From an optimization exercise on the open Yosys and OpenROAD flow, aimed at small area, a short achievable clock period and few clock cycles; shortcuts taken in it are not production practice.
The RTL was checked by simulation tests, not by an equivalence proof against the original design.
Some runs may be left out. An edit can pass the tests and still lose a function that they never use.
Power figures rest on the tool's default switching activity, not on a simulated workload.

==> flow/design.v <==
module riscv_mult_csa (
  input  logic [32:0] a_i,    
  input  logic [32:0] b_i,    
  output logic [63:0] s_o,    
  output logic [63:0] c_o     
);
  logic [33:0] bx;
  assign bx = {b_i[32], b_i};
  logic [34:0] ax;   
  assign ax = {a_i[32], a_i, 1'b0};
  logic one0, two0, neg0;
  assign one0 = bx[0] ^ 1'b0;
  assign two0 = (bx[1] & ~bx[0] & ~1'b0) | (~bx[1] & bx[0] & 1'b0);
  assign neg0 = bx[1];
  logic [33:0] pp0;
  assign pp0[0] = ((ax[1] & one0) | (ax[0] & two0)) ^ neg0;
  assign pp0[1] = ((ax[2] & one0) | (ax[1] & two0)) ^ neg0;
  assign pp0[2] = ((ax[3] & one0) | (ax[2] & two0)) ^ neg0;
  assign pp0[3] = ((ax[4] & one0) | (ax[3] & two0)) ^ neg0;
  assign pp0[4] = ((ax[5] & one0) | (ax[4] & two0)) ^ neg0;
  assign pp0[5] = ((ax[6] & one0) | (ax[5] & two0)) ^ neg0;
  assign pp0[6] = ((ax[7] & one0) | (ax[6] & two0)) ^ neg0;
  assign pp0[7] = ((ax[8] & one0) | (ax[7] & two0)) ^ neg0;
  assign pp0[8] = ((ax[9] & one0) | (ax[8] & two0)) ^ neg0;
  assign pp0[9] = ((ax[10] & one0) | (ax[9] & two0)) ^ neg0;
  assign pp0[10] = ((ax[11] & one0) | (ax[10] & two0)) ^ neg0;
  assign pp0[11] = ((ax[12] & one0) | (ax[11] & two0)) ^ neg0;
  assign pp0[12] = ((ax[13] & one0) | (ax[12] & two0)) ^ neg0;
  assign pp0[13] = ((ax[14] & one0) | (ax[13] & two0)) ^ neg0;
  assign pp0[14] = ((ax[15] & one0) | (ax[14] & two0)) ^ neg0;
  assign pp0[15] = ((ax[16] & one0) | (ax[15] & two0)) ^ neg0;
  assign pp0[16] = ((ax[17] & one0) | (ax[16] & two0)) ^ neg0;
  assign pp0[17] = ((ax[18] & one0) | (ax[17] & two0)) ^ neg0;
  assign pp0[18] = ((ax[19] & one0) | (ax[18] & two0)) ^ neg0;
  assign pp0[19] = ((ax[20] & one0) | (ax[19] & two0)) ^ neg0;
  assign pp0[20] = ((ax[21] & one0) | (ax[20] & two0)) ^ neg0;
  assign pp0[21] = ((ax[22] & one0) | (ax[21] & two0)) ^ neg0;
  assign pp0[22] = ((ax[23] & one0) | (ax[22] & two0)) ^ neg0;
  assign pp0[23] = ((ax[24] & one0) | (ax[23] & two0)) ^ neg0;
  assign pp0[24] = ((ax[25] & one0) | (ax[24] & two0)) ^ neg0;
  assign pp0[25] = ((ax[26] & one0) | (ax[25] & two0)) ^ neg0;
  assign pp0[26] = ((ax[27] & one0) | (ax[26] & two0)) ^ neg0;
  assign pp0[27] = ((ax[28] & one0) | (ax[27] & two0)) ^ neg0;
  assign pp0[28] = ((ax[29] & one0) | (ax[28] & two0)) ^ neg0;
  assign pp0[29] = ((ax[30] & one0) | (ax[29] & two0)) ^ neg0;
  assign pp0[30] = ((ax[31] & one0) | (ax[30] & two0)) ^ neg0;
  assign pp0[31] = ((ax[32] & one0) | (ax[31] & two0)) ^ neg0;
  assign pp0[32] = ((ax[33] & one0) | (ax[32] & two0)) ^ neg0;
  assign pp0[33] = ((ax[34] & one0) | (ax[33] & two0)) ^ neg0;
  logic one1, two1, neg1;
  assign one1 = bx[2] ^ bx[1];
  assign two1 = (bx[3] & ~bx[2] & ~bx[1]) | (~bx[3] & bx[2] & bx[1]);
  assign neg1 = bx[3];
  logic [33:0] pp1;
  assign pp1[0] = ((ax[1] & one1) | (ax[0] & two1)) ^ neg1;
  assign pp1[1] = ((ax[2] & one1) | (ax[1] & two1)) ^ neg1;
  assign pp1[2] = ((ax[3] & one1) | (ax[2] & two1)) ^ neg1;
  assign pp1[3] = ((ax[4] & one1) | (ax[3] & two1)) ^ neg1;
  assign pp1[4] = ((ax[5] & one1) | (ax[4] & two1)) ^ neg1;
  assign pp1[5] = ((ax[6] & one1) | (ax[5] & two1)) ^ neg1;
  assign pp1[6] = ((ax[7] & one1) | (ax[6] & two1)) ^ neg1;
  assign pp1[7] = ((ax[8] & one1) | (ax[7] & two1)) ^ neg1;
  assign pp1[8] = ((ax[9] & one1) | (ax[8] & two1)) ^ neg1;
  assign pp1[9] = ((ax[10] & one1) | (ax[9] & two1)) ^ neg1;
  assign pp1[10] = ((ax[11] & one1) | (ax[10] & two1)) ^ neg1;
  assign pp1[11] = ((ax[12] & one1) | (ax[11] & two1)) ^ neg1;
  assign pp1[12] = ((ax[13] & one1) | (ax[12] & two1)) ^ neg1;
  assign pp1[13] = ((ax[14] & one1) | (ax[13] & two1)) ^ neg1;
  assign pp1[14] = ((ax[15] & one1) | (ax[14] & two1)) ^ neg1;
  assign pp1[15] = ((ax[16] & one1) | (ax[15] & two1)) ^ neg1;
  assign pp1[16] = ((ax[17] & one1) | (ax[16] & two1)) ^ neg1;
  assign pp1[17] = ((ax[18] & one1) | (ax[17] & two1)) ^ neg1;
  assign pp1[18] = ((ax[19] & one1) | (ax[18] & two1)) ^ neg1;
  assign pp1[19] = ((ax[20] & one1) | (ax[19] & two1)) ^ neg1;
  assign pp1[20] = ((ax[21] & one1) | (ax[20] & two1)) ^ neg1;
  assign pp1[21] = ((ax[22] & one1) | (ax[21] & two1)) ^ neg1;
  assign pp1[22] = ((ax[23] & one1) | (ax[22] & two1)) ^ neg1;
  assign pp1[23] = ((ax[24] & one1) | (ax[23] & two1)) ^ neg1;
  assign pp1[24] = ((ax[25] & one1) | (ax[24] & two1)) ^ neg1;
  assign pp1[25] = ((ax[26] & one1) | (ax[25] & two1)) ^ neg1;
  assign pp1[26] = ((ax[27] & one1) | (ax[26] & two1)) ^ neg1;
  assign pp1[27] = ((ax[28] & one1) | (ax[27] & two1)) ^ neg1;
  assign pp1[28] = ((ax[29] & one1) | (ax[28] & two1)) ^ neg1;
  assign pp1[29] = ((ax[30] & one1) | (ax[29] & two1)) ^ neg1;
  assign pp1[30] = ((ax[31] & one1) | (ax[30] & two1)) ^ neg1;
  assign pp1[31] = ((ax[32] & one1) | (ax[31] & two1)) ^ neg1;
  assign pp1[32] = ((ax[33] & one1) | (ax[32] & two1)) ^ neg1;
  assign pp1[33] = ((ax[34] & one1) | (ax[33] & two1)) ^ neg1;
  logic one2, two2, neg2;
  assign one2 = bx[4] ^ bx[3];
  assign two2 = (bx[5] & ~bx[4] & ~bx[3]) | (~bx[5] & bx[4] & bx[3]);
  assign neg2 = bx[5];
  logic [33:0] pp2;
  assign pp2[0] = ((ax[1] & one2) | (ax[0] & two2)) ^ neg2;
  assign pp2[1] = ((ax[2] & one2) | (ax[1] & two2)) ^ neg2;
  assign pp2[2] = ((ax[3] & one2) | (ax[2] & two2)) ^ neg2;
  assign pp2[3] = ((ax[4] & one2) | (ax[3] & two2)) ^ neg2;
  assign pp2[4] = ((ax[5] & one2) | (ax[4] & two2)) ^ neg2;
  assign pp2[5] = ((ax[6] & one2) | (ax[5] & two2)) ^ neg2;
  assign pp2[6] = ((ax[7] & one2) | (ax[6] & two2)) ^ neg2;
  assign pp2[7] = ((ax[8] & one2) | (ax[7] & two2)) ^ neg2;
  assign pp2[8] = ((ax[9] & one2) | (ax[8] & two2)) ^ neg2;
  assign pp2[9] = ((ax[10] & one2) | (ax[9] & two2)) ^ neg2;
  assign pp2[10] = ((ax[11] & one2) | (ax[10] & two2)) ^ neg2;
  assign pp2[11] = ((ax[12] & one2) | (ax[11] & two2)) ^ neg2;
  assign pp2[12] = ((ax[13] & one2) | (ax[12] & two2)) ^ neg2;
  assign pp2[13] = ((ax[14] & one2) | (ax[13] & two2)) ^ neg2;
  assign pp2[14] = ((ax[15] & one2) | (ax[14] & two2)) ^ neg2;
  assign pp2[15] = ((ax[16] & one2) | (ax[15] & two2)) ^ neg2;
  assign pp2[16] = ((ax[17] & one2) | (ax[16] & two2)) ^ neg2;
  assign pp2[17] = ((ax[18] & one2) | (ax[17] & two2)) ^ neg2;
  assign pp2[18] = ((ax[19] & one2) | (ax[18] & two2)) ^ neg2;
  assign pp2[19] = ((ax[20] & one2) | (ax[19] & two2)) ^ neg2;
  assign pp2[20] = ((ax[21] & one2) | (ax[20] & two2)) ^ neg2;
  assign pp2[21] = ((ax[22] & one2) | (ax[21] & two2)) ^ neg2;
  assign pp2[22] = ((ax[23] & one2) | (ax[22] & two2)) ^ neg2;
  assign pp2[23] = ((ax[24] & one2) | (ax[23] & two2)) ^ neg2;
  assign pp2[24] = ((ax[25] & one2) | (ax[24] & two2)) ^ neg2;
  assign pp2[25] = ((ax[26] & one2) | (ax[25] & two2)) ^ neg2;
  assign pp2[26] = ((ax[27] & one2) | (ax[26] & two2)) ^ neg2;
  assign pp2[27] = ((ax[28] & one2) | (ax[27] & two2)) ^ neg2;
  assign pp2[28] = ((ax[29] & one2) | (ax[28] & two2)) ^ neg2;
  assign pp2[29] = ((ax[30] & one2) | (ax[29] & two2)) ^ neg2;
  assign pp2[30] = ((ax[31] & one2) | (ax[30] & two2)) ^ neg2;
  assign pp2[31] = ((ax[32] & one2) | (ax[31] & two2)) ^ neg2;
  assign pp2[32] = ((ax[33] & one2) | (ax[32] & two2)) ^ neg2;
  assign pp2[33] = ((ax[34] & one2) | (ax[33] & two2)) ^ neg2;
  logic one3, two3, neg3;
  assign one3 = bx[6] ^ bx[5];
  assign two3 = (bx[7] & ~bx[6] & ~bx[5]) | (~bx[7] & bx[6] & bx[5]);
  assign neg3 = bx[7];
  logic [33:0] pp3;
  assign pp3[0] = ((ax[1] & one3) | (ax[0] & two3)) ^ neg3;
  assign pp3[1] = ((ax[2] & one3) | (ax[1] & two3)) ^ neg3;
  assign pp3[2] = ((ax[3] & one3) | (ax[2] & two3)) ^ neg3;
  assign pp3[3] = ((ax[4] & one3) | (ax[3] & two3)) ^ neg3;
  assign pp3[4] = ((ax[5] & one3) | (ax[4] & two3)) ^ neg3;
  assign pp3[5] = ((ax[6] & one3) | (ax[5] & two3)) ^ neg3;
  assign pp3[6] = ((ax[7] & one3) | (ax[6] & two3)) ^ neg3;
  assign pp3[7] = ((ax[8] & one3) | (ax[7] & two3)) ^ neg3;
  assign pp3[8] = ((ax[9] & one3) | (ax[8] & two3)) ^ neg3;
  assign pp3[9] = ((ax[10] & one3) | (ax[9] & two3)) ^ neg3;
  assign pp3[10] = ((ax[11] & one3) | (ax[10] & two3)) ^ neg3;
  assign pp3[11] = ((ax[12] & one3) | (ax[11] & two3)) ^ neg3;
  assign pp3[12] = ((ax[13] & one3) | (ax[12] & two3)) ^ neg3;
  assign pp3[13] = ((ax[14] & one3) | (ax[13] & two3)) ^ neg3;
  assign pp3[14] = ((ax[15] & one3) | (ax[14] & two3)) ^ neg3;
  assign pp3[15] = ((ax[16] & one3) | (ax[15] & two3)) ^ neg3;
  assign pp3[16] = ((ax[17] & one3) | (ax[16] & two3)) ^ neg3;
  assign pp3[17] = ((ax[18] & one3) | (ax[17] & two3)) ^ neg3;
  assign pp3[18] = ((ax[19] & one3) | (ax[18] & two3)) ^ neg3;
  assign pp3[19] = ((ax[20] & one3) | (ax[19] & two3)) ^ neg3;
  assign pp3[20] = ((ax[21] & one3) | (ax[20] & two3)) ^ neg3;
  assign pp3[21] = ((ax[22] & one3) | (ax[21] & two3)) ^ neg3;
  assign pp3[22] = ((ax[23] & one3) | (ax[22] & two3)) ^ neg3;
  assign pp3[23] = ((ax[24] & one3) | (ax[23] & two3)) ^ neg3;
  assign pp3[24] = ((ax[25] & one3) | (ax[24] & two3)) ^ neg3;
  assign pp3[25] = ((ax[26] & one3) | (ax[25] & two3)) ^ neg3;
  assign pp3[26] = ((ax[27] & one3) | (ax[26] & two3)) ^ neg3;
  assign pp3[27] = ((ax[28] & one3) | (ax[27] & two3)) ^ neg3;
  assign pp3[28] = ((ax[29] & one3) | (ax[28] & two3)) ^ neg3;
  assign pp3[29] = ((ax[30] & one3) | (ax[29] & two3)) ^ neg3;
  assign pp3[30] = ((ax[31] & one3) | (ax[30] & two3)) ^ neg3;
  assign pp3[31] = ((ax[32] & one3) | (ax[31] & two3)) ^ neg3;
  assign pp3[32] = ((ax[33] & one3) | (ax[32] & two3)) ^ neg3;
  assign pp3[33] = ((ax[34] & one3) | (ax[33] & two3)) ^ neg3;
  logic one4, two4, neg4;
  assign one4 = bx[8] ^ bx[7];
  assign two4 = (bx[9] & ~bx[8] & ~bx[7]) | (~bx[9] & bx[8] & bx[7]);
  assign neg4 = bx[9];
  logic [33:0] pp4;
  assign pp4[0] = ((ax[1] & one4) | (ax[0] & two4)) ^ neg4;
  assign pp4[1] = ((ax[2] & one4) | (ax[1] & two4)) ^ neg4;
  assign pp4[2] = ((ax[3] & one4) | (ax[2] & two4)) ^ neg4;
  assign pp4[3] = ((ax[4] & one4) | (ax[3] & two4)) ^ neg4;
  assign pp4[4] = ((ax[5] & one4) | (ax[4] & two4)) ^ neg4;
  assign pp4[5] = ((ax[6] & one4) | (ax[5] & two4)) ^ neg4;
  assign pp4[6] = ((ax[7] & one4) | (ax[6] & two4)) ^ neg4;
  assign pp4[7] = ((ax[8] & one4) | (ax[7] & two4)) ^ neg4;
  assign pp4[8] = ((ax[9] & one4) | (ax[8] & two4)) ^ neg4;
  assign pp4[9] = ((ax[10] & one4) | (ax[9] & two4)) ^ neg4;
  assign pp4[10] = ((ax[11] & one4) | (ax[10] & two4)) ^ neg4;
  assign pp4[11] = ((ax[12] & one4) | (ax[11] & two4)) ^ neg4;
  assign pp4[12] = ((ax[13] & one4) | (ax[12] & two4)) ^ neg4;
  assign pp4[13] = ((ax[14] & one4) | (ax[13] & two4)) ^ neg4;
  assign pp4[14] = ((ax[15] & one4) | (ax[14] & two4)) ^ neg4;
  assign pp4[15] = ((ax[16] & one4) | (ax[15] & two4)) ^ neg4;
  assign pp4[16] = ((ax[17] & one4) | (ax[16] & two4)) ^ neg4;
  assign pp4[17] = ((ax[18] & one4) | (ax[17] & two4)) ^ neg4;
  assign pp4[18] = ((ax[19] & one4) | (ax[18] & two4)) ^ neg4;
  assign pp4[19] = ((ax[20] & one4) | (ax[19] & two4)) ^ neg4;
  assign pp4[20] = ((ax[21] & one4) | (ax[20] & two4)) ^ neg4;
  assign pp4[21] = ((ax[22] & one4) | (ax[21] & two4)) ^ neg4;
  assign pp4[22] = ((ax[23] & one4) | (ax[22] & two4)) ^ neg4;
  assign pp4[23] = ((ax[24] & one4) | (ax[23] & two4)) ^ neg4;
  assign pp4[24] = ((ax[25] & one4) | (ax[24] & two4)) ^ neg4;
  assign pp4[25] = ((ax[26] & one4) | (ax[25] & two4)) ^ neg4;
  assign pp4[26] = ((ax[27] & one4) | (ax[26] & two4)) ^ neg4;
  assign pp4[27] = ((ax[28] & one4) | (ax[27] & two4)) ^ neg4;
  assign pp4[28] = ((ax[29] & one4) | (ax[28] & two4)) ^ neg4;
  assign pp4[29] = ((ax[30] & one4) | (ax[29] & two4)) ^ neg4;
  assign pp4[30] = ((ax[31] & one4) | (ax[30] & two4)) ^ neg4;
  assign pp4[31] = ((ax[32] & one4) | (ax[31] & two4)) ^ neg4;
  assign pp4[32] = ((ax[33] & one4) | (ax[32] & two4)) ^ neg4;
  assign pp4[33] = ((ax[34] & one4) | (ax[33] & two4)) ^ neg4;
  logic one5, two5, neg5;
  assign one5 = bx[10] ^ bx[9];
  assign two5 = (bx[11] & ~bx[10] & ~bx[9]) | (~bx[11] & bx[10] & bx[9]);
  assign neg5 = bx[11];
  logic [33:0] pp5;
  assign pp5[0] = ((ax[1] & one5) | (ax[0] & two5)) ^ neg5;
  assign pp5[1] = ((ax[2] & one5) | (ax[1] & two5)) ^ neg5;
  assign pp5[2] = ((ax[3] & one5) | (ax[2] & two5)) ^ neg5;
  assign pp5[3] = ((ax[4] & one5) | (ax[3] & two5)) ^ neg5;
  assign pp5[4] = ((ax[5] & one5) | (ax[4] & two5)) ^ neg5;
  assign pp5[5] = ((ax[6] & one5) | (ax[5] & two5)) ^ neg5;
  assign pp5[6] = ((ax[7] & one5) | (ax[6] & two5)) ^ neg5;
  assign pp5[7] = ((ax[8] & one5) | (ax[7] & two5)) ^ neg5;
  assign pp5[8] = ((ax[9] & one5) | (ax[8] & two5)) ^ neg5;
  assign pp5[9] = ((ax[10] & one5) | (ax[9] & two5)) ^ neg5;
  assign pp5[10] = ((ax[11] & one5) | (ax[10] & two5)) ^ neg5;
  assign pp5[11] = ((ax[12] & one5) | (ax[11] & two5)) ^ neg5;
  assign pp5[12] = ((ax[13] & one5) | (ax[12] & two5)) ^ neg5;
  assign pp5[13] = ((ax[14] & one5) | (ax[13] & two5)) ^ neg5;
  assign pp5[14] = ((ax[15] & one5) | (ax[14] & two5)) ^ neg5;
  assign pp5[15] = ((ax[16] & one5) | (ax[15] & two5)) ^ neg5;
  assign pp5[16] = ((ax[17] & one5) | (ax[16] & two5)) ^ neg5;
  assign pp5[17] = ((ax[18] & one5) | (ax[17] & two5)) ^ neg5;
  assign pp5[18] = ((ax[19] & one5) | (ax[18] & two5)) ^ neg5;
  assign pp5[19] = ((ax[20] & one5) | (ax[19] & two5)) ^ neg5;
  assign pp5[20] = ((ax[21] & one5) | (ax[20] & two5)) ^ neg5;
  assign pp5[21] = ((ax[22] & one5) | (ax[21] & two5)) ^ neg5;
  assign pp5[22] = ((ax[23] & one5) | (ax[22] & two5)) ^ neg5;
  assign pp5[23] = ((ax[24] & one5) | (ax[23] & two5)) ^ neg5;
  assign pp5[24] = ((ax[25] & one5) | (ax[24] & two5)) ^ neg5;
  assign pp5[25] = ((ax[26] & one5) | (ax[25] & two5)) ^ neg5;
  assign pp5[26] = ((ax[27] & one5) | (ax[26] & two5)) ^ neg5;
  assign pp5[27] = ((ax[28] & one5) | (ax[27] & two5)) ^ neg5;
  assign pp5[28] = ((ax[29] & one5) | (ax[28] & two5)) ^ neg5;
  assign pp5[29] = ((ax[30] & one5) | (ax[29] & two5)) ^ neg5;
  assign pp5[30] = ((ax[31] & one5) | (ax[30] & two5)) ^ neg5;
  assign pp5[31] = ((ax[32] & one5) | (ax[31] & two5)) ^ neg5;
  assign pp5[32] = ((ax[33] & one5) | (ax[32] & two5)) ^ neg5;
  assign pp5[33] = ((ax[34] & one5) | (ax[33] & two5)) ^ neg5;
  logic one6, two6, neg6;
  assign one6 = bx[12] ^ bx[11];
  assign two6 = (bx[13] & ~bx[12] & ~bx[11]) | (~bx[13] & bx[12] & bx[11]);
  assign neg6 = bx[13];
  logic [33:0] pp6;
  assign pp6[0] = ((ax[1] & one6) | (ax[0] & two6)) ^ neg6;
  assign pp6[1] = ((ax[2] & one6) | (ax[1] & two6)) ^ neg6;
  assign pp6[2] = ((ax[3] & one6) | (ax[2] & two6)) ^ neg6;
  assign pp6[3] = ((ax[4] & one6) | (ax[3] & two6)) ^ neg6;
  assign pp6[4] = ((ax[5] & one6) | (ax[4] & two6)) ^ neg6;
  assign pp6[5] = ((ax[6] & one6) | (ax[5] & two6)) ^ neg6;
  assign pp6[6] = ((ax[7] & one6) | (ax[6] & two6)) ^ neg6;
  assign pp6[7] = ((ax[8] & one6) | (ax[7] & two6)) ^ neg6;
  assign pp6[8] = ((ax[9] & one6) | (ax[8] & two6)) ^ neg6;
  assign pp6[9] = ((ax[10] & one6) | (ax[9] & two6)) ^ neg6;
  assign pp6[10] = ((ax[11] & one6) | (ax[10] & two6)) ^ neg6;
  assign pp6[11] = ((ax[12] & one6) | (ax[11] & two6)) ^ neg6;
  assign pp6[12] = ((ax[13] & one6) | (ax[12] & two6)) ^ neg6;
  assign pp6[13] = ((ax[14] & one6) | (ax[13] & two6)) ^ neg6;
  assign pp6[14] = ((ax[15] & one6) | (ax[14] & two6)) ^ neg6;
  assign pp6[15] = ((ax[16] & one6) | (ax[15] & two6)) ^ neg6;
  assign pp6[16] = ((ax[17] & one6) | (ax[16] & two6)) ^ neg6;
  assign pp6[17] = ((ax[18] & one6) | (ax[17] & two6)) ^ neg6;
  assign pp6[18] = ((ax[19] & one6) | (ax[18] & two6)) ^ neg6;
  assign pp6[19] = ((ax[20] & one6) | (ax[19] & two6)) ^ neg6;
  assign pp6[20] = ((ax[21] & one6) | (ax[20] & two6)) ^ neg6;
  assign pp6[21] = ((ax[22] & one6) | (ax[21] & two6)) ^ neg6;
  assign pp6[22] = ((ax[23] & one6) | (ax[22] & two6)) ^ neg6;
  assign pp6[23] = ((ax[24] & one6) | (ax[23] & two6)) ^ neg6;
  assign pp6[24] = ((ax[25] & one6) | (ax[24] & two6)) ^ neg6;
  assign pp6[25] = ((ax[26] & one6) | (ax[25] & two6)) ^ neg6;
  assign pp6[26] = ((ax[27] & one6) | (ax[26] & two6)) ^ neg6;
  assign pp6[27] = ((ax[28] & one6) | (ax[27] & two6)) ^ neg6;
  assign pp6[28] = ((ax[29] & one6) | (ax[28] & two6)) ^ neg6;
  assign pp6[29] = ((ax[30] & one6) | (ax[29] & two6)) ^ neg6;
  assign pp6[30] = ((ax[31] & one6) | (ax[30] & two6)) ^ neg6;
  assign pp6[31] = ((ax[32] & one6) | (ax[31] & two6)) ^ neg6;
  assign pp6[32] = ((ax[33] & one6) | (ax[32] & two6)) ^ neg6;
  assign pp6[33] = ((ax[34] & one6) | (ax[33] & two6)) ^ neg6;
  logic one7, two7, neg7;
  assign one7 = bx[14] ^ bx[13];
  assign two7 = (bx[15] & ~bx[14] & ~bx[13]) | (~bx[15] & bx[14] & bx[13]);
  assign neg7 = bx[15];
  logic [33:0] pp7;
  assign pp7[0] = ((ax[1] & one7) | (ax[0] & two7)) ^ neg7;
  assign pp7[1] = ((ax[2] & one7) | (ax[1] & two7)) ^ neg7;
  assign pp7[2] = ((ax[3] & one7) | (ax[2] & two7)) ^ neg7;
  assign pp7[3] = ((ax[4] & one7) | (ax[3] & two7)) ^ neg7;
  assign pp7[4] = ((ax[5] & one7) | (ax[4] & two7)) ^ neg7;
  assign pp7[5] = ((ax[6] & one7) | (ax[5] & two7)) ^ neg7;
  assign pp7[6] = ((ax[7] & one7) | (ax[6] & two7)) ^ neg7;
  assign pp7[7] = ((ax[8] & one7) | (ax[7] & two7)) ^ neg7;
  assign pp7[8] = ((ax[9] & one7) | (ax[8] & two7)) ^ neg7;
  assign pp7[9] = ((ax[10] & one7) | (ax[9] & two7)) ^ neg7;
  assign pp7[10] = ((ax[11] & one7) | (ax[10] & two7)) ^ neg7;
  assign pp7[11] = ((ax[12] & one7) | (ax[11] & two7)) ^ neg7;
  assign pp7[12] = ((ax[13] & one7) | (ax[12] & two7)) ^ neg7;
  assign pp7[13] = ((ax[14] & one7) | (ax[13] & two7)) ^ neg7;
  assign pp7[14] = ((ax[15] & one7) | (ax[14] & two7)) ^ neg7;
  assign pp7[15] = ((ax[16] & one7) | (ax[15] & two7)) ^ neg7;
  assign pp7[16] = ((ax[17] & one7) | (ax[16] & two7)) ^ neg7;
  assign pp7[17] = ((ax[18] & one7) | (ax[17] & two7)) ^ neg7;
  assign pp7[18] = ((ax[19] & one7) | (ax[18] & two7)) ^ neg7;
  assign pp7[19] = ((ax[20] & one7) | (ax[19] & two7)) ^ neg7;
  assign pp7[20] = ((ax[21] & one7) | (ax[20] & two7)) ^ neg7;
  assign pp7[21] = ((ax[22] & one7) | (ax[21] & two7)) ^ neg7;
  assign pp7[22] = ((ax[23] & one7) | (ax[22] & two7)) ^ neg7;
  assign pp7[23] = ((ax[24] & one7) | (ax[23] & two7)) ^ neg7;
  assign pp7[24] = ((ax[25] & one7) | (ax[24] & two7)) ^ neg7;
  assign pp7[25] = ((ax[26] & one7) | (ax[25] & two7)) ^ neg7;
  assign pp7[26] = ((ax[27] & one7) | (ax[26] & two7)) ^ neg7;
  assign pp7[27] = ((ax[28] & one7) | (ax[27] & two7)) ^ neg7;
  assign pp7[28] = ((ax[29] & one7) | (ax[28] & two7)) ^ neg7;
  assign pp7[29] = ((ax[30] & one7) | (ax[29] & two7)) ^ neg7;
  assign pp7[30] = ((ax[31] & one7) | (ax[30] & two7)) ^ neg7;
  assign pp7[31] = ((ax[32] & one7) | (ax[31] & two7)) ^ neg7;
  assign pp7[32] = ((ax[33] & one7) | (ax[32] & two7)) ^ neg7;
  assign pp7[33] = ((ax[34] & one7) | (ax[33] & two7)) ^ neg7;
  logic one8, two8, neg8;
  assign one8 = bx[16] ^ bx[15];
  assign two8 = (bx[17] & ~bx[16] & ~bx[15]) | (~bx[17] & bx[16] & bx[15]);
  assign neg8 = bx[17];
  logic [33:0] pp8;
  assign pp8[0] = ((ax[1] & one8) | (ax[0] & two8)) ^ neg8;
  assign pp8[1] = ((ax[2] & one8) | (ax[1] & two8)) ^ neg8;
  assign pp8[2] = ((ax[3] & one8) | (ax[2] & two8)) ^ neg8;
  assign pp8[3] = ((ax[4] & one8) | (ax[3] & two8)) ^ neg8;
  assign pp8[4] = ((ax[5] & one8) | (ax[4] & two8)) ^ neg8;
  assign pp8[5] = ((ax[6] & one8) | (ax[5] & two8)) ^ neg8;
  assign pp8[6] = ((ax[7] & one8) | (ax[6] & two8)) ^ neg8;
  assign pp8[7] = ((ax[8] & one8) | (ax[7] & two8)) ^ neg8;
  assign pp8[8] = ((ax[9] & one8) | (ax[8] & two8)) ^ neg8;
  assign pp8[9] = ((ax[10] & one8) | (ax[9] & two8)) ^ neg8;
  assign pp8[10] = ((ax[11] & one8) | (ax[10] & two8)) ^ neg8;
  assign pp8[11] = ((ax[12] & one8) | (ax[11] & two8)) ^ neg8;
  assign pp8[12] = ((ax[13] & one8) | (ax[12] & two8)) ^ neg8;
  assign pp8[13] = ((ax[14] & one8) | (ax[13] & two8)) ^ neg8;
  assign pp8[14] = ((ax[15] & one8) | (ax[14] & two8)) ^ neg8;
  assign pp8[15] = ((ax[16] & one8) | (ax[15] & two8)) ^ neg8;
  assign pp8[16] = ((ax[17] & one8) | (ax[16] & two8)) ^ neg8;
  assign pp8[17] = ((ax[18] & one8) | (ax[17] & two8)) ^ neg8;
  assign pp8[18] = ((ax[19] & one8) | (ax[18] & two8)) ^ neg8;
  assign pp8[19] = ((ax[20] & one8) | (ax[19] & two8)) ^ neg8;
  assign pp8[20] = ((ax[21] & one8) | (ax[20] & two8)) ^ neg8;
  assign pp8[21] = ((ax[22] & one8) | (ax[21] & two8)) ^ neg8;
  assign pp8[22] = ((ax[23] & one8) | (ax[22] & two8)) ^ neg8;
  assign pp8[23] = ((ax[24] & one8) | (ax[23] & two8)) ^ neg8;
  assign pp8[24] = ((ax[25] & one8) | (ax[24] & two8)) ^ neg8;
  assign pp8[25] = ((ax[26] & one8) | (ax[25] & two8)) ^ neg8;
  assign pp8[26] = ((ax[27] & one8) | (ax[26] & two8)) ^ neg8;
  assign pp8[27] = ((ax[28] & one8) | (ax[27] & two8)) ^ neg8;
  assign pp8[28] = ((ax[29] & one8) | (ax[28] & two8)) ^ neg8;
  assign pp8[29] = ((ax[30] & one8) | (ax[29] & two8)) ^ neg8;
  assign pp8[30] = ((ax[31] & one8) | (ax[30] & two8)) ^ neg8;
  assign pp8[31] = ((ax[32] & one8) | (ax[31] & two8)) ^ neg8;
  assign pp8[32] = ((ax[33] & one8) | (ax[32] & two8)) ^ neg8;
  assign pp8[33] = ((ax[34] & one8) | (ax[33] & two8)) ^ neg8;
  logic one9, two9, neg9;
  assign one9 = bx[18] ^ bx[17];
  assign two9 = (bx[19] & ~bx[18] & ~bx[17]) | (~bx[19] & bx[18] & bx[17]);
  assign neg9 = bx[19];
  logic [33:0] pp9;
  assign pp9[0] = ((ax[1] & one9) | (ax[0] & two9)) ^ neg9;
  assign pp9[1] = ((ax[2] & one9) | (ax[1] & two9)) ^ neg9;
  assign pp9[2] = ((ax[3] & one9) | (ax[2] & two9)) ^ neg9;
  assign pp9[3] = ((ax[4] & one9) | (ax[3] & two9)) ^ neg9;
  assign pp9[4] = ((ax[5] & one9) | (ax[4] & two9)) ^ neg9;
  assign pp9[5] = ((ax[6] & one9) | (ax[5] & two9)) ^ neg9;
  assign pp9[6] = ((ax[7] & one9) | (ax[6] & two9)) ^ neg9;
  assign pp9[7] = ((ax[8] & one9) | (ax[7] & two9)) ^ neg9;
  assign pp9[8] = ((ax[9] & one9) | (ax[8] & two9)) ^ neg9;
  assign pp9[9] = ((ax[10] & one9) | (ax[9] & two9)) ^ neg9;
  assign pp9[10] = ((ax[11] & one9) | (ax[10] & two9)) ^ neg9;
  assign pp9[11] = ((ax[12] & one9) | (ax[11] & two9)) ^ neg9;
  assign pp9[12] = ((ax[13] & one9) | (ax[12] & two9)) ^ neg9;
  assign pp9[13] = ((ax[14] & one9) | (ax[13] & two9)) ^ neg9;
  assign pp9[14] = ((ax[15] & one9) | (ax[14] & two9)) ^ neg9;
  assign pp9[15] = ((ax[16] & one9) | (ax[15] & two9)) ^ neg9;
  assign pp9[16] = ((ax[17] & one9) | (ax[16] & two9)) ^ neg9;
  assign pp9[17] = ((ax[18] & one9) | (ax[17] & two9)) ^ neg9;
  assign pp9[18] = ((ax[19] & one9) | (ax[18] & two9)) ^ neg9;
  assign pp9[19] = ((ax[20] & one9) | (ax[19] & two9)) ^ neg9;
  assign pp9[20] = ((ax[21] & one9) | (ax[20] & two9)) ^ neg9;
  assign pp9[21] = ((ax[22] & one9) | (ax[21] & two9)) ^ neg9;
  assign pp9[22] = ((ax[23] & one9) | (ax[22] & two9)) ^ neg9;
  assign pp9[23] = ((ax[24] & one9) | (ax[23] & two9)) ^ neg9;
  assign pp9[24] = ((ax[25] & one9) | (ax[24] & two9)) ^ neg9;
  assign pp9[25] = ((ax[26] & one9) | (ax[25] & two9)) ^ neg9;
  assign pp9[26] = ((ax[27] & one9) | (ax[26] & two9)) ^ neg9;
  assign pp9[27] = ((ax[28] & one9) | (ax[27] & two9)) ^ neg9;
  assign pp9[28] = ((ax[29] & one9) | (ax[28] & two9)) ^ neg9;
  assign pp9[29] = ((ax[30] & one9) | (ax[29] & two9)) ^ neg9;
  assign pp9[30] = ((ax[31] & one9) | (ax[30] & two9)) ^ neg9;
  assign pp9[31] = ((ax[32] & one9) | (ax[31] & two9)) ^ neg9;
  assign pp9[32] = ((ax[33] & one9) | (ax[32] & two9)) ^ neg9;
  assign pp9[33] = ((ax[34] & one9) | (ax[33] & two9)) ^ neg9;
  logic one10, two10, neg10;
  assign one10 = bx[20] ^ bx[19];
  assign two10 = (bx[21] & ~bx[20] & ~bx[19]) | (~bx[21] & bx[20] & bx[19]);
  assign neg10 = bx[21];
  logic [33:0] pp10;
  assign pp10[0] = ((ax[1] & one10) | (ax[0] & two10)) ^ neg10;
  assign pp10[1] = ((ax[2] & one10) | (ax[1] & two10)) ^ neg10;
  assign pp10[2] = ((ax[3] & one10) | (ax[2] & two10)) ^ neg10;
  assign pp10[3] = ((ax[4] & one10) | (ax[3] & two10)) ^ neg10;
  assign pp10[4] = ((ax[5] & one10) | (ax[4] & two10)) ^ neg10;
  assign pp10[5] = ((ax[6] & one10) | (ax[5] & two10)) ^ neg10;
  assign pp10[6] = ((ax[7] & one10) | (ax[6] & two10)) ^ neg10;
  assign pp10[7] = ((ax[8] & one10) | (ax[7] & two10)) ^ neg10;
  assign pp10[8] = ((ax[9] & one10) | (ax[8] & two10)) ^ neg10;
  assign pp10[9] = ((ax[10] & one10) | (ax[9] & two10)) ^ neg10;
  assign pp10[10] = ((ax[11] & one10) | (ax[10] & two10)) ^ neg10;
  assign pp10[11] = ((ax[12] & one10) | (ax[11] & two10)) ^ neg10;
  assign pp10[12] = ((ax[13] & one10) | (ax[12] & two10)) ^ neg10;
  assign pp10[13] = ((ax[14] & one10) | (ax[13] & two10)) ^ neg10;
  assign pp10[14] = ((ax[15] & one10) | (ax[14] & two10)) ^ neg10;
  assign pp10[15] = ((ax[16] & one10) | (ax[15] & two10)) ^ neg10;
  assign pp10[16] = ((ax[17] & one10) | (ax[16] & two10)) ^ neg10;
  assign pp10[17] = ((ax[18] & one10) | (ax[17] & two10)) ^ neg10;
  assign pp10[18] = ((ax[19] & one10) | (ax[18] & two10)) ^ neg10;
  assign pp10[19] = ((ax[20] & one10) | (ax[19] & two10)) ^ neg10;
  assign pp10[20] = ((ax[21] & one10) | (ax[20] & two10)) ^ neg10;
  assign pp10[21] = ((ax[22] & one10) | (ax[21] & two10)) ^ neg10;
  assign pp10[22] = ((ax[23] & one10) | (ax[22] & two10)) ^ neg10;
  assign pp10[23] = ((ax[24] & one10) | (ax[23] & two10)) ^ neg10;
  assign pp10[24] = ((ax[25] & one10) | (ax[24] & two10)) ^ neg10;
  assign pp10[25] = ((ax[26] & one10) | (ax[25] & two10)) ^ neg10;
  assign pp10[26] = ((ax[27] & one10) | (ax[26] & two10)) ^ neg10;
  assign pp10[27] = ((ax[28] & one10) | (ax[27] & two10)) ^ neg10;
  assign pp10[28] = ((ax[29] & one10) | (ax[28] & two10)) ^ neg10;
  assign pp10[29] = ((ax[30] & one10) | (ax[29] & two10)) ^ neg10;
  assign pp10[30] = ((ax[31] & one10) | (ax[30] & two10)) ^ neg10;
  assign pp10[31] = ((ax[32] & one10) | (ax[31] & two10)) ^ neg10;
  assign pp10[32] = ((ax[33] & one10) | (ax[32] & two10)) ^ neg10;
  assign pp10[33] = ((ax[34] & one10) | (ax[33] & two10)) ^ neg10;
  logic one11, two11, neg11;
  assign one11 = bx[22] ^ bx[21];
  assign two11 = (bx[23] & ~bx[22] & ~bx[21]) | (~bx[23] & bx[22] & bx[21]);
  assign neg11 = bx[23];
  logic [33:0] pp11;
  assign pp11[0] = ((ax[1] & one11) | (ax[0] & two11)) ^ neg11;
  assign pp11[1] = ((ax[2] & one11) | (ax[1] & two11)) ^ neg11;
  assign pp11[2] = ((ax[3] & one11) | (ax[2] & two11)) ^ neg11;
  assign pp11[3] = ((ax[4] & one11) | (ax[3] & two11)) ^ neg11;
  assign pp11[4] = ((ax[5] & one11) | (ax[4] & two11)) ^ neg11;
  assign pp11[5] = ((ax[6] & one11) | (ax[5] & two11)) ^ neg11;
  assign pp11[6] = ((ax[7] & one11) | (ax[6] & two11)) ^ neg11;
  assign pp11[7] = ((ax[8] & one11) | (ax[7] & two11)) ^ neg11;
  assign pp11[8] = ((ax[9] & one11) | (ax[8] & two11)) ^ neg11;
  assign pp11[9] = ((ax[10] & one11) | (ax[9] & two11)) ^ neg11;
  assign pp11[10] = ((ax[11] & one11) | (ax[10] & two11)) ^ neg11;
  assign pp11[11] = ((ax[12] & one11) | (ax[11] & two11)) ^ neg11;
  assign pp11[12] = ((ax[13] & one11) | (ax[12] & two11)) ^ neg11;
  assign pp11[13] = ((ax[14] & one11) | (ax[13] & two11)) ^ neg11;
  assign pp11[14] = ((ax[15] & one11) | (ax[14] & two11)) ^ neg11;
  assign pp11[15] = ((ax[16] & one11) | (ax[15] & two11)) ^ neg11;
  assign pp11[16] = ((ax[17] & one11) | (ax[16] & two11)) ^ neg11;
  assign pp11[17] = ((ax[18] & one11) | (ax[17] & two11)) ^ neg11;
  assign pp11[18] = ((ax[19] & one11) | (ax[18] & two11)) ^ neg11;
  assign pp11[19] = ((ax[20] & one11) | (ax[19] & two11)) ^ neg11;
  assign pp11[20] = ((ax[21] & one11) | (ax[20] & two11)) ^ neg11;
  assign pp11[21] = ((ax[22] & one11) | (ax[21] & two11)) ^ neg11;
  assign pp11[22] = ((ax[23] & one11) | (ax[22] & two11)) ^ neg11;
  assign pp11[23] = ((ax[24] & one11) | (ax[23] & two11)) ^ neg11;
  assign pp11[24] = ((ax[25] & one11) | (ax[24] & two11)) ^ neg11;
  assign pp11[25] = ((ax[26] & one11) | (ax[25] & two11)) ^ neg11;
  assign pp11[26] = ((ax[27] & one11) | (ax[26] & two11)) ^ neg11;
  assign pp11[27] = ((ax[28] & one11) | (ax[27] & two11)) ^ neg11;
  assign pp11[28] = ((ax[29] & one11) | (ax[28] & two11)) ^ neg11;
  assign pp11[29] = ((ax[30] & one11) | (ax[29] & two11)) ^ neg11;
  assign pp11[30] = ((ax[31] & one11) | (ax[30] & two11)) ^ neg11;
  assign pp11[31] = ((ax[32] & one11) | (ax[31] & two11)) ^ neg11;
  assign pp11[32] = ((ax[33] & one11) | (ax[32] & two11)) ^ neg11;
  assign pp11[33] = ((ax[34] & one11) | (ax[33] & two11)) ^ neg11;
  logic one12, two12, neg12;
  assign one12 = bx[24] ^ bx[23];
  assign two12 = (bx[25] & ~bx[24] & ~bx[23]) | (~bx[25] & bx[24] & bx[23]);
  assign neg12 = bx[25];
  logic [33:0] pp12;
  assign pp12[0] = ((ax[1] & one12) | (ax[0] & two12)) ^ neg12;
  assign pp12[1] = ((ax[2] & one12) | (ax[1] & two12)) ^ neg12;
  assign pp12[2] = ((ax[3] & one12) | (ax[2] & two12)) ^ neg12;
  assign pp12[3] = ((ax[4] & one12) | (ax[3] & two12)) ^ neg12;
  assign pp12[4] = ((ax[5] & one12) | (ax[4] & two12)) ^ neg12;
  assign pp12[5] = ((ax[6] & one12) | (ax[5] & two12)) ^ neg12;
  assign pp12[6] = ((ax[7] & one12) | (ax[6] & two12)) ^ neg12;
  assign pp12[7] = ((ax[8] & one12) | (ax[7] & two12)) ^ neg12;
  assign pp12[8] = ((ax[9] & one12) | (ax[8] & two12)) ^ neg12;
  assign pp12[9] = ((ax[10] & one12) | (ax[9] & two12)) ^ neg12;
  assign pp12[10] = ((ax[11] & one12) | (ax[10] & two12)) ^ neg12;
  assign pp12[11] = ((ax[12] & one12) | (ax[11] & two12)) ^ neg12;
  assign pp12[12] = ((ax[13] & one12) | (ax[12] & two12)) ^ neg12;
  assign pp12[13] = ((ax[14] & one12) | (ax[13] & two12)) ^ neg12;
  assign pp12[14] = ((ax[15] & one12) | (ax[14] & two12)) ^ neg12;
  assign pp12[15] = ((ax[16] & one12) | (ax[15] & two12)) ^ neg12;
  assign pp12[16] = ((ax[17] & one12) | (ax[16] & two12)) ^ neg12;
  assign pp12[17] = ((ax[18] & one12) | (ax[17] & two12)) ^ neg12;
  assign pp12[18] = ((ax[19] & one12) | (ax[18] & two12)) ^ neg12;
  assign pp12[19] = ((ax[20] & one12) | (ax[19] & two12)) ^ neg12;
  assign pp12[20] = ((ax[21] & one12) | (ax[20] & two12)) ^ neg12;
  assign pp12[21] = ((ax[22] & one12) | (ax[21] & two12)) ^ neg12;
  assign pp12[22] = ((ax[23] & one12) | (ax[22] & two12)) ^ neg12;
  assign pp12[23] = ((ax[24] & one12) | (ax[23] & two12)) ^ neg12;
  assign pp12[24] = ((ax[25] & one12) | (ax[24] & two12)) ^ neg12;
  assign pp12[25] = ((ax[26] & one12) | (ax[25] & two12)) ^ neg12;
  assign pp12[26] = ((ax[27] & one12) | (ax[26] & two12)) ^ neg12;
  assign pp12[27] = ((ax[28] & one12) | (ax[27] & two12)) ^ neg12;
  assign pp12[28] = ((ax[29] & one12) | (ax[28] & two12)) ^ neg12;
  assign pp12[29] = ((ax[30] & one12) | (ax[29] & two12)) ^ neg12;
  assign pp12[30] = ((ax[31] & one12) | (ax[30] & two12)) ^ neg12;
  assign pp12[31] = ((ax[32] & one12) | (ax[31] & two12)) ^ neg12;
  assign pp12[32] = ((ax[33] & one12) | (ax[32] & two12)) ^ neg12;
  assign pp12[33] = ((ax[34] & one12) | (ax[33] & two12)) ^ neg12;
  logic one13, two13, neg13;
  assign one13 = bx[26] ^ bx[25];
  assign two13 = (bx[27] & ~bx[26] & ~bx[25]) | (~bx[27] & bx[26] & bx[25]);
  assign neg13 = bx[27];
  logic [33:0] pp13;
  assign pp13[0] = ((ax[1] & one13) | (ax[0] & two13)) ^ neg13;
  assign pp13[1] = ((ax[2] & one13) | (ax[1] & two13)) ^ neg13;
  assign pp13[2] = ((ax[3] & one13) | (ax[2] & two13)) ^ neg13;
  assign pp13[3] = ((ax[4] & one13) | (ax[3] & two13)) ^ neg13;
  assign pp13[4] = ((ax[5] & one13) | (ax[4] & two13)) ^ neg13;
  assign pp13[5] = ((ax[6] & one13) | (ax[5] & two13)) ^ neg13;
  assign pp13[6] = ((ax[7] & one13) | (ax[6] & two13)) ^ neg13;
  assign pp13[7] = ((ax[8] & one13) | (ax[7] & two13)) ^ neg13;
  assign pp13[8] = ((ax[9] & one13) | (ax[8] & two13)) ^ neg13;
  assign pp13[9] = ((ax[10] & one13) | (ax[9] & two13)) ^ neg13;
  assign pp13[10] = ((ax[11] & one13) | (ax[10] & two13)) ^ neg13;
  assign pp13[11] = ((ax[12] & one13) | (ax[11] & two13)) ^ neg13;
  assign pp13[12] = ((ax[13] & one13) | (ax[12] & two13)) ^ neg13;
  assign pp13[13] = ((ax[14] & one13) | (ax[13] & two13)) ^ neg13;
  assign pp13[14] = ((ax[15] & one13) | (ax[14] & two13)) ^ neg13;
  assign pp13[15] = ((ax[16] & one13) | (ax[15] & two13)) ^ neg13;
  assign pp13[16] = ((ax[17] & one13) | (ax[16] & two13)) ^ neg13;
  assign pp13[17] = ((ax[18] & one13) | (ax[17] & two13)) ^ neg13;
  assign pp13[18] = ((ax[19] & one13) | (ax[18] & two13)) ^ neg13;
  assign pp13[19] = ((ax[20] & one13) | (ax[19] & two13)) ^ neg13;
  assign pp13[20] = ((ax[21] & one13) | (ax[20] & two13)) ^ neg13;
  assign pp13[21] = ((ax[22] & one13) | (ax[21] & two13)) ^ neg13;
  assign pp13[22] = ((ax[23] & one13) | (ax[22] & two13)) ^ neg13;
  assign pp13[23] = ((ax[24] & one13) | (ax[23] & two13)) ^ neg13;
  assign pp13[24] = ((ax[25] & one13) | (ax[24] & two13)) ^ neg13;
  assign pp13[25] = ((ax[26] & one13) | (ax[25] & two13)) ^ neg13;
  assign pp13[26] = ((ax[27] & one13) | (ax[26] & two13)) ^ neg13;
  assign pp13[27] = ((ax[28] & one13) | (ax[27] & two13)) ^ neg13;
  assign pp13[28] = ((ax[29] & one13) | (ax[28] & two13)) ^ neg13;
  assign pp13[29] = ((ax[30] & one13) | (ax[29] & two13)) ^ neg13;
  assign pp13[30] = ((ax[31] & one13) | (ax[30] & two13)) ^ neg13;
  assign pp13[31] = ((ax[32] & one13) | (ax[31] & two13)) ^ neg13;
  assign pp13[32] = ((ax[33] & one13) | (ax[32] & two13)) ^ neg13;
  assign pp13[33] = ((ax[34] & one13) | (ax[33] & two13)) ^ neg13;
  logic one14, two14, neg14;
  assign one14 = bx[28] ^ bx[27];
  assign two14 = (bx[29] & ~bx[28] & ~bx[27]) | (~bx[29] & bx[28] & bx[27]);
  assign neg14 = bx[29];
  logic [33:0] pp14;
  assign pp14[0] = ((ax[1] & one14) | (ax[0] & two14)) ^ neg14;
  assign pp14[1] = ((ax[2] & one14) | (ax[1] & two14)) ^ neg14;
  assign pp14[2] = ((ax[3] & one14) | (ax[2] & two14)) ^ neg14;
  assign pp14[3] = ((ax[4] & one14) | (ax[3] & two14)) ^ neg14;
  assign pp14[4] = ((ax[5] & one14) | (ax[4] & two14)) ^ neg14;
  assign pp14[5] = ((ax[6] & one14) | (ax[5] & two14)) ^ neg14;
  assign pp14[6] = ((ax[7] & one14) | (ax[6] & two14)) ^ neg14;
  assign pp14[7] = ((ax[8] & one14) | (ax[7] & two14)) ^ neg14;
  assign pp14[8] = ((ax[9] & one14) | (ax[8] & two14)) ^ neg14;
  assign pp14[9] = ((ax[10] & one14) | (ax[9] & two14)) ^ neg14;
  assign pp14[10] = ((ax[11] & one14) | (ax[10] & two14)) ^ neg14;
  assign pp14[11] = ((ax[12] & one14) | (ax[11] & two14)) ^ neg14;
  assign pp14[12] = ((ax[13] & one14) | (ax[12] & two14)) ^ neg14;
  assign pp14[13] = ((ax[14] & one14) | (ax[13] & two14)) ^ neg14;
  assign pp14[14] = ((ax[15] & one14) | (ax[14] & two14)) ^ neg14;
  assign pp14[15] = ((ax[16] & one14) | (ax[15] & two14)) ^ neg14;
  assign pp14[16] = ((ax[17] & one14) | (ax[16] & two14)) ^ neg14;
  assign pp14[17] = ((ax[18] & one14) | (ax[17] & two14)) ^ neg14;
  assign pp14[18] = ((ax[19] & one14) | (ax[18] & two14)) ^ neg14;
  assign pp14[19] = ((ax[20] & one14) | (ax[19] & two14)) ^ neg14;
  assign pp14[20] = ((ax[21] & one14) | (ax[20] & two14)) ^ neg14;
  assign pp14[21] = ((ax[22] & one14) | (ax[21] & two14)) ^ neg14;
  assign pp14[22] = ((ax[23] & one14) | (ax[22] & two14)) ^ neg14;
  assign pp14[23] = ((ax[24] & one14) | (ax[23] & two14)) ^ neg14;
  assign pp14[24] = ((ax[25] & one14) | (ax[24] & two14)) ^ neg14;
  assign pp14[25] = ((ax[26] & one14) | (ax[25] & two14)) ^ neg14;
  assign pp14[26] = ((ax[27] & one14) | (ax[26] & two14)) ^ neg14;
  assign pp14[27] = ((ax[28] & one14) | (ax[27] & two14)) ^ neg14;
  assign pp14[28] = ((ax[29] & one14) | (ax[28] & two14)) ^ neg14;
  assign pp14[29] = ((ax[30] & one14) | (ax[29] & two14)) ^ neg14;
  assign pp14[30] = ((ax[31] & one14) | (ax[30] & two14)) ^ neg14;
  assign pp14[31] = ((ax[32] & one14) | (ax[31] & two14)) ^ neg14;
  assign pp14[32] = ((ax[33] & one14) | (ax[32] & two14)) ^ neg14;
  assign pp14[33] = ((ax[34] & one14) | (ax[33] & two14)) ^ neg14;
  logic one15, two15, neg15;
  assign one15 = bx[30] ^ bx[29];
  assign two15 = (bx[31] & ~bx[30] & ~bx[29]) | (~bx[31] & bx[30] & bx[29]);
  assign neg15 = bx[31];
  logic [33:0] pp15;
  assign pp15[0] = ((ax[1] & one15) | (ax[0] & two15)) ^ neg15;
  assign pp15[1] = ((ax[2] & one15) | (ax[1] & two15)) ^ neg15;
  assign pp15[2] = ((ax[3] & one15) | (ax[2] & two15)) ^ neg15;
  assign pp15[3] = ((ax[4] & one15) | (ax[3] & two15)) ^ neg15;
  assign pp15[4] = ((ax[5] & one15) | (ax[4] & two15)) ^ neg15;
  assign pp15[5] = ((ax[6] & one15) | (ax[5] & two15)) ^ neg15;
  assign pp15[6] = ((ax[7] & one15) | (ax[6] & two15)) ^ neg15;
  assign pp15[7] = ((ax[8] & one15) | (ax[7] & two15)) ^ neg15;
  assign pp15[8] = ((ax[9] & one15) | (ax[8] & two15)) ^ neg15;
  assign pp15[9] = ((ax[10] & one15) | (ax[9] & two15)) ^ neg15;
  assign pp15[10] = ((ax[11] & one15) | (ax[10] & two15)) ^ neg15;
  assign pp15[11] = ((ax[12] & one15) | (ax[11] & two15)) ^ neg15;
  assign pp15[12] = ((ax[13] & one15) | (ax[12] & two15)) ^ neg15;
  assign pp15[13] = ((ax[14] & one15) | (ax[13] & two15)) ^ neg15;
  assign pp15[14] = ((ax[15] & one15) | (ax[14] & two15)) ^ neg15;
  assign pp15[15] = ((ax[16] & one15) | (ax[15] & two15)) ^ neg15;
  assign pp15[16] = ((ax[17] & one15) | (ax[16] & two15)) ^ neg15;
  assign pp15[17] = ((ax[18] & one15) | (ax[17] & two15)) ^ neg15;
  assign pp15[18] = ((ax[19] & one15) | (ax[18] & two15)) ^ neg15;
  assign pp15[19] = ((ax[20] & one15) | (ax[19] & two15)) ^ neg15;
  assign pp15[20] = ((ax[21] & one15) | (ax[20] & two15)) ^ neg15;
  assign pp15[21] = ((ax[22] & one15) | (ax[21] & two15)) ^ neg15;
  assign pp15[22] = ((ax[23] & one15) | (ax[22] & two15)) ^ neg15;
  assign pp15[23] = ((ax[24] & one15) | (ax[23] & two15)) ^ neg15;
  assign pp15[24] = ((ax[25] & one15) | (ax[24] & two15)) ^ neg15;
  assign pp15[25] = ((ax[26] & one15) | (ax[25] & two15)) ^ neg15;
  assign pp15[26] = ((ax[27] & one15) | (ax[26] & two15)) ^ neg15;
  assign pp15[27] = ((ax[28] & one15) | (ax[27] & two15)) ^ neg15;
  assign pp15[28] = ((ax[29] & one15) | (ax[28] & two15)) ^ neg15;
  assign pp15[29] = ((ax[30] & one15) | (ax[29] & two15)) ^ neg15;
  assign pp15[30] = ((ax[31] & one15) | (ax[30] & two15)) ^ neg15;
  assign pp15[31] = ((ax[32] & one15) | (ax[31] & two15)) ^ neg15;
  assign pp15[32] = ((ax[33] & one15) | (ax[32] & two15)) ^ neg15;
  assign pp15[33] = ((ax[34] & one15) | (ax[33] & two15)) ^ neg15;
  logic one16, two16, neg16;
  assign one16 = bx[32] ^ bx[31];
  assign two16 = (bx[33] & ~bx[32] & ~bx[31]) | (~bx[33] & bx[32] & bx[31]);
  assign neg16 = bx[33];
  logic [33:0] pp16;
  assign pp16[0] = ((ax[1] & one16) | (ax[0] & two16)) ^ neg16;
  assign pp16[1] = ((ax[2] & one16) | (ax[1] & two16)) ^ neg16;
  assign pp16[2] = ((ax[3] & one16) | (ax[2] & two16)) ^ neg16;
  assign pp16[3] = ((ax[4] & one16) | (ax[3] & two16)) ^ neg16;
  assign pp16[4] = ((ax[5] & one16) | (ax[4] & two16)) ^ neg16;
  assign pp16[5] = ((ax[6] & one16) | (ax[5] & two16)) ^ neg16;
  assign pp16[6] = ((ax[7] & one16) | (ax[6] & two16)) ^ neg16;
  assign pp16[7] = ((ax[8] & one16) | (ax[7] & two16)) ^ neg16;
  assign pp16[8] = ((ax[9] & one16) | (ax[8] & two16)) ^ neg16;
  assign pp16[9] = ((ax[10] & one16) | (ax[9] & two16)) ^ neg16;
  assign pp16[10] = ((ax[11] & one16) | (ax[10] & two16)) ^ neg16;
  assign pp16[11] = ((ax[12] & one16) | (ax[11] & two16)) ^ neg16;
  assign pp16[12] = ((ax[13] & one16) | (ax[12] & two16)) ^ neg16;
  assign pp16[13] = ((ax[14] & one16) | (ax[13] & two16)) ^ neg16;
  assign pp16[14] = ((ax[15] & one16) | (ax[14] & two16)) ^ neg16;
  assign pp16[15] = ((ax[16] & one16) | (ax[15] & two16)) ^ neg16;
  assign pp16[16] = ((ax[17] & one16) | (ax[16] & two16)) ^ neg16;
  assign pp16[17] = ((ax[18] & one16) | (ax[17] & two16)) ^ neg16;
  assign pp16[18] = ((ax[19] & one16) | (ax[18] & two16)) ^ neg16;
  assign pp16[19] = ((ax[20] & one16) | (ax[19] & two16)) ^ neg16;
  assign pp16[20] = ((ax[21] & one16) | (ax[20] & two16)) ^ neg16;
  assign pp16[21] = ((ax[22] & one16) | (ax[21] & two16)) ^ neg16;
  assign pp16[22] = ((ax[23] & one16) | (ax[22] & two16)) ^ neg16;
  assign pp16[23] = ((ax[24] & one16) | (ax[23] & two16)) ^ neg16;
  assign pp16[24] = ((ax[25] & one16) | (ax[24] & two16)) ^ neg16;
  assign pp16[25] = ((ax[26] & one16) | (ax[25] & two16)) ^ neg16;
  assign pp16[26] = ((ax[27] & one16) | (ax[26] & two16)) ^ neg16;
  assign pp16[27] = ((ax[28] & one16) | (ax[27] & two16)) ^ neg16;
  assign pp16[28] = ((ax[29] & one16) | (ax[28] & two16)) ^ neg16;
  assign pp16[29] = ((ax[30] & one16) | (ax[29] & two16)) ^ neg16;
  assign pp16[30] = ((ax[31] & one16) | (ax[30] & two16)) ^ neg16;
  assign pp16[31] = ((ax[32] & one16) | (ax[31] & two16)) ^ neg16;
  assign pp16[32] = ((ax[33] & one16) | (ax[32] & two16)) ^ neg16;
  assign pp16[33] = ((ax[34] & one16) | (ax[33] & two16)) ^ neg16;
  logic s1, c2;
  assign s1 = pp0[24] ^ pp1[22];
  assign c2 = pp0[24] & pp1[22];
  logic s3, c4;
  assign s3 = pp0[25] ^ pp1[23];
  assign c4 = pp0[25] & pp1[23];
  logic s5, c6;
  assign s5 = pp0[26] ^ pp1[24] ^ pp2[22];
  assign c6 = (pp0[26] & pp1[24]) | (pp0[26] & pp2[22]) | (pp1[24] & pp2[22]);
  logic s7, c8;
  assign s7 = pp3[20] ^ pp4[18];
  assign c8 = pp3[20] & pp4[18];
  logic s9, c10;
  assign s9 = pp0[27] ^ pp1[25] ^ pp2[23];
  assign c10 = (pp0[27] & pp1[25]) | (pp0[27] & pp2[23]) | (pp1[25] & pp2[23]);
  logic s11, c12;
  assign s11 = pp3[21] ^ pp4[19];
  assign c12 = pp3[21] & pp4[19];
  logic s13, c14;
  assign s13 = pp0[28] ^ pp1[26] ^ pp2[24];
  assign c14 = (pp0[28] & pp1[26]) | (pp0[28] & pp2[24]) | (pp1[26] & pp2[24]);
  logic s15, c16;
  assign s15 = pp3[22] ^ pp4[20] ^ pp5[18];
  assign c16 = (pp3[22] & pp4[20]) | (pp3[22] & pp5[18]) | (pp4[20] & pp5[18]);
  logic s17, c18;
  assign s17 = pp6[16] ^ pp7[14];
  assign c18 = pp6[16] & pp7[14];
  logic s19, c20;
  assign s19 = pp0[29] ^ pp1[27] ^ pp2[25];
  assign c20 = (pp0[29] & pp1[27]) | (pp0[29] & pp2[25]) | (pp1[27] & pp2[25]);
  logic s21, c22;
  assign s21 = pp3[23] ^ pp4[21] ^ pp5[19];
  assign c22 = (pp3[23] & pp4[21]) | (pp3[23] & pp5[19]) | (pp4[21] & pp5[19]);
  logic s23, c24;
  assign s23 = pp6[17] ^ pp7[15];
  assign c24 = pp6[17] & pp7[15];
  logic s25, c26;
  assign s25 = pp0[30] ^ pp1[28] ^ pp2[26];
  assign c26 = (pp0[30] & pp1[28]) | (pp0[30] & pp2[26]) | (pp1[28] & pp2[26]);
  logic s27, c28;
  assign s27 = pp3[24] ^ pp4[22] ^ pp5[20];
  assign c28 = (pp3[24] & pp4[22]) | (pp3[24] & pp5[20]) | (pp4[22] & pp5[20]);
  logic s29, c30;
  assign s29 = pp6[18] ^ pp7[16] ^ pp8[14];
  assign c30 = (pp6[18] & pp7[16]) | (pp6[18] & pp8[14]) | (pp7[16] & pp8[14]);
  logic s31, c32;
  assign s31 = pp9[12] ^ pp10[10];
  assign c32 = pp9[12] & pp10[10];
  logic s33, c34;
  assign s33 = pp0[31] ^ pp1[29] ^ pp2[27];
  assign c34 = (pp0[31] & pp1[29]) | (pp0[31] & pp2[27]) | (pp1[29] & pp2[27]);
  logic s35, c36;
  assign s35 = pp3[25] ^ pp4[23] ^ pp5[21];
  assign c36 = (pp3[25] & pp4[23]) | (pp3[25] & pp5[21]) | (pp4[23] & pp5[21]);
  logic s37, c38;
  assign s37 = pp6[19] ^ pp7[17] ^ pp8[15];
  assign c38 = (pp6[19] & pp7[17]) | (pp6[19] & pp8[15]) | (pp7[17] & pp8[15]);
  logic s39, c40;
  assign s39 = pp9[13] ^ pp10[11];
  assign c40 = pp9[13] & pp10[11];
  logic s41, c42;
  assign s41 = pp0[32] ^ pp1[30] ^ pp2[28];
  assign c42 = (pp0[32] & pp1[30]) | (pp0[32] & pp2[28]) | (pp1[30] & pp2[28]);
  logic s43, c44;
  assign s43 = pp3[26] ^ pp4[24] ^ pp5[22];
  assign c44 = (pp3[26] & pp4[24]) | (pp3[26] & pp5[22]) | (pp4[24] & pp5[22]);
  logic s45, c46;
  assign s45 = pp6[20] ^ pp7[18] ^ pp8[16];
  assign c46 = (pp6[20] & pp7[18]) | (pp6[20] & pp8[16]) | (pp7[18] & pp8[16]);
  logic s47, c48;
  assign s47 = pp9[14] ^ pp10[12] ^ pp11[10];
  assign c48 = (pp9[14] & pp10[12]) | (pp9[14] & pp11[10]) | (pp10[12] & pp11[10]);
  logic s49, c50;
  assign s49 = pp12[8] ^ pp13[6];
  assign c50 = pp12[8] & pp13[6];
  logic s51, c52;
  assign s51 = ~pp0[33] ^ pp1[31] ^ pp2[29];
  assign c52 = (~pp0[33] & pp1[31]) | (~pp0[33] & pp2[29]) | (pp1[31] & pp2[29]);
  logic s53, c54;
  assign s53 = pp3[27] ^ pp4[25] ^ pp5[23];
  assign c54 = (pp3[27] & pp4[25]) | (pp3[27] & pp5[23]) | (pp4[25] & pp5[23]);
  logic s55, c56;
  assign s55 = pp6[21] ^ pp7[19] ^ pp8[17];
  assign c56 = (pp6[21] & pp7[19]) | (pp6[21] & pp8[17]) | (pp7[19] & pp8[17]);
  logic s57, c58;
  assign s57 = pp9[15] ^ pp10[13] ^ pp11[11];
  assign c58 = (pp9[15] & pp10[13]) | (pp9[15] & pp11[11]) | (pp10[13] & pp11[11]);
  logic s59, c60;
  assign s59 = pp12[9] ^ pp13[7] ^ pp14[5];
  assign c60 = (pp12[9] & pp13[7]) | (pp12[9] & pp14[5]) | (pp13[7] & pp14[5]);
  logic s61, c62;
  assign s61 = pp1[32] ^ pp2[30] ^ pp3[28];
  assign c62 = (pp1[32] & pp2[30]) | (pp1[32] & pp3[28]) | (pp2[30] & pp3[28]);
  logic s63, c64;
  assign s63 = pp4[26] ^ pp5[24] ^ pp6[22];
  assign c64 = (pp4[26] & pp5[24]) | (pp4[26] & pp6[22]) | (pp5[24] & pp6[22]);
  logic s65, c66;
  assign s65 = pp7[20] ^ pp8[18] ^ pp9[16];
  assign c66 = (pp7[20] & pp8[18]) | (pp7[20] & pp9[16]) | (pp8[18] & pp9[16]);
  logic s67, c68;
  assign s67 = pp10[14] ^ pp11[12] ^ pp12[10];
  assign c68 = (pp10[14] & pp11[12]) | (pp10[14] & pp12[10]) | (pp11[12] & pp12[10]);
  logic s69, c70;
  assign s69 = pp13[8] ^ pp14[6];
  assign c70 = pp13[8] & pp14[6];
  logic s71, c72;
  assign s71 = ~pp1[33] ^ pp2[31] ^ pp3[29];
  assign c72 = (~pp1[33] & pp2[31]) | (~pp1[33] & pp3[29]) | (pp2[31] & pp3[29]);
  logic s73, c74;
  assign s73 = pp4[27] ^ pp5[25] ^ pp6[23];
  assign c74 = (pp4[27] & pp5[25]) | (pp4[27] & pp6[23]) | (pp5[25] & pp6[23]);
  logic s75, c76;
  assign s75 = pp7[21] ^ pp8[19] ^ pp9[17];
  assign c76 = (pp7[21] & pp8[19]) | (pp7[21] & pp9[17]) | (pp8[19] & pp9[17]);
  logic s77, c78;
  assign s77 = pp10[15] ^ pp11[13] ^ pp12[11];
  assign c78 = (pp10[15] & pp11[13]) | (pp10[15] & pp12[11]) | (pp11[13] & pp12[11]);
  logic s79, c80;
  assign s79 = pp2[32] ^ pp3[30] ^ pp4[28];
  assign c80 = (pp2[32] & pp3[30]) | (pp2[32] & pp4[28]) | (pp3[30] & pp4[28]);
  logic s81, c82;
  assign s81 = pp5[26] ^ pp6[24] ^ pp7[22];
  assign c82 = (pp5[26] & pp6[24]) | (pp5[26] & pp7[22]) | (pp6[24] & pp7[22]);
  logic s83, c84;
  assign s83 = pp8[20] ^ pp9[18] ^ pp10[16];
  assign c84 = (pp8[20] & pp9[18]) | (pp8[20] & pp10[16]) | (pp9[18] & pp10[16]);
  logic s85, c86;
  assign s85 = pp11[14] ^ pp12[12];
  assign c86 = pp11[14] & pp12[12];
  logic s87, c88;
  assign s87 = ~pp2[33] ^ pp3[31] ^ pp4[29];
  assign c88 = (~pp2[33] & pp3[31]) | (~pp2[33] & pp4[29]) | (pp3[31] & pp4[29]);
  logic s89, c90;
  assign s89 = pp5[27] ^ pp6[25] ^ pp7[23];
  assign c90 = (pp5[27] & pp6[25]) | (pp5[27] & pp7[23]) | (pp6[25] & pp7[23]);
  logic s91, c92;
  assign s91 = pp8[21] ^ pp9[19] ^ pp10[17];
  assign c92 = (pp8[21] & pp9[19]) | (pp8[21] & pp10[17]) | (pp9[19] & pp10[17]);
  logic s93, c94;
  assign s93 = pp3[32] ^ pp4[30] ^ pp5[28];
  assign c94 = (pp3[32] & pp4[30]) | (pp3[32] & pp5[28]) | (pp4[30] & pp5[28]);
  logic s95, c96;
  assign s95 = pp6[26] ^ pp7[24] ^ pp8[22];
  assign c96 = (pp6[26] & pp7[24]) | (pp6[26] & pp8[22]) | (pp7[24] & pp8[22]);
  logic s97, c98;
  assign s97 = pp9[20] ^ pp10[18];
  assign c98 = pp9[20] & pp10[18];
  logic s99, c100;
  assign s99 = ~pp3[33] ^ pp4[31] ^ pp5[29];
  assign c100 = (~pp3[33] & pp4[31]) | (~pp3[33] & pp5[29]) | (pp4[31] & pp5[29]);
  logic s101, c102;
  assign s101 = pp6[27] ^ pp7[25] ^ pp8[23];
  assign c102 = (pp6[27] & pp7[25]) | (pp6[27] & pp8[23]) | (pp7[25] & pp8[23]);
  logic s103, c104;
  assign s103 = pp4[32] ^ pp5[30] ^ pp6[28];
  assign c104 = (pp4[32] & pp5[30]) | (pp4[32] & pp6[28]) | (pp5[30] & pp6[28]);
  logic s105, c106;
  assign s105 = pp7[26] ^ pp8[24];
  assign c106 = pp7[26] & pp8[24];
  logic s107, c108;
  assign s107 = ~pp4[33] ^ pp5[31] ^ pp6[29];
  assign c108 = (~pp4[33] & pp5[31]) | (~pp4[33] & pp6[29]) | (pp5[31] & pp6[29]);
  logic s109, c110;
  assign s109 = pp5[32] ^ pp6[30];
  assign c110 = pp5[32] & pp6[30];
  logic s111, c112;
  assign s111 = pp0[16] ^ pp1[14];
  assign c112 = pp0[16] & pp1[14];
  logic s113, c114;
  assign s113 = pp0[17] ^ pp1[15];
  assign c114 = pp0[17] & pp1[15];
  logic s115, c116;
  assign s115 = pp0[18] ^ pp1[16] ^ pp2[14];
  assign c116 = (pp0[18] & pp1[16]) | (pp0[18] & pp2[14]) | (pp1[16] & pp2[14]);
  logic s117, c118;
  assign s117 = pp3[12] ^ pp4[10];
  assign c118 = pp3[12] & pp4[10];
  logic s119, c120;
  assign s119 = pp0[19] ^ pp1[17] ^ pp2[15];
  assign c120 = (pp0[19] & pp1[17]) | (pp0[19] & pp2[15]) | (pp1[17] & pp2[15]);
  logic s121, c122;
  assign s121 = pp3[13] ^ pp4[11];
  assign c122 = pp3[13] & pp4[11];
  logic s123, c124;
  assign s123 = pp0[20] ^ pp1[18] ^ pp2[16];
  assign c124 = (pp0[20] & pp1[18]) | (pp0[20] & pp2[16]) | (pp1[18] & pp2[16]);
  logic s125, c126;
  assign s125 = pp3[14] ^ pp4[12] ^ pp5[10];
  assign c126 = (pp3[14] & pp4[12]) | (pp3[14] & pp5[10]) | (pp4[12] & pp5[10]);
  logic s127, c128;
  assign s127 = pp6[8] ^ pp7[6];
  assign c128 = pp6[8] & pp7[6];
  logic s129, c130;
  assign s129 = pp0[21] ^ pp1[19] ^ pp2[17];
  assign c130 = (pp0[21] & pp1[19]) | (pp0[21] & pp2[17]) | (pp1[19] & pp2[17]);
  logic s131, c132;
  assign s131 = pp3[15] ^ pp4[13] ^ pp5[11];
  assign c132 = (pp3[15] & pp4[13]) | (pp3[15] & pp5[11]) | (pp4[13] & pp5[11]);
  logic s133, c134;
  assign s133 = pp6[9] ^ pp7[7];
  assign c134 = pp6[9] & pp7[7];
  logic s135, c136;
  assign s135 = pp0[22] ^ pp1[20] ^ pp2[18];
  assign c136 = (pp0[22] & pp1[20]) | (pp0[22] & pp2[18]) | (pp1[20] & pp2[18]);
  logic s137, c138;
  assign s137 = pp3[16] ^ pp4[14] ^ pp5[12];
  assign c138 = (pp3[16] & pp4[14]) | (pp3[16] & pp5[12]) | (pp4[14] & pp5[12]);
  logic s139, c140;
  assign s139 = pp6[10] ^ pp7[8] ^ pp8[6];
  assign c140 = (pp6[10] & pp7[8]) | (pp6[10] & pp8[6]) | (pp7[8] & pp8[6]);
  logic s141, c142;
  assign s141 = pp9[4] ^ pp10[2];
  assign c142 = pp9[4] & pp10[2];
  logic s143, c144;
  assign s143 = pp0[23] ^ pp1[21] ^ pp2[19];
  assign c144 = (pp0[23] & pp1[21]) | (pp0[23] & pp2[19]) | (pp1[21] & pp2[19]);
  logic s145, c146;
  assign s145 = pp3[17] ^ pp4[15] ^ pp5[13];
  assign c146 = (pp3[17] & pp4[15]) | (pp3[17] & pp5[13]) | (pp4[15] & pp5[13]);
  logic s147, c148;
  assign s147 = pp6[11] ^ pp7[9] ^ pp8[7];
  assign c148 = (pp6[11] & pp7[9]) | (pp6[11] & pp8[7]) | (pp7[9] & pp8[7]);
  logic s149, c150;
  assign s149 = pp9[5] ^ pp10[3];
  assign c150 = pp9[5] & pp10[3];
  logic s151, c152;
  assign s151 = s1 ^ pp2[20] ^ pp3[18];
  assign c152 = (s1 & pp2[20]) | (s1 & pp3[18]) | (pp2[20] & pp3[18]);
  logic s153, c154;
  assign s153 = pp4[16] ^ pp5[14] ^ pp6[12];
  assign c154 = (pp4[16] & pp5[14]) | (pp4[16] & pp6[12]) | (pp5[14] & pp6[12]);
  logic s155, c156;
  assign s155 = pp7[10] ^ pp8[8] ^ pp9[6];
  assign c156 = (pp7[10] & pp8[8]) | (pp7[10] & pp9[6]) | (pp8[8] & pp9[6]);
  logic s157, c158;
  assign s157 = pp10[4] ^ pp11[2] ^ pp12[0];
  assign c158 = (pp10[4] & pp11[2]) | (pp10[4] & pp12[0]) | (pp11[2] & pp12[0]);
  logic s159, c160;
  assign s159 = s3 ^ pp2[21] ^ pp3[19];
  assign c160 = (s3 & pp2[21]) | (s3 & pp3[19]) | (pp2[21] & pp3[19]);
  logic s161, c162;
  assign s161 = pp4[17] ^ pp5[15] ^ pp6[13];
  assign c162 = (pp4[17] & pp5[15]) | (pp4[17] & pp6[13]) | (pp5[15] & pp6[13]);
  logic s163, c164;
  assign s163 = pp7[11] ^ pp8[9] ^ pp9[7];
  assign c164 = (pp7[11] & pp8[9]) | (pp7[11] & pp9[7]) | (pp8[9] & pp9[7]);
  logic s165, c166;
  assign s165 = pp10[5] ^ pp11[3] ^ pp12[1];
  assign c166 = (pp10[5] & pp11[3]) | (pp10[5] & pp12[1]) | (pp11[3] & pp12[1]);
  logic s167, c168;
  assign s167 = s5 ^ s7 ^ pp5[16];
  assign c168 = (s5 & s7) | (s5 & pp5[16]) | (s7 & pp5[16]);
  logic s169, c170;
  assign s169 = pp6[14] ^ pp7[12] ^ pp8[10];
  assign c170 = (pp6[14] & pp7[12]) | (pp6[14] & pp8[10]) | (pp7[12] & pp8[10]);
  logic s171, c172;
  assign s171 = pp9[8] ^ pp10[6] ^ pp11[4];
  assign c172 = (pp9[8] & pp10[6]) | (pp9[8] & pp11[4]) | (pp10[6] & pp11[4]);
  logic s173, c174;
  assign s173 = pp12[2] ^ pp13[0] ^ neg13;
  assign c174 = (pp12[2] & pp13[0]) | (pp12[2] & neg13) | (pp13[0] & neg13);
  logic s175, c176;
  assign s175 = s9 ^ s11 ^ pp5[17];
  assign c176 = (s9 & s11) | (s9 & pp5[17]) | (s11 & pp5[17]);
  logic s177, c178;
  assign s177 = pp6[15] ^ pp7[13] ^ pp8[11];
  assign c178 = (pp6[15] & pp7[13]) | (pp6[15] & pp8[11]) | (pp7[13] & pp8[11]);
  logic s179, c180;
  assign s179 = pp9[9] ^ pp10[7] ^ pp11[5];
  assign c180 = (pp9[9] & pp10[7]) | (pp9[9] & pp11[5]) | (pp10[7] & pp11[5]);
  logic s181, c182;
  assign s181 = pp12[3] ^ pp13[1] ^ c6;
  assign c182 = (pp12[3] & pp13[1]) | (pp12[3] & c6) | (pp13[1] & c6);
  logic s183, c184;
  assign s183 = s13 ^ s15 ^ s17;
  assign c184 = (s13 & s15) | (s13 & s17) | (s15 & s17);
  logic s185, c186;
  assign s185 = pp8[12] ^ pp9[10] ^ pp10[8];
  assign c186 = (pp8[12] & pp9[10]) | (pp8[12] & pp10[8]) | (pp9[10] & pp10[8]);
  logic s187, c188;
  assign s187 = pp11[6] ^ pp12[4] ^ pp13[2];
  assign c188 = (pp11[6] & pp12[4]) | (pp11[6] & pp13[2]) | (pp12[4] & pp13[2]);
  logic s189, c190;
  assign s189 = pp14[0] ^ neg14 ^ c10;
  assign c190 = (pp14[0] & neg14) | (pp14[0] & c10) | (neg14 & c10);
  logic s191, c192;
  assign s191 = s19 ^ s21 ^ s23;
  assign c192 = (s19 & s21) | (s19 & s23) | (s21 & s23);
  logic s193, c194;
  assign s193 = pp8[13] ^ pp9[11] ^ pp10[9];
  assign c194 = (pp8[13] & pp9[11]) | (pp8[13] & pp10[9]) | (pp9[11] & pp10[9]);
  logic s195, c196;
  assign s195 = pp11[7] ^ pp12[5] ^ pp13[3];
  assign c196 = (pp11[7] & pp12[5]) | (pp11[7] & pp13[3]) | (pp12[5] & pp13[3]);
  logic s197, c198;
  assign s197 = pp14[1] ^ c14 ^ c16;
  assign c198 = (pp14[1] & c14) | (pp14[1] & c16) | (c14 & c16);
  logic s199, c200;
  assign s199 = s25 ^ s27 ^ s29;
  assign c200 = (s25 & s27) | (s25 & s29) | (s27 & s29);
  logic s201, c202;
  assign s201 = s31 ^ pp11[8] ^ pp12[6];
  assign c202 = (s31 & pp11[8]) | (s31 & pp12[6]) | (pp11[8] & pp12[6]);
  logic s203, c204;
  assign s203 = pp13[4] ^ pp14[2] ^ pp15[0];
  assign c204 = (pp13[4] & pp14[2]) | (pp13[4] & pp15[0]) | (pp14[2] & pp15[0]);
  logic s205, c206;
  assign s205 = neg15 ^ c20 ^ c22;
  assign c206 = (neg15 & c20) | (neg15 & c22) | (c20 & c22);
  logic s207, c208;
  assign s207 = s33 ^ s35 ^ s37;
  assign c208 = (s33 & s35) | (s33 & s37) | (s35 & s37);
  logic s209, c210;
  assign s209 = s39 ^ pp11[9] ^ pp12[7];
  assign c210 = (s39 & pp11[9]) | (s39 & pp12[7]) | (pp11[9] & pp12[7]);
  logic s211, c212;
  assign s211 = pp13[5] ^ pp14[3] ^ pp15[1];
  assign c212 = (pp13[5] & pp14[3]) | (pp13[5] & pp15[1]) | (pp14[3] & pp15[1]);
  logic s213, c214;
  assign s213 = c26 ^ c28 ^ c30;
  assign c214 = (c26 & c28) | (c26 & c30) | (c28 & c30);
  logic s215, c216;
  assign s215 = s41 ^ s43 ^ s45;
  assign c216 = (s41 & s43) | (s41 & s45) | (s43 & s45);
  logic s217, c218;
  assign s217 = s47 ^ s49 ^ pp14[4];
  assign c218 = (s47 & s49) | (s47 & pp14[4]) | (s49 & pp14[4]);
  logic s219, c220;
  assign s219 = pp15[2] ^ pp16[0] ^ neg16;
  assign c220 = (pp15[2] & pp16[0]) | (pp15[2] & neg16) | (pp16[0] & neg16);
  logic s221, c222;
  assign s221 = c34 ^ c36 ^ c38;
  assign c222 = (c34 & c36) | (c34 & c38) | (c36 & c38);
  logic s223, c224;
  assign s223 = s51 ^ s53 ^ s55;
  assign c224 = (s51 & s53) | (s51 & s55) | (s53 & s55);
  logic s225, c226;
  assign s225 = s57 ^ s59 ^ pp15[3];
  assign c226 = (s57 & s59) | (s57 & pp15[3]) | (s59 & pp15[3]);
  logic s227, c228;
  assign s227 = pp16[1] ^ 1'b1 ^ c42;
  assign c228 = (pp16[1] & 1'b1) | (pp16[1] & c42) | (1'b1 & c42);
  logic s229, c230;
  assign s229 = c44 ^ c46 ^ c48;
  assign c230 = (c44 & c46) | (c44 & c48) | (c46 & c48);
  logic s231, c232;
  assign s231 = s61 ^ s63 ^ s65;
  assign c232 = (s61 & s63) | (s61 & s65) | (s63 & s65);
  logic s233, c234;
  assign s233 = s67 ^ s69 ^ pp15[4];
  assign c234 = (s67 & s69) | (s67 & pp15[4]) | (s69 & pp15[4]);
  logic s235, c236;
  assign s235 = pp16[2] ^ 1'b1 ^ c52;
  assign c236 = (pp16[2] & 1'b1) | (pp16[2] & c52) | (1'b1 & c52);
  logic s237, c238;
  assign s237 = c54 ^ c56 ^ c58;
  assign c238 = (c54 & c56) | (c54 & c58) | (c56 & c58);
  logic s239, c240;
  assign s239 = s71 ^ s73 ^ s75;
  assign c240 = (s71 & s73) | (s71 & s75) | (s73 & s75);
  logic s241, c242;
  assign s241 = s77 ^ pp13[9] ^ pp14[7];
  assign c242 = (s77 & pp13[9]) | (s77 & pp14[7]) | (pp13[9] & pp14[7]);
  logic s243, c244;
  assign s243 = pp15[5] ^ pp16[3] ^ c62;
  assign c244 = (pp15[5] & pp16[3]) | (pp15[5] & c62) | (pp16[3] & c62);
  logic s245, c246;
  assign s245 = c64 ^ c66 ^ c68;
  assign c246 = (c64 & c66) | (c64 & c68) | (c66 & c68);
  logic s247, c248;
  assign s247 = s79 ^ s81 ^ s83;
  assign c248 = (s79 & s81) | (s79 & s83) | (s81 & s83);
  logic s249, c250;
  assign s249 = s85 ^ pp13[10] ^ pp14[8];
  assign c250 = (s85 & pp13[10]) | (s85 & pp14[8]) | (pp13[10] & pp14[8]);
  logic s251, c252;
  assign s251 = pp15[6] ^ pp16[4] ^ 1'b1;
  assign c252 = (pp15[6] & pp16[4]) | (pp15[6] & 1'b1) | (pp16[4] & 1'b1);
  logic s253, c254;
  assign s253 = c72 ^ c74 ^ c76;
  assign c254 = (c72 & c74) | (c72 & c76) | (c74 & c76);
  logic s255, c256;
  assign s255 = s87 ^ s89 ^ s91;
  assign c256 = (s87 & s89) | (s87 & s91) | (s89 & s91);
  logic s257, c258;
  assign s257 = pp11[15] ^ pp12[13] ^ pp13[11];
  assign c258 = (pp11[15] & pp12[13]) | (pp11[15] & pp13[11]) | (pp12[13] & pp13[11]);
  logic s259, c260;
  assign s259 = pp14[9] ^ pp15[7] ^ pp16[5];
  assign c260 = (pp14[9] & pp15[7]) | (pp14[9] & pp16[5]) | (pp15[7] & pp16[5]);
  logic s261, c262;
  assign s261 = c80 ^ c82 ^ c84;
  assign c262 = (c80 & c82) | (c80 & c84) | (c82 & c84);
  logic s263, c264;
  assign s263 = s93 ^ s95 ^ s97;
  assign c264 = (s93 & s95) | (s93 & s97) | (s95 & s97);
  logic s265, c266;
  assign s265 = pp11[16] ^ pp12[14] ^ pp13[12];
  assign c266 = (pp11[16] & pp12[14]) | (pp11[16] & pp13[12]) | (pp12[14] & pp13[12]);
  logic s267, c268;
  assign s267 = pp14[10] ^ pp15[8] ^ pp16[6];
  assign c268 = (pp14[10] & pp15[8]) | (pp14[10] & pp16[6]) | (pp15[8] & pp16[6]);
  logic s269, c270;
  assign s269 = 1'b1 ^ c88 ^ c90;
  assign c270 = (1'b1 & c88) | (1'b1 & c90) | (c88 & c90);
  logic s271, c272;
  assign s271 = s99 ^ s101 ^ pp9[21];
  assign c272 = (s99 & s101) | (s99 & pp9[21]) | (s101 & pp9[21]);
  logic s273, c274;
  assign s273 = pp10[19] ^ pp11[17] ^ pp12[15];
  assign c274 = (pp10[19] & pp11[17]) | (pp10[19] & pp12[15]) | (pp11[17] & pp12[15]);
  logic s275, c276;
  assign s275 = pp13[13] ^ pp14[11] ^ pp15[9];
  assign c276 = (pp13[13] & pp14[11]) | (pp13[13] & pp15[9]) | (pp14[11] & pp15[9]);
  logic s277, c278;
  assign s277 = pp16[7] ^ c94 ^ c96;
  assign c278 = (pp16[7] & c94) | (pp16[7] & c96) | (c94 & c96);
  logic s279, c280;
  assign s279 = s103 ^ s105 ^ pp9[22];
  assign c280 = (s103 & s105) | (s103 & pp9[22]) | (s105 & pp9[22]);
  logic s281, c282;
  assign s281 = pp10[20] ^ pp11[18] ^ pp12[16];
  assign c282 = (pp10[20] & pp11[18]) | (pp10[20] & pp12[16]) | (pp11[18] & pp12[16]);
  logic s283, c284;
  assign s283 = pp13[14] ^ pp14[12] ^ pp15[10];
  assign c284 = (pp13[14] & pp14[12]) | (pp13[14] & pp15[10]) | (pp14[12] & pp15[10]);
  logic s285, c286;
  assign s285 = pp16[8] ^ 1'b1 ^ c100;
  assign c286 = (pp16[8] & 1'b1) | (pp16[8] & c100) | (1'b1 & c100);
  logic s287, c288;
  assign s287 = s107 ^ pp7[27] ^ pp8[25];
  assign c288 = (s107 & pp7[27]) | (s107 & pp8[25]) | (pp7[27] & pp8[25]);
  logic s289, c290;
  assign s289 = pp9[23] ^ pp10[21] ^ pp11[19];
  assign c290 = (pp9[23] & pp10[21]) | (pp9[23] & pp11[19]) | (pp10[21] & pp11[19]);
  logic s291, c292;
  assign s291 = pp12[17] ^ pp13[15] ^ pp14[13];
  assign c292 = (pp12[17] & pp13[15]) | (pp12[17] & pp14[13]) | (pp13[15] & pp14[13]);
  logic s293, c294;
  assign s293 = pp15[11] ^ pp16[9] ^ c104;
  assign c294 = (pp15[11] & pp16[9]) | (pp15[11] & c104) | (pp16[9] & c104);
  logic s295, c296;
  assign s295 = s109 ^ pp7[28] ^ pp8[26];
  assign c296 = (s109 & pp7[28]) | (s109 & pp8[26]) | (pp7[28] & pp8[26]);
  logic s297, c298;
  assign s297 = pp9[24] ^ pp10[22] ^ pp11[20];
  assign c298 = (pp9[24] & pp10[22]) | (pp9[24] & pp11[20]) | (pp10[22] & pp11[20]);
  logic s299, c300;
  assign s299 = pp12[18] ^ pp13[16] ^ pp14[14];
  assign c300 = (pp12[18] & pp13[16]) | (pp12[18] & pp14[14]) | (pp13[16] & pp14[14]);
  logic s301, c302;
  assign s301 = pp15[12] ^ pp16[10] ^ 1'b1;
  assign c302 = (pp15[12] & pp16[10]) | (pp15[12] & 1'b1) | (pp16[10] & 1'b1);
  logic s303, c304;
  assign s303 = ~pp5[33] ^ pp6[31] ^ pp7[29];
  assign c304 = (~pp5[33] & pp6[31]) | (~pp5[33] & pp7[29]) | (pp6[31] & pp7[29]);
  logic s305, c306;
  assign s305 = pp8[27] ^ pp9[25] ^ pp10[23];
  assign c306 = (pp8[27] & pp9[25]) | (pp8[27] & pp10[23]) | (pp9[25] & pp10[23]);
  logic s307, c308;
  assign s307 = pp11[21] ^ pp12[19] ^ pp13[17];
  assign c308 = (pp11[21] & pp12[19]) | (pp11[21] & pp13[17]) | (pp12[19] & pp13[17]);
  logic s309, c310;
  assign s309 = pp14[15] ^ pp15[13] ^ pp16[11];
  assign c310 = (pp14[15] & pp15[13]) | (pp14[15] & pp16[11]) | (pp15[13] & pp16[11]);
  logic s311, c312;
  assign s311 = pp6[32] ^ pp7[30] ^ pp8[28];
  assign c312 = (pp6[32] & pp7[30]) | (pp6[32] & pp8[28]) | (pp7[30] & pp8[28]);
  logic s313, c314;
  assign s313 = pp9[26] ^ pp10[24] ^ pp11[22];
  assign c314 = (pp9[26] & pp10[24]) | (pp9[26] & pp11[22]) | (pp10[24] & pp11[22]);
  logic s315, c316;
  assign s315 = pp12[20] ^ pp13[18] ^ pp14[16];
  assign c316 = (pp12[20] & pp13[18]) | (pp12[20] & pp14[16]) | (pp13[18] & pp14[16]);
  logic s317, c318;
  assign s317 = pp15[14] ^ pp16[12];
  assign c318 = pp15[14] & pp16[12];
  logic s319, c320;
  assign s319 = ~pp6[33] ^ pp7[31] ^ pp8[29];
  assign c320 = (~pp6[33] & pp7[31]) | (~pp6[33] & pp8[29]) | (pp7[31] & pp8[29]);
  logic s321, c322;
  assign s321 = pp9[27] ^ pp10[25] ^ pp11[23];
  assign c322 = (pp9[27] & pp10[25]) | (pp9[27] & pp11[23]) | (pp10[25] & pp11[23]);
  logic s323, c324;
  assign s323 = pp12[21] ^ pp13[19] ^ pp14[17];
  assign c324 = (pp12[21] & pp13[19]) | (pp12[21] & pp14[17]) | (pp13[19] & pp14[17]);
  logic s325, c326;
  assign s325 = pp7[32] ^ pp8[30] ^ pp9[28];
  assign c326 = (pp7[32] & pp8[30]) | (pp7[32] & pp9[28]) | (pp8[30] & pp9[28]);
  logic s327, c328;
  assign s327 = pp10[26] ^ pp11[24] ^ pp12[22];
  assign c328 = (pp10[26] & pp11[24]) | (pp10[26] & pp12[22]) | (pp11[24] & pp12[22]);
  logic s329, c330;
  assign s329 = pp13[20] ^ pp14[18];
  assign c330 = pp13[20] & pp14[18];
  logic s331, c332;
  assign s331 = ~pp7[33] ^ pp8[31] ^ pp9[29];
  assign c332 = (~pp7[33] & pp8[31]) | (~pp7[33] & pp9[29]) | (pp8[31] & pp9[29]);
  logic s333, c334;
  assign s333 = pp10[27] ^ pp11[25] ^ pp12[23];
  assign c334 = (pp10[27] & pp11[25]) | (pp10[27] & pp12[23]) | (pp11[25] & pp12[23]);
  logic s335, c336;
  assign s335 = pp8[32] ^ pp9[30] ^ pp10[28];
  assign c336 = (pp8[32] & pp9[30]) | (pp8[32] & pp10[28]) | (pp9[30] & pp10[28]);
  logic s337, c338;
  assign s337 = pp11[26] ^ pp12[24];
  assign c338 = pp11[26] & pp12[24];
  logic s339, c340;
  assign s339 = ~pp8[33] ^ pp9[31] ^ pp10[29];
  assign c340 = (~pp8[33] & pp9[31]) | (~pp8[33] & pp10[29]) | (pp9[31] & pp10[29]);
  logic s341, c342;
  assign s341 = pp9[32] ^ pp10[30];
  assign c342 = pp9[32] & pp10[30];
  logic s343, c344;
  assign s343 = pp0[10] ^ pp1[8];
  assign c344 = pp0[10] & pp1[8];
  logic s345, c346;
  assign s345 = pp0[11] ^ pp1[9];
  assign c346 = pp0[11] & pp1[9];
  logic s347, c348;
  assign s347 = pp0[12] ^ pp1[10] ^ pp2[8];
  assign c348 = (pp0[12] & pp1[10]) | (pp0[12] & pp2[8]) | (pp1[10] & pp2[8]);
  logic s349, c350;
  assign s349 = pp3[6] ^ pp4[4];
  assign c350 = pp3[6] & pp4[4];
  logic s351, c352;
  assign s351 = pp0[13] ^ pp1[11] ^ pp2[9];
  assign c352 = (pp0[13] & pp1[11]) | (pp0[13] & pp2[9]) | (pp1[11] & pp2[9]);
  logic s353, c354;
  assign s353 = pp3[7] ^ pp4[5];
  assign c354 = pp3[7] & pp4[5];
  logic s355, c356;
  assign s355 = pp0[14] ^ pp1[12] ^ pp2[10];
  assign c356 = (pp0[14] & pp1[12]) | (pp0[14] & pp2[10]) | (pp1[12] & pp2[10]);
  logic s357, c358;
  assign s357 = pp3[8] ^ pp4[6] ^ pp5[4];
  assign c358 = (pp3[8] & pp4[6]) | (pp3[8] & pp5[4]) | (pp4[6] & pp5[4]);
  logic s359, c360;
  assign s359 = pp6[2] ^ pp7[0];
  assign c360 = pp6[2] & pp7[0];
  logic s361, c362;
  assign s361 = pp0[15] ^ pp1[13] ^ pp2[11];
  assign c362 = (pp0[15] & pp1[13]) | (pp0[15] & pp2[11]) | (pp1[13] & pp2[11]);
  logic s363, c364;
  assign s363 = pp3[9] ^ pp4[7] ^ pp5[5];
  assign c364 = (pp3[9] & pp4[7]) | (pp3[9] & pp5[5]) | (pp4[7] & pp5[5]);
  logic s365, c366;
  assign s365 = pp6[3] ^ pp7[1];
  assign c366 = pp6[3] & pp7[1];
  logic s367, c368;
  assign s367 = s111 ^ pp2[12] ^ pp3[10];
  assign c368 = (s111 & pp2[12]) | (s111 & pp3[10]) | (pp2[12] & pp3[10]);
  logic s369, c370;
  assign s369 = pp4[8] ^ pp5[6] ^ pp6[4];
  assign c370 = (pp4[8] & pp5[6]) | (pp4[8] & pp6[4]) | (pp5[6] & pp6[4]);
  logic s371, c372;
  assign s371 = pp7[2] ^ pp8[0] ^ neg8;
  assign c372 = (pp7[2] & pp8[0]) | (pp7[2] & neg8) | (pp8[0] & neg8);
  logic s373, c374;
  assign s373 = s113 ^ pp2[13] ^ pp3[11];
  assign c374 = (s113 & pp2[13]) | (s113 & pp3[11]) | (pp2[13] & pp3[11]);
  logic s375, c376;
  assign s375 = pp4[9] ^ pp5[7] ^ pp6[5];
  assign c376 = (pp4[9] & pp5[7]) | (pp4[9] & pp6[5]) | (pp5[7] & pp6[5]);
  logic s377, c378;
  assign s377 = pp7[3] ^ pp8[1] ^ c112;
  assign c378 = (pp7[3] & pp8[1]) | (pp7[3] & c112) | (pp8[1] & c112);
  logic s379, c380;
  assign s379 = s115 ^ s117 ^ pp5[8];
  assign c380 = (s115 & s117) | (s115 & pp5[8]) | (s117 & pp5[8]);
  logic s381, c382;
  assign s381 = pp6[6] ^ pp7[4] ^ pp8[2];
  assign c382 = (pp6[6] & pp7[4]) | (pp6[6] & pp8[2]) | (pp7[4] & pp8[2]);
  logic s383, c384;
  assign s383 = pp9[0] ^ neg9 ^ c114;
  assign c384 = (pp9[0] & neg9) | (pp9[0] & c114) | (neg9 & c114);
  logic s385, c386;
  assign s385 = s119 ^ s121 ^ pp5[9];
  assign c386 = (s119 & s121) | (s119 & pp5[9]) | (s121 & pp5[9]);
  logic s387, c388;
  assign s387 = pp6[7] ^ pp7[5] ^ pp8[3];
  assign c388 = (pp6[7] & pp7[5]) | (pp6[7] & pp8[3]) | (pp7[5] & pp8[3]);
  logic s389, c390;
  assign s389 = pp9[1] ^ c116 ^ c118;
  assign c390 = (pp9[1] & c116) | (pp9[1] & c118) | (c116 & c118);
  logic s391, c392;
  assign s391 = s123 ^ s125 ^ s127;
  assign c392 = (s123 & s125) | (s123 & s127) | (s125 & s127);
  logic s393, c394;
  assign s393 = pp8[4] ^ pp9[2] ^ pp10[0];
  assign c394 = (pp8[4] & pp9[2]) | (pp8[4] & pp10[0]) | (pp9[2] & pp10[0]);
  logic s395, c396;
  assign s395 = neg10 ^ c120 ^ c122;
  assign c396 = (neg10 & c120) | (neg10 & c122) | (c120 & c122);
  logic s397, c398;
  assign s397 = s129 ^ s131 ^ s133;
  assign c398 = (s129 & s131) | (s129 & s133) | (s131 & s133);
  logic s399, c400;
  assign s399 = pp8[5] ^ pp9[3] ^ pp10[1];
  assign c400 = (pp8[5] & pp9[3]) | (pp8[5] & pp10[1]) | (pp9[3] & pp10[1]);
  logic s401, c402;
  assign s401 = c124 ^ c126 ^ c128;
  assign c402 = (c124 & c126) | (c124 & c128) | (c126 & c128);
  logic s403, c404;
  assign s403 = s135 ^ s137 ^ s139;
  assign c404 = (s135 & s137) | (s135 & s139) | (s137 & s139);
  logic s405, c406;
  assign s405 = s141 ^ pp11[0] ^ neg11;
  assign c406 = (s141 & pp11[0]) | (s141 & neg11) | (pp11[0] & neg11);
  logic s407, c408;
  assign s407 = c130 ^ c132 ^ c134;
  assign c408 = (c130 & c132) | (c130 & c134) | (c132 & c134);
  logic s409, c410;
  assign s409 = s143 ^ s145 ^ s147;
  assign c410 = (s143 & s145) | (s143 & s147) | (s145 & s147);
  logic s411, c412;
  assign s411 = s149 ^ pp11[1] ^ c136;
  assign c412 = (s149 & pp11[1]) | (s149 & c136) | (pp11[1] & c136);
  logic s413, c414;
  assign s413 = c138 ^ c140 ^ c142;
  assign c414 = (c138 & c140) | (c138 & c142) | (c140 & c142);
  logic s415, c416;
  assign s415 = s151 ^ s153 ^ s155;
  assign c416 = (s151 & s153) | (s151 & s155) | (s153 & s155);
  logic s417, c418;
  assign s417 = s157 ^ neg12 ^ c144;
  assign c418 = (s157 & neg12) | (s157 & c144) | (neg12 & c144);
  logic s419, c420;
  assign s419 = c146 ^ c148 ^ c150;
  assign c420 = (c146 & c148) | (c146 & c150) | (c148 & c150);
  logic s421, c422;
  assign s421 = s159 ^ s161 ^ s163;
  assign c422 = (s159 & s161) | (s159 & s163) | (s161 & s163);
  logic s423, c424;
  assign s423 = s165 ^ c2 ^ c152;
  assign c424 = (s165 & c2) | (s165 & c152) | (c2 & c152);
  logic s425, c426;
  assign s425 = c154 ^ c156 ^ c158;
  assign c426 = (c154 & c156) | (c154 & c158) | (c156 & c158);
  logic s427, c428;
  assign s427 = s167 ^ s169 ^ s171;
  assign c428 = (s167 & s169) | (s167 & s171) | (s169 & s171);
  logic s429, c430;
  assign s429 = s173 ^ c4 ^ c160;
  assign c430 = (s173 & c4) | (s173 & c160) | (c4 & c160);
  logic s431, c432;
  assign s431 = c162 ^ c164 ^ c166;
  assign c432 = (c162 & c164) | (c162 & c166) | (c164 & c166);
  logic s433, c434;
  assign s433 = s175 ^ s177 ^ s179;
  assign c434 = (s175 & s177) | (s175 & s179) | (s177 & s179);
  logic s435, c436;
  assign s435 = s181 ^ c8 ^ c168;
  assign c436 = (s181 & c8) | (s181 & c168) | (c8 & c168);
  logic s437, c438;
  assign s437 = c170 ^ c172 ^ c174;
  assign c438 = (c170 & c172) | (c170 & c174) | (c172 & c174);
  logic s439, c440;
  assign s439 = s183 ^ s185 ^ s187;
  assign c440 = (s183 & s185) | (s183 & s187) | (s185 & s187);
  logic s441, c442;
  assign s441 = s189 ^ c12 ^ c176;
  assign c442 = (s189 & c12) | (s189 & c176) | (c12 & c176);
  logic s443, c444;
  assign s443 = c178 ^ c180 ^ c182;
  assign c444 = (c178 & c180) | (c178 & c182) | (c180 & c182);
  logic s445, c446;
  assign s445 = s191 ^ s193 ^ s195;
  assign c446 = (s191 & s193) | (s191 & s195) | (s193 & s195);
  logic s447, c448;
  assign s447 = s197 ^ c18 ^ c184;
  assign c448 = (s197 & c18) | (s197 & c184) | (c18 & c184);
  logic s449, c450;
  assign s449 = c186 ^ c188 ^ c190;
  assign c450 = (c186 & c188) | (c186 & c190) | (c188 & c190);
  logic s451, c452;
  assign s451 = s199 ^ s201 ^ s203;
  assign c452 = (s199 & s201) | (s199 & s203) | (s201 & s203);
  logic s453, c454;
  assign s453 = s205 ^ c24 ^ c192;
  assign c454 = (s205 & c24) | (s205 & c192) | (c24 & c192);
  logic s455, c456;
  assign s455 = c194 ^ c196 ^ c198;
  assign c456 = (c194 & c196) | (c194 & c198) | (c196 & c198);
  logic s457, c458;
  assign s457 = s207 ^ s209 ^ s211;
  assign c458 = (s207 & s209) | (s207 & s211) | (s209 & s211);
  logic s459, c460;
  assign s459 = s213 ^ c32 ^ c200;
  assign c460 = (s213 & c32) | (s213 & c200) | (c32 & c200);
  logic s461, c462;
  assign s461 = c202 ^ c204 ^ c206;
  assign c462 = (c202 & c204) | (c202 & c206) | (c204 & c206);
  logic s463, c464;
  assign s463 = s215 ^ s217 ^ s219;
  assign c464 = (s215 & s217) | (s215 & s219) | (s217 & s219);
  logic s465, c466;
  assign s465 = s221 ^ c40 ^ c208;
  assign c466 = (s221 & c40) | (s221 & c208) | (c40 & c208);
  logic s467, c468;
  assign s467 = c210 ^ c212 ^ c214;
  assign c468 = (c210 & c212) | (c210 & c214) | (c212 & c214);
  logic s469, c470;
  assign s469 = s223 ^ s225 ^ s227;
  assign c470 = (s223 & s225) | (s223 & s227) | (s225 & s227);
  logic s471, c472;
  assign s471 = s229 ^ c50 ^ c216;
  assign c472 = (s229 & c50) | (s229 & c216) | (c50 & c216);
  logic s473, c474;
  assign s473 = c218 ^ c220 ^ c222;
  assign c474 = (c218 & c220) | (c218 & c222) | (c220 & c222);
  logic s475, c476;
  assign s475 = s231 ^ s233 ^ s235;
  assign c476 = (s231 & s233) | (s231 & s235) | (s233 & s235);
  logic s477, c478;
  assign s477 = s237 ^ c60 ^ c224;
  assign c478 = (s237 & c60) | (s237 & c224) | (c60 & c224);
  logic s479, c480;
  assign s479 = c226 ^ c228 ^ c230;
  assign c480 = (c226 & c228) | (c226 & c230) | (c228 & c230);
  logic s481, c482;
  assign s481 = s239 ^ s241 ^ s243;
  assign c482 = (s239 & s241) | (s239 & s243) | (s241 & s243);
  logic s483, c484;
  assign s483 = s245 ^ c70 ^ c232;
  assign c484 = (s245 & c70) | (s245 & c232) | (c70 & c232);
  logic s485, c486;
  assign s485 = c234 ^ c236 ^ c238;
  assign c486 = (c234 & c236) | (c234 & c238) | (c236 & c238);
  logic s487, c488;
  assign s487 = s247 ^ s249 ^ s251;
  assign c488 = (s247 & s249) | (s247 & s251) | (s249 & s251);
  logic s489, c490;
  assign s489 = s253 ^ c78 ^ c240;
  assign c490 = (s253 & c78) | (s253 & c240) | (c78 & c240);
  logic s491, c492;
  assign s491 = c242 ^ c244 ^ c246;
  assign c492 = (c242 & c244) | (c242 & c246) | (c244 & c246);
  logic s493, c494;
  assign s493 = s255 ^ s257 ^ s259;
  assign c494 = (s255 & s257) | (s255 & s259) | (s257 & s259);
  logic s495, c496;
  assign s495 = s261 ^ c86 ^ c248;
  assign c496 = (s261 & c86) | (s261 & c248) | (c86 & c248);
  logic s497, c498;
  assign s497 = c250 ^ c252 ^ c254;
  assign c498 = (c250 & c252) | (c250 & c254) | (c252 & c254);
  logic s499, c500;
  assign s499 = s263 ^ s265 ^ s267;
  assign c500 = (s263 & s265) | (s263 & s267) | (s265 & s267);
  logic s501, c502;
  assign s501 = s269 ^ c92 ^ c256;
  assign c502 = (s269 & c92) | (s269 & c256) | (c92 & c256);
  logic s503, c504;
  assign s503 = c258 ^ c260 ^ c262;
  assign c504 = (c258 & c260) | (c258 & c262) | (c260 & c262);
  logic s505, c506;
  assign s505 = s271 ^ s273 ^ s275;
  assign c506 = (s271 & s273) | (s271 & s275) | (s273 & s275);
  logic s507, c508;
  assign s507 = s277 ^ c98 ^ c264;
  assign c508 = (s277 & c98) | (s277 & c264) | (c98 & c264);
  logic s509, c510;
  assign s509 = c266 ^ c268 ^ c270;
  assign c510 = (c266 & c268) | (c266 & c270) | (c268 & c270);
  logic s511, c512;
  assign s511 = s279 ^ s281 ^ s283;
  assign c512 = (s279 & s281) | (s279 & s283) | (s281 & s283);
  logic s513, c514;
  assign s513 = s285 ^ c102 ^ c272;
  assign c514 = (s285 & c102) | (s285 & c272) | (c102 & c272);
  logic s515, c516;
  assign s515 = c274 ^ c276 ^ c278;
  assign c516 = (c274 & c276) | (c274 & c278) | (c276 & c278);
  logic s517, c518;
  assign s517 = s287 ^ s289 ^ s291;
  assign c518 = (s287 & s289) | (s287 & s291) | (s289 & s291);
  logic s519, c520;
  assign s519 = s293 ^ c106 ^ c280;
  assign c520 = (s293 & c106) | (s293 & c280) | (c106 & c280);
  logic s521, c522;
  assign s521 = c282 ^ c284 ^ c286;
  assign c522 = (c282 & c284) | (c282 & c286) | (c284 & c286);
  logic s523, c524;
  assign s523 = s295 ^ s297 ^ s299;
  assign c524 = (s295 & s297) | (s295 & s299) | (s297 & s299);
  logic s525, c526;
  assign s525 = s301 ^ c108 ^ c288;
  assign c526 = (s301 & c108) | (s301 & c288) | (c108 & c288);
  logic s527, c528;
  assign s527 = c290 ^ c292 ^ c294;
  assign c528 = (c290 & c292) | (c290 & c294) | (c292 & c294);
  logic s529, c530;
  assign s529 = s303 ^ s305 ^ s307;
  assign c530 = (s303 & s305) | (s303 & s307) | (s305 & s307);
  logic s531, c532;
  assign s531 = s309 ^ c110 ^ c296;
  assign c532 = (s309 & c110) | (s309 & c296) | (c110 & c296);
  logic s533, c534;
  assign s533 = c298 ^ c300 ^ c302;
  assign c534 = (c298 & c300) | (c298 & c302) | (c300 & c302);
  logic s535, c536;
  assign s535 = s311 ^ s313 ^ s315;
  assign c536 = (s311 & s313) | (s311 & s315) | (s313 & s315);
  logic s537, c538;
  assign s537 = s317 ^ 1'b1 ^ c304;
  assign c538 = (s317 & 1'b1) | (s317 & c304) | (1'b1 & c304);
  logic s539, c540;
  assign s539 = c306 ^ c308 ^ c310;
  assign c540 = (c306 & c308) | (c306 & c310) | (c308 & c310);
  logic s541, c542;
  assign s541 = s319 ^ s321 ^ s323;
  assign c542 = (s319 & s321) | (s319 & s323) | (s321 & s323);
  logic s543, c544;
  assign s543 = pp15[15] ^ pp16[13] ^ c312;
  assign c544 = (pp15[15] & pp16[13]) | (pp15[15] & c312) | (pp16[13] & c312);
  logic s545, c546;
  assign s545 = c314 ^ c316 ^ c318;
  assign c546 = (c314 & c316) | (c314 & c318) | (c316 & c318);
  logic s547, c548;
  assign s547 = s325 ^ s327 ^ s329;
  assign c548 = (s325 & s327) | (s325 & s329) | (s327 & s329);
  logic s549, c550;
  assign s549 = pp15[16] ^ pp16[14] ^ 1'b1;
  assign c550 = (pp15[16] & pp16[14]) | (pp15[16] & 1'b1) | (pp16[14] & 1'b1);
  logic s551, c552;
  assign s551 = c320 ^ c322 ^ c324;
  assign c552 = (c320 & c322) | (c320 & c324) | (c322 & c324);
  logic s553, c554;
  assign s553 = s331 ^ s333 ^ pp13[21];
  assign c554 = (s331 & s333) | (s331 & pp13[21]) | (s333 & pp13[21]);
  logic s555, c556;
  assign s555 = pp14[19] ^ pp15[17] ^ pp16[15];
  assign c556 = (pp14[19] & pp15[17]) | (pp14[19] & pp16[15]) | (pp15[17] & pp16[15]);
  logic s557, c558;
  assign s557 = c326 ^ c328 ^ c330;
  assign c558 = (c326 & c328) | (c326 & c330) | (c328 & c330);
  logic s559, c560;
  assign s559 = s335 ^ s337 ^ pp13[22];
  assign c560 = (s335 & s337) | (s335 & pp13[22]) | (s337 & pp13[22]);
  logic s561, c562;
  assign s561 = pp14[20] ^ pp15[18] ^ pp16[16];
  assign c562 = (pp14[20] & pp15[18]) | (pp14[20] & pp16[16]) | (pp15[18] & pp16[16]);
  logic s563, c564;
  assign s563 = 1'b1 ^ c332 ^ c334;
  assign c564 = (1'b1 & c332) | (1'b1 & c334) | (c332 & c334);
  logic s565, c566;
  assign s565 = s339 ^ pp11[27] ^ pp12[25];
  assign c566 = (s339 & pp11[27]) | (s339 & pp12[25]) | (pp11[27] & pp12[25]);
  logic s567, c568;
  assign s567 = pp13[23] ^ pp14[21] ^ pp15[19];
  assign c568 = (pp13[23] & pp14[21]) | (pp13[23] & pp15[19]) | (pp14[21] & pp15[19]);
  logic s569, c570;
  assign s569 = pp16[17] ^ c336 ^ c338;
  assign c570 = (pp16[17] & c336) | (pp16[17] & c338) | (c336 & c338);
  logic s571, c572;
  assign s571 = s341 ^ pp11[28] ^ pp12[26];
  assign c572 = (s341 & pp11[28]) | (s341 & pp12[26]) | (pp11[28] & pp12[26]);
  logic s573, c574;
  assign s573 = pp13[24] ^ pp14[22] ^ pp15[20];
  assign c574 = (pp13[24] & pp14[22]) | (pp13[24] & pp15[20]) | (pp14[22] & pp15[20]);
  logic s575, c576;
  assign s575 = pp16[18] ^ 1'b1 ^ c340;
  assign c576 = (pp16[18] & 1'b1) | (pp16[18] & c340) | (1'b1 & c340);
  logic s577, c578;
  assign s577 = ~pp9[33] ^ pp10[31] ^ pp11[29];
  assign c578 = (~pp9[33] & pp10[31]) | (~pp9[33] & pp11[29]) | (pp10[31] & pp11[29]);
  logic s579, c580;
  assign s579 = pp12[27] ^ pp13[25] ^ pp14[23];
  assign c580 = (pp12[27] & pp13[25]) | (pp12[27] & pp14[23]) | (pp13[25] & pp14[23]);
  logic s581, c582;
  assign s581 = pp15[21] ^ pp16[19] ^ c342;
  assign c582 = (pp15[21] & pp16[19]) | (pp15[21] & c342) | (pp16[19] & c342);
  logic s583, c584;
  assign s583 = pp10[32] ^ pp11[30] ^ pp12[28];
  assign c584 = (pp10[32] & pp11[30]) | (pp10[32] & pp12[28]) | (pp11[30] & pp12[28]);
  logic s585, c586;
  assign s585 = pp13[26] ^ pp14[24] ^ pp15[22];
  assign c586 = (pp13[26] & pp14[24]) | (pp13[26] & pp15[22]) | (pp14[24] & pp15[22]);
  logic s587, c588;
  assign s587 = pp16[20] ^ 1'b1;
  assign c588 = pp16[20] & 1'b1;
  logic s589, c590;
  assign s589 = ~pp10[33] ^ pp11[31] ^ pp12[29];
  assign c590 = (~pp10[33] & pp11[31]) | (~pp10[33] & pp12[29]) | (pp11[31] & pp12[29]);
  logic s591, c592;
  assign s591 = pp13[27] ^ pp14[25] ^ pp15[23];
  assign c592 = (pp13[27] & pp14[25]) | (pp13[27] & pp15[23]) | (pp14[25] & pp15[23]);
  logic s593, c594;
  assign s593 = pp11[32] ^ pp12[30] ^ pp13[28];
  assign c594 = (pp11[32] & pp12[30]) | (pp11[32] & pp13[28]) | (pp12[30] & pp13[28]);
  logic s595, c596;
  assign s595 = pp14[26] ^ pp15[24];
  assign c596 = pp14[26] & pp15[24];
  logic s597, c598;
  assign s597 = ~pp11[33] ^ pp12[31] ^ pp13[29];
  assign c598 = (~pp11[33] & pp12[31]) | (~pp11[33] & pp13[29]) | (pp12[31] & pp13[29]);
  logic s599, c600;
  assign s599 = pp12[32] ^ pp13[30];
  assign c600 = pp12[32] & pp13[30];
  logic s601, c602;
  assign s601 = pp0[6] ^ pp1[4];
  assign c602 = pp0[6] & pp1[4];
  logic s603, c604;
  assign s603 = pp0[7] ^ pp1[5];
  assign c604 = pp0[7] & pp1[5];
  logic s605, c606;
  assign s605 = pp0[8] ^ pp1[6] ^ pp2[4];
  assign c606 = (pp0[8] & pp1[6]) | (pp0[8] & pp2[4]) | (pp1[6] & pp2[4]);
  logic s607, c608;
  assign s607 = pp3[2] ^ pp4[0];
  assign c608 = pp3[2] & pp4[0];
  logic s609, c610;
  assign s609 = pp0[9] ^ pp1[7] ^ pp2[5];
  assign c610 = (pp0[9] & pp1[7]) | (pp0[9] & pp2[5]) | (pp1[7] & pp2[5]);
  logic s611, c612;
  assign s611 = pp3[3] ^ pp4[1];
  assign c612 = pp3[3] & pp4[1];
  logic s613, c614;
  assign s613 = s343 ^ pp2[6] ^ pp3[4];
  assign c614 = (s343 & pp2[6]) | (s343 & pp3[4]) | (pp2[6] & pp3[4]);
  logic s615, c616;
  assign s615 = pp4[2] ^ pp5[0] ^ neg5;
  assign c616 = (pp4[2] & pp5[0]) | (pp4[2] & neg5) | (pp5[0] & neg5);
  logic s617, c618;
  assign s617 = s345 ^ pp2[7] ^ pp3[5];
  assign c618 = (s345 & pp2[7]) | (s345 & pp3[5]) | (pp2[7] & pp3[5]);
  logic s619, c620;
  assign s619 = pp4[3] ^ pp5[1] ^ c344;
  assign c620 = (pp4[3] & pp5[1]) | (pp4[3] & c344) | (pp5[1] & c344);
  logic s621, c622;
  assign s621 = s347 ^ s349 ^ pp5[2];
  assign c622 = (s347 & s349) | (s347 & pp5[2]) | (s349 & pp5[2]);
  logic s623, c624;
  assign s623 = pp6[0] ^ neg6 ^ c346;
  assign c624 = (pp6[0] & neg6) | (pp6[0] & c346) | (neg6 & c346);
  logic s625, c626;
  assign s625 = s351 ^ s353 ^ pp5[3];
  assign c626 = (s351 & s353) | (s351 & pp5[3]) | (s353 & pp5[3]);
  logic s627, c628;
  assign s627 = pp6[1] ^ c348 ^ c350;
  assign c628 = (pp6[1] & c348) | (pp6[1] & c350) | (c348 & c350);
  logic s629, c630;
  assign s629 = s355 ^ s357 ^ s359;
  assign c630 = (s355 & s357) | (s355 & s359) | (s357 & s359);
  logic s631, c632;
  assign s631 = neg7 ^ c352 ^ c354;
  assign c632 = (neg7 & c352) | (neg7 & c354) | (c352 & c354);
  logic s633, c634;
  assign s633 = s361 ^ s363 ^ s365;
  assign c634 = (s361 & s363) | (s361 & s365) | (s363 & s365);
  logic s635, c636;
  assign s635 = c356 ^ c358 ^ c360;
  assign c636 = (c356 & c358) | (c356 & c360) | (c358 & c360);
  logic s637, c638;
  assign s637 = s367 ^ s369 ^ s371;
  assign c638 = (s367 & s369) | (s367 & s371) | (s369 & s371);
  logic s639, c640;
  assign s639 = c362 ^ c364 ^ c366;
  assign c640 = (c362 & c364) | (c362 & c366) | (c364 & c366);
  logic s641, c642;
  assign s641 = s373 ^ s375 ^ s377;
  assign c642 = (s373 & s375) | (s373 & s377) | (s375 & s377);
  logic s643, c644;
  assign s643 = c368 ^ c370 ^ c372;
  assign c644 = (c368 & c370) | (c368 & c372) | (c370 & c372);
  logic s645, c646;
  assign s645 = s379 ^ s381 ^ s383;
  assign c646 = (s379 & s381) | (s379 & s383) | (s381 & s383);
  logic s647, c648;
  assign s647 = c374 ^ c376 ^ c378;
  assign c648 = (c374 & c376) | (c374 & c378) | (c376 & c378);
  logic s649, c650;
  assign s649 = s385 ^ s387 ^ s389;
  assign c650 = (s385 & s387) | (s385 & s389) | (s387 & s389);
  logic s651, c652;
  assign s651 = c380 ^ c382 ^ c384;
  assign c652 = (c380 & c382) | (c380 & c384) | (c382 & c384);
  logic s653, c654;
  assign s653 = s391 ^ s393 ^ s395;
  assign c654 = (s391 & s393) | (s391 & s395) | (s393 & s395);
  logic s655, c656;
  assign s655 = c386 ^ c388 ^ c390;
  assign c656 = (c386 & c388) | (c386 & c390) | (c388 & c390);
  logic s657, c658;
  assign s657 = s397 ^ s399 ^ s401;
  assign c658 = (s397 & s399) | (s397 & s401) | (s399 & s401);
  logic s659, c660;
  assign s659 = c392 ^ c394 ^ c396;
  assign c660 = (c392 & c394) | (c392 & c396) | (c394 & c396);
  logic s661, c662;
  assign s661 = s403 ^ s405 ^ s407;
  assign c662 = (s403 & s405) | (s403 & s407) | (s405 & s407);
  logic s663, c664;
  assign s663 = c398 ^ c400 ^ c402;
  assign c664 = (c398 & c400) | (c398 & c402) | (c400 & c402);
  logic s665, c666;
  assign s665 = s409 ^ s411 ^ s413;
  assign c666 = (s409 & s411) | (s409 & s413) | (s411 & s413);
  logic s667, c668;
  assign s667 = c404 ^ c406 ^ c408;
  assign c668 = (c404 & c406) | (c404 & c408) | (c406 & c408);
  logic s669, c670;
  assign s669 = s415 ^ s417 ^ s419;
  assign c670 = (s415 & s417) | (s415 & s419) | (s417 & s419);
  logic s671, c672;
  assign s671 = c410 ^ c412 ^ c414;
  assign c672 = (c410 & c412) | (c410 & c414) | (c412 & c414);
  logic s673, c674;
  assign s673 = s421 ^ s423 ^ s425;
  assign c674 = (s421 & s423) | (s421 & s425) | (s423 & s425);
  logic s675, c676;
  assign s675 = c416 ^ c418 ^ c420;
  assign c676 = (c416 & c418) | (c416 & c420) | (c418 & c420);
  logic s677, c678;
  assign s677 = s427 ^ s429 ^ s431;
  assign c678 = (s427 & s429) | (s427 & s431) | (s429 & s431);
  logic s679, c680;
  assign s679 = c422 ^ c424 ^ c426;
  assign c680 = (c422 & c424) | (c422 & c426) | (c424 & c426);
  logic s681, c682;
  assign s681 = s433 ^ s435 ^ s437;
  assign c682 = (s433 & s435) | (s433 & s437) | (s435 & s437);
  logic s683, c684;
  assign s683 = c428 ^ c430 ^ c432;
  assign c684 = (c428 & c430) | (c428 & c432) | (c430 & c432);
  logic s685, c686;
  assign s685 = s439 ^ s441 ^ s443;
  assign c686 = (s439 & s441) | (s439 & s443) | (s441 & s443);
  logic s687, c688;
  assign s687 = c434 ^ c436 ^ c438;
  assign c688 = (c434 & c436) | (c434 & c438) | (c436 & c438);
  logic s689, c690;
  assign s689 = s445 ^ s447 ^ s449;
  assign c690 = (s445 & s447) | (s445 & s449) | (s447 & s449);
  logic s691, c692;
  assign s691 = c440 ^ c442 ^ c444;
  assign c692 = (c440 & c442) | (c440 & c444) | (c442 & c444);
  logic s693, c694;
  assign s693 = s451 ^ s453 ^ s455;
  assign c694 = (s451 & s453) | (s451 & s455) | (s453 & s455);
  logic s695, c696;
  assign s695 = c446 ^ c448 ^ c450;
  assign c696 = (c446 & c448) | (c446 & c450) | (c448 & c450);
  logic s697, c698;
  assign s697 = s457 ^ s459 ^ s461;
  assign c698 = (s457 & s459) | (s457 & s461) | (s459 & s461);
  logic s699, c700;
  assign s699 = c452 ^ c454 ^ c456;
  assign c700 = (c452 & c454) | (c452 & c456) | (c454 & c456);
  logic s701, c702;
  assign s701 = s463 ^ s465 ^ s467;
  assign c702 = (s463 & s465) | (s463 & s467) | (s465 & s467);
  logic s703, c704;
  assign s703 = c458 ^ c460 ^ c462;
  assign c704 = (c458 & c460) | (c458 & c462) | (c460 & c462);
  logic s705, c706;
  assign s705 = s469 ^ s471 ^ s473;
  assign c706 = (s469 & s471) | (s469 & s473) | (s471 & s473);
  logic s707, c708;
  assign s707 = c464 ^ c466 ^ c468;
  assign c708 = (c464 & c466) | (c464 & c468) | (c466 & c468);
  logic s709, c710;
  assign s709 = s475 ^ s477 ^ s479;
  assign c710 = (s475 & s477) | (s475 & s479) | (s477 & s479);
  logic s711, c712;
  assign s711 = c470 ^ c472 ^ c474;
  assign c712 = (c470 & c472) | (c470 & c474) | (c472 & c474);
  logic s713, c714;
  assign s713 = s481 ^ s483 ^ s485;
  assign c714 = (s481 & s483) | (s481 & s485) | (s483 & s485);
  logic s715, c716;
  assign s715 = c476 ^ c478 ^ c480;
  assign c716 = (c476 & c478) | (c476 & c480) | (c478 & c480);
  logic s717, c718;
  assign s717 = s487 ^ s489 ^ s491;
  assign c718 = (s487 & s489) | (s487 & s491) | (s489 & s491);
  logic s719, c720;
  assign s719 = c482 ^ c484 ^ c486;
  assign c720 = (c482 & c484) | (c482 & c486) | (c484 & c486);
  logic s721, c722;
  assign s721 = s493 ^ s495 ^ s497;
  assign c722 = (s493 & s495) | (s493 & s497) | (s495 & s497);
  logic s723, c724;
  assign s723 = c488 ^ c490 ^ c492;
  assign c724 = (c488 & c490) | (c488 & c492) | (c490 & c492);
  logic s725, c726;
  assign s725 = s499 ^ s501 ^ s503;
  assign c726 = (s499 & s501) | (s499 & s503) | (s501 & s503);
  logic s727, c728;
  assign s727 = c494 ^ c496 ^ c498;
  assign c728 = (c494 & c496) | (c494 & c498) | (c496 & c498);
  logic s729, c730;
  assign s729 = s505 ^ s507 ^ s509;
  assign c730 = (s505 & s507) | (s505 & s509) | (s507 & s509);
  logic s731, c732;
  assign s731 = c500 ^ c502 ^ c504;
  assign c732 = (c500 & c502) | (c500 & c504) | (c502 & c504);
  logic s733, c734;
  assign s733 = s511 ^ s513 ^ s515;
  assign c734 = (s511 & s513) | (s511 & s515) | (s513 & s515);
  logic s735, c736;
  assign s735 = c506 ^ c508 ^ c510;
  assign c736 = (c506 & c508) | (c506 & c510) | (c508 & c510);
  logic s737, c738;
  assign s737 = s517 ^ s519 ^ s521;
  assign c738 = (s517 & s519) | (s517 & s521) | (s519 & s521);
  logic s739, c740;
  assign s739 = c512 ^ c514 ^ c516;
  assign c740 = (c512 & c514) | (c512 & c516) | (c514 & c516);
  logic s741, c742;
  assign s741 = s523 ^ s525 ^ s527;
  assign c742 = (s523 & s525) | (s523 & s527) | (s525 & s527);
  logic s743, c744;
  assign s743 = c518 ^ c520 ^ c522;
  assign c744 = (c518 & c520) | (c518 & c522) | (c520 & c522);
  logic s745, c746;
  assign s745 = s529 ^ s531 ^ s533;
  assign c746 = (s529 & s531) | (s529 & s533) | (s531 & s533);
  logic s747, c748;
  assign s747 = c524 ^ c526 ^ c528;
  assign c748 = (c524 & c526) | (c524 & c528) | (c526 & c528);
  logic s749, c750;
  assign s749 = s535 ^ s537 ^ s539;
  assign c750 = (s535 & s537) | (s535 & s539) | (s537 & s539);
  logic s751, c752;
  assign s751 = c530 ^ c532 ^ c534;
  assign c752 = (c530 & c532) | (c530 & c534) | (c532 & c534);
  logic s753, c754;
  assign s753 = s541 ^ s543 ^ s545;
  assign c754 = (s541 & s543) | (s541 & s545) | (s543 & s545);
  logic s755, c756;
  assign s755 = c536 ^ c538 ^ c540;
  assign c756 = (c536 & c538) | (c536 & c540) | (c538 & c540);
  logic s757, c758;
  assign s757 = s547 ^ s549 ^ s551;
  assign c758 = (s547 & s549) | (s547 & s551) | (s549 & s551);
  logic s759, c760;
  assign s759 = c542 ^ c544 ^ c546;
  assign c760 = (c542 & c544) | (c542 & c546) | (c544 & c546);
  logic s761, c762;
  assign s761 = s553 ^ s555 ^ s557;
  assign c762 = (s553 & s555) | (s553 & s557) | (s555 & s557);
  logic s763, c764;
  assign s763 = c548 ^ c550 ^ c552;
  assign c764 = (c548 & c550) | (c548 & c552) | (c550 & c552);
  logic s765, c766;
  assign s765 = s559 ^ s561 ^ s563;
  assign c766 = (s559 & s561) | (s559 & s563) | (s561 & s563);
  logic s767, c768;
  assign s767 = c554 ^ c556 ^ c558;
  assign c768 = (c554 & c556) | (c554 & c558) | (c556 & c558);
  logic s769, c770;
  assign s769 = s565 ^ s567 ^ s569;
  assign c770 = (s565 & s567) | (s565 & s569) | (s567 & s569);
  logic s771, c772;
  assign s771 = c560 ^ c562 ^ c564;
  assign c772 = (c560 & c562) | (c560 & c564) | (c562 & c564);
  logic s773, c774;
  assign s773 = s571 ^ s573 ^ s575;
  assign c774 = (s571 & s573) | (s571 & s575) | (s573 & s575);
  logic s775, c776;
  assign s775 = c566 ^ c568 ^ c570;
  assign c776 = (c566 & c568) | (c566 & c570) | (c568 & c570);
  logic s777, c778;
  assign s777 = s577 ^ s579 ^ s581;
  assign c778 = (s577 & s579) | (s577 & s581) | (s579 & s581);
  logic s779, c780;
  assign s779 = c572 ^ c574 ^ c576;
  assign c780 = (c572 & c574) | (c572 & c576) | (c574 & c576);
  logic s781, c782;
  assign s781 = s583 ^ s585 ^ s587;
  assign c782 = (s583 & s585) | (s583 & s587) | (s585 & s587);
  logic s783, c784;
  assign s783 = c578 ^ c580 ^ c582;
  assign c784 = (c578 & c580) | (c578 & c582) | (c580 & c582);
  logic s785, c786;
  assign s785 = s589 ^ s591 ^ pp16[21];
  assign c786 = (s589 & s591) | (s589 & pp16[21]) | (s591 & pp16[21]);
  logic s787, c788;
  assign s787 = c584 ^ c586 ^ c588;
  assign c788 = (c584 & c586) | (c584 & c588) | (c586 & c588);
  logic s789, c790;
  assign s789 = s593 ^ s595 ^ pp16[22];
  assign c790 = (s593 & s595) | (s593 & pp16[22]) | (s595 & pp16[22]);
  logic s791, c792;
  assign s791 = 1'b1 ^ c590 ^ c592;
  assign c792 = (1'b1 & c590) | (1'b1 & c592) | (c590 & c592);
  logic s793, c794;
  assign s793 = s597 ^ pp14[27] ^ pp15[25];
  assign c794 = (s597 & pp14[27]) | (s597 & pp15[25]) | (pp14[27] & pp15[25]);
  logic s795, c796;
  assign s795 = pp16[23] ^ c594 ^ c596;
  assign c796 = (pp16[23] & c594) | (pp16[23] & c596) | (c594 & c596);
  logic s797, c798;
  assign s797 = s599 ^ pp14[28] ^ pp15[26];
  assign c798 = (s599 & pp14[28]) | (s599 & pp15[26]) | (pp14[28] & pp15[26]);
  logic s799, c800;
  assign s799 = pp16[24] ^ 1'b1 ^ c598;
  assign c800 = (pp16[24] & 1'b1) | (pp16[24] & c598) | (1'b1 & c598);
  logic s801, c802;
  assign s801 = ~pp12[33] ^ pp13[31] ^ pp14[29];
  assign c802 = (~pp12[33] & pp13[31]) | (~pp12[33] & pp14[29]) | (pp13[31] & pp14[29]);
  logic s803, c804;
  assign s803 = pp15[27] ^ pp16[25] ^ c600;
  assign c804 = (pp15[27] & pp16[25]) | (pp15[27] & c600) | (pp16[25] & c600);
  logic s805, c806;
  assign s805 = pp13[32] ^ pp14[30] ^ pp15[28];
  assign c806 = (pp13[32] & pp14[30]) | (pp13[32] & pp15[28]) | (pp14[30] & pp15[28]);
  logic s807, c808;
  assign s807 = pp16[26] ^ 1'b1;
  assign c808 = pp16[26] & 1'b1;
  logic s809, c810;
  assign s809 = ~pp13[33] ^ pp14[31] ^ pp15[29];
  assign c810 = (~pp13[33] & pp14[31]) | (~pp13[33] & pp15[29]) | (pp14[31] & pp15[29]);
  logic s811, c812;
  assign s811 = pp14[32] ^ pp15[30];
  assign c812 = pp14[32] & pp15[30];
  logic s813, c814;
  assign s813 = pp0[4] ^ pp1[2];
  assign c814 = pp0[4] & pp1[2];
  logic s815, c816;
  assign s815 = pp0[5] ^ pp1[3];
  assign c816 = pp0[5] & pp1[3];
  logic s817, c818;
  assign s817 = s601 ^ pp2[2] ^ pp3[0];
  assign c818 = (s601 & pp2[2]) | (s601 & pp3[0]) | (pp2[2] & pp3[0]);
  logic s819, c820;
  assign s819 = s603 ^ pp2[3] ^ pp3[1];
  assign c820 = (s603 & pp2[3]) | (s603 & pp3[1]) | (pp2[3] & pp3[1]);
  logic s821, c822;
  assign s821 = s605 ^ s607 ^ neg4;
  assign c822 = (s605 & s607) | (s605 & neg4) | (s607 & neg4);
  logic s823, c824;
  assign s823 = s609 ^ s611 ^ c606;
  assign c824 = (s609 & s611) | (s609 & c606) | (s611 & c606);
  logic s825, c826;
  assign s825 = s613 ^ s615 ^ c610;
  assign c826 = (s613 & s615) | (s613 & c610) | (s615 & c610);
  logic s827, c828;
  assign s827 = s617 ^ s619 ^ c614;
  assign c828 = (s617 & s619) | (s617 & c614) | (s619 & c614);
  logic s829, c830;
  assign s829 = s621 ^ s623 ^ c618;
  assign c830 = (s621 & s623) | (s621 & c618) | (s623 & c618);
  logic s831, c832;
  assign s831 = s625 ^ s627 ^ c622;
  assign c832 = (s625 & s627) | (s625 & c622) | (s627 & c622);
  logic s833, c834;
  assign s833 = s629 ^ s631 ^ c626;
  assign c834 = (s629 & s631) | (s629 & c626) | (s631 & c626);
  logic s835, c836;
  assign s835 = s633 ^ s635 ^ c630;
  assign c836 = (s633 & s635) | (s633 & c630) | (s635 & c630);
  logic s837, c838;
  assign s837 = s637 ^ s639 ^ c634;
  assign c838 = (s637 & s639) | (s637 & c634) | (s639 & c634);
  logic s839, c840;
  assign s839 = s641 ^ s643 ^ c638;
  assign c840 = (s641 & s643) | (s641 & c638) | (s643 & c638);
  logic s841, c842;
  assign s841 = s645 ^ s647 ^ c642;
  assign c842 = (s645 & s647) | (s645 & c642) | (s647 & c642);
  logic s843, c844;
  assign s843 = s649 ^ s651 ^ c646;
  assign c844 = (s649 & s651) | (s649 & c646) | (s651 & c646);
  logic s845, c846;
  assign s845 = s653 ^ s655 ^ c650;
  assign c846 = (s653 & s655) | (s653 & c650) | (s655 & c650);
  logic s847, c848;
  assign s847 = s657 ^ s659 ^ c654;
  assign c848 = (s657 & s659) | (s657 & c654) | (s659 & c654);
  logic s849, c850;
  assign s849 = s661 ^ s663 ^ c658;
  assign c850 = (s661 & s663) | (s661 & c658) | (s663 & c658);
  logic s851, c852;
  assign s851 = s665 ^ s667 ^ c662;
  assign c852 = (s665 & s667) | (s665 & c662) | (s667 & c662);
  logic s853, c854;
  assign s853 = s669 ^ s671 ^ c666;
  assign c854 = (s669 & s671) | (s669 & c666) | (s671 & c666);
  logic s855, c856;
  assign s855 = s673 ^ s675 ^ c670;
  assign c856 = (s673 & s675) | (s673 & c670) | (s675 & c670);
  logic s857, c858;
  assign s857 = s677 ^ s679 ^ c674;
  assign c858 = (s677 & s679) | (s677 & c674) | (s679 & c674);
  logic s859, c860;
  assign s859 = s681 ^ s683 ^ c678;
  assign c860 = (s681 & s683) | (s681 & c678) | (s683 & c678);
  logic s861, c862;
  assign s861 = s685 ^ s687 ^ c682;
  assign c862 = (s685 & s687) | (s685 & c682) | (s687 & c682);
  logic s863, c864;
  assign s863 = s689 ^ s691 ^ c686;
  assign c864 = (s689 & s691) | (s689 & c686) | (s691 & c686);
  logic s865, c866;
  assign s865 = s693 ^ s695 ^ c690;
  assign c866 = (s693 & s695) | (s693 & c690) | (s695 & c690);
  logic s867, c868;
  assign s867 = s697 ^ s699 ^ c694;
  assign c868 = (s697 & s699) | (s697 & c694) | (s699 & c694);
  logic s869, c870;
  assign s869 = s701 ^ s703 ^ c698;
  assign c870 = (s701 & s703) | (s701 & c698) | (s703 & c698);
  logic s871, c872;
  assign s871 = s705 ^ s707 ^ c702;
  assign c872 = (s705 & s707) | (s705 & c702) | (s707 & c702);
  logic s873, c874;
  assign s873 = s709 ^ s711 ^ c706;
  assign c874 = (s709 & s711) | (s709 & c706) | (s711 & c706);
  logic s875, c876;
  assign s875 = s713 ^ s715 ^ c710;
  assign c876 = (s713 & s715) | (s713 & c710) | (s715 & c710);
  logic s877, c878;
  assign s877 = s717 ^ s719 ^ c714;
  assign c878 = (s717 & s719) | (s717 & c714) | (s719 & c714);
  logic s879, c880;
  assign s879 = s721 ^ s723 ^ c718;
  assign c880 = (s721 & s723) | (s721 & c718) | (s723 & c718);
  logic s881, c882;
  assign s881 = s725 ^ s727 ^ c722;
  assign c882 = (s725 & s727) | (s725 & c722) | (s727 & c722);
  logic s883, c884;
  assign s883 = s729 ^ s731 ^ c726;
  assign c884 = (s729 & s731) | (s729 & c726) | (s731 & c726);
  logic s885, c886;
  assign s885 = s733 ^ s735 ^ c730;
  assign c886 = (s733 & s735) | (s733 & c730) | (s735 & c730);
  logic s887, c888;
  assign s887 = s737 ^ s739 ^ c734;
  assign c888 = (s737 & s739) | (s737 & c734) | (s739 & c734);
  logic s889, c890;
  assign s889 = s741 ^ s743 ^ c738;
  assign c890 = (s741 & s743) | (s741 & c738) | (s743 & c738);
  logic s891, c892;
  assign s891 = s745 ^ s747 ^ c742;
  assign c892 = (s745 & s747) | (s745 & c742) | (s747 & c742);
  logic s893, c894;
  assign s893 = s749 ^ s751 ^ c746;
  assign c894 = (s749 & s751) | (s749 & c746) | (s751 & c746);
  logic s895, c896;
  assign s895 = s753 ^ s755 ^ c750;
  assign c896 = (s753 & s755) | (s753 & c750) | (s755 & c750);
  logic s897, c898;
  assign s897 = s757 ^ s759 ^ c754;
  assign c898 = (s757 & s759) | (s757 & c754) | (s759 & c754);
  logic s899, c900;
  assign s899 = s761 ^ s763 ^ c758;
  assign c900 = (s761 & s763) | (s761 & c758) | (s763 & c758);
  logic s901, c902;
  assign s901 = s765 ^ s767 ^ c762;
  assign c902 = (s765 & s767) | (s765 & c762) | (s767 & c762);
  logic s903, c904;
  assign s903 = s769 ^ s771 ^ c766;
  assign c904 = (s769 & s771) | (s769 & c766) | (s771 & c766);
  logic s905, c906;
  assign s905 = s773 ^ s775 ^ c770;
  assign c906 = (s773 & s775) | (s773 & c770) | (s775 & c770);
  logic s907, c908;
  assign s907 = s777 ^ s779 ^ c774;
  assign c908 = (s777 & s779) | (s777 & c774) | (s779 & c774);
  logic s909, c910;
  assign s909 = s781 ^ s783 ^ c778;
  assign c910 = (s781 & s783) | (s781 & c778) | (s783 & c778);
  logic s911, c912;
  assign s911 = s785 ^ s787 ^ c782;
  assign c912 = (s785 & s787) | (s785 & c782) | (s787 & c782);
  logic s913, c914;
  assign s913 = s789 ^ s791 ^ c786;
  assign c914 = (s789 & s791) | (s789 & c786) | (s791 & c786);
  logic s915, c916;
  assign s915 = s793 ^ s795 ^ c790;
  assign c916 = (s793 & s795) | (s793 & c790) | (s795 & c790);
  logic s917, c918;
  assign s917 = s797 ^ s799 ^ c794;
  assign c918 = (s797 & s799) | (s797 & c794) | (s799 & c794);
  logic s919, c920;
  assign s919 = s801 ^ s803 ^ c798;
  assign c920 = (s801 & s803) | (s801 & c798) | (s803 & c798);
  logic s921, c922;
  assign s921 = s805 ^ s807 ^ c802;
  assign c922 = (s805 & s807) | (s805 & c802) | (s807 & c802);
  logic s923, c924;
  assign s923 = s809 ^ pp16[27] ^ c806;
  assign c924 = (s809 & pp16[27]) | (s809 & c806) | (pp16[27] & c806);
  logic s925, c926;
  assign s925 = s811 ^ pp16[28] ^ 1'b1;
  assign c926 = (s811 & pp16[28]) | (s811 & 1'b1) | (pp16[28] & 1'b1);
  logic s927, c928;
  assign s927 = ~pp14[33] ^ pp15[31] ^ pp16[29];
  assign c928 = (~pp14[33] & pp15[31]) | (~pp14[33] & pp16[29]) | (pp15[31] & pp16[29]);
  logic s929, c930;
  assign s929 = pp15[32] ^ pp16[30];
  assign c930 = pp15[32] & pp16[30];
  logic s931, c932;
  assign s931 = pp0[2] ^ pp1[0];
  assign c932 = pp0[2] & pp1[0];
  logic s933, c934;
  assign s933 = pp0[3] ^ pp1[1];
  assign c934 = pp0[3] & pp1[1];
  logic s935, c936;
  assign s935 = s813 ^ pp2[0] ^ neg2;
  assign c936 = (s813 & pp2[0]) | (s813 & neg2) | (pp2[0] & neg2);
  logic s937, c938;
  assign s937 = s815 ^ pp2[1] ^ c814;
  assign c938 = (s815 & pp2[1]) | (s815 & c814) | (pp2[1] & c814);
  logic s939, c940;
  assign s939 = s817 ^ neg3 ^ c816;
  assign c940 = (s817 & neg3) | (s817 & c816) | (neg3 & c816);
  logic s941, c942;
  assign s941 = s819 ^ c602 ^ c818;
  assign c942 = (s819 & c602) | (s819 & c818) | (c602 & c818);
  logic s943, c944;
  assign s943 = s821 ^ c604 ^ c820;
  assign c944 = (s821 & c604) | (s821 & c820) | (c604 & c820);
  logic s945, c946;
  assign s945 = s823 ^ c608 ^ c822;
  assign c946 = (s823 & c608) | (s823 & c822) | (c608 & c822);
  logic s947, c948;
  assign s947 = s825 ^ c612 ^ c824;
  assign c948 = (s825 & c612) | (s825 & c824) | (c612 & c824);
  logic s949, c950;
  assign s949 = s827 ^ c616 ^ c826;
  assign c950 = (s827 & c616) | (s827 & c826) | (c616 & c826);
  logic s951, c952;
  assign s951 = s829 ^ c620 ^ c828;
  assign c952 = (s829 & c620) | (s829 & c828) | (c620 & c828);
  logic s953, c954;
  assign s953 = s831 ^ c624 ^ c830;
  assign c954 = (s831 & c624) | (s831 & c830) | (c624 & c830);
  logic s955, c956;
  assign s955 = s833 ^ c628 ^ c832;
  assign c956 = (s833 & c628) | (s833 & c832) | (c628 & c832);
  logic s957, c958;
  assign s957 = s835 ^ c632 ^ c834;
  assign c958 = (s835 & c632) | (s835 & c834) | (c632 & c834);
  logic s959, c960;
  assign s959 = s837 ^ c636 ^ c836;
  assign c960 = (s837 & c636) | (s837 & c836) | (c636 & c836);
  logic s961, c962;
  assign s961 = s839 ^ c640 ^ c838;
  assign c962 = (s839 & c640) | (s839 & c838) | (c640 & c838);
  logic s963, c964;
  assign s963 = s841 ^ c644 ^ c840;
  assign c964 = (s841 & c644) | (s841 & c840) | (c644 & c840);
  logic s965, c966;
  assign s965 = s843 ^ c648 ^ c842;
  assign c966 = (s843 & c648) | (s843 & c842) | (c648 & c842);
  logic s967, c968;
  assign s967 = s845 ^ c652 ^ c844;
  assign c968 = (s845 & c652) | (s845 & c844) | (c652 & c844);
  logic s969, c970;
  assign s969 = s847 ^ c656 ^ c846;
  assign c970 = (s847 & c656) | (s847 & c846) | (c656 & c846);
  logic s971, c972;
  assign s971 = s849 ^ c660 ^ c848;
  assign c972 = (s849 & c660) | (s849 & c848) | (c660 & c848);
  logic s973, c974;
  assign s973 = s851 ^ c664 ^ c850;
  assign c974 = (s851 & c664) | (s851 & c850) | (c664 & c850);
  logic s975, c976;
  assign s975 = s853 ^ c668 ^ c852;
  assign c976 = (s853 & c668) | (s853 & c852) | (c668 & c852);
  logic s977, c978;
  assign s977 = s855 ^ c672 ^ c854;
  assign c978 = (s855 & c672) | (s855 & c854) | (c672 & c854);
  logic s979, c980;
  assign s979 = s857 ^ c676 ^ c856;
  assign c980 = (s857 & c676) | (s857 & c856) | (c676 & c856);
  logic s981, c982;
  assign s981 = s859 ^ c680 ^ c858;
  assign c982 = (s859 & c680) | (s859 & c858) | (c680 & c858);
  logic s983, c984;
  assign s983 = s861 ^ c684 ^ c860;
  assign c984 = (s861 & c684) | (s861 & c860) | (c684 & c860);
  logic s985, c986;
  assign s985 = s863 ^ c688 ^ c862;
  assign c986 = (s863 & c688) | (s863 & c862) | (c688 & c862);
  logic s987, c988;
  assign s987 = s865 ^ c692 ^ c864;
  assign c988 = (s865 & c692) | (s865 & c864) | (c692 & c864);
  logic s989, c990;
  assign s989 = s867 ^ c696 ^ c866;
  assign c990 = (s867 & c696) | (s867 & c866) | (c696 & c866);
  logic s991, c992;
  assign s991 = s869 ^ c700 ^ c868;
  assign c992 = (s869 & c700) | (s869 & c868) | (c700 & c868);
  logic s993, c994;
  assign s993 = s871 ^ c704 ^ c870;
  assign c994 = (s871 & c704) | (s871 & c870) | (c704 & c870);
  logic s995, c996;
  assign s995 = s873 ^ c708 ^ c872;
  assign c996 = (s873 & c708) | (s873 & c872) | (c708 & c872);
  logic s997, c998;
  assign s997 = s875 ^ c712 ^ c874;
  assign c998 = (s875 & c712) | (s875 & c874) | (c712 & c874);
  logic s999, c1000;
  assign s999 = s877 ^ c716 ^ c876;
  assign c1000 = (s877 & c716) | (s877 & c876) | (c716 & c876);
  logic s1001, c1002;
  assign s1001 = s879 ^ c720 ^ c878;
  assign c1002 = (s879 & c720) | (s879 & c878) | (c720 & c878);
  logic s1003, c1004;
  assign s1003 = s881 ^ c724 ^ c880;
  assign c1004 = (s881 & c724) | (s881 & c880) | (c724 & c880);
  logic s1005, c1006;
  assign s1005 = s883 ^ c728 ^ c882;
  assign c1006 = (s883 & c728) | (s883 & c882) | (c728 & c882);
  logic s1007, c1008;
  assign s1007 = s885 ^ c732 ^ c884;
  assign c1008 = (s885 & c732) | (s885 & c884) | (c732 & c884);
  logic s1009, c1010;
  assign s1009 = s887 ^ c736 ^ c886;
  assign c1010 = (s887 & c736) | (s887 & c886) | (c736 & c886);
  logic s1011, c1012;
  assign s1011 = s889 ^ c740 ^ c888;
  assign c1012 = (s889 & c740) | (s889 & c888) | (c740 & c888);
  logic s1013, c1014;
  assign s1013 = s891 ^ c744 ^ c890;
  assign c1014 = (s891 & c744) | (s891 & c890) | (c744 & c890);
  logic s1015, c1016;
  assign s1015 = s893 ^ c748 ^ c892;
  assign c1016 = (s893 & c748) | (s893 & c892) | (c748 & c892);
  logic s1017, c1018;
  assign s1017 = s895 ^ c752 ^ c894;
  assign c1018 = (s895 & c752) | (s895 & c894) | (c752 & c894);
  logic s1019, c1020;
  assign s1019 = s897 ^ c756 ^ c896;
  assign c1020 = (s897 & c756) | (s897 & c896) | (c756 & c896);
  logic s1021, c1022;
  assign s1021 = s899 ^ c760 ^ c898;
  assign c1022 = (s899 & c760) | (s899 & c898) | (c760 & c898);
  logic s1023, c1024;
  assign s1023 = s901 ^ c764 ^ c900;
  assign c1024 = (s901 & c764) | (s901 & c900) | (c764 & c900);
  logic s1025, c1026;
  assign s1025 = s903 ^ c768 ^ c902;
  assign c1026 = (s903 & c768) | (s903 & c902) | (c768 & c902);
  logic s1027, c1028;
  assign s1027 = s905 ^ c772 ^ c904;
  assign c1028 = (s905 & c772) | (s905 & c904) | (c772 & c904);
  logic s1029, c1030;
  assign s1029 = s907 ^ c776 ^ c906;
  assign c1030 = (s907 & c776) | (s907 & c906) | (c776 & c906);
  logic s1031, c1032;
  assign s1031 = s909 ^ c780 ^ c908;
  assign c1032 = (s909 & c780) | (s909 & c908) | (c780 & c908);
  logic s1033, c1034;
  assign s1033 = s911 ^ c784 ^ c910;
  assign c1034 = (s911 & c784) | (s911 & c910) | (c784 & c910);
  logic s1035, c1036;
  assign s1035 = s913 ^ c788 ^ c912;
  assign c1036 = (s913 & c788) | (s913 & c912) | (c788 & c912);
  logic s1037, c1038;
  assign s1037 = s915 ^ c792 ^ c914;
  assign c1038 = (s915 & c792) | (s915 & c914) | (c792 & c914);
  logic s1039, c1040;
  assign s1039 = s917 ^ c796 ^ c916;
  assign c1040 = (s917 & c796) | (s917 & c916) | (c796 & c916);
  logic s1041, c1042;
  assign s1041 = s919 ^ c800 ^ c918;
  assign c1042 = (s919 & c800) | (s919 & c918) | (c800 & c918);
  logic s1043, c1044;
  assign s1043 = s921 ^ c804 ^ c920;
  assign c1044 = (s921 & c804) | (s921 & c920) | (c804 & c920);
  logic s1045, c1046;
  assign s1045 = s923 ^ c808 ^ c922;
  assign c1046 = (s923 & c808) | (s923 & c922) | (c808 & c922);
  logic s1047, c1048;
  assign s1047 = s925 ^ c810 ^ c924;
  assign c1048 = (s925 & c810) | (s925 & c924) | (c810 & c924);
  logic s1049, c1050;
  assign s1049 = s927 ^ c812 ^ c926;
  assign c1050 = (s927 & c812) | (s927 & c926) | (c812 & c926);
  logic s1051, c1052;
  assign s1051 = s929 ^ 1'b1 ^ c928;
  assign c1052 = (s929 & 1'b1) | (s929 & c928) | (1'b1 & c928);
  logic s1053, c1054;
  assign s1053 = ~pp15[33] ^ pp16[31] ^ c930;
  assign c1054 = (~pp15[33] & pp16[31]) | (~pp15[33] & c930) | (pp16[31] & c930);
  assign s_o[0] = pp0[0];
  assign c_o[0] = neg0;
  assign s_o[1] = pp0[1];
  assign c_o[1] = 1'b0;
  assign s_o[2] = s931;
  assign c_o[2] = neg1;
  assign s_o[3] = s933;
  assign c_o[3] = c932;
  assign s_o[4] = s935;
  assign c_o[4] = c934;
  assign s_o[5] = s937;
  assign c_o[5] = c936;
  assign s_o[6] = s939;
  assign c_o[6] = c938;
  assign s_o[7] = s941;
  assign c_o[7] = c940;
  assign s_o[8] = s943;
  assign c_o[8] = c942;
  assign s_o[9] = s945;
  assign c_o[9] = c944;
  assign s_o[10] = s947;
  assign c_o[10] = c946;
  assign s_o[11] = s949;
  assign c_o[11] = c948;
  assign s_o[12] = s951;
  assign c_o[12] = c950;
  assign s_o[13] = s953;
  assign c_o[13] = c952;
  assign s_o[14] = s955;
  assign c_o[14] = c954;
  assign s_o[15] = s957;
  assign c_o[15] = c956;
  assign s_o[16] = s959;
  assign c_o[16] = c958;
  assign s_o[17] = s961;
  assign c_o[17] = c960;
  assign s_o[18] = s963;
  assign c_o[18] = c962;
  assign s_o[19] = s965;
  assign c_o[19] = c964;
  assign s_o[20] = s967;
  assign c_o[20] = c966;
  assign s_o[21] = s969;
  assign c_o[21] = c968;
  assign s_o[22] = s971;
  assign c_o[22] = c970;
  assign s_o[23] = s973;
  assign c_o[23] = c972;
  assign s_o[24] = s975;
  assign c_o[24] = c974;
  assign s_o[25] = s977;
  assign c_o[25] = c976;
  assign s_o[26] = s979;
  assign c_o[26] = c978;
  assign s_o[27] = s981;
  assign c_o[27] = c980;
  assign s_o[28] = s983;
  assign c_o[28] = c982;
  assign s_o[29] = s985;
  assign c_o[29] = c984;
  assign s_o[30] = s987;
  assign c_o[30] = c986;
  assign s_o[31] = s989;
  assign c_o[31] = c988;
  assign s_o[32] = s991;
  assign c_o[32] = c990;
  assign s_o[33] = s993;
  assign c_o[33] = c992;
  assign s_o[34] = s995;
  assign c_o[34] = c994;
  assign s_o[35] = s997;
  assign c_o[35] = c996;
  assign s_o[36] = s999;
  assign c_o[36] = c998;
  assign s_o[37] = s1001;
  assign c_o[37] = c1000;
  assign s_o[38] = s1003;
  assign c_o[38] = c1002;
  assign s_o[39] = s1005;
  assign c_o[39] = c1004;
  assign s_o[40] = s1007;
  assign c_o[40] = c1006;
  assign s_o[41] = s1009;
  assign c_o[41] = c1008;
  assign s_o[42] = s1011;
  assign c_o[42] = c1010;
  assign s_o[43] = s1013;
  assign c_o[43] = c1012;
  assign s_o[44] = s1015;
  assign c_o[44] = c1014;
  assign s_o[45] = s1017;
  assign c_o[45] = c1016;
  assign s_o[46] = s1019;
  assign c_o[46] = c1018;
  assign s_o[47] = s1021;
  assign c_o[47] = c1020;
  assign s_o[48] = s1023;
  assign c_o[48] = c1022;
  assign s_o[49] = s1025;
  assign c_o[49] = c1024;
  assign s_o[50] = s1027;
  assign c_o[50] = c1026;
  assign s_o[51] = s1029;
  assign c_o[51] = c1028;
  assign s_o[52] = s1031;
  assign c_o[52] = c1030;
  assign s_o[53] = s1033;
  assign c_o[53] = c1032;
  assign s_o[54] = s1035;
  assign c_o[54] = c1034;
  assign s_o[55] = s1037;
  assign c_o[55] = c1036;
  assign s_o[56] = s1039;
  assign c_o[56] = c1038;
  assign s_o[57] = s1041;
  assign c_o[57] = c1040;
  assign s_o[58] = s1043;
  assign c_o[58] = c1042;
  assign s_o[59] = s1045;
  assign c_o[59] = c1044;
  assign s_o[60] = s1047;
  assign c_o[60] = c1046;
  assign s_o[61] = s1049;
  assign c_o[61] = c1048;
  assign s_o[62] = s1051;
  assign c_o[62] = c1050;
  assign s_o[63] = s1053;
  assign c_o[63] = c1052;
endmodule
module riscv_regfile (
  input  logic        clk,
  input  logic [4:0]  raddr_a,
  output logic [31:0] rdata_a,
  input  logic [4:0]  raddr_b,
  output logic [31:0] rdata_b,
  input  logic        we,
  input  logic [4:0]  waddr,
  input  logic [31:0] wdata
);
  logic [31:0] rf [1:31];
  genvar i;
  generate
    for (i = 1; i < 32; i++) begin : g_reg
      always_ff @(posedge clk) begin
        if (we && waddr == i) rf[i] <= wdata;
      end
    end
  endgenerate
  assign rdata_a = (raddr_a == 5'd0) ? 32'b0 : rf[raddr_a];
  assign rdata_b = (raddr_b == 5'd0) ? 32'b0 : rf[raddr_b];
endmodule
module riscv_core
(
  input  logic            clk,
  input  logic            rst_n,
  input  logic            fetch_enable_i,
  output logic            ctrl_busy_o,
  output logic            instr_req_o,
  output logic [31:0]     instr_addr_o,
  input  logic            instr_rvalid_i,
  input  logic [31:0]     instr_rdata_i,
  output logic            data_req_o,
  output logic [31:0]     data_addr_o,
  output logic [31:0]     data_wdata_o,
  output logic            data_we_o,
  output logic [3:0]      data_be_o,
  input  logic            data_rvalid_i,
  input  logic [31:0]     data_rdata_i
);
  logic        started_q;
  logic [31:1] pc_f_q;           
  logic [31:1] pc_d_q;           
  logic        vd_q;             
  logic        pred_d_q;         
  logic        btb_v_q;
  logic [31:1] btb_pc_q, btb_tgt_q;
  logic        e_v_q;
  logic [31:1] e_pc_q;
  logic [31:0] e_a_q, e_b_q;
  logic [31:1] e_tgt_q;          
  logic [4:0]  e_rd_q;
  logic        e_we_q;
  logic        e_sub_q, e_r_add_q, e_r_slt_q, e_slt_u_q, e_r_xor_q, e_r_or_q, e_r_and_q;
  logic        e_r_sh_q, e_sh_left_q, e_sh_arith_q, e_r_link_q, e_r_csr_q;
  logic        e_load_q, e_store_q;
  logic [1:0]  e_size_q;
  logic        e_lsign_q;
  logic        e_branch_q, e_jal_q, e_jalr_q;
  logic [2:0]  e_bf3_q;
  logic        e_off4_q, e_off8_q, e_back_q;
  logic        e_mul_q, e_mulhi_q;
  logic [32:0] e_ma_q, e_mb_q;   
  logic        e_btbp_q;         
  logic        e_csr_q;
  logic [1:0]  e_csr_op_q;       
  logic        e_c_mscratch_q, e_c_mepc_q, e_c_mcause_q, e_c_mstatus_q, e_c_misa_q;
  logic        e_c_mtvec_q, e_c_mvendorid_q, e_c_marchid_q;
  logic        e_trap_q;
  logic [1:0]  e_cause_q;        
  logic        e_mret_q;
  logic        e_pred_q;
  logic        m_v_q;
  logic [4:0]  m_rd_q;
  logic        m_we_q;
  logic        m_load_q;
  logic        m_mul_q, m_mulhi_q;
  logic [1:0]  m_size_q;
  logic        m_lsign_q;
  logic [31:0] m_res_q;          
  logic [63:0] m_cs_q, m_cc_q;   
  logic        m_req_q, m_dwe_q;
  logic [3:0]  m_be_q;
  logic [31:0] m_wdata_q;
  logic        w_v_q;
  logic [4:0]  w_rd_q;
  logic        w_we_q;
  logic        w_load_q;
  logic [1:0]  w_size_q;
  logic        w_lsign_q;
  logic [1:0]  w_alo_q;
  logic [31:0] w_res_q;
  logic [31:0] mscratch_q;
  logic [31:1] mepc_q;
  logic [1:0]  mcause_q;         
  logic        mpie_q, mie_q;
  assign ctrl_busy_o  = started_q;
  assign instr_req_o  = 1'b1;
  assign instr_addr_o = {pc_f_q, 1'b0};
  assign data_req_o   = m_req_q;
  assign data_we_o    = m_dwe_q;
  assign data_addr_o  = m_res_q;
  assign data_be_o    = m_be_q;
  assign data_wdata_o = m_wdata_q;
  logic [31:0] ir;
  assign ir = instr_rdata_i;
  logic [6:0] opc;
  logic [2:0] f3;
  logic [6:0] f7;
  logic [4:0] rs1, rs2, rd;
  assign opc = ir[6:0];
  assign f3  = ir[14:12];
  assign f7  = ir[31:25];
  assign rs1 = ir[19:15];
  assign rs2 = ir[24:20];
  assign rd  = ir[11:7];
  logic [31:0] imm_i, imm_s, imm_u, imm_j;
  logic [12:1] imm_b;
  assign imm_i = {{20{ir[31]}}, ir[31:20]};
  assign imm_s = {{20{ir[31]}}, ir[31:25], ir[11:7]};
  assign imm_u = {ir[31:12], 12'b0};
  assign imm_j = {{12{ir[31]}}, ir[19:12], ir[20], ir[30:21], 1'b0};
  assign imm_b = {ir[31], ir[7], ir[30:25], ir[11:8]};
  logic op_lui, op_auipc, op_jal, op_jalr, op_br, op_ld, op_st, op_imm, op_op, op_fence, op_sys;
  assign op_lui   = (opc == 7'b0110111);
  assign op_auipc = (opc == 7'b0010111);
  assign op_jal   = (opc == 7'b1101111);
  assign op_jalr  = (opc == 7'b1100111);
  assign op_br    = (opc == 7'b1100011);
  assign op_ld    = (opc == 7'b0000011);
  assign op_st    = (opc == 7'b0100011);
  assign op_imm   = (opc == 7'b0010011);
  assign op_op    = (opc == 7'b0110011);
  assign op_fence = (opc == 7'b0001111);
  assign op_sys   = (opc == 7'b1110011);
  logic is_mul, sys_priv, sys_csr, is_ecall, is_ebreak, is_mret, sys_nop;
  assign is_mul    = op_op & (f7 == 7'b0000001) & ~f3[2];
  assign sys_priv  = op_sys & (f3 == 3'b000) & (rs1 == 5'd0) & (rd == 5'd0);
  assign is_ecall  = sys_priv & (ir[31:20] == 12'h000);
  assign is_ebreak = sys_priv & (ir[31:20] == 12'h001);
  assign is_mret   = sys_priv & (ir[31:20] == 12'h302);
  assign sys_nop   = sys_priv & ((ir[31:20] == 12'h7b2) | (ir[31:20] == 12'h105) | (ir[31:20] == 12'h8c0));
  assign sys_csr   = op_sys & (f3[1:0] != 2'b00);
  logic legal;
  always_comb begin
    legal = 1'b0;
    if (op_lui | op_auipc | op_jal | op_ld) legal = 1'b1;
    if (op_jalr & (f3 == 3'b000)) legal = 1'b1;
    if (op_br & (f3[2:1] != 2'b01)) legal = 1'b1;
    if (op_st & (f3[2] == 1'b0) & (f3[1:0] != 2'b11)) legal = 1'b1;
    if (op_imm) begin
      if (f3 == 3'b001)      legal = (f7 == 7'b0);
      else if (f3 == 3'b101) legal = (f7 == 7'b0) | (f7 == 7'b0100000);
      else                   legal = 1'b1;
    end
    if (op_op) legal = (f7 == 7'b0) | ((f7 == 7'b0100000) & ((f3 == 3'b000) | (f3 == 3'b101))) | is_mul;
    if (op_fence & (f3[2:1] == 2'b00)) legal = 1'b1;
    if (is_ecall | is_ebreak | is_mret | sys_nop | sys_csr) legal = 1'b1;
  end
  logic trap_d;
  assign trap_d = ~legal | is_ecall | is_ebreak;
  logic use1, use2;
  assign use1 = op_jalr | op_br | op_ld | op_st | op_imm | op_op | (sys_csr & ~f3[2]);
  assign use2 = op_br | op_st | op_op;
  logic wr_d;
  assign wr_d = legal & (op_lui | op_auipc | op_jal | op_jalr | op_ld | op_imm | op_op | sys_csr) & (rd != 5'd0);
  logic        w_wen;
  logic [31:0] w_data;
  logic [31:0] rf_a, rf_b;
  riscv_regfile regfile_i (
    .clk     ( clk     ),
    .raddr_a ( rs1     ),
    .rdata_a ( rf_a    ),
    .raddr_b ( rs2     ),
    .rdata_b ( rf_b    ),
    .we      ( w_wen   ),
    .waddr   ( w_rd_q  ),
    .wdata   ( w_data  )
  );
  logic [31:0] alu_out;    
  logic [31:0] m_result;   
  logic e_fw_ok, m_fw_ok, w_fw_ok;
  assign e_fw_ok = e_v_q & e_we_q;
  assign m_fw_ok = m_v_q & m_we_q;
  assign w_fw_ok = w_v_q & w_we_q;
  logic        hit1_e, hit1_m, hit1_w, hit2_e, hit2_m, hit2_w;
  assign hit1_e = e_fw_ok & (e_rd_q == rs1);
  assign hit1_m = m_fw_ok & (m_rd_q == rs1);
  assign hit1_w = w_fw_ok & (w_rd_q == rs1);
  assign hit2_e = e_fw_ok & (e_rd_q == rs2);
  assign hit2_m = m_fw_ok & (m_rd_q == rs2);
  assign hit2_w = w_fw_ok & (w_rd_q == rs2);
  logic [31:0] fw1, fw2;
  assign fw1 = hit1_e ? alu_out : hit1_m ? m_result : w_data;
  assign fw2 = hit2_e ? alu_out : hit2_m ? m_result : w_data;
  logic rf1_sel, rf2_sel;
  assign rf1_sel = ~(hit1_e | hit1_m | hit1_w);
  assign rf2_sel = ~(hit2_e | hit2_m | hit2_w);
  logic [31:0] rs1_v, rs2_v;
  assign rs1_v = rf1_sel ? rf_a : fw1;
  assign rs2_v = rf2_sel ? rf_b : fw2;
  logic        a_nreg, b_nreg;
  logic [31:0] a_alt, b_alt;
  assign a_nreg = op_lui | op_auipc | op_jal | (sys_csr & f3[2]);
  assign a_alt  = (op_auipc | op_jal) ? {pc_d_q, 1'b0} : (sys_csr & f3[2]) ? {27'b0, rs1} : 32'b0;
  assign b_nreg = ~(op_op | op_br);
  assign b_alt  = op_st ? imm_s : (op_lui | op_auipc) ? imm_u : op_jal ? imm_j : imm_i;
  logic [31:0] a_early, b_early;
  assign a_early = a_nreg ? a_alt : fw1;
  assign b_early = b_nreg ? b_alt : fw2;
  logic [31:0] a_next, b_next;
  assign a_next = (rf1_sel & ~a_nreg) ? rf_a : a_early;
  assign b_next = (rf2_sel & ~b_nreg) ? rf_b : b_early;
  logic e_late, m_late;
  assign e_late = e_fw_ok & (e_load_q | e_mul_q);
  assign m_late = m_fw_ok & m_load_q;
  logic hazard;
  assign hazard = (use1 & (rs1 != 5'd0) & ((e_late & (e_rd_q == rs1)) | (m_late & (m_rd_q == rs1)))) |
                  (use2 & (rs2 != 5'd0) & ((e_late & (e_rd_q == rs2)) | (m_late & (m_rd_q == rs2))));
  logic [32:0] sum33;
  logic [31:0] b_inv;
  assign b_inv = e_sub_q ? ~e_b_q : e_b_q;
  assign sum33 = {1'b0, e_a_q} + {1'b0, b_inv} + {32'b0, e_sub_q};
  logic ltu, lts, eq;
  assign ltu = ~sum33[32];
  assign lts = (e_a_q[31] ^ e_b_q[31]) ? e_a_q[31] : sum33[31];
  assign eq  = (e_a_q == e_b_q);
  logic [31:0] sh_in, sh_rev, sh_res;
  logic [32:0] sh_ext;
  always_comb begin
    for (int i = 0; i < 32; i++) sh_rev[i] = e_a_q[31 - i];
  end
  assign sh_in  = e_sh_left_q ? sh_rev : e_a_q;
  assign sh_ext = $signed({e_sh_arith_q & e_a_q[31], sh_in}) >>> e_b_q[4:0];
  always_comb begin
    for (int i = 0; i < 32; i++) sh_res[i] = e_sh_left_q ? sh_ext[31 - i] : sh_ext[i];
  end
  logic [31:1] link;
  assign link = e_pc_q + 31'd2;
  logic [31:0] csr_rdata;
  logic [31:0] mcause_val;
  always_comb begin
    case (mcause_q)
      2'd1:    mcause_val = 32'd2;
      2'd2:    mcause_val = 32'd3;
      2'd3:    mcause_val = 32'd11;
      default: mcause_val = 32'd0;
    endcase
  end
  assign csr_rdata = ({32{e_c_mscratch_q}}  & mscratch_q) |
                     ({32{e_c_mepc_q}}      & {mepc_q, 1'b0}) |
                     ({32{e_c_mcause_q}}    & mcause_val) |
                     ({32{e_c_mstatus_q}}   & {19'b0, 2'b11, 3'b0, mpie_q, 3'b0, mie_q, 3'b0}) |
                     ({32{e_c_misa_q}}      & 32'h4000_1100) |
                     ({32{e_c_mtvec_q}}     & 32'h0000_0001) |
                     ({32{e_c_mvendorid_q}} & 32'h0000_0602) |
                     ({32{e_c_marchid_q}}   & 32'h0000_0004);
  assign alu_out = ({32{e_r_add_q}}  & sum33[31:0]) |
                   ({32{e_r_slt_q}}  & {31'b0, e_slt_u_q ? ltu : lts}) |
                   ({32{e_r_xor_q}}  & (e_a_q ^ e_b_q)) |
                   ({32{e_r_or_q}}   & (e_a_q | e_b_q)) |
                   ({32{e_r_and_q}}  & (e_a_q & e_b_q)) |
                   ({32{e_r_sh_q}}   & sh_res) |
                   ({32{e_r_link_q}} & {link, 1'b0}) |
                   ({32{e_r_csr_q}}  & csr_rdata);
  logic cond;
  always_comb begin
    case (e_bf3_q[2:1])
      2'b00:   cond = eq;
      2'b10:   cond = lts;
      default: cond = ltu;
    endcase
    cond = cond ^ e_bf3_q[0];
  end
  logic [31:1] br_tgt;
  assign br_tgt = e_tgt_q;
  logic br_taken, jmp_taken;
  assign br_taken  = e_v_q & e_branch_q & cond;
  assign jmp_taken = e_v_q & (e_jal_q | br_taken);
  logic        redirect;       
  logic        skip8;          
  logic [31:1] tgt;
  always_comb begin
    redirect = 1'b0;
    skip8    = 1'b0;
    tgt      = link;
    if (e_v_q) begin
      if (e_trap_q) begin
        redirect = 1'b1;
        tgt      = 31'h2c;             
      end else if (e_mret_q) begin
        redirect = 1'b1;
        tgt      = mepc_q;
      end else if (e_jalr_q) begin
        redirect = 1'b1;
        tgt      = sum33[31:1];
      end else if (jmp_taken) begin
        tgt = br_tgt;
        if (e_pred_q)      ;
        else if (e_off4_q) ;
        else if (e_off8_q & ~pred_d_q) skip8 = 1'b1;
        else redirect = 1'b1;
      end else if (e_pred_q) begin
        redirect = 1'b1;               
        tgt      = link;
      end
    end
  end
  logic dv;         
  logic replay;
  assign dv     = vd_q & ~redirect & ~skip8;
  assign replay = dv & hazard;
  logic issue;      
  assign issue = dv & ~hazard;
  logic        dpred;
  logic [31:1] dtgt;
  assign dpred = issue & ~pred_d_q & ((op_jal & (imm_j != 32'd4)) | (op_br & (f3[2:1] != 2'b01) & ir[31]));
  assign dtgt  = pc_d_q + (op_jal ? imm_j[31:1] : {{19{imm_b[12]}}, imm_b});   
  logic btb_hit;
  assign btb_hit = btb_v_q & (btb_pc_q == pc_f_q);
  logic go;
  assign go = started_q | fetch_enable_i;
  logic [31:1] pc_f_early;
  always_comb begin
    if (redirect)     pc_f_early = tgt;
    else if (dpred)   pc_f_early = dtgt;
    else if (!go)     pc_f_early = pc_f_q;
    else if (btb_hit) pc_f_early = btb_tgt_q;
    else              pc_f_early = pc_f_q + 31'd2;
  end
  always_ff @(posedge clk, negedge rst_n) begin
    if (!rst_n) begin
      started_q <= 1'b0;
      pc_f_q    <= 31'h40;                
      vd_q      <= 1'b0;
      pred_d_q  <= 1'b0;
      btb_v_q   <= 1'b0;
    end else begin
      if (fetch_enable_i) started_q <= 1'b1;
      pc_f_q <= replay ? pc_d_q : pc_f_early;
      vd_q     <= go & ~redirect & ~replay & ~dpred;
      pred_d_q <= btb_hit;
      if (br_taken & e_back_q & ~e_btbp_q) btb_v_q <= 1'b1;
    end
  end
  always_ff @(posedge clk) begin
    pc_d_q <= pc_f_q;
    if (br_taken & e_back_q & ~e_btbp_q) begin
      btb_pc_q  <= e_pc_q;
      btb_tgt_q <= br_tgt;
    end
  end
  always_ff @(posedge clk, negedge rst_n) begin
    if (!rst_n) e_v_q <= 1'b0;
    else        e_v_q <= issue;
  end
  always_ff @(posedge clk) begin
    e_pc_q   <= pc_d_q;
    e_pred_q <= pred_d_q | dpred;
    e_btbp_q <= pred_d_q;
    e_rd_q   <= rd;
    e_we_q   <= wr_d;
    e_a_q    <= a_next;
    e_b_q    <= b_next;
    e_tgt_q  <= dtgt;
    e_sub_q      <= op_br | (op_op & ~f7[0] & (f3 == 3'b000) & f7[5]) | ((op_op & ~f7[0] | op_imm) & (f3[2:1] == 2'b01));
    e_r_add_q    <= op_lui | op_auipc | op_ld | op_st | ((op_op & ~f7[0] | op_imm) & (f3 == 3'b000));
    e_r_slt_q    <= (op_op & ~f7[0] | op_imm) & (f3[2:1] == 2'b01);
    e_slt_u_q    <= f3[0];
    e_r_xor_q    <= (op_op & ~f7[0] | op_imm) & (f3 == 3'b100);
    e_r_or_q     <= (op_op & ~f7[0] | op_imm) & (f3 == 3'b110);
    e_r_and_q    <= (op_op & ~f7[0] | op_imm) & (f3 == 3'b111);
    e_r_sh_q     <= (op_op & ~f7[0] | op_imm) & (f3[1:0] == 2'b01);
    e_sh_left_q  <= ~f3[2];
    e_sh_arith_q <= f7[5];
    e_r_link_q   <= op_jal | op_jalr;
    e_r_csr_q    <= sys_csr;
    e_load_q   <= op_ld;
    e_store_q  <= op_st & legal;
    e_size_q   <= f3[1:0];
    e_lsign_q  <= ~f3[2];
    e_branch_q <= op_br & legal;
    e_jal_q    <= op_jal;
    e_jalr_q   <= op_jalr & legal;
    e_bf3_q    <= f3;
    e_off4_q   <= op_jal ? (imm_j == 32'd4) : (imm_b == 12'd2);
    e_off8_q   <= op_jal ? (imm_j == 32'd8) : (imm_b == 12'd4);
    e_back_q   <= ir[31];
    e_mul_q    <= is_mul;
    e_mulhi_q  <= (f3[1:0] != 2'b00);
    e_ma_q     <= {(f3[1:0] != 2'b11) & rs1_v[31], rs1_v};
    e_mb_q     <= {(f3[1:0] == 2'b01) & rs2_v[31], rs2_v};
    e_csr_q          <= sys_csr;
    e_csr_op_q       <= (f3[1:0] == 2'b01 || rs1 != 5'd0) ? f3[1:0] : 2'b00;
    e_c_mscratch_q   <= (ir[31:20] == 12'h340);
    e_c_mepc_q       <= (ir[31:20] == 12'h341);
    e_c_mcause_q     <= (ir[31:20] == 12'h342);
    e_c_mstatus_q    <= (ir[31:20] == 12'h300);
    e_c_misa_q       <= (ir[31:20] == 12'h301);
    e_c_mtvec_q      <= (ir[31:20] == 12'h305);
    e_c_mvendorid_q  <= (ir[31:20] == 12'hf11);
    e_c_marchid_q    <= (ir[31:20] == 12'hf12);
    e_trap_q  <= trap_d;
    e_cause_q <= ~legal ? 2'd1 : is_ebreak ? 2'd2 : 2'd3;
    e_mret_q  <= is_mret;
  end
  logic [63:0] mul_s, mul_c;
  riscv_mult_csa mult_i (
    .a_i ( e_ma_q ),
    .b_i ( e_mb_q ),
    .s_o ( mul_s ),
    .c_o ( mul_c )
  );
  logic [31:0] csr_wval;
  always_comb begin
    case (e_csr_op_q)
      2'b10:   csr_wval = csr_rdata | e_a_q;
      2'b11:   csr_wval = csr_rdata & ~e_a_q;
      default: csr_wval = e_a_q;
    endcase
  end
  logic csr_we;
  assign csr_we = e_v_q & e_csr_q & ~e_trap_q & (e_csr_op_q != 2'b00);
  always_ff @(posedge clk, negedge rst_n) begin
    if (!rst_n) begin
      mscratch_q <= 32'b0;
      mepc_q     <= 31'b0;
      mcause_q   <= 2'b0;
      mpie_q     <= 1'b0;
      mie_q      <= 1'b0;
    end else begin
      if (e_v_q & e_trap_q) begin
        mepc_q   <= e_pc_q;
        mcause_q <= e_cause_q;
        mpie_q   <= mie_q;
        mie_q    <= 1'b0;
      end else begin
        if (csr_we & e_c_mscratch_q) mscratch_q <= csr_wval;
        if (csr_we & e_c_mepc_q)     mepc_q     <= csr_wval[31:1];
        if (e_v_q & e_mret_q) begin
          mpie_q <= 1'b1;
          mie_q  <= mpie_q;
        end
      end
    end
  end
  logic [3:0] be;
  always_comb begin
    case (e_size_q)
      2'b00:   be = 4'b0001 << sum33[1:0];
      2'b01:   be = sum33[1] ? 4'b1100 : 4'b0011;
      default: be = 4'b1111;
    endcase
  end
  always_ff @(posedge clk, negedge rst_n) begin
    if (!rst_n) begin
      m_v_q   <= 1'b0;
      m_req_q <= 1'b0;
    end else begin
      m_v_q   <= e_v_q & ~e_trap_q;
      m_req_q <= e_v_q & ~e_trap_q & (e_load_q | e_store_q);
    end
  end
  always_ff @(posedge clk) begin
    m_rd_q    <= e_rd_q;
    m_we_q    <= e_we_q & ~e_trap_q;
    m_load_q  <= e_load_q;
    m_mul_q   <= e_mul_q;
    m_mulhi_q <= e_mulhi_q;
    m_size_q  <= e_size_q;
    m_lsign_q <= e_lsign_q;
    m_res_q   <= alu_out;
    m_cs_q    <= mul_s;
    m_cc_q    <= mul_c;
    m_dwe_q   <= e_store_q;
    m_be_q    <= be;
    case (e_size_q)
      2'b00:   m_wdata_q <= {4{e_mb_q[7:0]}};
      2'b01:   m_wdata_q <= {2{e_mb_q[15:0]}};
      default: m_wdata_q <= e_mb_q[31:0];
    endcase
  end
  logic [63:0] prod;
  assign prod = m_cs_q + m_cc_q;
  assign m_result = m_mul_q ? (m_mulhi_q ? prod[63:32] : prod[31:0]) : m_res_q;
  always_ff @(posedge clk, negedge rst_n) begin
    if (!rst_n) w_v_q <= 1'b0;
    else        w_v_q <= m_v_q;
  end
  always_ff @(posedge clk) begin
    w_rd_q    <= m_rd_q;
    w_we_q    <= m_we_q;
    w_load_q  <= m_load_q;
    w_size_q  <= m_size_q;
    w_lsign_q <= m_lsign_q;
    w_alo_q   <= m_res_q[1:0];
    w_res_q   <= m_result;
  end
  logic [31:0] ld_sh;
  logic [31:0] ld_val;
  assign ld_sh = data_rdata_i >> {w_alo_q, 3'b000};
  always_comb begin
    case (w_size_q)
      2'b00:   ld_val = {{24{w_lsign_q & ld_sh[7]}}, ld_sh[7:0]};
      2'b01:   ld_val = {{16{w_lsign_q & ld_sh[15]}}, ld_sh[15:0]};
      default: ld_val = data_rdata_i;
    endcase
  end
  assign w_data = w_load_q ? ld_val : w_res_q;
  assign w_wen  = w_v_q & w_we_q;
endmodule
==> flow/flow/run.sh <==
#!/bin/bash
# Standard synthesis and layout; the layout's timing repair aims for a setup
# slack of SETUP_MARGIN ns at the design's clock period (same SDC), so that
# the achieved period is pushed well below the constraint.
set -euo pipefail
SETUP_MARGIN=10
bash standard.sh synth > synth.log 2>&1
bash standard.sh SETUP_SLACK_MARGIN=$SETUP_MARGIN finish > layout.log 2>&1
==> flow/standard.sh <==
#!/bin/bash
# synth_recipe.tcl (not shown) runs the flow's synth.tcl, then flattens the netlist and writes it again
# the make line also repeats each setting of config.mk as NAME=value (left out here)
make -C /OpenROAD-flow-scripts/flow DESIGN_CONFIG=/design/flow/config.mk WORK_HOME=/design/flow/orfs CLKGATE_MAP_FILE= SYNTH_SCRIPT=/design/flow/synth_recipe.tcl "${@:-finish}"
==> flow/config.mk <==
export PLATFORM = sky130hd
export DESIGN_NAME = riscv_core
export DESIGN_NICKNAME = riscv_core
export VERILOG_FILES = /design/flow/design.v
export SDC_FILE = /design/flow/constraint.sdc
export NUM_CORES = 4
export LEC_CHECK = 0
export CAP_MARGIN = 20
export CELL_PAD_IN_SITES_DETAIL_PLACEMENT = 1
export CELL_PAD_IN_SITES_GLOBAL_PLACEMENT = 1
export CORE_MARGIN = 2
export CORE_UTILIZATION = 35
export PLACE_DENSITY = 0.45
export SLEW_MARGIN = 20
==> flow/constraint.sdc <==
create_clock -name core_clock -period 15.0 [get_ports {clk}]
set_input_delay 3.0000 -clock core_clock [delete_from_list [all_inputs] [get_ports {clk}]]
set_output_delay 3.0000 -clock core_clock [all_outputs]
set_load 0.01 [all_outputs]
==> run_1/clk_routes.png <==
The bar under the picture is 200 um long.
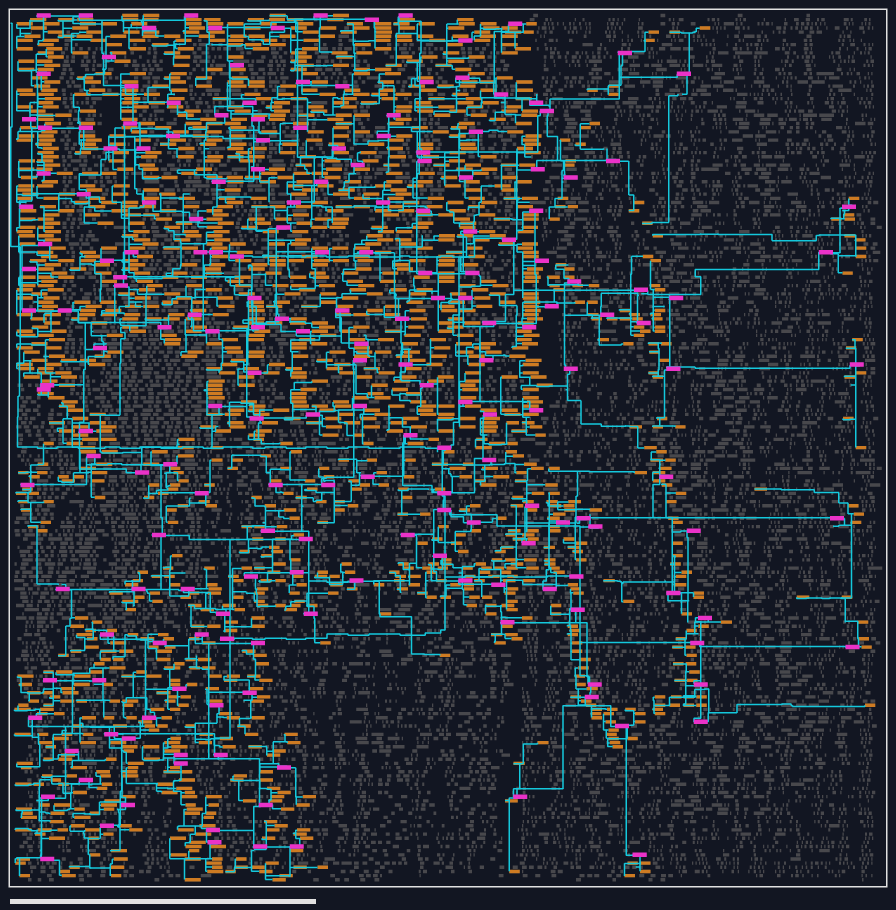
[flip-flops] orange | count: 1,679
[clock drivers] magenta | count: 201
[clock wires] cyan | length: 26.2 mm
routed clock nets: 202

==> run_1/placement_by_type.png <==
Fill, decap, tap and diode cells in grey.
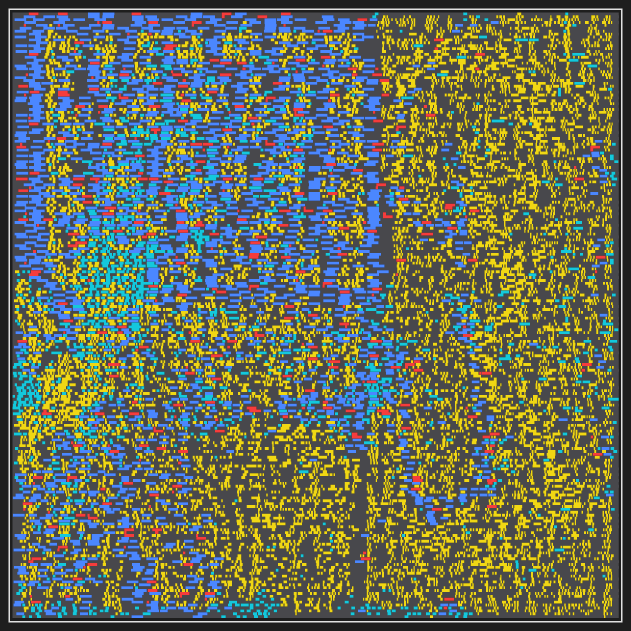
| class | colour | cells | share of their area |
|---|---|---|---|
| remaining buffers and delay cells | cyan | 1,419 | 12% |
| combinational and other logic | yellow | 9,551 | 50% |
| sequential cells | blue | 1,679 | 32% |
| clock drivers and dummy loads | red | 373 | 4.9% |

==> run_1/clock_tree.png <==
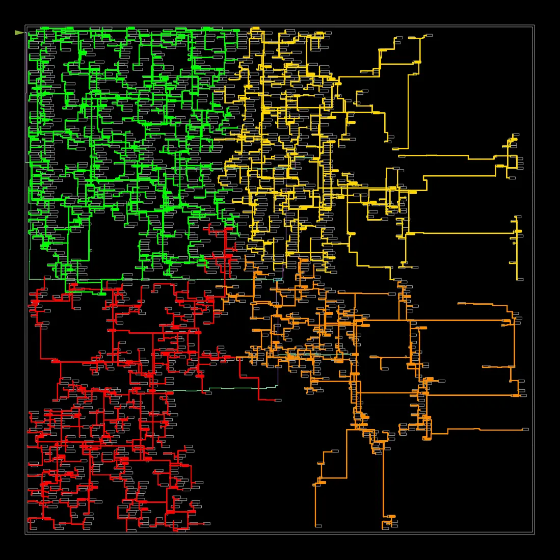
total CTS buffers: 201
H-tree depth: 4
sinks on the clock net: 1,679

## run 1: where the power goes
part	internal (mW)	total (mW)	switching, mW
combinational	6.79	17.9	11.1
sequential	5.57	6.06	0.494
clock	2.94	5.22	2.28
## run 1: synth_stat cells, drive strengths merged, types with 59 or more instances
cell,number
a21o,98
nor2,1012
mux2i,141
xnor2,155
a22o,268
and3,82
dfrtp,105
inv,618
a211oi,148
maj3,127
buf,228
edfxtp,1054
o21ai,1017
nor2b,78
o22ai,123
xor2,142
dfxtp,519
ha,248
a22oi,677
nand4,209
nor3,165
clkbuf,957
a31oi,59
a222oi,70
and2,59
nand2,1215
nand3,177
a21oi,960
o221ai,71
o211ai,199
a221oi,291
fa,459
## run 1: worst paths after layout
kind	end	depth (start not counted)
max reg2reg	pc_f_q[30]$_DFFE_PN0P_	15
min reg2reg	w_size_q[0]$_DFF_P_	0
max in group asynchronous	pc_f_q[1]$_DFFE_PN0P_	2
max	e_ma_q[11]$_DFF_P_	18
min	w_size_q[0]$_DFF_P_	0
min in group asynchronous	pc_f_q[15]$_DFFE_PN0P_	1
## run 1: critical path, delay by kind of cell
family          cells  cell delay [ps]
compound gates      3              530
buf+inv            10             1370
simple gates        5             1610
==> results.rst, run 1 <==
.. list-table::
   :header-rows: 1

   * - Metric
     - Value
   * - HPWL after detailed placement
     - 447 mm
   * - Initial detailed-routing violation count
     - 17,700
   * - Total Die Area
     - 0.329 mm^2
   * - Largest net degree at the start of global routing
     - 86
   * - Maximum buffer depth of the clock tree
     - 4
   * - Pre-antenna DRT Iters
     - 9
   * - Initial antenna violation count
     - 74
   * - Final slew viol count
     - 0
   * - Clock insertion delay at the later pin of the skew report
     - 1010 ps
   * - Crit-path most repeated cell
     - buf_12
   * - Post-CTS setup repair buffer count
     - 497
   * - PwrDens
     - 202 mW/mm^2
   * - Detail Route met3 WL
     - 81.3 mm
   * - Fin. Hold Viols
     - 0
   * - Proportion of layout cells with a drive suffix above 1
     - 20.4%
   * - Final period utilization
     - 38.6%
   * - Crit Reg-Reg Startpoint
     - e_a_q[31]$_DFF_P_
   * - Placer congestion estimate
     - 0.981
   * - Top-level I/O count
     - 173
   * - Worst hold slack
     - 327 ps
   * - Routing usage on met2
     - 63.9%
   * - Number of clock-tree buffers in the layout
     - 249
   * - Routed length on met1
     - 275 mm
   * - Max reg flops
     - 992
   * - Layout overhead on the synthesized area
     - 27.2%
   * - Area after detailed placement
     - 0.121 mm^2
   * - Final setup violation count
     - 0
   * - Fill cell count
     - 35,400
   * - Wirelength per Cell
     - 42.4 um
   * - Fin nets
     - 13,600
   * - Flop and latch count out of synthesis
     - 1,679
   * - Total overflow reported by the global router
     - 0
   * - Transition at the pin with the smallest max-transition slack
     - 1330 ps
   * - Buffering overhead
     - 12.0%
   * - Net count after synthesis
     - 13,200
   * - Type of the worst setup path
     - input port to register
   * - Run status
     - no timing/DRC/antenna violations
   * - Worst slack, placed
     - 6610 ps
   * - Final worst-path setup slack
     - 9210 ps
   * - Fin crit period
     - 5790 ps
   * - Count of antenna-violating nets left after detailed routing
     - 0
   * - Number of distinct library cell variants in the gate-level netlist after synthesis
     - 105
   * - Max rail drop VDD
     - 350 uV
   * - Wirelength, routed
     - 737 mm
   * - Max Cap Violations
     - 0
   * - Multi-In Gates
     - 8,925
   * - Proportion of cell area occupied by registers
     - 31.2%
   * - Hold_sp
     - m_size_q[0]$_DFF_P_
   * - Top area cells in the synthesized netlist
     - edfxtp_1 28%, dfxtp_1 9.2%, fa_1 8.1%, a22oi_1 4.5%, o21ai_0 4.4%
   * - Port buffer count
     - 168
   * - Setup crit start
     - instr_rdata_i[19]
   * - GR met3 Demand/Resource
     - 9.91%
   * - Remaining max-slew budget at the tightest pin
     - 11.4%
   * - Most used routing layer
     - met2
   * - Finished Layout Cells
     - 17,400
   * - Register area share after synthesis
     - 39.4%
   * - Mean number of vias per cell
     - 6.75
   * - Synthesized instance count
     - 12,400
   * - Simple-gate area share of the yosys netlist
     - 12.8%
   * - Total number of tap cells
     - 4,325
   * - Final Power
     - 29.2 mW
   * - Required time of the critical path
     - 15,760 ps
   * - Register name with the most flops
     - regfile_i.rf
   * - Hold-fix buffer count after cts
     - 0
   * - Endpoint class of the critical path
     - register
   * - Combined area of all synthesized cells
     - 0.113 mm^2
   * - Number of global-route vias before repair
     - 112,000
   * - Antenna diode instance count
     - 31
   * - Largest registers
     - regfile_i.rf (992), m_cs_q (64), m_cc_q (61)
   * - Global Route met1 Usage
     - 53.4%
   * - Number of instances resized during post-cts repair
     - 1,242
   * - Arr. time, crit path
     - 6550 ps
   * - Library cell with the largest summed area after synthesis
     - edfxtp_1
   * - Synthesis Warnings
     - 35
   * - Clock tree cell share of total cell area
     - 4.70%
   * - Static leakage
     - 54.0 nW
   * - Total negative slack
     - 0 ps
   * - Final design utilization
     - 44.6%
   * - Fraction of the mapped netlist area in adder cells
     - 12.0%
   * - Area fraction of the dominant cell type after synthesis
     - 27.9%
   * - Via count of the routed design
     - 117,000
   * - Chip width
     - 573 um
   * - Commonest cells after routing, fill and taps aside
     - 1,183 x nand2_1, 1,054 x edfxtp_1, 921 x o21ai_0
   * - Most frequent standard cell in the layout excluding fill and tap cells
     - nand2_1
   * - R2R Setup Slk
     - 9830 ps
   * - CORE AREA
     - 0.323 mm^2
Testbench counts for the RTL of run 1, summed over its fixed seeds: cycles 29,761.
==> run_1/flops_by_reg.png <==
The bar under the picture is 200 um long. Other sequential cells in the stronger grey, the rest of the logic in the fainter grey.
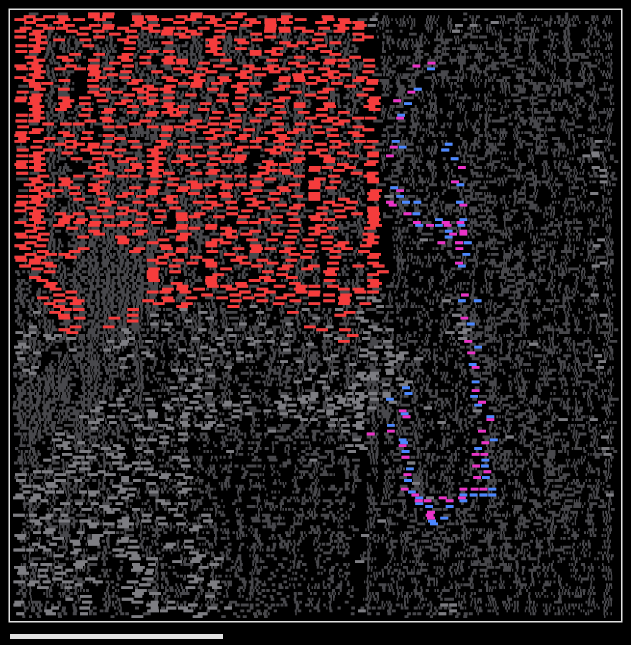

==> run 2, diff against run 1 <==
--- a/flow/design.v
+++ b/flow/design.v
@@ -2423,6 +2423,7 @@
 );
   logic        started_q;
   logic [31:1] pc_f_q;           
+  logic [31:1] pc_o_q;           
   logic [31:1] pc_d_q;           
   logic        vd_q;             
   logic        pred_d_q;         
@@ -2442,7 +2443,7 @@
   logic        e_branch_q, e_jal_q, e_jalr_q;
   logic [2:0]  e_bf3_q;
   logic        e_off4_q, e_off8_q, e_back_q;
-  logic        e_mul_q, e_mulhi_q;
+  logic        e_mul_q, e_mulhi_q, e_mulhsu_q;
   logic [32:0] e_ma_q, e_mb_q;   
   logic        e_btbp_q;         
   logic        e_csr_q;
@@ -2457,10 +2458,12 @@
   logic [4:0]  m_rd_q;
   logic        m_we_q;
   logic        m_load_q;
-  logic        m_mul_q, m_mulhi_q;
+  logic        m_mul_q, m_mulhi_q, m_mulhsu_q;
+  logic [15:0] m_ahi_q, m_bhi_q;   
   logic [1:0]  m_size_q;
   logic        m_lsign_q;
   logic [31:0] m_res_q;          
+  logic [31:0] m_addr_q;         
   logic [63:0] m_cs_q, m_cc_q;   
   logic        m_req_q, m_dwe_q;
   logic [3:0]  m_be_q;
@@ -2473,16 +2476,18 @@
   logic        w_lsign_q;
   logic [1:0]  w_alo_q;
   logic [31:0] w_res_q;
+  logic        w_mulhsu_q;
+  logic [16:0] w_y17_q;          
   logic [31:0] mscratch_q;
   logic [31:1] mepc_q;
   logic [1:0]  mcause_q;         
   logic        mpie_q, mie_q;
   assign ctrl_busy_o  = started_q;
   assign instr_req_o  = 1'b1;
-  assign instr_addr_o = {pc_f_q, 1'b0};
+  assign instr_addr_o = {pc_o_q, 1'b0};
   assign data_req_o   = m_req_q;
   assign data_we_o    = m_dwe_q;
-  assign data_addr_o  = m_res_q;
+  assign data_addr_o  = m_addr_q;
   assign data_be_o    = m_be_q;
   assign data_wdata_o = m_wdata_q;
   logic [31:0] ir;
@@ -2596,7 +2601,7 @@
   assign b_next = (rf2_sel & ~b_nreg) ? rf_b : b_early;
   logic e_late, m_late;
   assign e_late = e_fw_ok & (e_load_q | e_mul_q);
-  assign m_late = m_fw_ok & m_load_q;
+  assign m_late = m_fw_ok & (m_load_q | (m_mul_q & m_mulhsu_q));
   logic hazard;
   assign hazard = (use1 & (rs1 != 5'd0) & ((e_late & (e_rd_q == rs1)) | (m_late & (m_rd_q == rs1)))) |
                   (use2 & (rs2 != 5'd0) & ((e_late & (e_rd_q == rs2)) | (m_late & (m_rd_q == rs2))));
@@ -2678,7 +2683,7 @@
         redirect = 1'b1;
         tgt      = sum33[31:1];
       end else if (jmp_taken) begin
-        tgt = br_tgt;
+        tgt = e_jal_q ? sum33[31:1] : br_tgt;
         if (e_pred_q)      ;
         else if (e_off4_q) ;
         else if (e_off8_q & ~pred_d_q) skip8 = 1'b1;
@@ -2697,8 +2702,8 @@
   assign issue = dv & ~hazard;
   logic        dpred;
   logic [31:1] dtgt;
-  assign dpred = issue & ~pred_d_q & ((op_jal & (imm_j != 32'd4)) | (op_br & (f3[2:1] != 2'b01) & ir[31]));
-  assign dtgt  = pc_d_q + (op_jal ? imm_j[31:1] : {{19{imm_b[12]}}, imm_b});   
+  assign dpred = issue & ~pred_d_q & op_br & (f3[2:1] != 2'b01) & ir[31];
+  assign dtgt  = pc_d_q + {{19{imm_b[12]}}, imm_b};   
   logic btb_hit;
   assign btb_hit = btb_v_q & (btb_pc_q == pc_f_q);
   logic go;
@@ -2727,6 +2732,10 @@
     end
   end
   always_ff @(posedge clk) begin
+    if (!rst_n) pc_o_q <= 31'h40;
+    else        pc_o_q <= replay ? pc_d_q : pc_f_early;
+  end
+  always_ff @(posedge clk) begin
     pc_d_q <= pc_f_q;
     if (br_taken & e_back_q & ~e_btbp_q) begin
       btb_pc_q  <= e_pc_q;
@@ -2771,6 +2780,7 @@
     e_back_q   <= ir[31];
     e_mul_q    <= is_mul;
     e_mulhi_q  <= (f3[1:0] != 2'b00);
+    e_mulhsu_q <= (f3[1:0] == 2'b10);
     e_ma_q     <= {(f3[1:0] != 2'b11) & rs1_v[31], rs1_v};
     e_mb_q     <= {(f3[1:0] == 2'b01) & rs2_v[31], rs2_v};
     e_csr_q          <= sys_csr;
@@ -2850,9 +2860,13 @@
     m_load_q  <= e_load_q;
     m_mul_q   <= e_mul_q;
     m_mulhi_q <= e_mulhi_q;
+    m_mulhsu_q <= e_mulhsu_q;
+    m_ahi_q   <= e_ma_q[31:16];
+    m_bhi_q   <= e_mb_q[31:16];
     m_size_q  <= e_size_q;
     m_lsign_q <= e_lsign_q;
     m_res_q   <= alu_out;
+    if (e_load_q | e_store_q) m_addr_q <= alu_out;
     m_cs_q    <= mul_s;
     m_cc_q    <= mul_c;
     m_dwe_q   <= e_store_q;
@@ -2866,6 +2880,8 @@
   logic [63:0] prod;
   assign prod = m_cs_q + m_cc_q;
   assign m_result = m_mul_q ? (m_mulhi_q ? prod[63:32] : prod[31:0]) : m_res_q;
+  logic [16:0] y17;
+  assign y17 = 17'(m_ahi_q * m_bhi_q) ^ {m_ahi_q[15] & m_bhi_q[0], 16'b0};
   always_ff @(posedge clk, negedge rst_n) begin
     if (!rst_n) w_v_q <= 1'b0;
     else        w_v_q <= m_v_q;
@@ -2878,6 +2894,8 @@
     w_lsign_q <= m_lsign_q;
     w_alo_q   <= m_res_q[1:0];
     w_res_q   <= m_result;
+    w_mulhsu_q <= m_mul_q & m_mulhsu_q;
+    w_y17_q   <= y17;
   end
   logic [31:0] ld_sh;
   logic [31:0] ld_val;
@@ -2889,6 +2907,12 @@
       default: ld_val = data_rdata_i;
     endcase
   end
-  assign w_data = w_load_q ? ld_val : w_res_q;
+  logic [16:0] hsu_r;
+  logic        hsu_k;
+  logic [31:0] w_mres;
+  assign hsu_r  = w_res_q[16:0] - w_y17_q;
+  assign hsu_k  = w_mulhsu_q & hsu_r[16] & ~hsu_r[15];
+  assign w_mres = hsu_k ? {w_res_q[31:17] - 15'd1, w_res_q[16:0]} : w_res_q;
+  assign w_data = w_load_q ? ld_val : w_mres;
   assign w_wen  = w_v_q & w_we_q;
 endmodule
--- a/flow/flow/run.sh
+++ b/flow/flow/run.sh
@@ -3,6 +3,6 @@
 # slack of SETUP_MARGIN ns at the design's clock period (same SDC), so that
 # the achieved period is pushed well below the constraint.
 set -euo pipefail
-SETUP_MARGIN=10
+SETUP_MARGIN=9.8
 bash standard.sh synth > synth.log 2>&1
 bash standard.sh SETUP_SLACK_MARGIN=$SETUP_MARGIN finish > layout.log 2>&1
--- a/flow/config.mk
+++ b/flow/config.mk
@@ -9,6 +9,7 @@
 export CELL_PAD_IN_SITES_DETAIL_PLACEMENT = 1
 export CELL_PAD_IN_SITES_GLOBAL_PLACEMENT = 1
 export CORE_MARGIN = 2
-export CORE_UTILIZATION = 35
-export PLACE_DENSITY = 0.45
+export CORE_UTILIZATION = 38
+export PLACE_DENSITY = 0.5
 export SLEW_MARGIN = 20
+export TNS_END_PERCENT = 10
==> run_2/flops_by_reg.png <==
The bar under the picture is 200 um long. Other sequential cells in the stronger grey, the rest of the logic in the fainter grey.
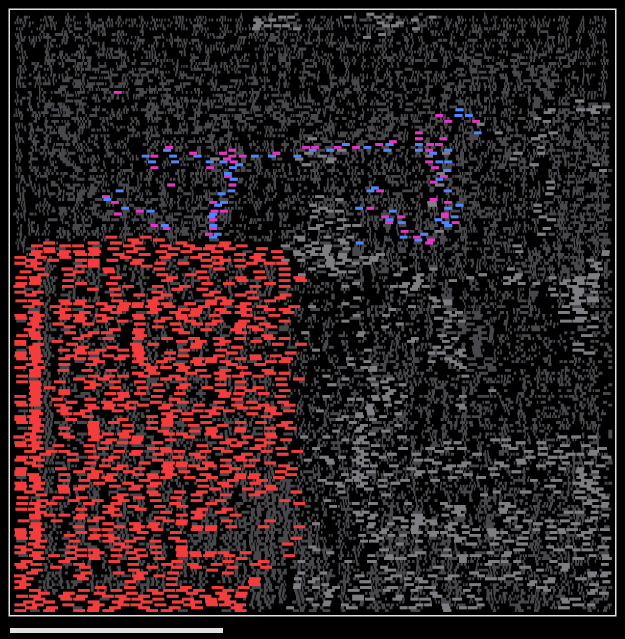
| netlist name | colour | sequential cells |
|---|---|---|
| m_cc_q | magenta | 61 |
| m_cs_q | blue | 64 |
| regfile_i.rf | red | 992 |
not coloured: 677

==> run_2/placement_by_type.png <==
Fill, decap, tap and diode cells in grey.
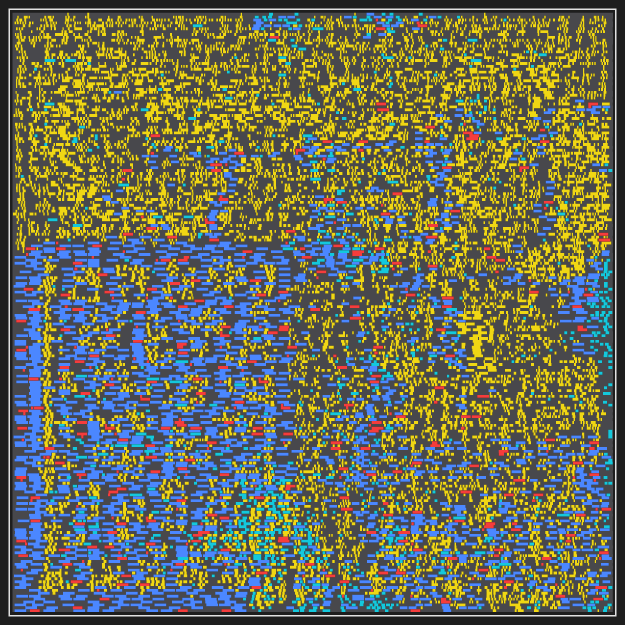
| class | colour | cells | share of their area |
|---|---|---|---|
| clock drivers and dummy loads | red | 381 | 5.1% |
| combinational and other logic | yellow | 10,138 | 53% |
| remaining buffers and delay cells | cyan | 883 | 7.1% |
| sequential cells | blue | 1,794 | 35% |

==> run_2/clk_routes.png <==
The bar under the picture is 200 um long.
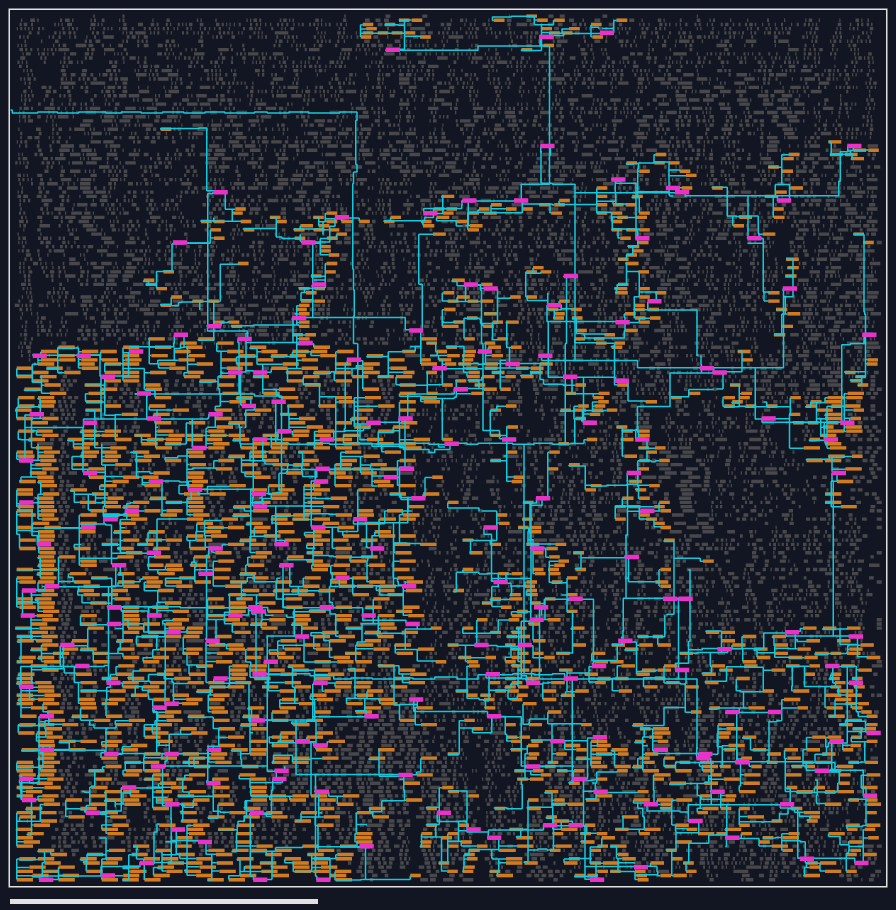
clock network power share: 16.9%
clk_skew: 113 ps
clock insertion delay at the later pin of the skew report: 980 ps
Power Clock: 5.35 mW

==> results.rst, run 2 <==
.. list-table::
   :header-rows: 1

   * - Metric
     - Value
   * - Leading post-synthesis cells by instance count
     - 1,227 x nand2_1, 1,168 x nor2_1, 1,086 x edfxtp_1
   * - Most used routing layer
     - met2
   * - Fin crit period
     - 5680 ps (-111 ps)
   * - CTS tree
     - built
   * - Pre-antenna DRT Iters
     - 9 (unchanged)
   * - Final design utilization
     - 44.5% (-0.11 points)
   * - Comb. pwr
     - 19.7 mW (+10%)
   * - Final Power
     - 31.7 mW (+8.5%)
   * - Placer congestion estimate
     - 0.988 (+0.69%)
   * - Port buffer count
     - 168 (unchanged)
   * - Net count after synthesis
     - 14,100 (+6.8%)
   * - Layout overhead on the synthesized area
     - 16.8%
   * - Most frequent standard cell in the layout excluding fill and tap cells
     - nand2_1
   * - Fin nets
     - 14,000 (+2.4%)
   * - Routing usage on met2
     - 58.7% (-5.2 points)
   * - Crit Reg-Reg Startpoint
     - e_sub_q$_DFF_P_
   * - H-tree depth
     - 4 (unchanged)
   * - Number of instances resized during post-cts repair
     - 672 (-46%)
   * - Hold_sp
     - m_size_q[1]$_DFF_P_
   * - Area after detailed placement
     - 0.128 mm^2 (+5.7%)
   * - Final period utilization
     - 37.9% (-0.74 points)
   * - Detail Route met3 WL
     - 82.9 mm (+2.0%)
   * - PwrDens
     - 224 mW/mm^2 (+11%)
   * - Top area cells in the synthesized netlist
     - edfxtp_1 27%, dfxtp_1 10%, fa_1 9.1%, o21ai_0 4.3%, a22oi_1 4.1%
   * - Flop and latch count out of synthesis
     - 1,794 (+6.8%)
   * - Static leakage
     - 52.6 nW (-2.5%)
   * - Top contributor to total power
     - combinational logic
   * - Synthesized instance count
     - 13,100 (+5.9%)
   * - Sequential group power
     - 6.60 mW (+8.9%)
   * - Cell count after placement
     - 16,700
   * - Total CTS buffers
     - 207 (+3.0%)
   * - Reg clk slew, reported paths
     - 60 ps
   * - Run status
     - no timing/DRC/antenna violations
   * - Power dissipated by switching net loads
     - 15.2 mW (+9.5%)
   * - Part of the total power dissipated in sequential elements
     - 20.8% (about the same)
   * - Register name with the most flops
     - regfile_i.rf
   * - Register area share after synthesis
     - 39.1% (-0.29 points)
   * - Proportion of power drawn by combinational gates
     - 62.3% (+1.0 points)
   * - Number of distinct library cell variants in the gate-level netlist after synthesis
     - 120 (+14%)
   * - Transition at the pin with the smallest max-transition slack
     - 1220 ps (-108 ps)
   * - Maximum buffer depth of the clock tree
     - 4 (unchanged)
   * - Fin. Hold Viols
     - 0 (unchanged)
   * - Combined area of all synthesized cells
     - 0.121 mm^2 (+6.6%)
   * - Commonest cells after routing, fill and taps aside
     - 1,201 x nand2_1, 1,086 x edfxtp_1, 1,053 x nor2_1
   * - Worst hold slack
     - 328 ps (+1.86 ps)
   * - Number of global-route vias before repair
     - 114,000 (+1.9%)
   * - Top delay family on crit path
     - compound AO/OA/AOI/OAI gates
   * - Remaining max-slew budget at the tightest pin
     - 17.7% (+6.3 points)
   * - Switching power share of the total
     - 48.0% (+0.45 points)
   * - Hold-fix buffer count after cts
     - 0 (unchanged)
   * - Wirelength per Cell
     - 39.8 um (-6.1%)
   * - Count of buffer and inverter cells on the critical path
     - 4 (-6)
   * - Routed length on met1
     - 279 mm (+1.2%)
   * - Total Die Area
     - 0.323 mm^2 (-1.8%)
   * - Post-CTS setup repair buffer count
     - 181 (-64%)
   * - Proportion of layout cells with a drive suffix above 1
     - 13.0% (-7.4 points)
   * - Initial antenna violation count
     - 75 (+1.4%)
   * - Final worst-path setup slack
     - 9320 ps (+111 ps)
   * - Total negative slack
     - 0 ps (unchanged)
   * - Worst slack, placed
     - 6450 ps (-162 ps)
   * - Initial detailed-routing violation count
     - 18,100 (+2.7%)
   * - Via count of the routed design
     - 118,000 (+0.93%)
   * - Library cell with the highest instance count after synthesis
     - nand2_1
   * - Setup crit start
     - instr_rdata_i[18]
   * - Count of antenna-violating nets left after detailed routing
     - 0 (unchanged)
   * - Global Route met1 Usage
     - 55.1% (+1.7 points)
   * - GR met3 Demand/Resource
     - 11.4% (+1.5 points)
   * - Chip width
     - 568 um (-0.89%)
   * - Library cell with the largest summed area after synthesis
     - edfxtp_1
   * - Mean number of vias per cell
     - 6.80 (+0.71%)
   * - Finished Layout Cells
     - 17,400 (+0.22%)
   * - Largest registers
     - regfile_i.rf (992), m_cs_q (64), m_cc_q (61)
   * - Area fraction of the dominant cell type after synthesis
     - 26.9% (-0.94 points)
   * - Synthesis Warnings
     - 35 (unchanged)
   * - Max Cap Violations
     - 0 (unchanged)
   * - Arr. time, crit path
     - 6490 ps (-60 ps)
   * - Max rail drop VDD
     - 444 uV (+27%)
   * - First-pass GRT wire length
     - 930 mm
   * - HPWL after detailed placement
     - 456 mm (+2.1%)
   * - Sinks on the clock net
     - 1,794 (+6.8%)
   * - Final slew viol count
     - 0 (unchanged)
   * - Required time of the critical path
     - 15,820 ps (+60 ps)
   * - Max reg flops
     - 992 (unchanged)
   * - Wirelength, routed
     - 694 mm (-5.9%)
   * - Total overflow reported by the global router
     - 0 (unchanged)
   * - Type of the worst setup path
     - input port to register
   * - Largest net degree at the start of global routing
     - 93 (+8.1%)
Testbench counts for the RTL of run 2, summed over its fixed seeds: cycles 30,000.
-- run 2: cell type report --
cell class / count / area, um^2
diodes: 40 / 100
clock inverters: 123 / 1390
clock buffers: 258 / 5590
fillers: 35200 / 176000
repair inverters: 4 / 22.5
multi-input cells: 9379 / 68800
flip-flops and latches: 1794 / 47600
repair buffers: 883 / 9690
well taps: 4180 / 5230
inverters: 755 / 2890
-- run 2: kinds of logic after synthesis --
family	Yosys count	share of synthesized area, %
AOI/OAI and AO/OA	4371	24.0
and+or+nand+nor	3471	12.7
buffers and inverters	1953	6.20
DFF	1794	39.1
adders and majority gates	1004	13.5
xor gates and xnor gates	345	2.50
muxes	185	1.98
other	2	0.00621
-- run 2: path summary, 6_finish.rpt --
kind / cells past startpoint / slack (ps) / to
setup / recovery: 12 / 9320 / e_a_q[0]$_DFF_P_
hold / removal: 0 / 330 / w_size_q[1]$_DFF_P_
setup reg to reg: 15 / 9520 / e_b_q[27]$_DFF_P_
hold reg to reg: 0 / 330 / w_size_q[1]$_DFF_P_
max in group asynchronous: 2 / 11550 / mscratch_q[6]$_DFFE_PN0P_
min in group asynchronous: 1 / 1980 / started_q$_DFFE_PN0P_
==> run_2/clock_tree.png <==
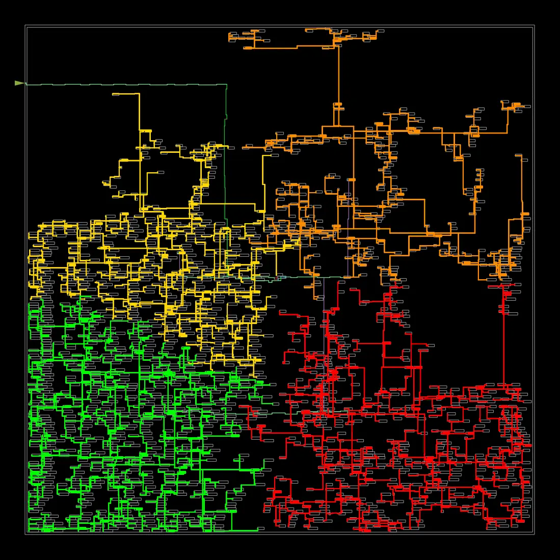

==> run 3, diff against run 2 <==
==> flow/config.mk (replaced) <==
export PLATFORM = sky130hd
export DESIGN_NAME = riscv_core
export DESIGN_NICKNAME = riscv_core
export VERILOG_FILES = /design/flow/design.v
export SDC_FILE = /design/flow/constraint.sdc
export NUM_CORES = 4
export LEC_CHECK = 0
export CAP_MARGIN = 20
export CORE_MARGIN = 2
export CORE_UTILIZATION = 45
export PLACE_DENSITY = 0.6
export SLEW_MARGIN = 20
export TNS_END_PERCENT = 10
==> run_3/clock_tree.png <==
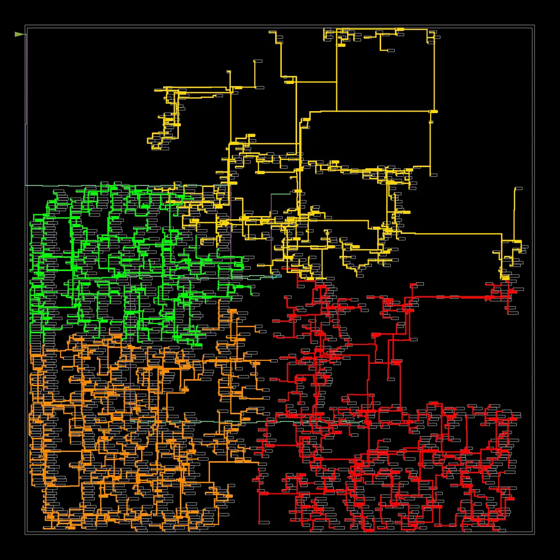
root buffer selected by CTS: clkbuf_16
number of sequential cells: 1,794

==> run_3/flops_by_reg.png <==
The bar under the picture is 200 um long. Other sequential cells in the stronger grey, the rest of the logic in the fainter grey.
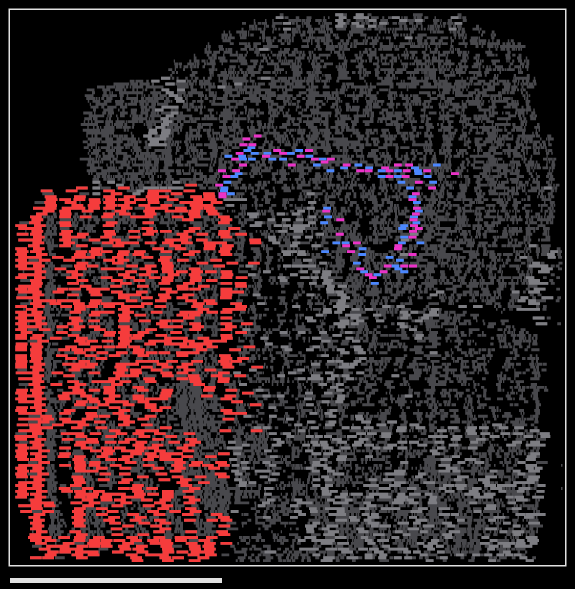
sequential group power: 6.50 mW
proportion of cell area occupied by registers: 34.4%
sequential cell area: 0.0475 mm^2
final design utilization: 51.6%

==> results.rst, run 3 <==
.. list-table::
   :header-rows: 1

   * - Metric
     - Value
   * - Run status
     - no timing/DRC/antenna violations
   * - Total Die Area
     - 0.273 mm^2 (-15%)
   * - Sinks on the clock net
     - 1,794 (unchanged)
   * - Reg clk slew, reported paths
     - 70 ps (about the same)
   * - Routing usage on met2
     - 58.3% (-0.41 points)
   * - Max Cap Violations
     - 0 (unchanged)
   * - Fraction of the mapped netlist area in adder cells
     - 13.5% (unchanged)
   * - Max reg flops
     - 992 (unchanged)
   * - Port buffer count
     - 168 (unchanged)
   * - Count of buffer and inverter cells on the critical path
     - 3 (-1)
   * - Maximum buffer depth of the clock tree
     - 4 (unchanged)
   * - Placer congestion estimate
     - 1.08 (+9.4%)
   * - Post-Synth XOR/XNOR Area
     - 2.50% (unchanged)
   * - Remaining max-slew budget at the tightest pin
     - 15.4% (-2.4 points)
   * - Max rail drop VDD
     - 916 uV (+110%)
   * - Synthesized instance count
     - 13,100 (unchanged)
   * - Library cell with the largest summed area after synthesis
     - edfxtp_1
   * - Via count of the routed design
     - 116,000 (-1.7%)
   * - Initial detailed-routing violation count
     - 21,700 (+19%)
   * - Final period utilization
     - 38.1% (+0.20 points)
   * - Global Route met1 Usage
     - 51.8% (-3.3 points)
   * - Mean number of vias per cell
     - 7.01 (+3.1%)
   * - Hold_sp
     - e_mulhsu_q$_DFF_P_
   * - Commonest cells after routing, fill and taps aside
     - 1,207 x nand2_1, 1,086 x edfxtp_1, 1,058 x nor2_1
   * - Post-CTS setup repair buffer count
     - 120 (-34%)
   * - Number of instances resized during post-cts repair
     - 546 (-19%)
   * - Main combinational cell family by area after synthesis
     - compound AO/OA/AOI/OAI gates
   * - Fin crit period
     - 5710 ps (+30.1 ps)
   * - Synthesis Warnings
     - 35 (unchanged)
   * - PwrDens
     - 229 mW/mm^2 (+2.1%)
   * - Proportion of layout cells with a drive suffix above 1
     - 11.9% (-1.1 points)
   * - R2R cell count
     - 15 (unchanged)
   * - Pre-antenna DRT Iters
     - 13 (+4)
   * - Sink of the worst hold path
     - m_mulhsu_q$_DFF_P_
   * - Largest net degree at the start of global routing
     - 139 (+49%)
   * - Total negative slack
     - 0 ps (unchanged)
   * - Library cell with the highest instance count after synthesis
     - nand2_1
   * - Top delay family on crit path
     - simple AND/OR/NAND/NOR gates
   * - Crit Reg-Reg Startpoint
     - e_sub_q$_DFF_P_
   * - Transition at the pin with the smallest max-transition slack
     - 1270 ps (+45.9 ps)
   * - Clock insertion delay at the later pin of the skew report
     - 940 ps (-40 ps)
   * - Arr. time, crit path
     - 6540 ps (+50 ps)
   * - Largest registers
     - regfile_i.rf (992), m_cs_q (64), m_cc_q (61)
   * - Hold path cells
     - 0 (unchanged)
   * - Final worst-path setup slack
     - 9290 ps (-30.1 ps)
   * - Total overflow reported by the global router
     - 0 (unchanged)
   * - Finished Layout Cells
     - 16,600 (-4.7%)
   * - Flop and latch count out of synthesis
     - 1,794 (unchanged)
   * - Number of global-route vias before repair
     - 105,000 (-7.7%)
   * - Area fraction of the dominant cell type after synthesis
     - 26.9% (unchanged)
   * - Static leakage
     - 51.4 nW (-2.3%)
   * - Hold-fix buffer count after cts
     - 0 (unchanged)
   * - Type of the worst setup path
     - input port to register
   * - Chip width
     - 523 um (-8.0%)
   * - Final slew viol count
     - 0 (unchanged)
   * - R2R Setup Slk
     - 9420 ps (-100 ps)
==> run_3/placement_by_type.png <==
Fill, decap, tap and diode cells in grey.
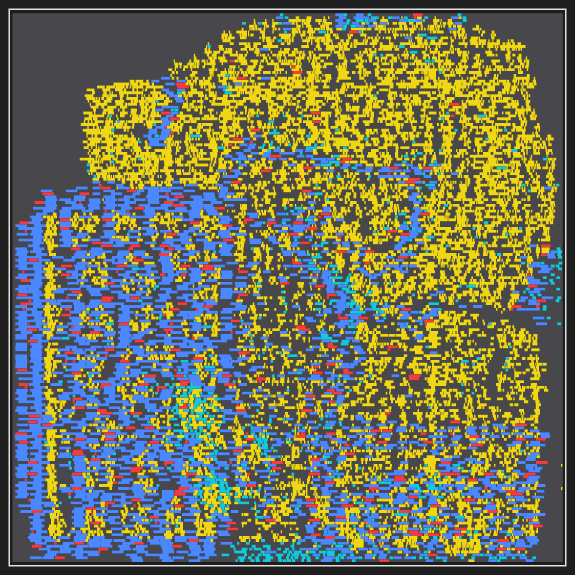
| class | colour | cells | share of their area |
|---|---|---|---|
| remaining buffers and delay cells | cyan | 731 | 5.5% |
| clock drivers and dummy loads | red | 352 | 5.3% |
| sequential cells | blue | 1,794 | 36% |
| combinational and other logic | yellow | 10,139 | 54% |

run 3: cell types whose count changed in the layout (fill, tap and decap cells not counted), sizes merged, moves of 11 or more:
cell    delta
inv       +18
clkbuf    -29
clkinv    -41
bufinv    +20
buf      -133
bufbuf    -11
run 3: cell type report:
type | instances | area (um^2)
clock buffers | 232 | 5220
inverters | 755 | 2880
multi-input cells | 9382 | 68800
repair inverters | 2 | 15.0
clock inverters | 120 | 1830
flip-flops and latches | 1794 | 47500
diodes | 31 | 77.6
fillers | 24100 | 129000
repair buffers | 731 | 7390
well taps | 3552 | 4440
run 3: power breakdown:
part / switching, mW / internal [mW]
logic: 12.0 / 7.66
clock network: 2.22 / 3.21
registers: 0.531 / 5.97
run 3: logic make-up after synthesis:
logic type,Yosys count
AO/OA/AOI/OAI,4371
XOR/XNOR,345
adder cells (fa/ha/maj),1004
buffers and inverters,1953
flip-flops,1794
multiplexers,185
other,2
AND/OR/NAND/NOR,3471
run 3: through the flow:
stage	total power, mW	utilization (%)	hold WS, ps
detailed placement	24.7	47.2	315
CTS	30.6	50.9	310
global route	33.2	51.6	325
floorplan	17.1	-	310
finish	31.6	51.6	324
global placement	24.8	47.2	312
==> run_3/clk_routes.png <==
The bar under the picture is 200 um long.
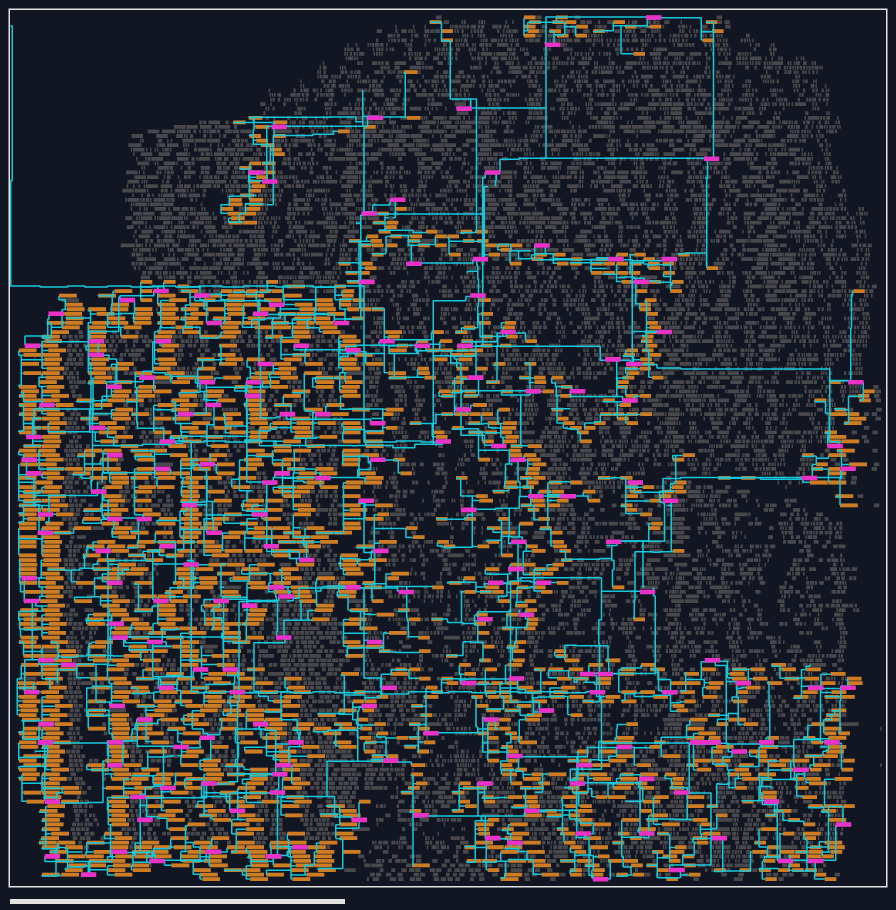

--- run 4: outline of the changes from run 3 ---
flow/design.v: 2918 -> 2805 lines; modules unchanged: 1
  riscv_mult_csa: edited, 2383 -> 2262 lines
  riscv_core: edited, 513 -> 521 lines
--- a/flow/config.mk
+++ b/flow/config.mk
@@ -7,7 +7,8 @@
 export LEC_CHECK = 0
 export CAP_MARGIN = 20
+export CELL_PAD_IN_SITES_DETAIL_PLACEMENT = 1
+export CELL_PAD_IN_SITES_GLOBAL_PLACEMENT = 1
 export CORE_MARGIN = 2
-export CORE_UTILIZATION = 45
-export PLACE_DENSITY = 0.6
+export CORE_UTILIZATION = 40
+export PLACE_DENSITY = 0.55
 export SLEW_MARGIN = 20
-export TNS_END_PERCENT = 10
==> run_4/clk_routes.png <==
The bar under the picture is 200 um long.
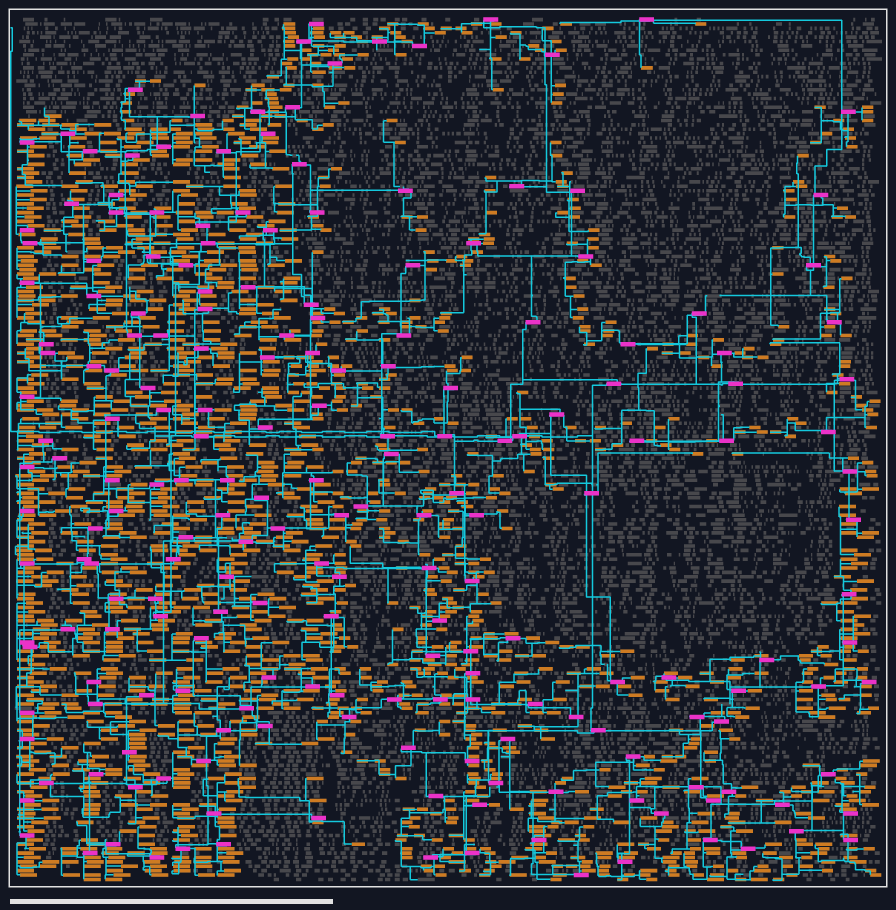
[flip-flops] orange | count: 1,835
[clock wires] cyan | length: 26.6 mm
[clock drivers] magenta | count: 208
flops lie: spread over the die
routed clock nets: 209

==> run_4/placement_by_type.png <==
Fill, decap, tap and diode cells in grey.
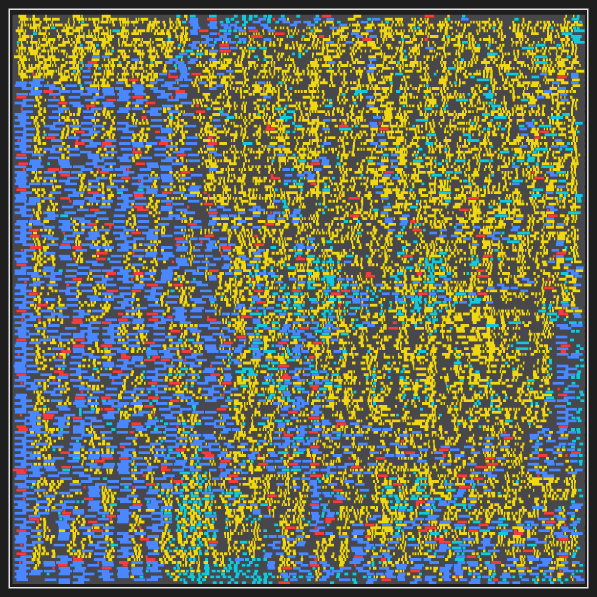
final design utilization: 49.9%
CORE AREA: 0.289 mm^2
area of all placed cells without fillers: 0.144 mm^2
proportion of cell area occupied by registers: 33.5%

==> run_4/flops_by_reg.png <==
The bar under the picture is 200 um long. Other sequential cells in the stronger grey, the rest of the logic in the fainter grey.
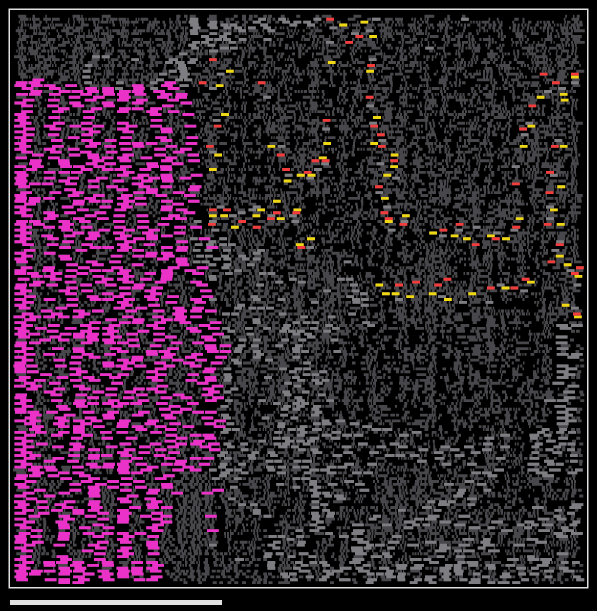
| netlist name | colour | sequential cells |
|---|---|---|
| m_r0_q | yellow | 64 |
| regfile_i.rf | magenta | 992 |
| m_r1_q | red | 60 |
not coloured: 719

==> results.rst, run 4 <==
.. list-table::
   :header-rows: 1

   * - Metric
     - Value
   * - Port buffer count
     - 168 (unchanged)
   * - Finished Layout Cells
     - 16,200 (-2.5%)
   * - Power Clock
     - 5.62 mW (+3%)
   * - Sequential group power
     - 6.32 mW (-3%)
   * - Remaining max-slew budget at the tightest pin
     - -17.6% (-33 points)
   * - Power dissipated by switching net loads
     - 14.5 mW (-1.7%)
   * - Buffering overhead
     - 9.04% (+3.7 points)
   * - Internal power contribution
     - 16.1 mW (-4.2%)
   * - Async SR Flop Fraction
     - 5.78%
   * - Antenna diode instance count
     - 32 (+3.2%)
   * - Sequential cell area
     - 0.0482 mm^2 (+1.4%)
   * - Static leakage
     - 53.5 nW (+4.1%)
   * - R2R cell count
     - 22 (+7)
   * - Most frequent standard cell in the layout excluding fill and tap cells
     - edfxtp_1
   * - Hold path cells
     - 0 (unchanged)
   * - Fill cell count
     - 30,500 (+27%)
   * - Pre-antenna DRT Iters
     - 9 (-4)
   * - Critical Path End
     - pc_o_q[22]$_SDFF_PN0_
   * - CTS tree
     - built
   * - Synthesis Warnings
     - 35 (unchanged)
   * - Required time of the critical path
     - 15,770 ps
   * - Top delay family on crit path
     - compound AO/OA/AOI/OAI gates
   * - Wirelength, routed
     - 741 mm
   * - Final Power
     - 30.6 mW (-3.1%)
   * - Layout checks that failed
     - capacitance limit, slew limit
   * - Die extent in y
     - 543 um
   * - Multi-In Gates
     - 8,216 (-12%)
   * - Setup repair after global routing missed its margin
     - true
   * - Library cell with the largest summed area after synthesis
     - edfxtp_1
   * - Area fraction of the dominant cell type after synthesis
     - 28.0% (+1.1 points)
   * - Clock tree cell share of total cell area
     - 5.11% (about the same)
   * - Initial detailed-routing violation count
     - 20,500 (-5.5%)
   * - Biggest area consumer among cell classes
     - multi-input gates
   * - Chip width
     - 543 um (+3.9%)
   * - Hold-fix buffer count after cts
     - 0 (unchanged)
   * - Count of buffer and inverter cells on the critical path
     - 6 (+3)
   * - Number of clock-tree buffers in the layout
     - 272 (+17%)
   * - Sink of the worst hold path
     - w_size_q[1]$_DFF_P_
   * - Area used by multi-input combinational logic
     - 0.0675 mm^2 (-1.9%)
   * - Placer congestion estimate
     - 1.03 (-4.7%)
   * - Register area share after synthesis
     - 41.4%
   * - PwrDens
     - 213 mW/mm^2 (-7.0%)
   * - Mean number of vias per cell
     - 7.34 (+4.8%)
   * - Total overflow reported by the global router
     - 0 (unchanged)
   * - Clock network power share
     - 18.3% (+1.1 points)
   * - Largest net degree at the start of global routing
     - 77 (-45%)
   * - Worst hold slack
     - 329 ps (+4.70 ps)
   * - Proportion of layout cells with a drive suffix above 1
     - 19.1% (+7.2 points)
   * - Switching power share of the total
     - 47.4% (+0.64 points)
   * - Top contributor to total power
     - combinational logic
   * - Share of the final layout cell area in multi-input gates
     - 46.9% (-2.9 points)
   * - Count of antenna-violating nets left after detailed routing
     - 0
   * - Final period utilization
     - 38.8% (+0.70 points)
   * - Final slew viol count
     - 6 (+6)
   * - R2R Setup Slk
     - 9190 ps (-230 ps)
   * - Root buffer selected by CTS
     - clkbuf_16
   * - Proportion of power drawn by combinational gates
     - 61.0% (-1.3 points)
   * - Combined area of all synthesized cells
     - 0.116 mm^2
   * - Startpoint class of the critical path
     - register
   * - Type of the worst setup path
     - register to register
   * - Post-Syn Area per Cell
     - 9.80 um^2
   * - Hold_sp
     - m_size_q[1]$_DFF_P_
   * - Commonest cells after routing, fill and taps aside
     - 1,086 x edfxtp_1, 981 x a21oi_1, 878 x o21ai_0
   * - Maximum buffer depth of the clock tree
     - 4 (unchanged)
   * - Arr. time, crit path
     - 6580 ps (+40 ps)
   * - Number of cells on the critical path
     - 22
   * - Count of non-CTS inverters in the layout
     - 726 (-4.1%)
   * - Net count after synthesis
     - 12,800
   * - Largest registers
     - regfile_i.rf (992), m_r0_q (64), m_r1_q (60)
   * - Global Route met1 Usage
     - 59.5% (+7.7 points)
   * - Reg clk slew, reported paths
     - 60 ps (about the same)
   * - Routing usage on met2
     - 68.9% (+11 points)
   * - Run status
     - failed layout checks
   * - Clock insertion delay at the later pin of the skew report
     - 950 ps (about the same)
   * - Transition at the pin with the smallest max-transition slack
     - 1750 ps (+479 ps)
   * - Number of sequential cells
     - 1,835 (+2.3%)
   * - Final worst-path setup slack
     - 9190 ps (-105 ps)
   * - Top-level I/O count
     - 173
   * - Crit Reg-Reg Startpoint
     - e_f3a_q$_DFF_P_
   * - Synthesized instance count
     - 11,900 (-9.6%)
   * - Wirelength per Cell
     - 45.8 um
   * - Library cell with the highest instance count after synthesis
     - edfxtp_1
   * - Max reg flops
     - 992 (unchanged)
   * - Count of non-CTS buffers in the layout
     - 1,116 (+53%)
   * - Via count of the routed design
     - 119,000 (+2.2%)
   * - Total negative slack
     - 0 ps (unchanged)
   * - Max rail drop VDD
     - 257 uV (-72%)
   * - Max Cap Violations
     - 2 (+2)
   * - Sinks on the clock net
     - 1,835 (+2.3%)
   * - Flop and latch count out of synthesis
     - 1,835 (+2.3%)
   * - Part of the total power dissipated in sequential elements
     - 20.6% (about the same)
   * - Register name with the most flops
     - regfile_i.rf
   * - Number of distinct library cell variants in the gate-level netlist after synthesis
     - 99
   * - Fin crit period
     - 5810 ps (+105 ps)
   * - Comb. pwr
     - 18.7 mW (-5%)
   * - Number of global-route vias before repair
     - 116,000 (+9.8%)
   * - Total number of tap cells
     - 3,880 (+9.2%)
   * - Total Die Area
     - 0.295 mm^2 (+8.0%)
Testbench counts for the RTL of run 4, summed over its fixed seeds: cycles 30,452.
## run 4: cell count changes after synthesis, sizes merged, moves of 65 or more
cell / previous run / this run
a21oi: 940 / 1055
a22oi: 656 / 451
nor2: 1169 / 621
nor2b: 65 / 130
buf: 262 / 118
maj3: 137 / 0
o221ai: 66 / 373
a211oi: 172 / 97
o22ai: 158 / 412
o21ai: 1057 / 934
mux2i: 104 / 181
nand2: 1228 / 738
o211ai: 215 / 37
## run 4: metal layers
layer  routed length, um  share of wire, %  vias up
met4               74200                10       52
met1              264000                36    60000
met2              301000                41    10400
met5                 479             0.065        -
met3              102000                14     3256
li1                    -                 -    45100
## run 4: logic make-up after synthesis
| group | after synthesis | share of synthesized area (%) |
|---|---|---|
| xor+xnor | 311 | 2.34 |
| flops | 1835 | 41.4 |
| other cells | 2 | 0.00646 |
| buf+inv | 1838 | 6.00 |
| fa+ha+maj | 868 | 12.9 |
| simple gates | 2306 | 9.22 |
| compound gates | 4446 | 25.5 |
| mux | 260 | 2.63 |
## run 4: timing repair
action / 4_1_cts / 5_1_grt
cloned: 65 / 24
resized for setup: 1132 / 433
pin swaps: 206 / 140
setup endpoints to repair: 881 / 669
setup buffers: 285 / 127

static timing again, ports no longer ideal:
Ports are ideal in the flow. The routed layouts listed here were re-timed in OpenROAD. Step 1 (the two cells are an assumption about what drives the block):
set clk [get_ports {clk}]
set_driving_cell -lib_cell sky130_fd_sc_hd__clkbuf_16 $clk
set_driving_cell -lib_cell sky130_fd_sc_hd__buf_2 [delete_from_list [all_inputs] $clk]
Step 2 also shifts input and output timing later by t, the mid clock arrival at the registers, as if the neighbouring blocks saw the same clock. Three values: ideal, step 1, step 2; two values: the first two.
run	t, ns	setup slack, ns	worst setup path at the end	latest minus earliest clock arrival (ns)	worst register clock-pin slew, ns
run 1	1.042	9.210 / 9.232 / 8.190	input to register	0.159 / 0.159	0.08 / 0.08
run 2	1.028	9.321 / 9.382 / 8.354	input to register	0.123 / 0.122	0.07 / 0.07
run 3	0.984	9.291 / 9.149 / 8.165	input to register	0.124 / 0.124	0.07 / 0.07
run 4	1.014	9.186 / 9.186 / 8.433	input to register	0.090 / 0.090	0.07 / 0.07
The setup slack of run 3, which loses most, moves by -0.142 ns with the drivers and by -1.126 ns with both steps.
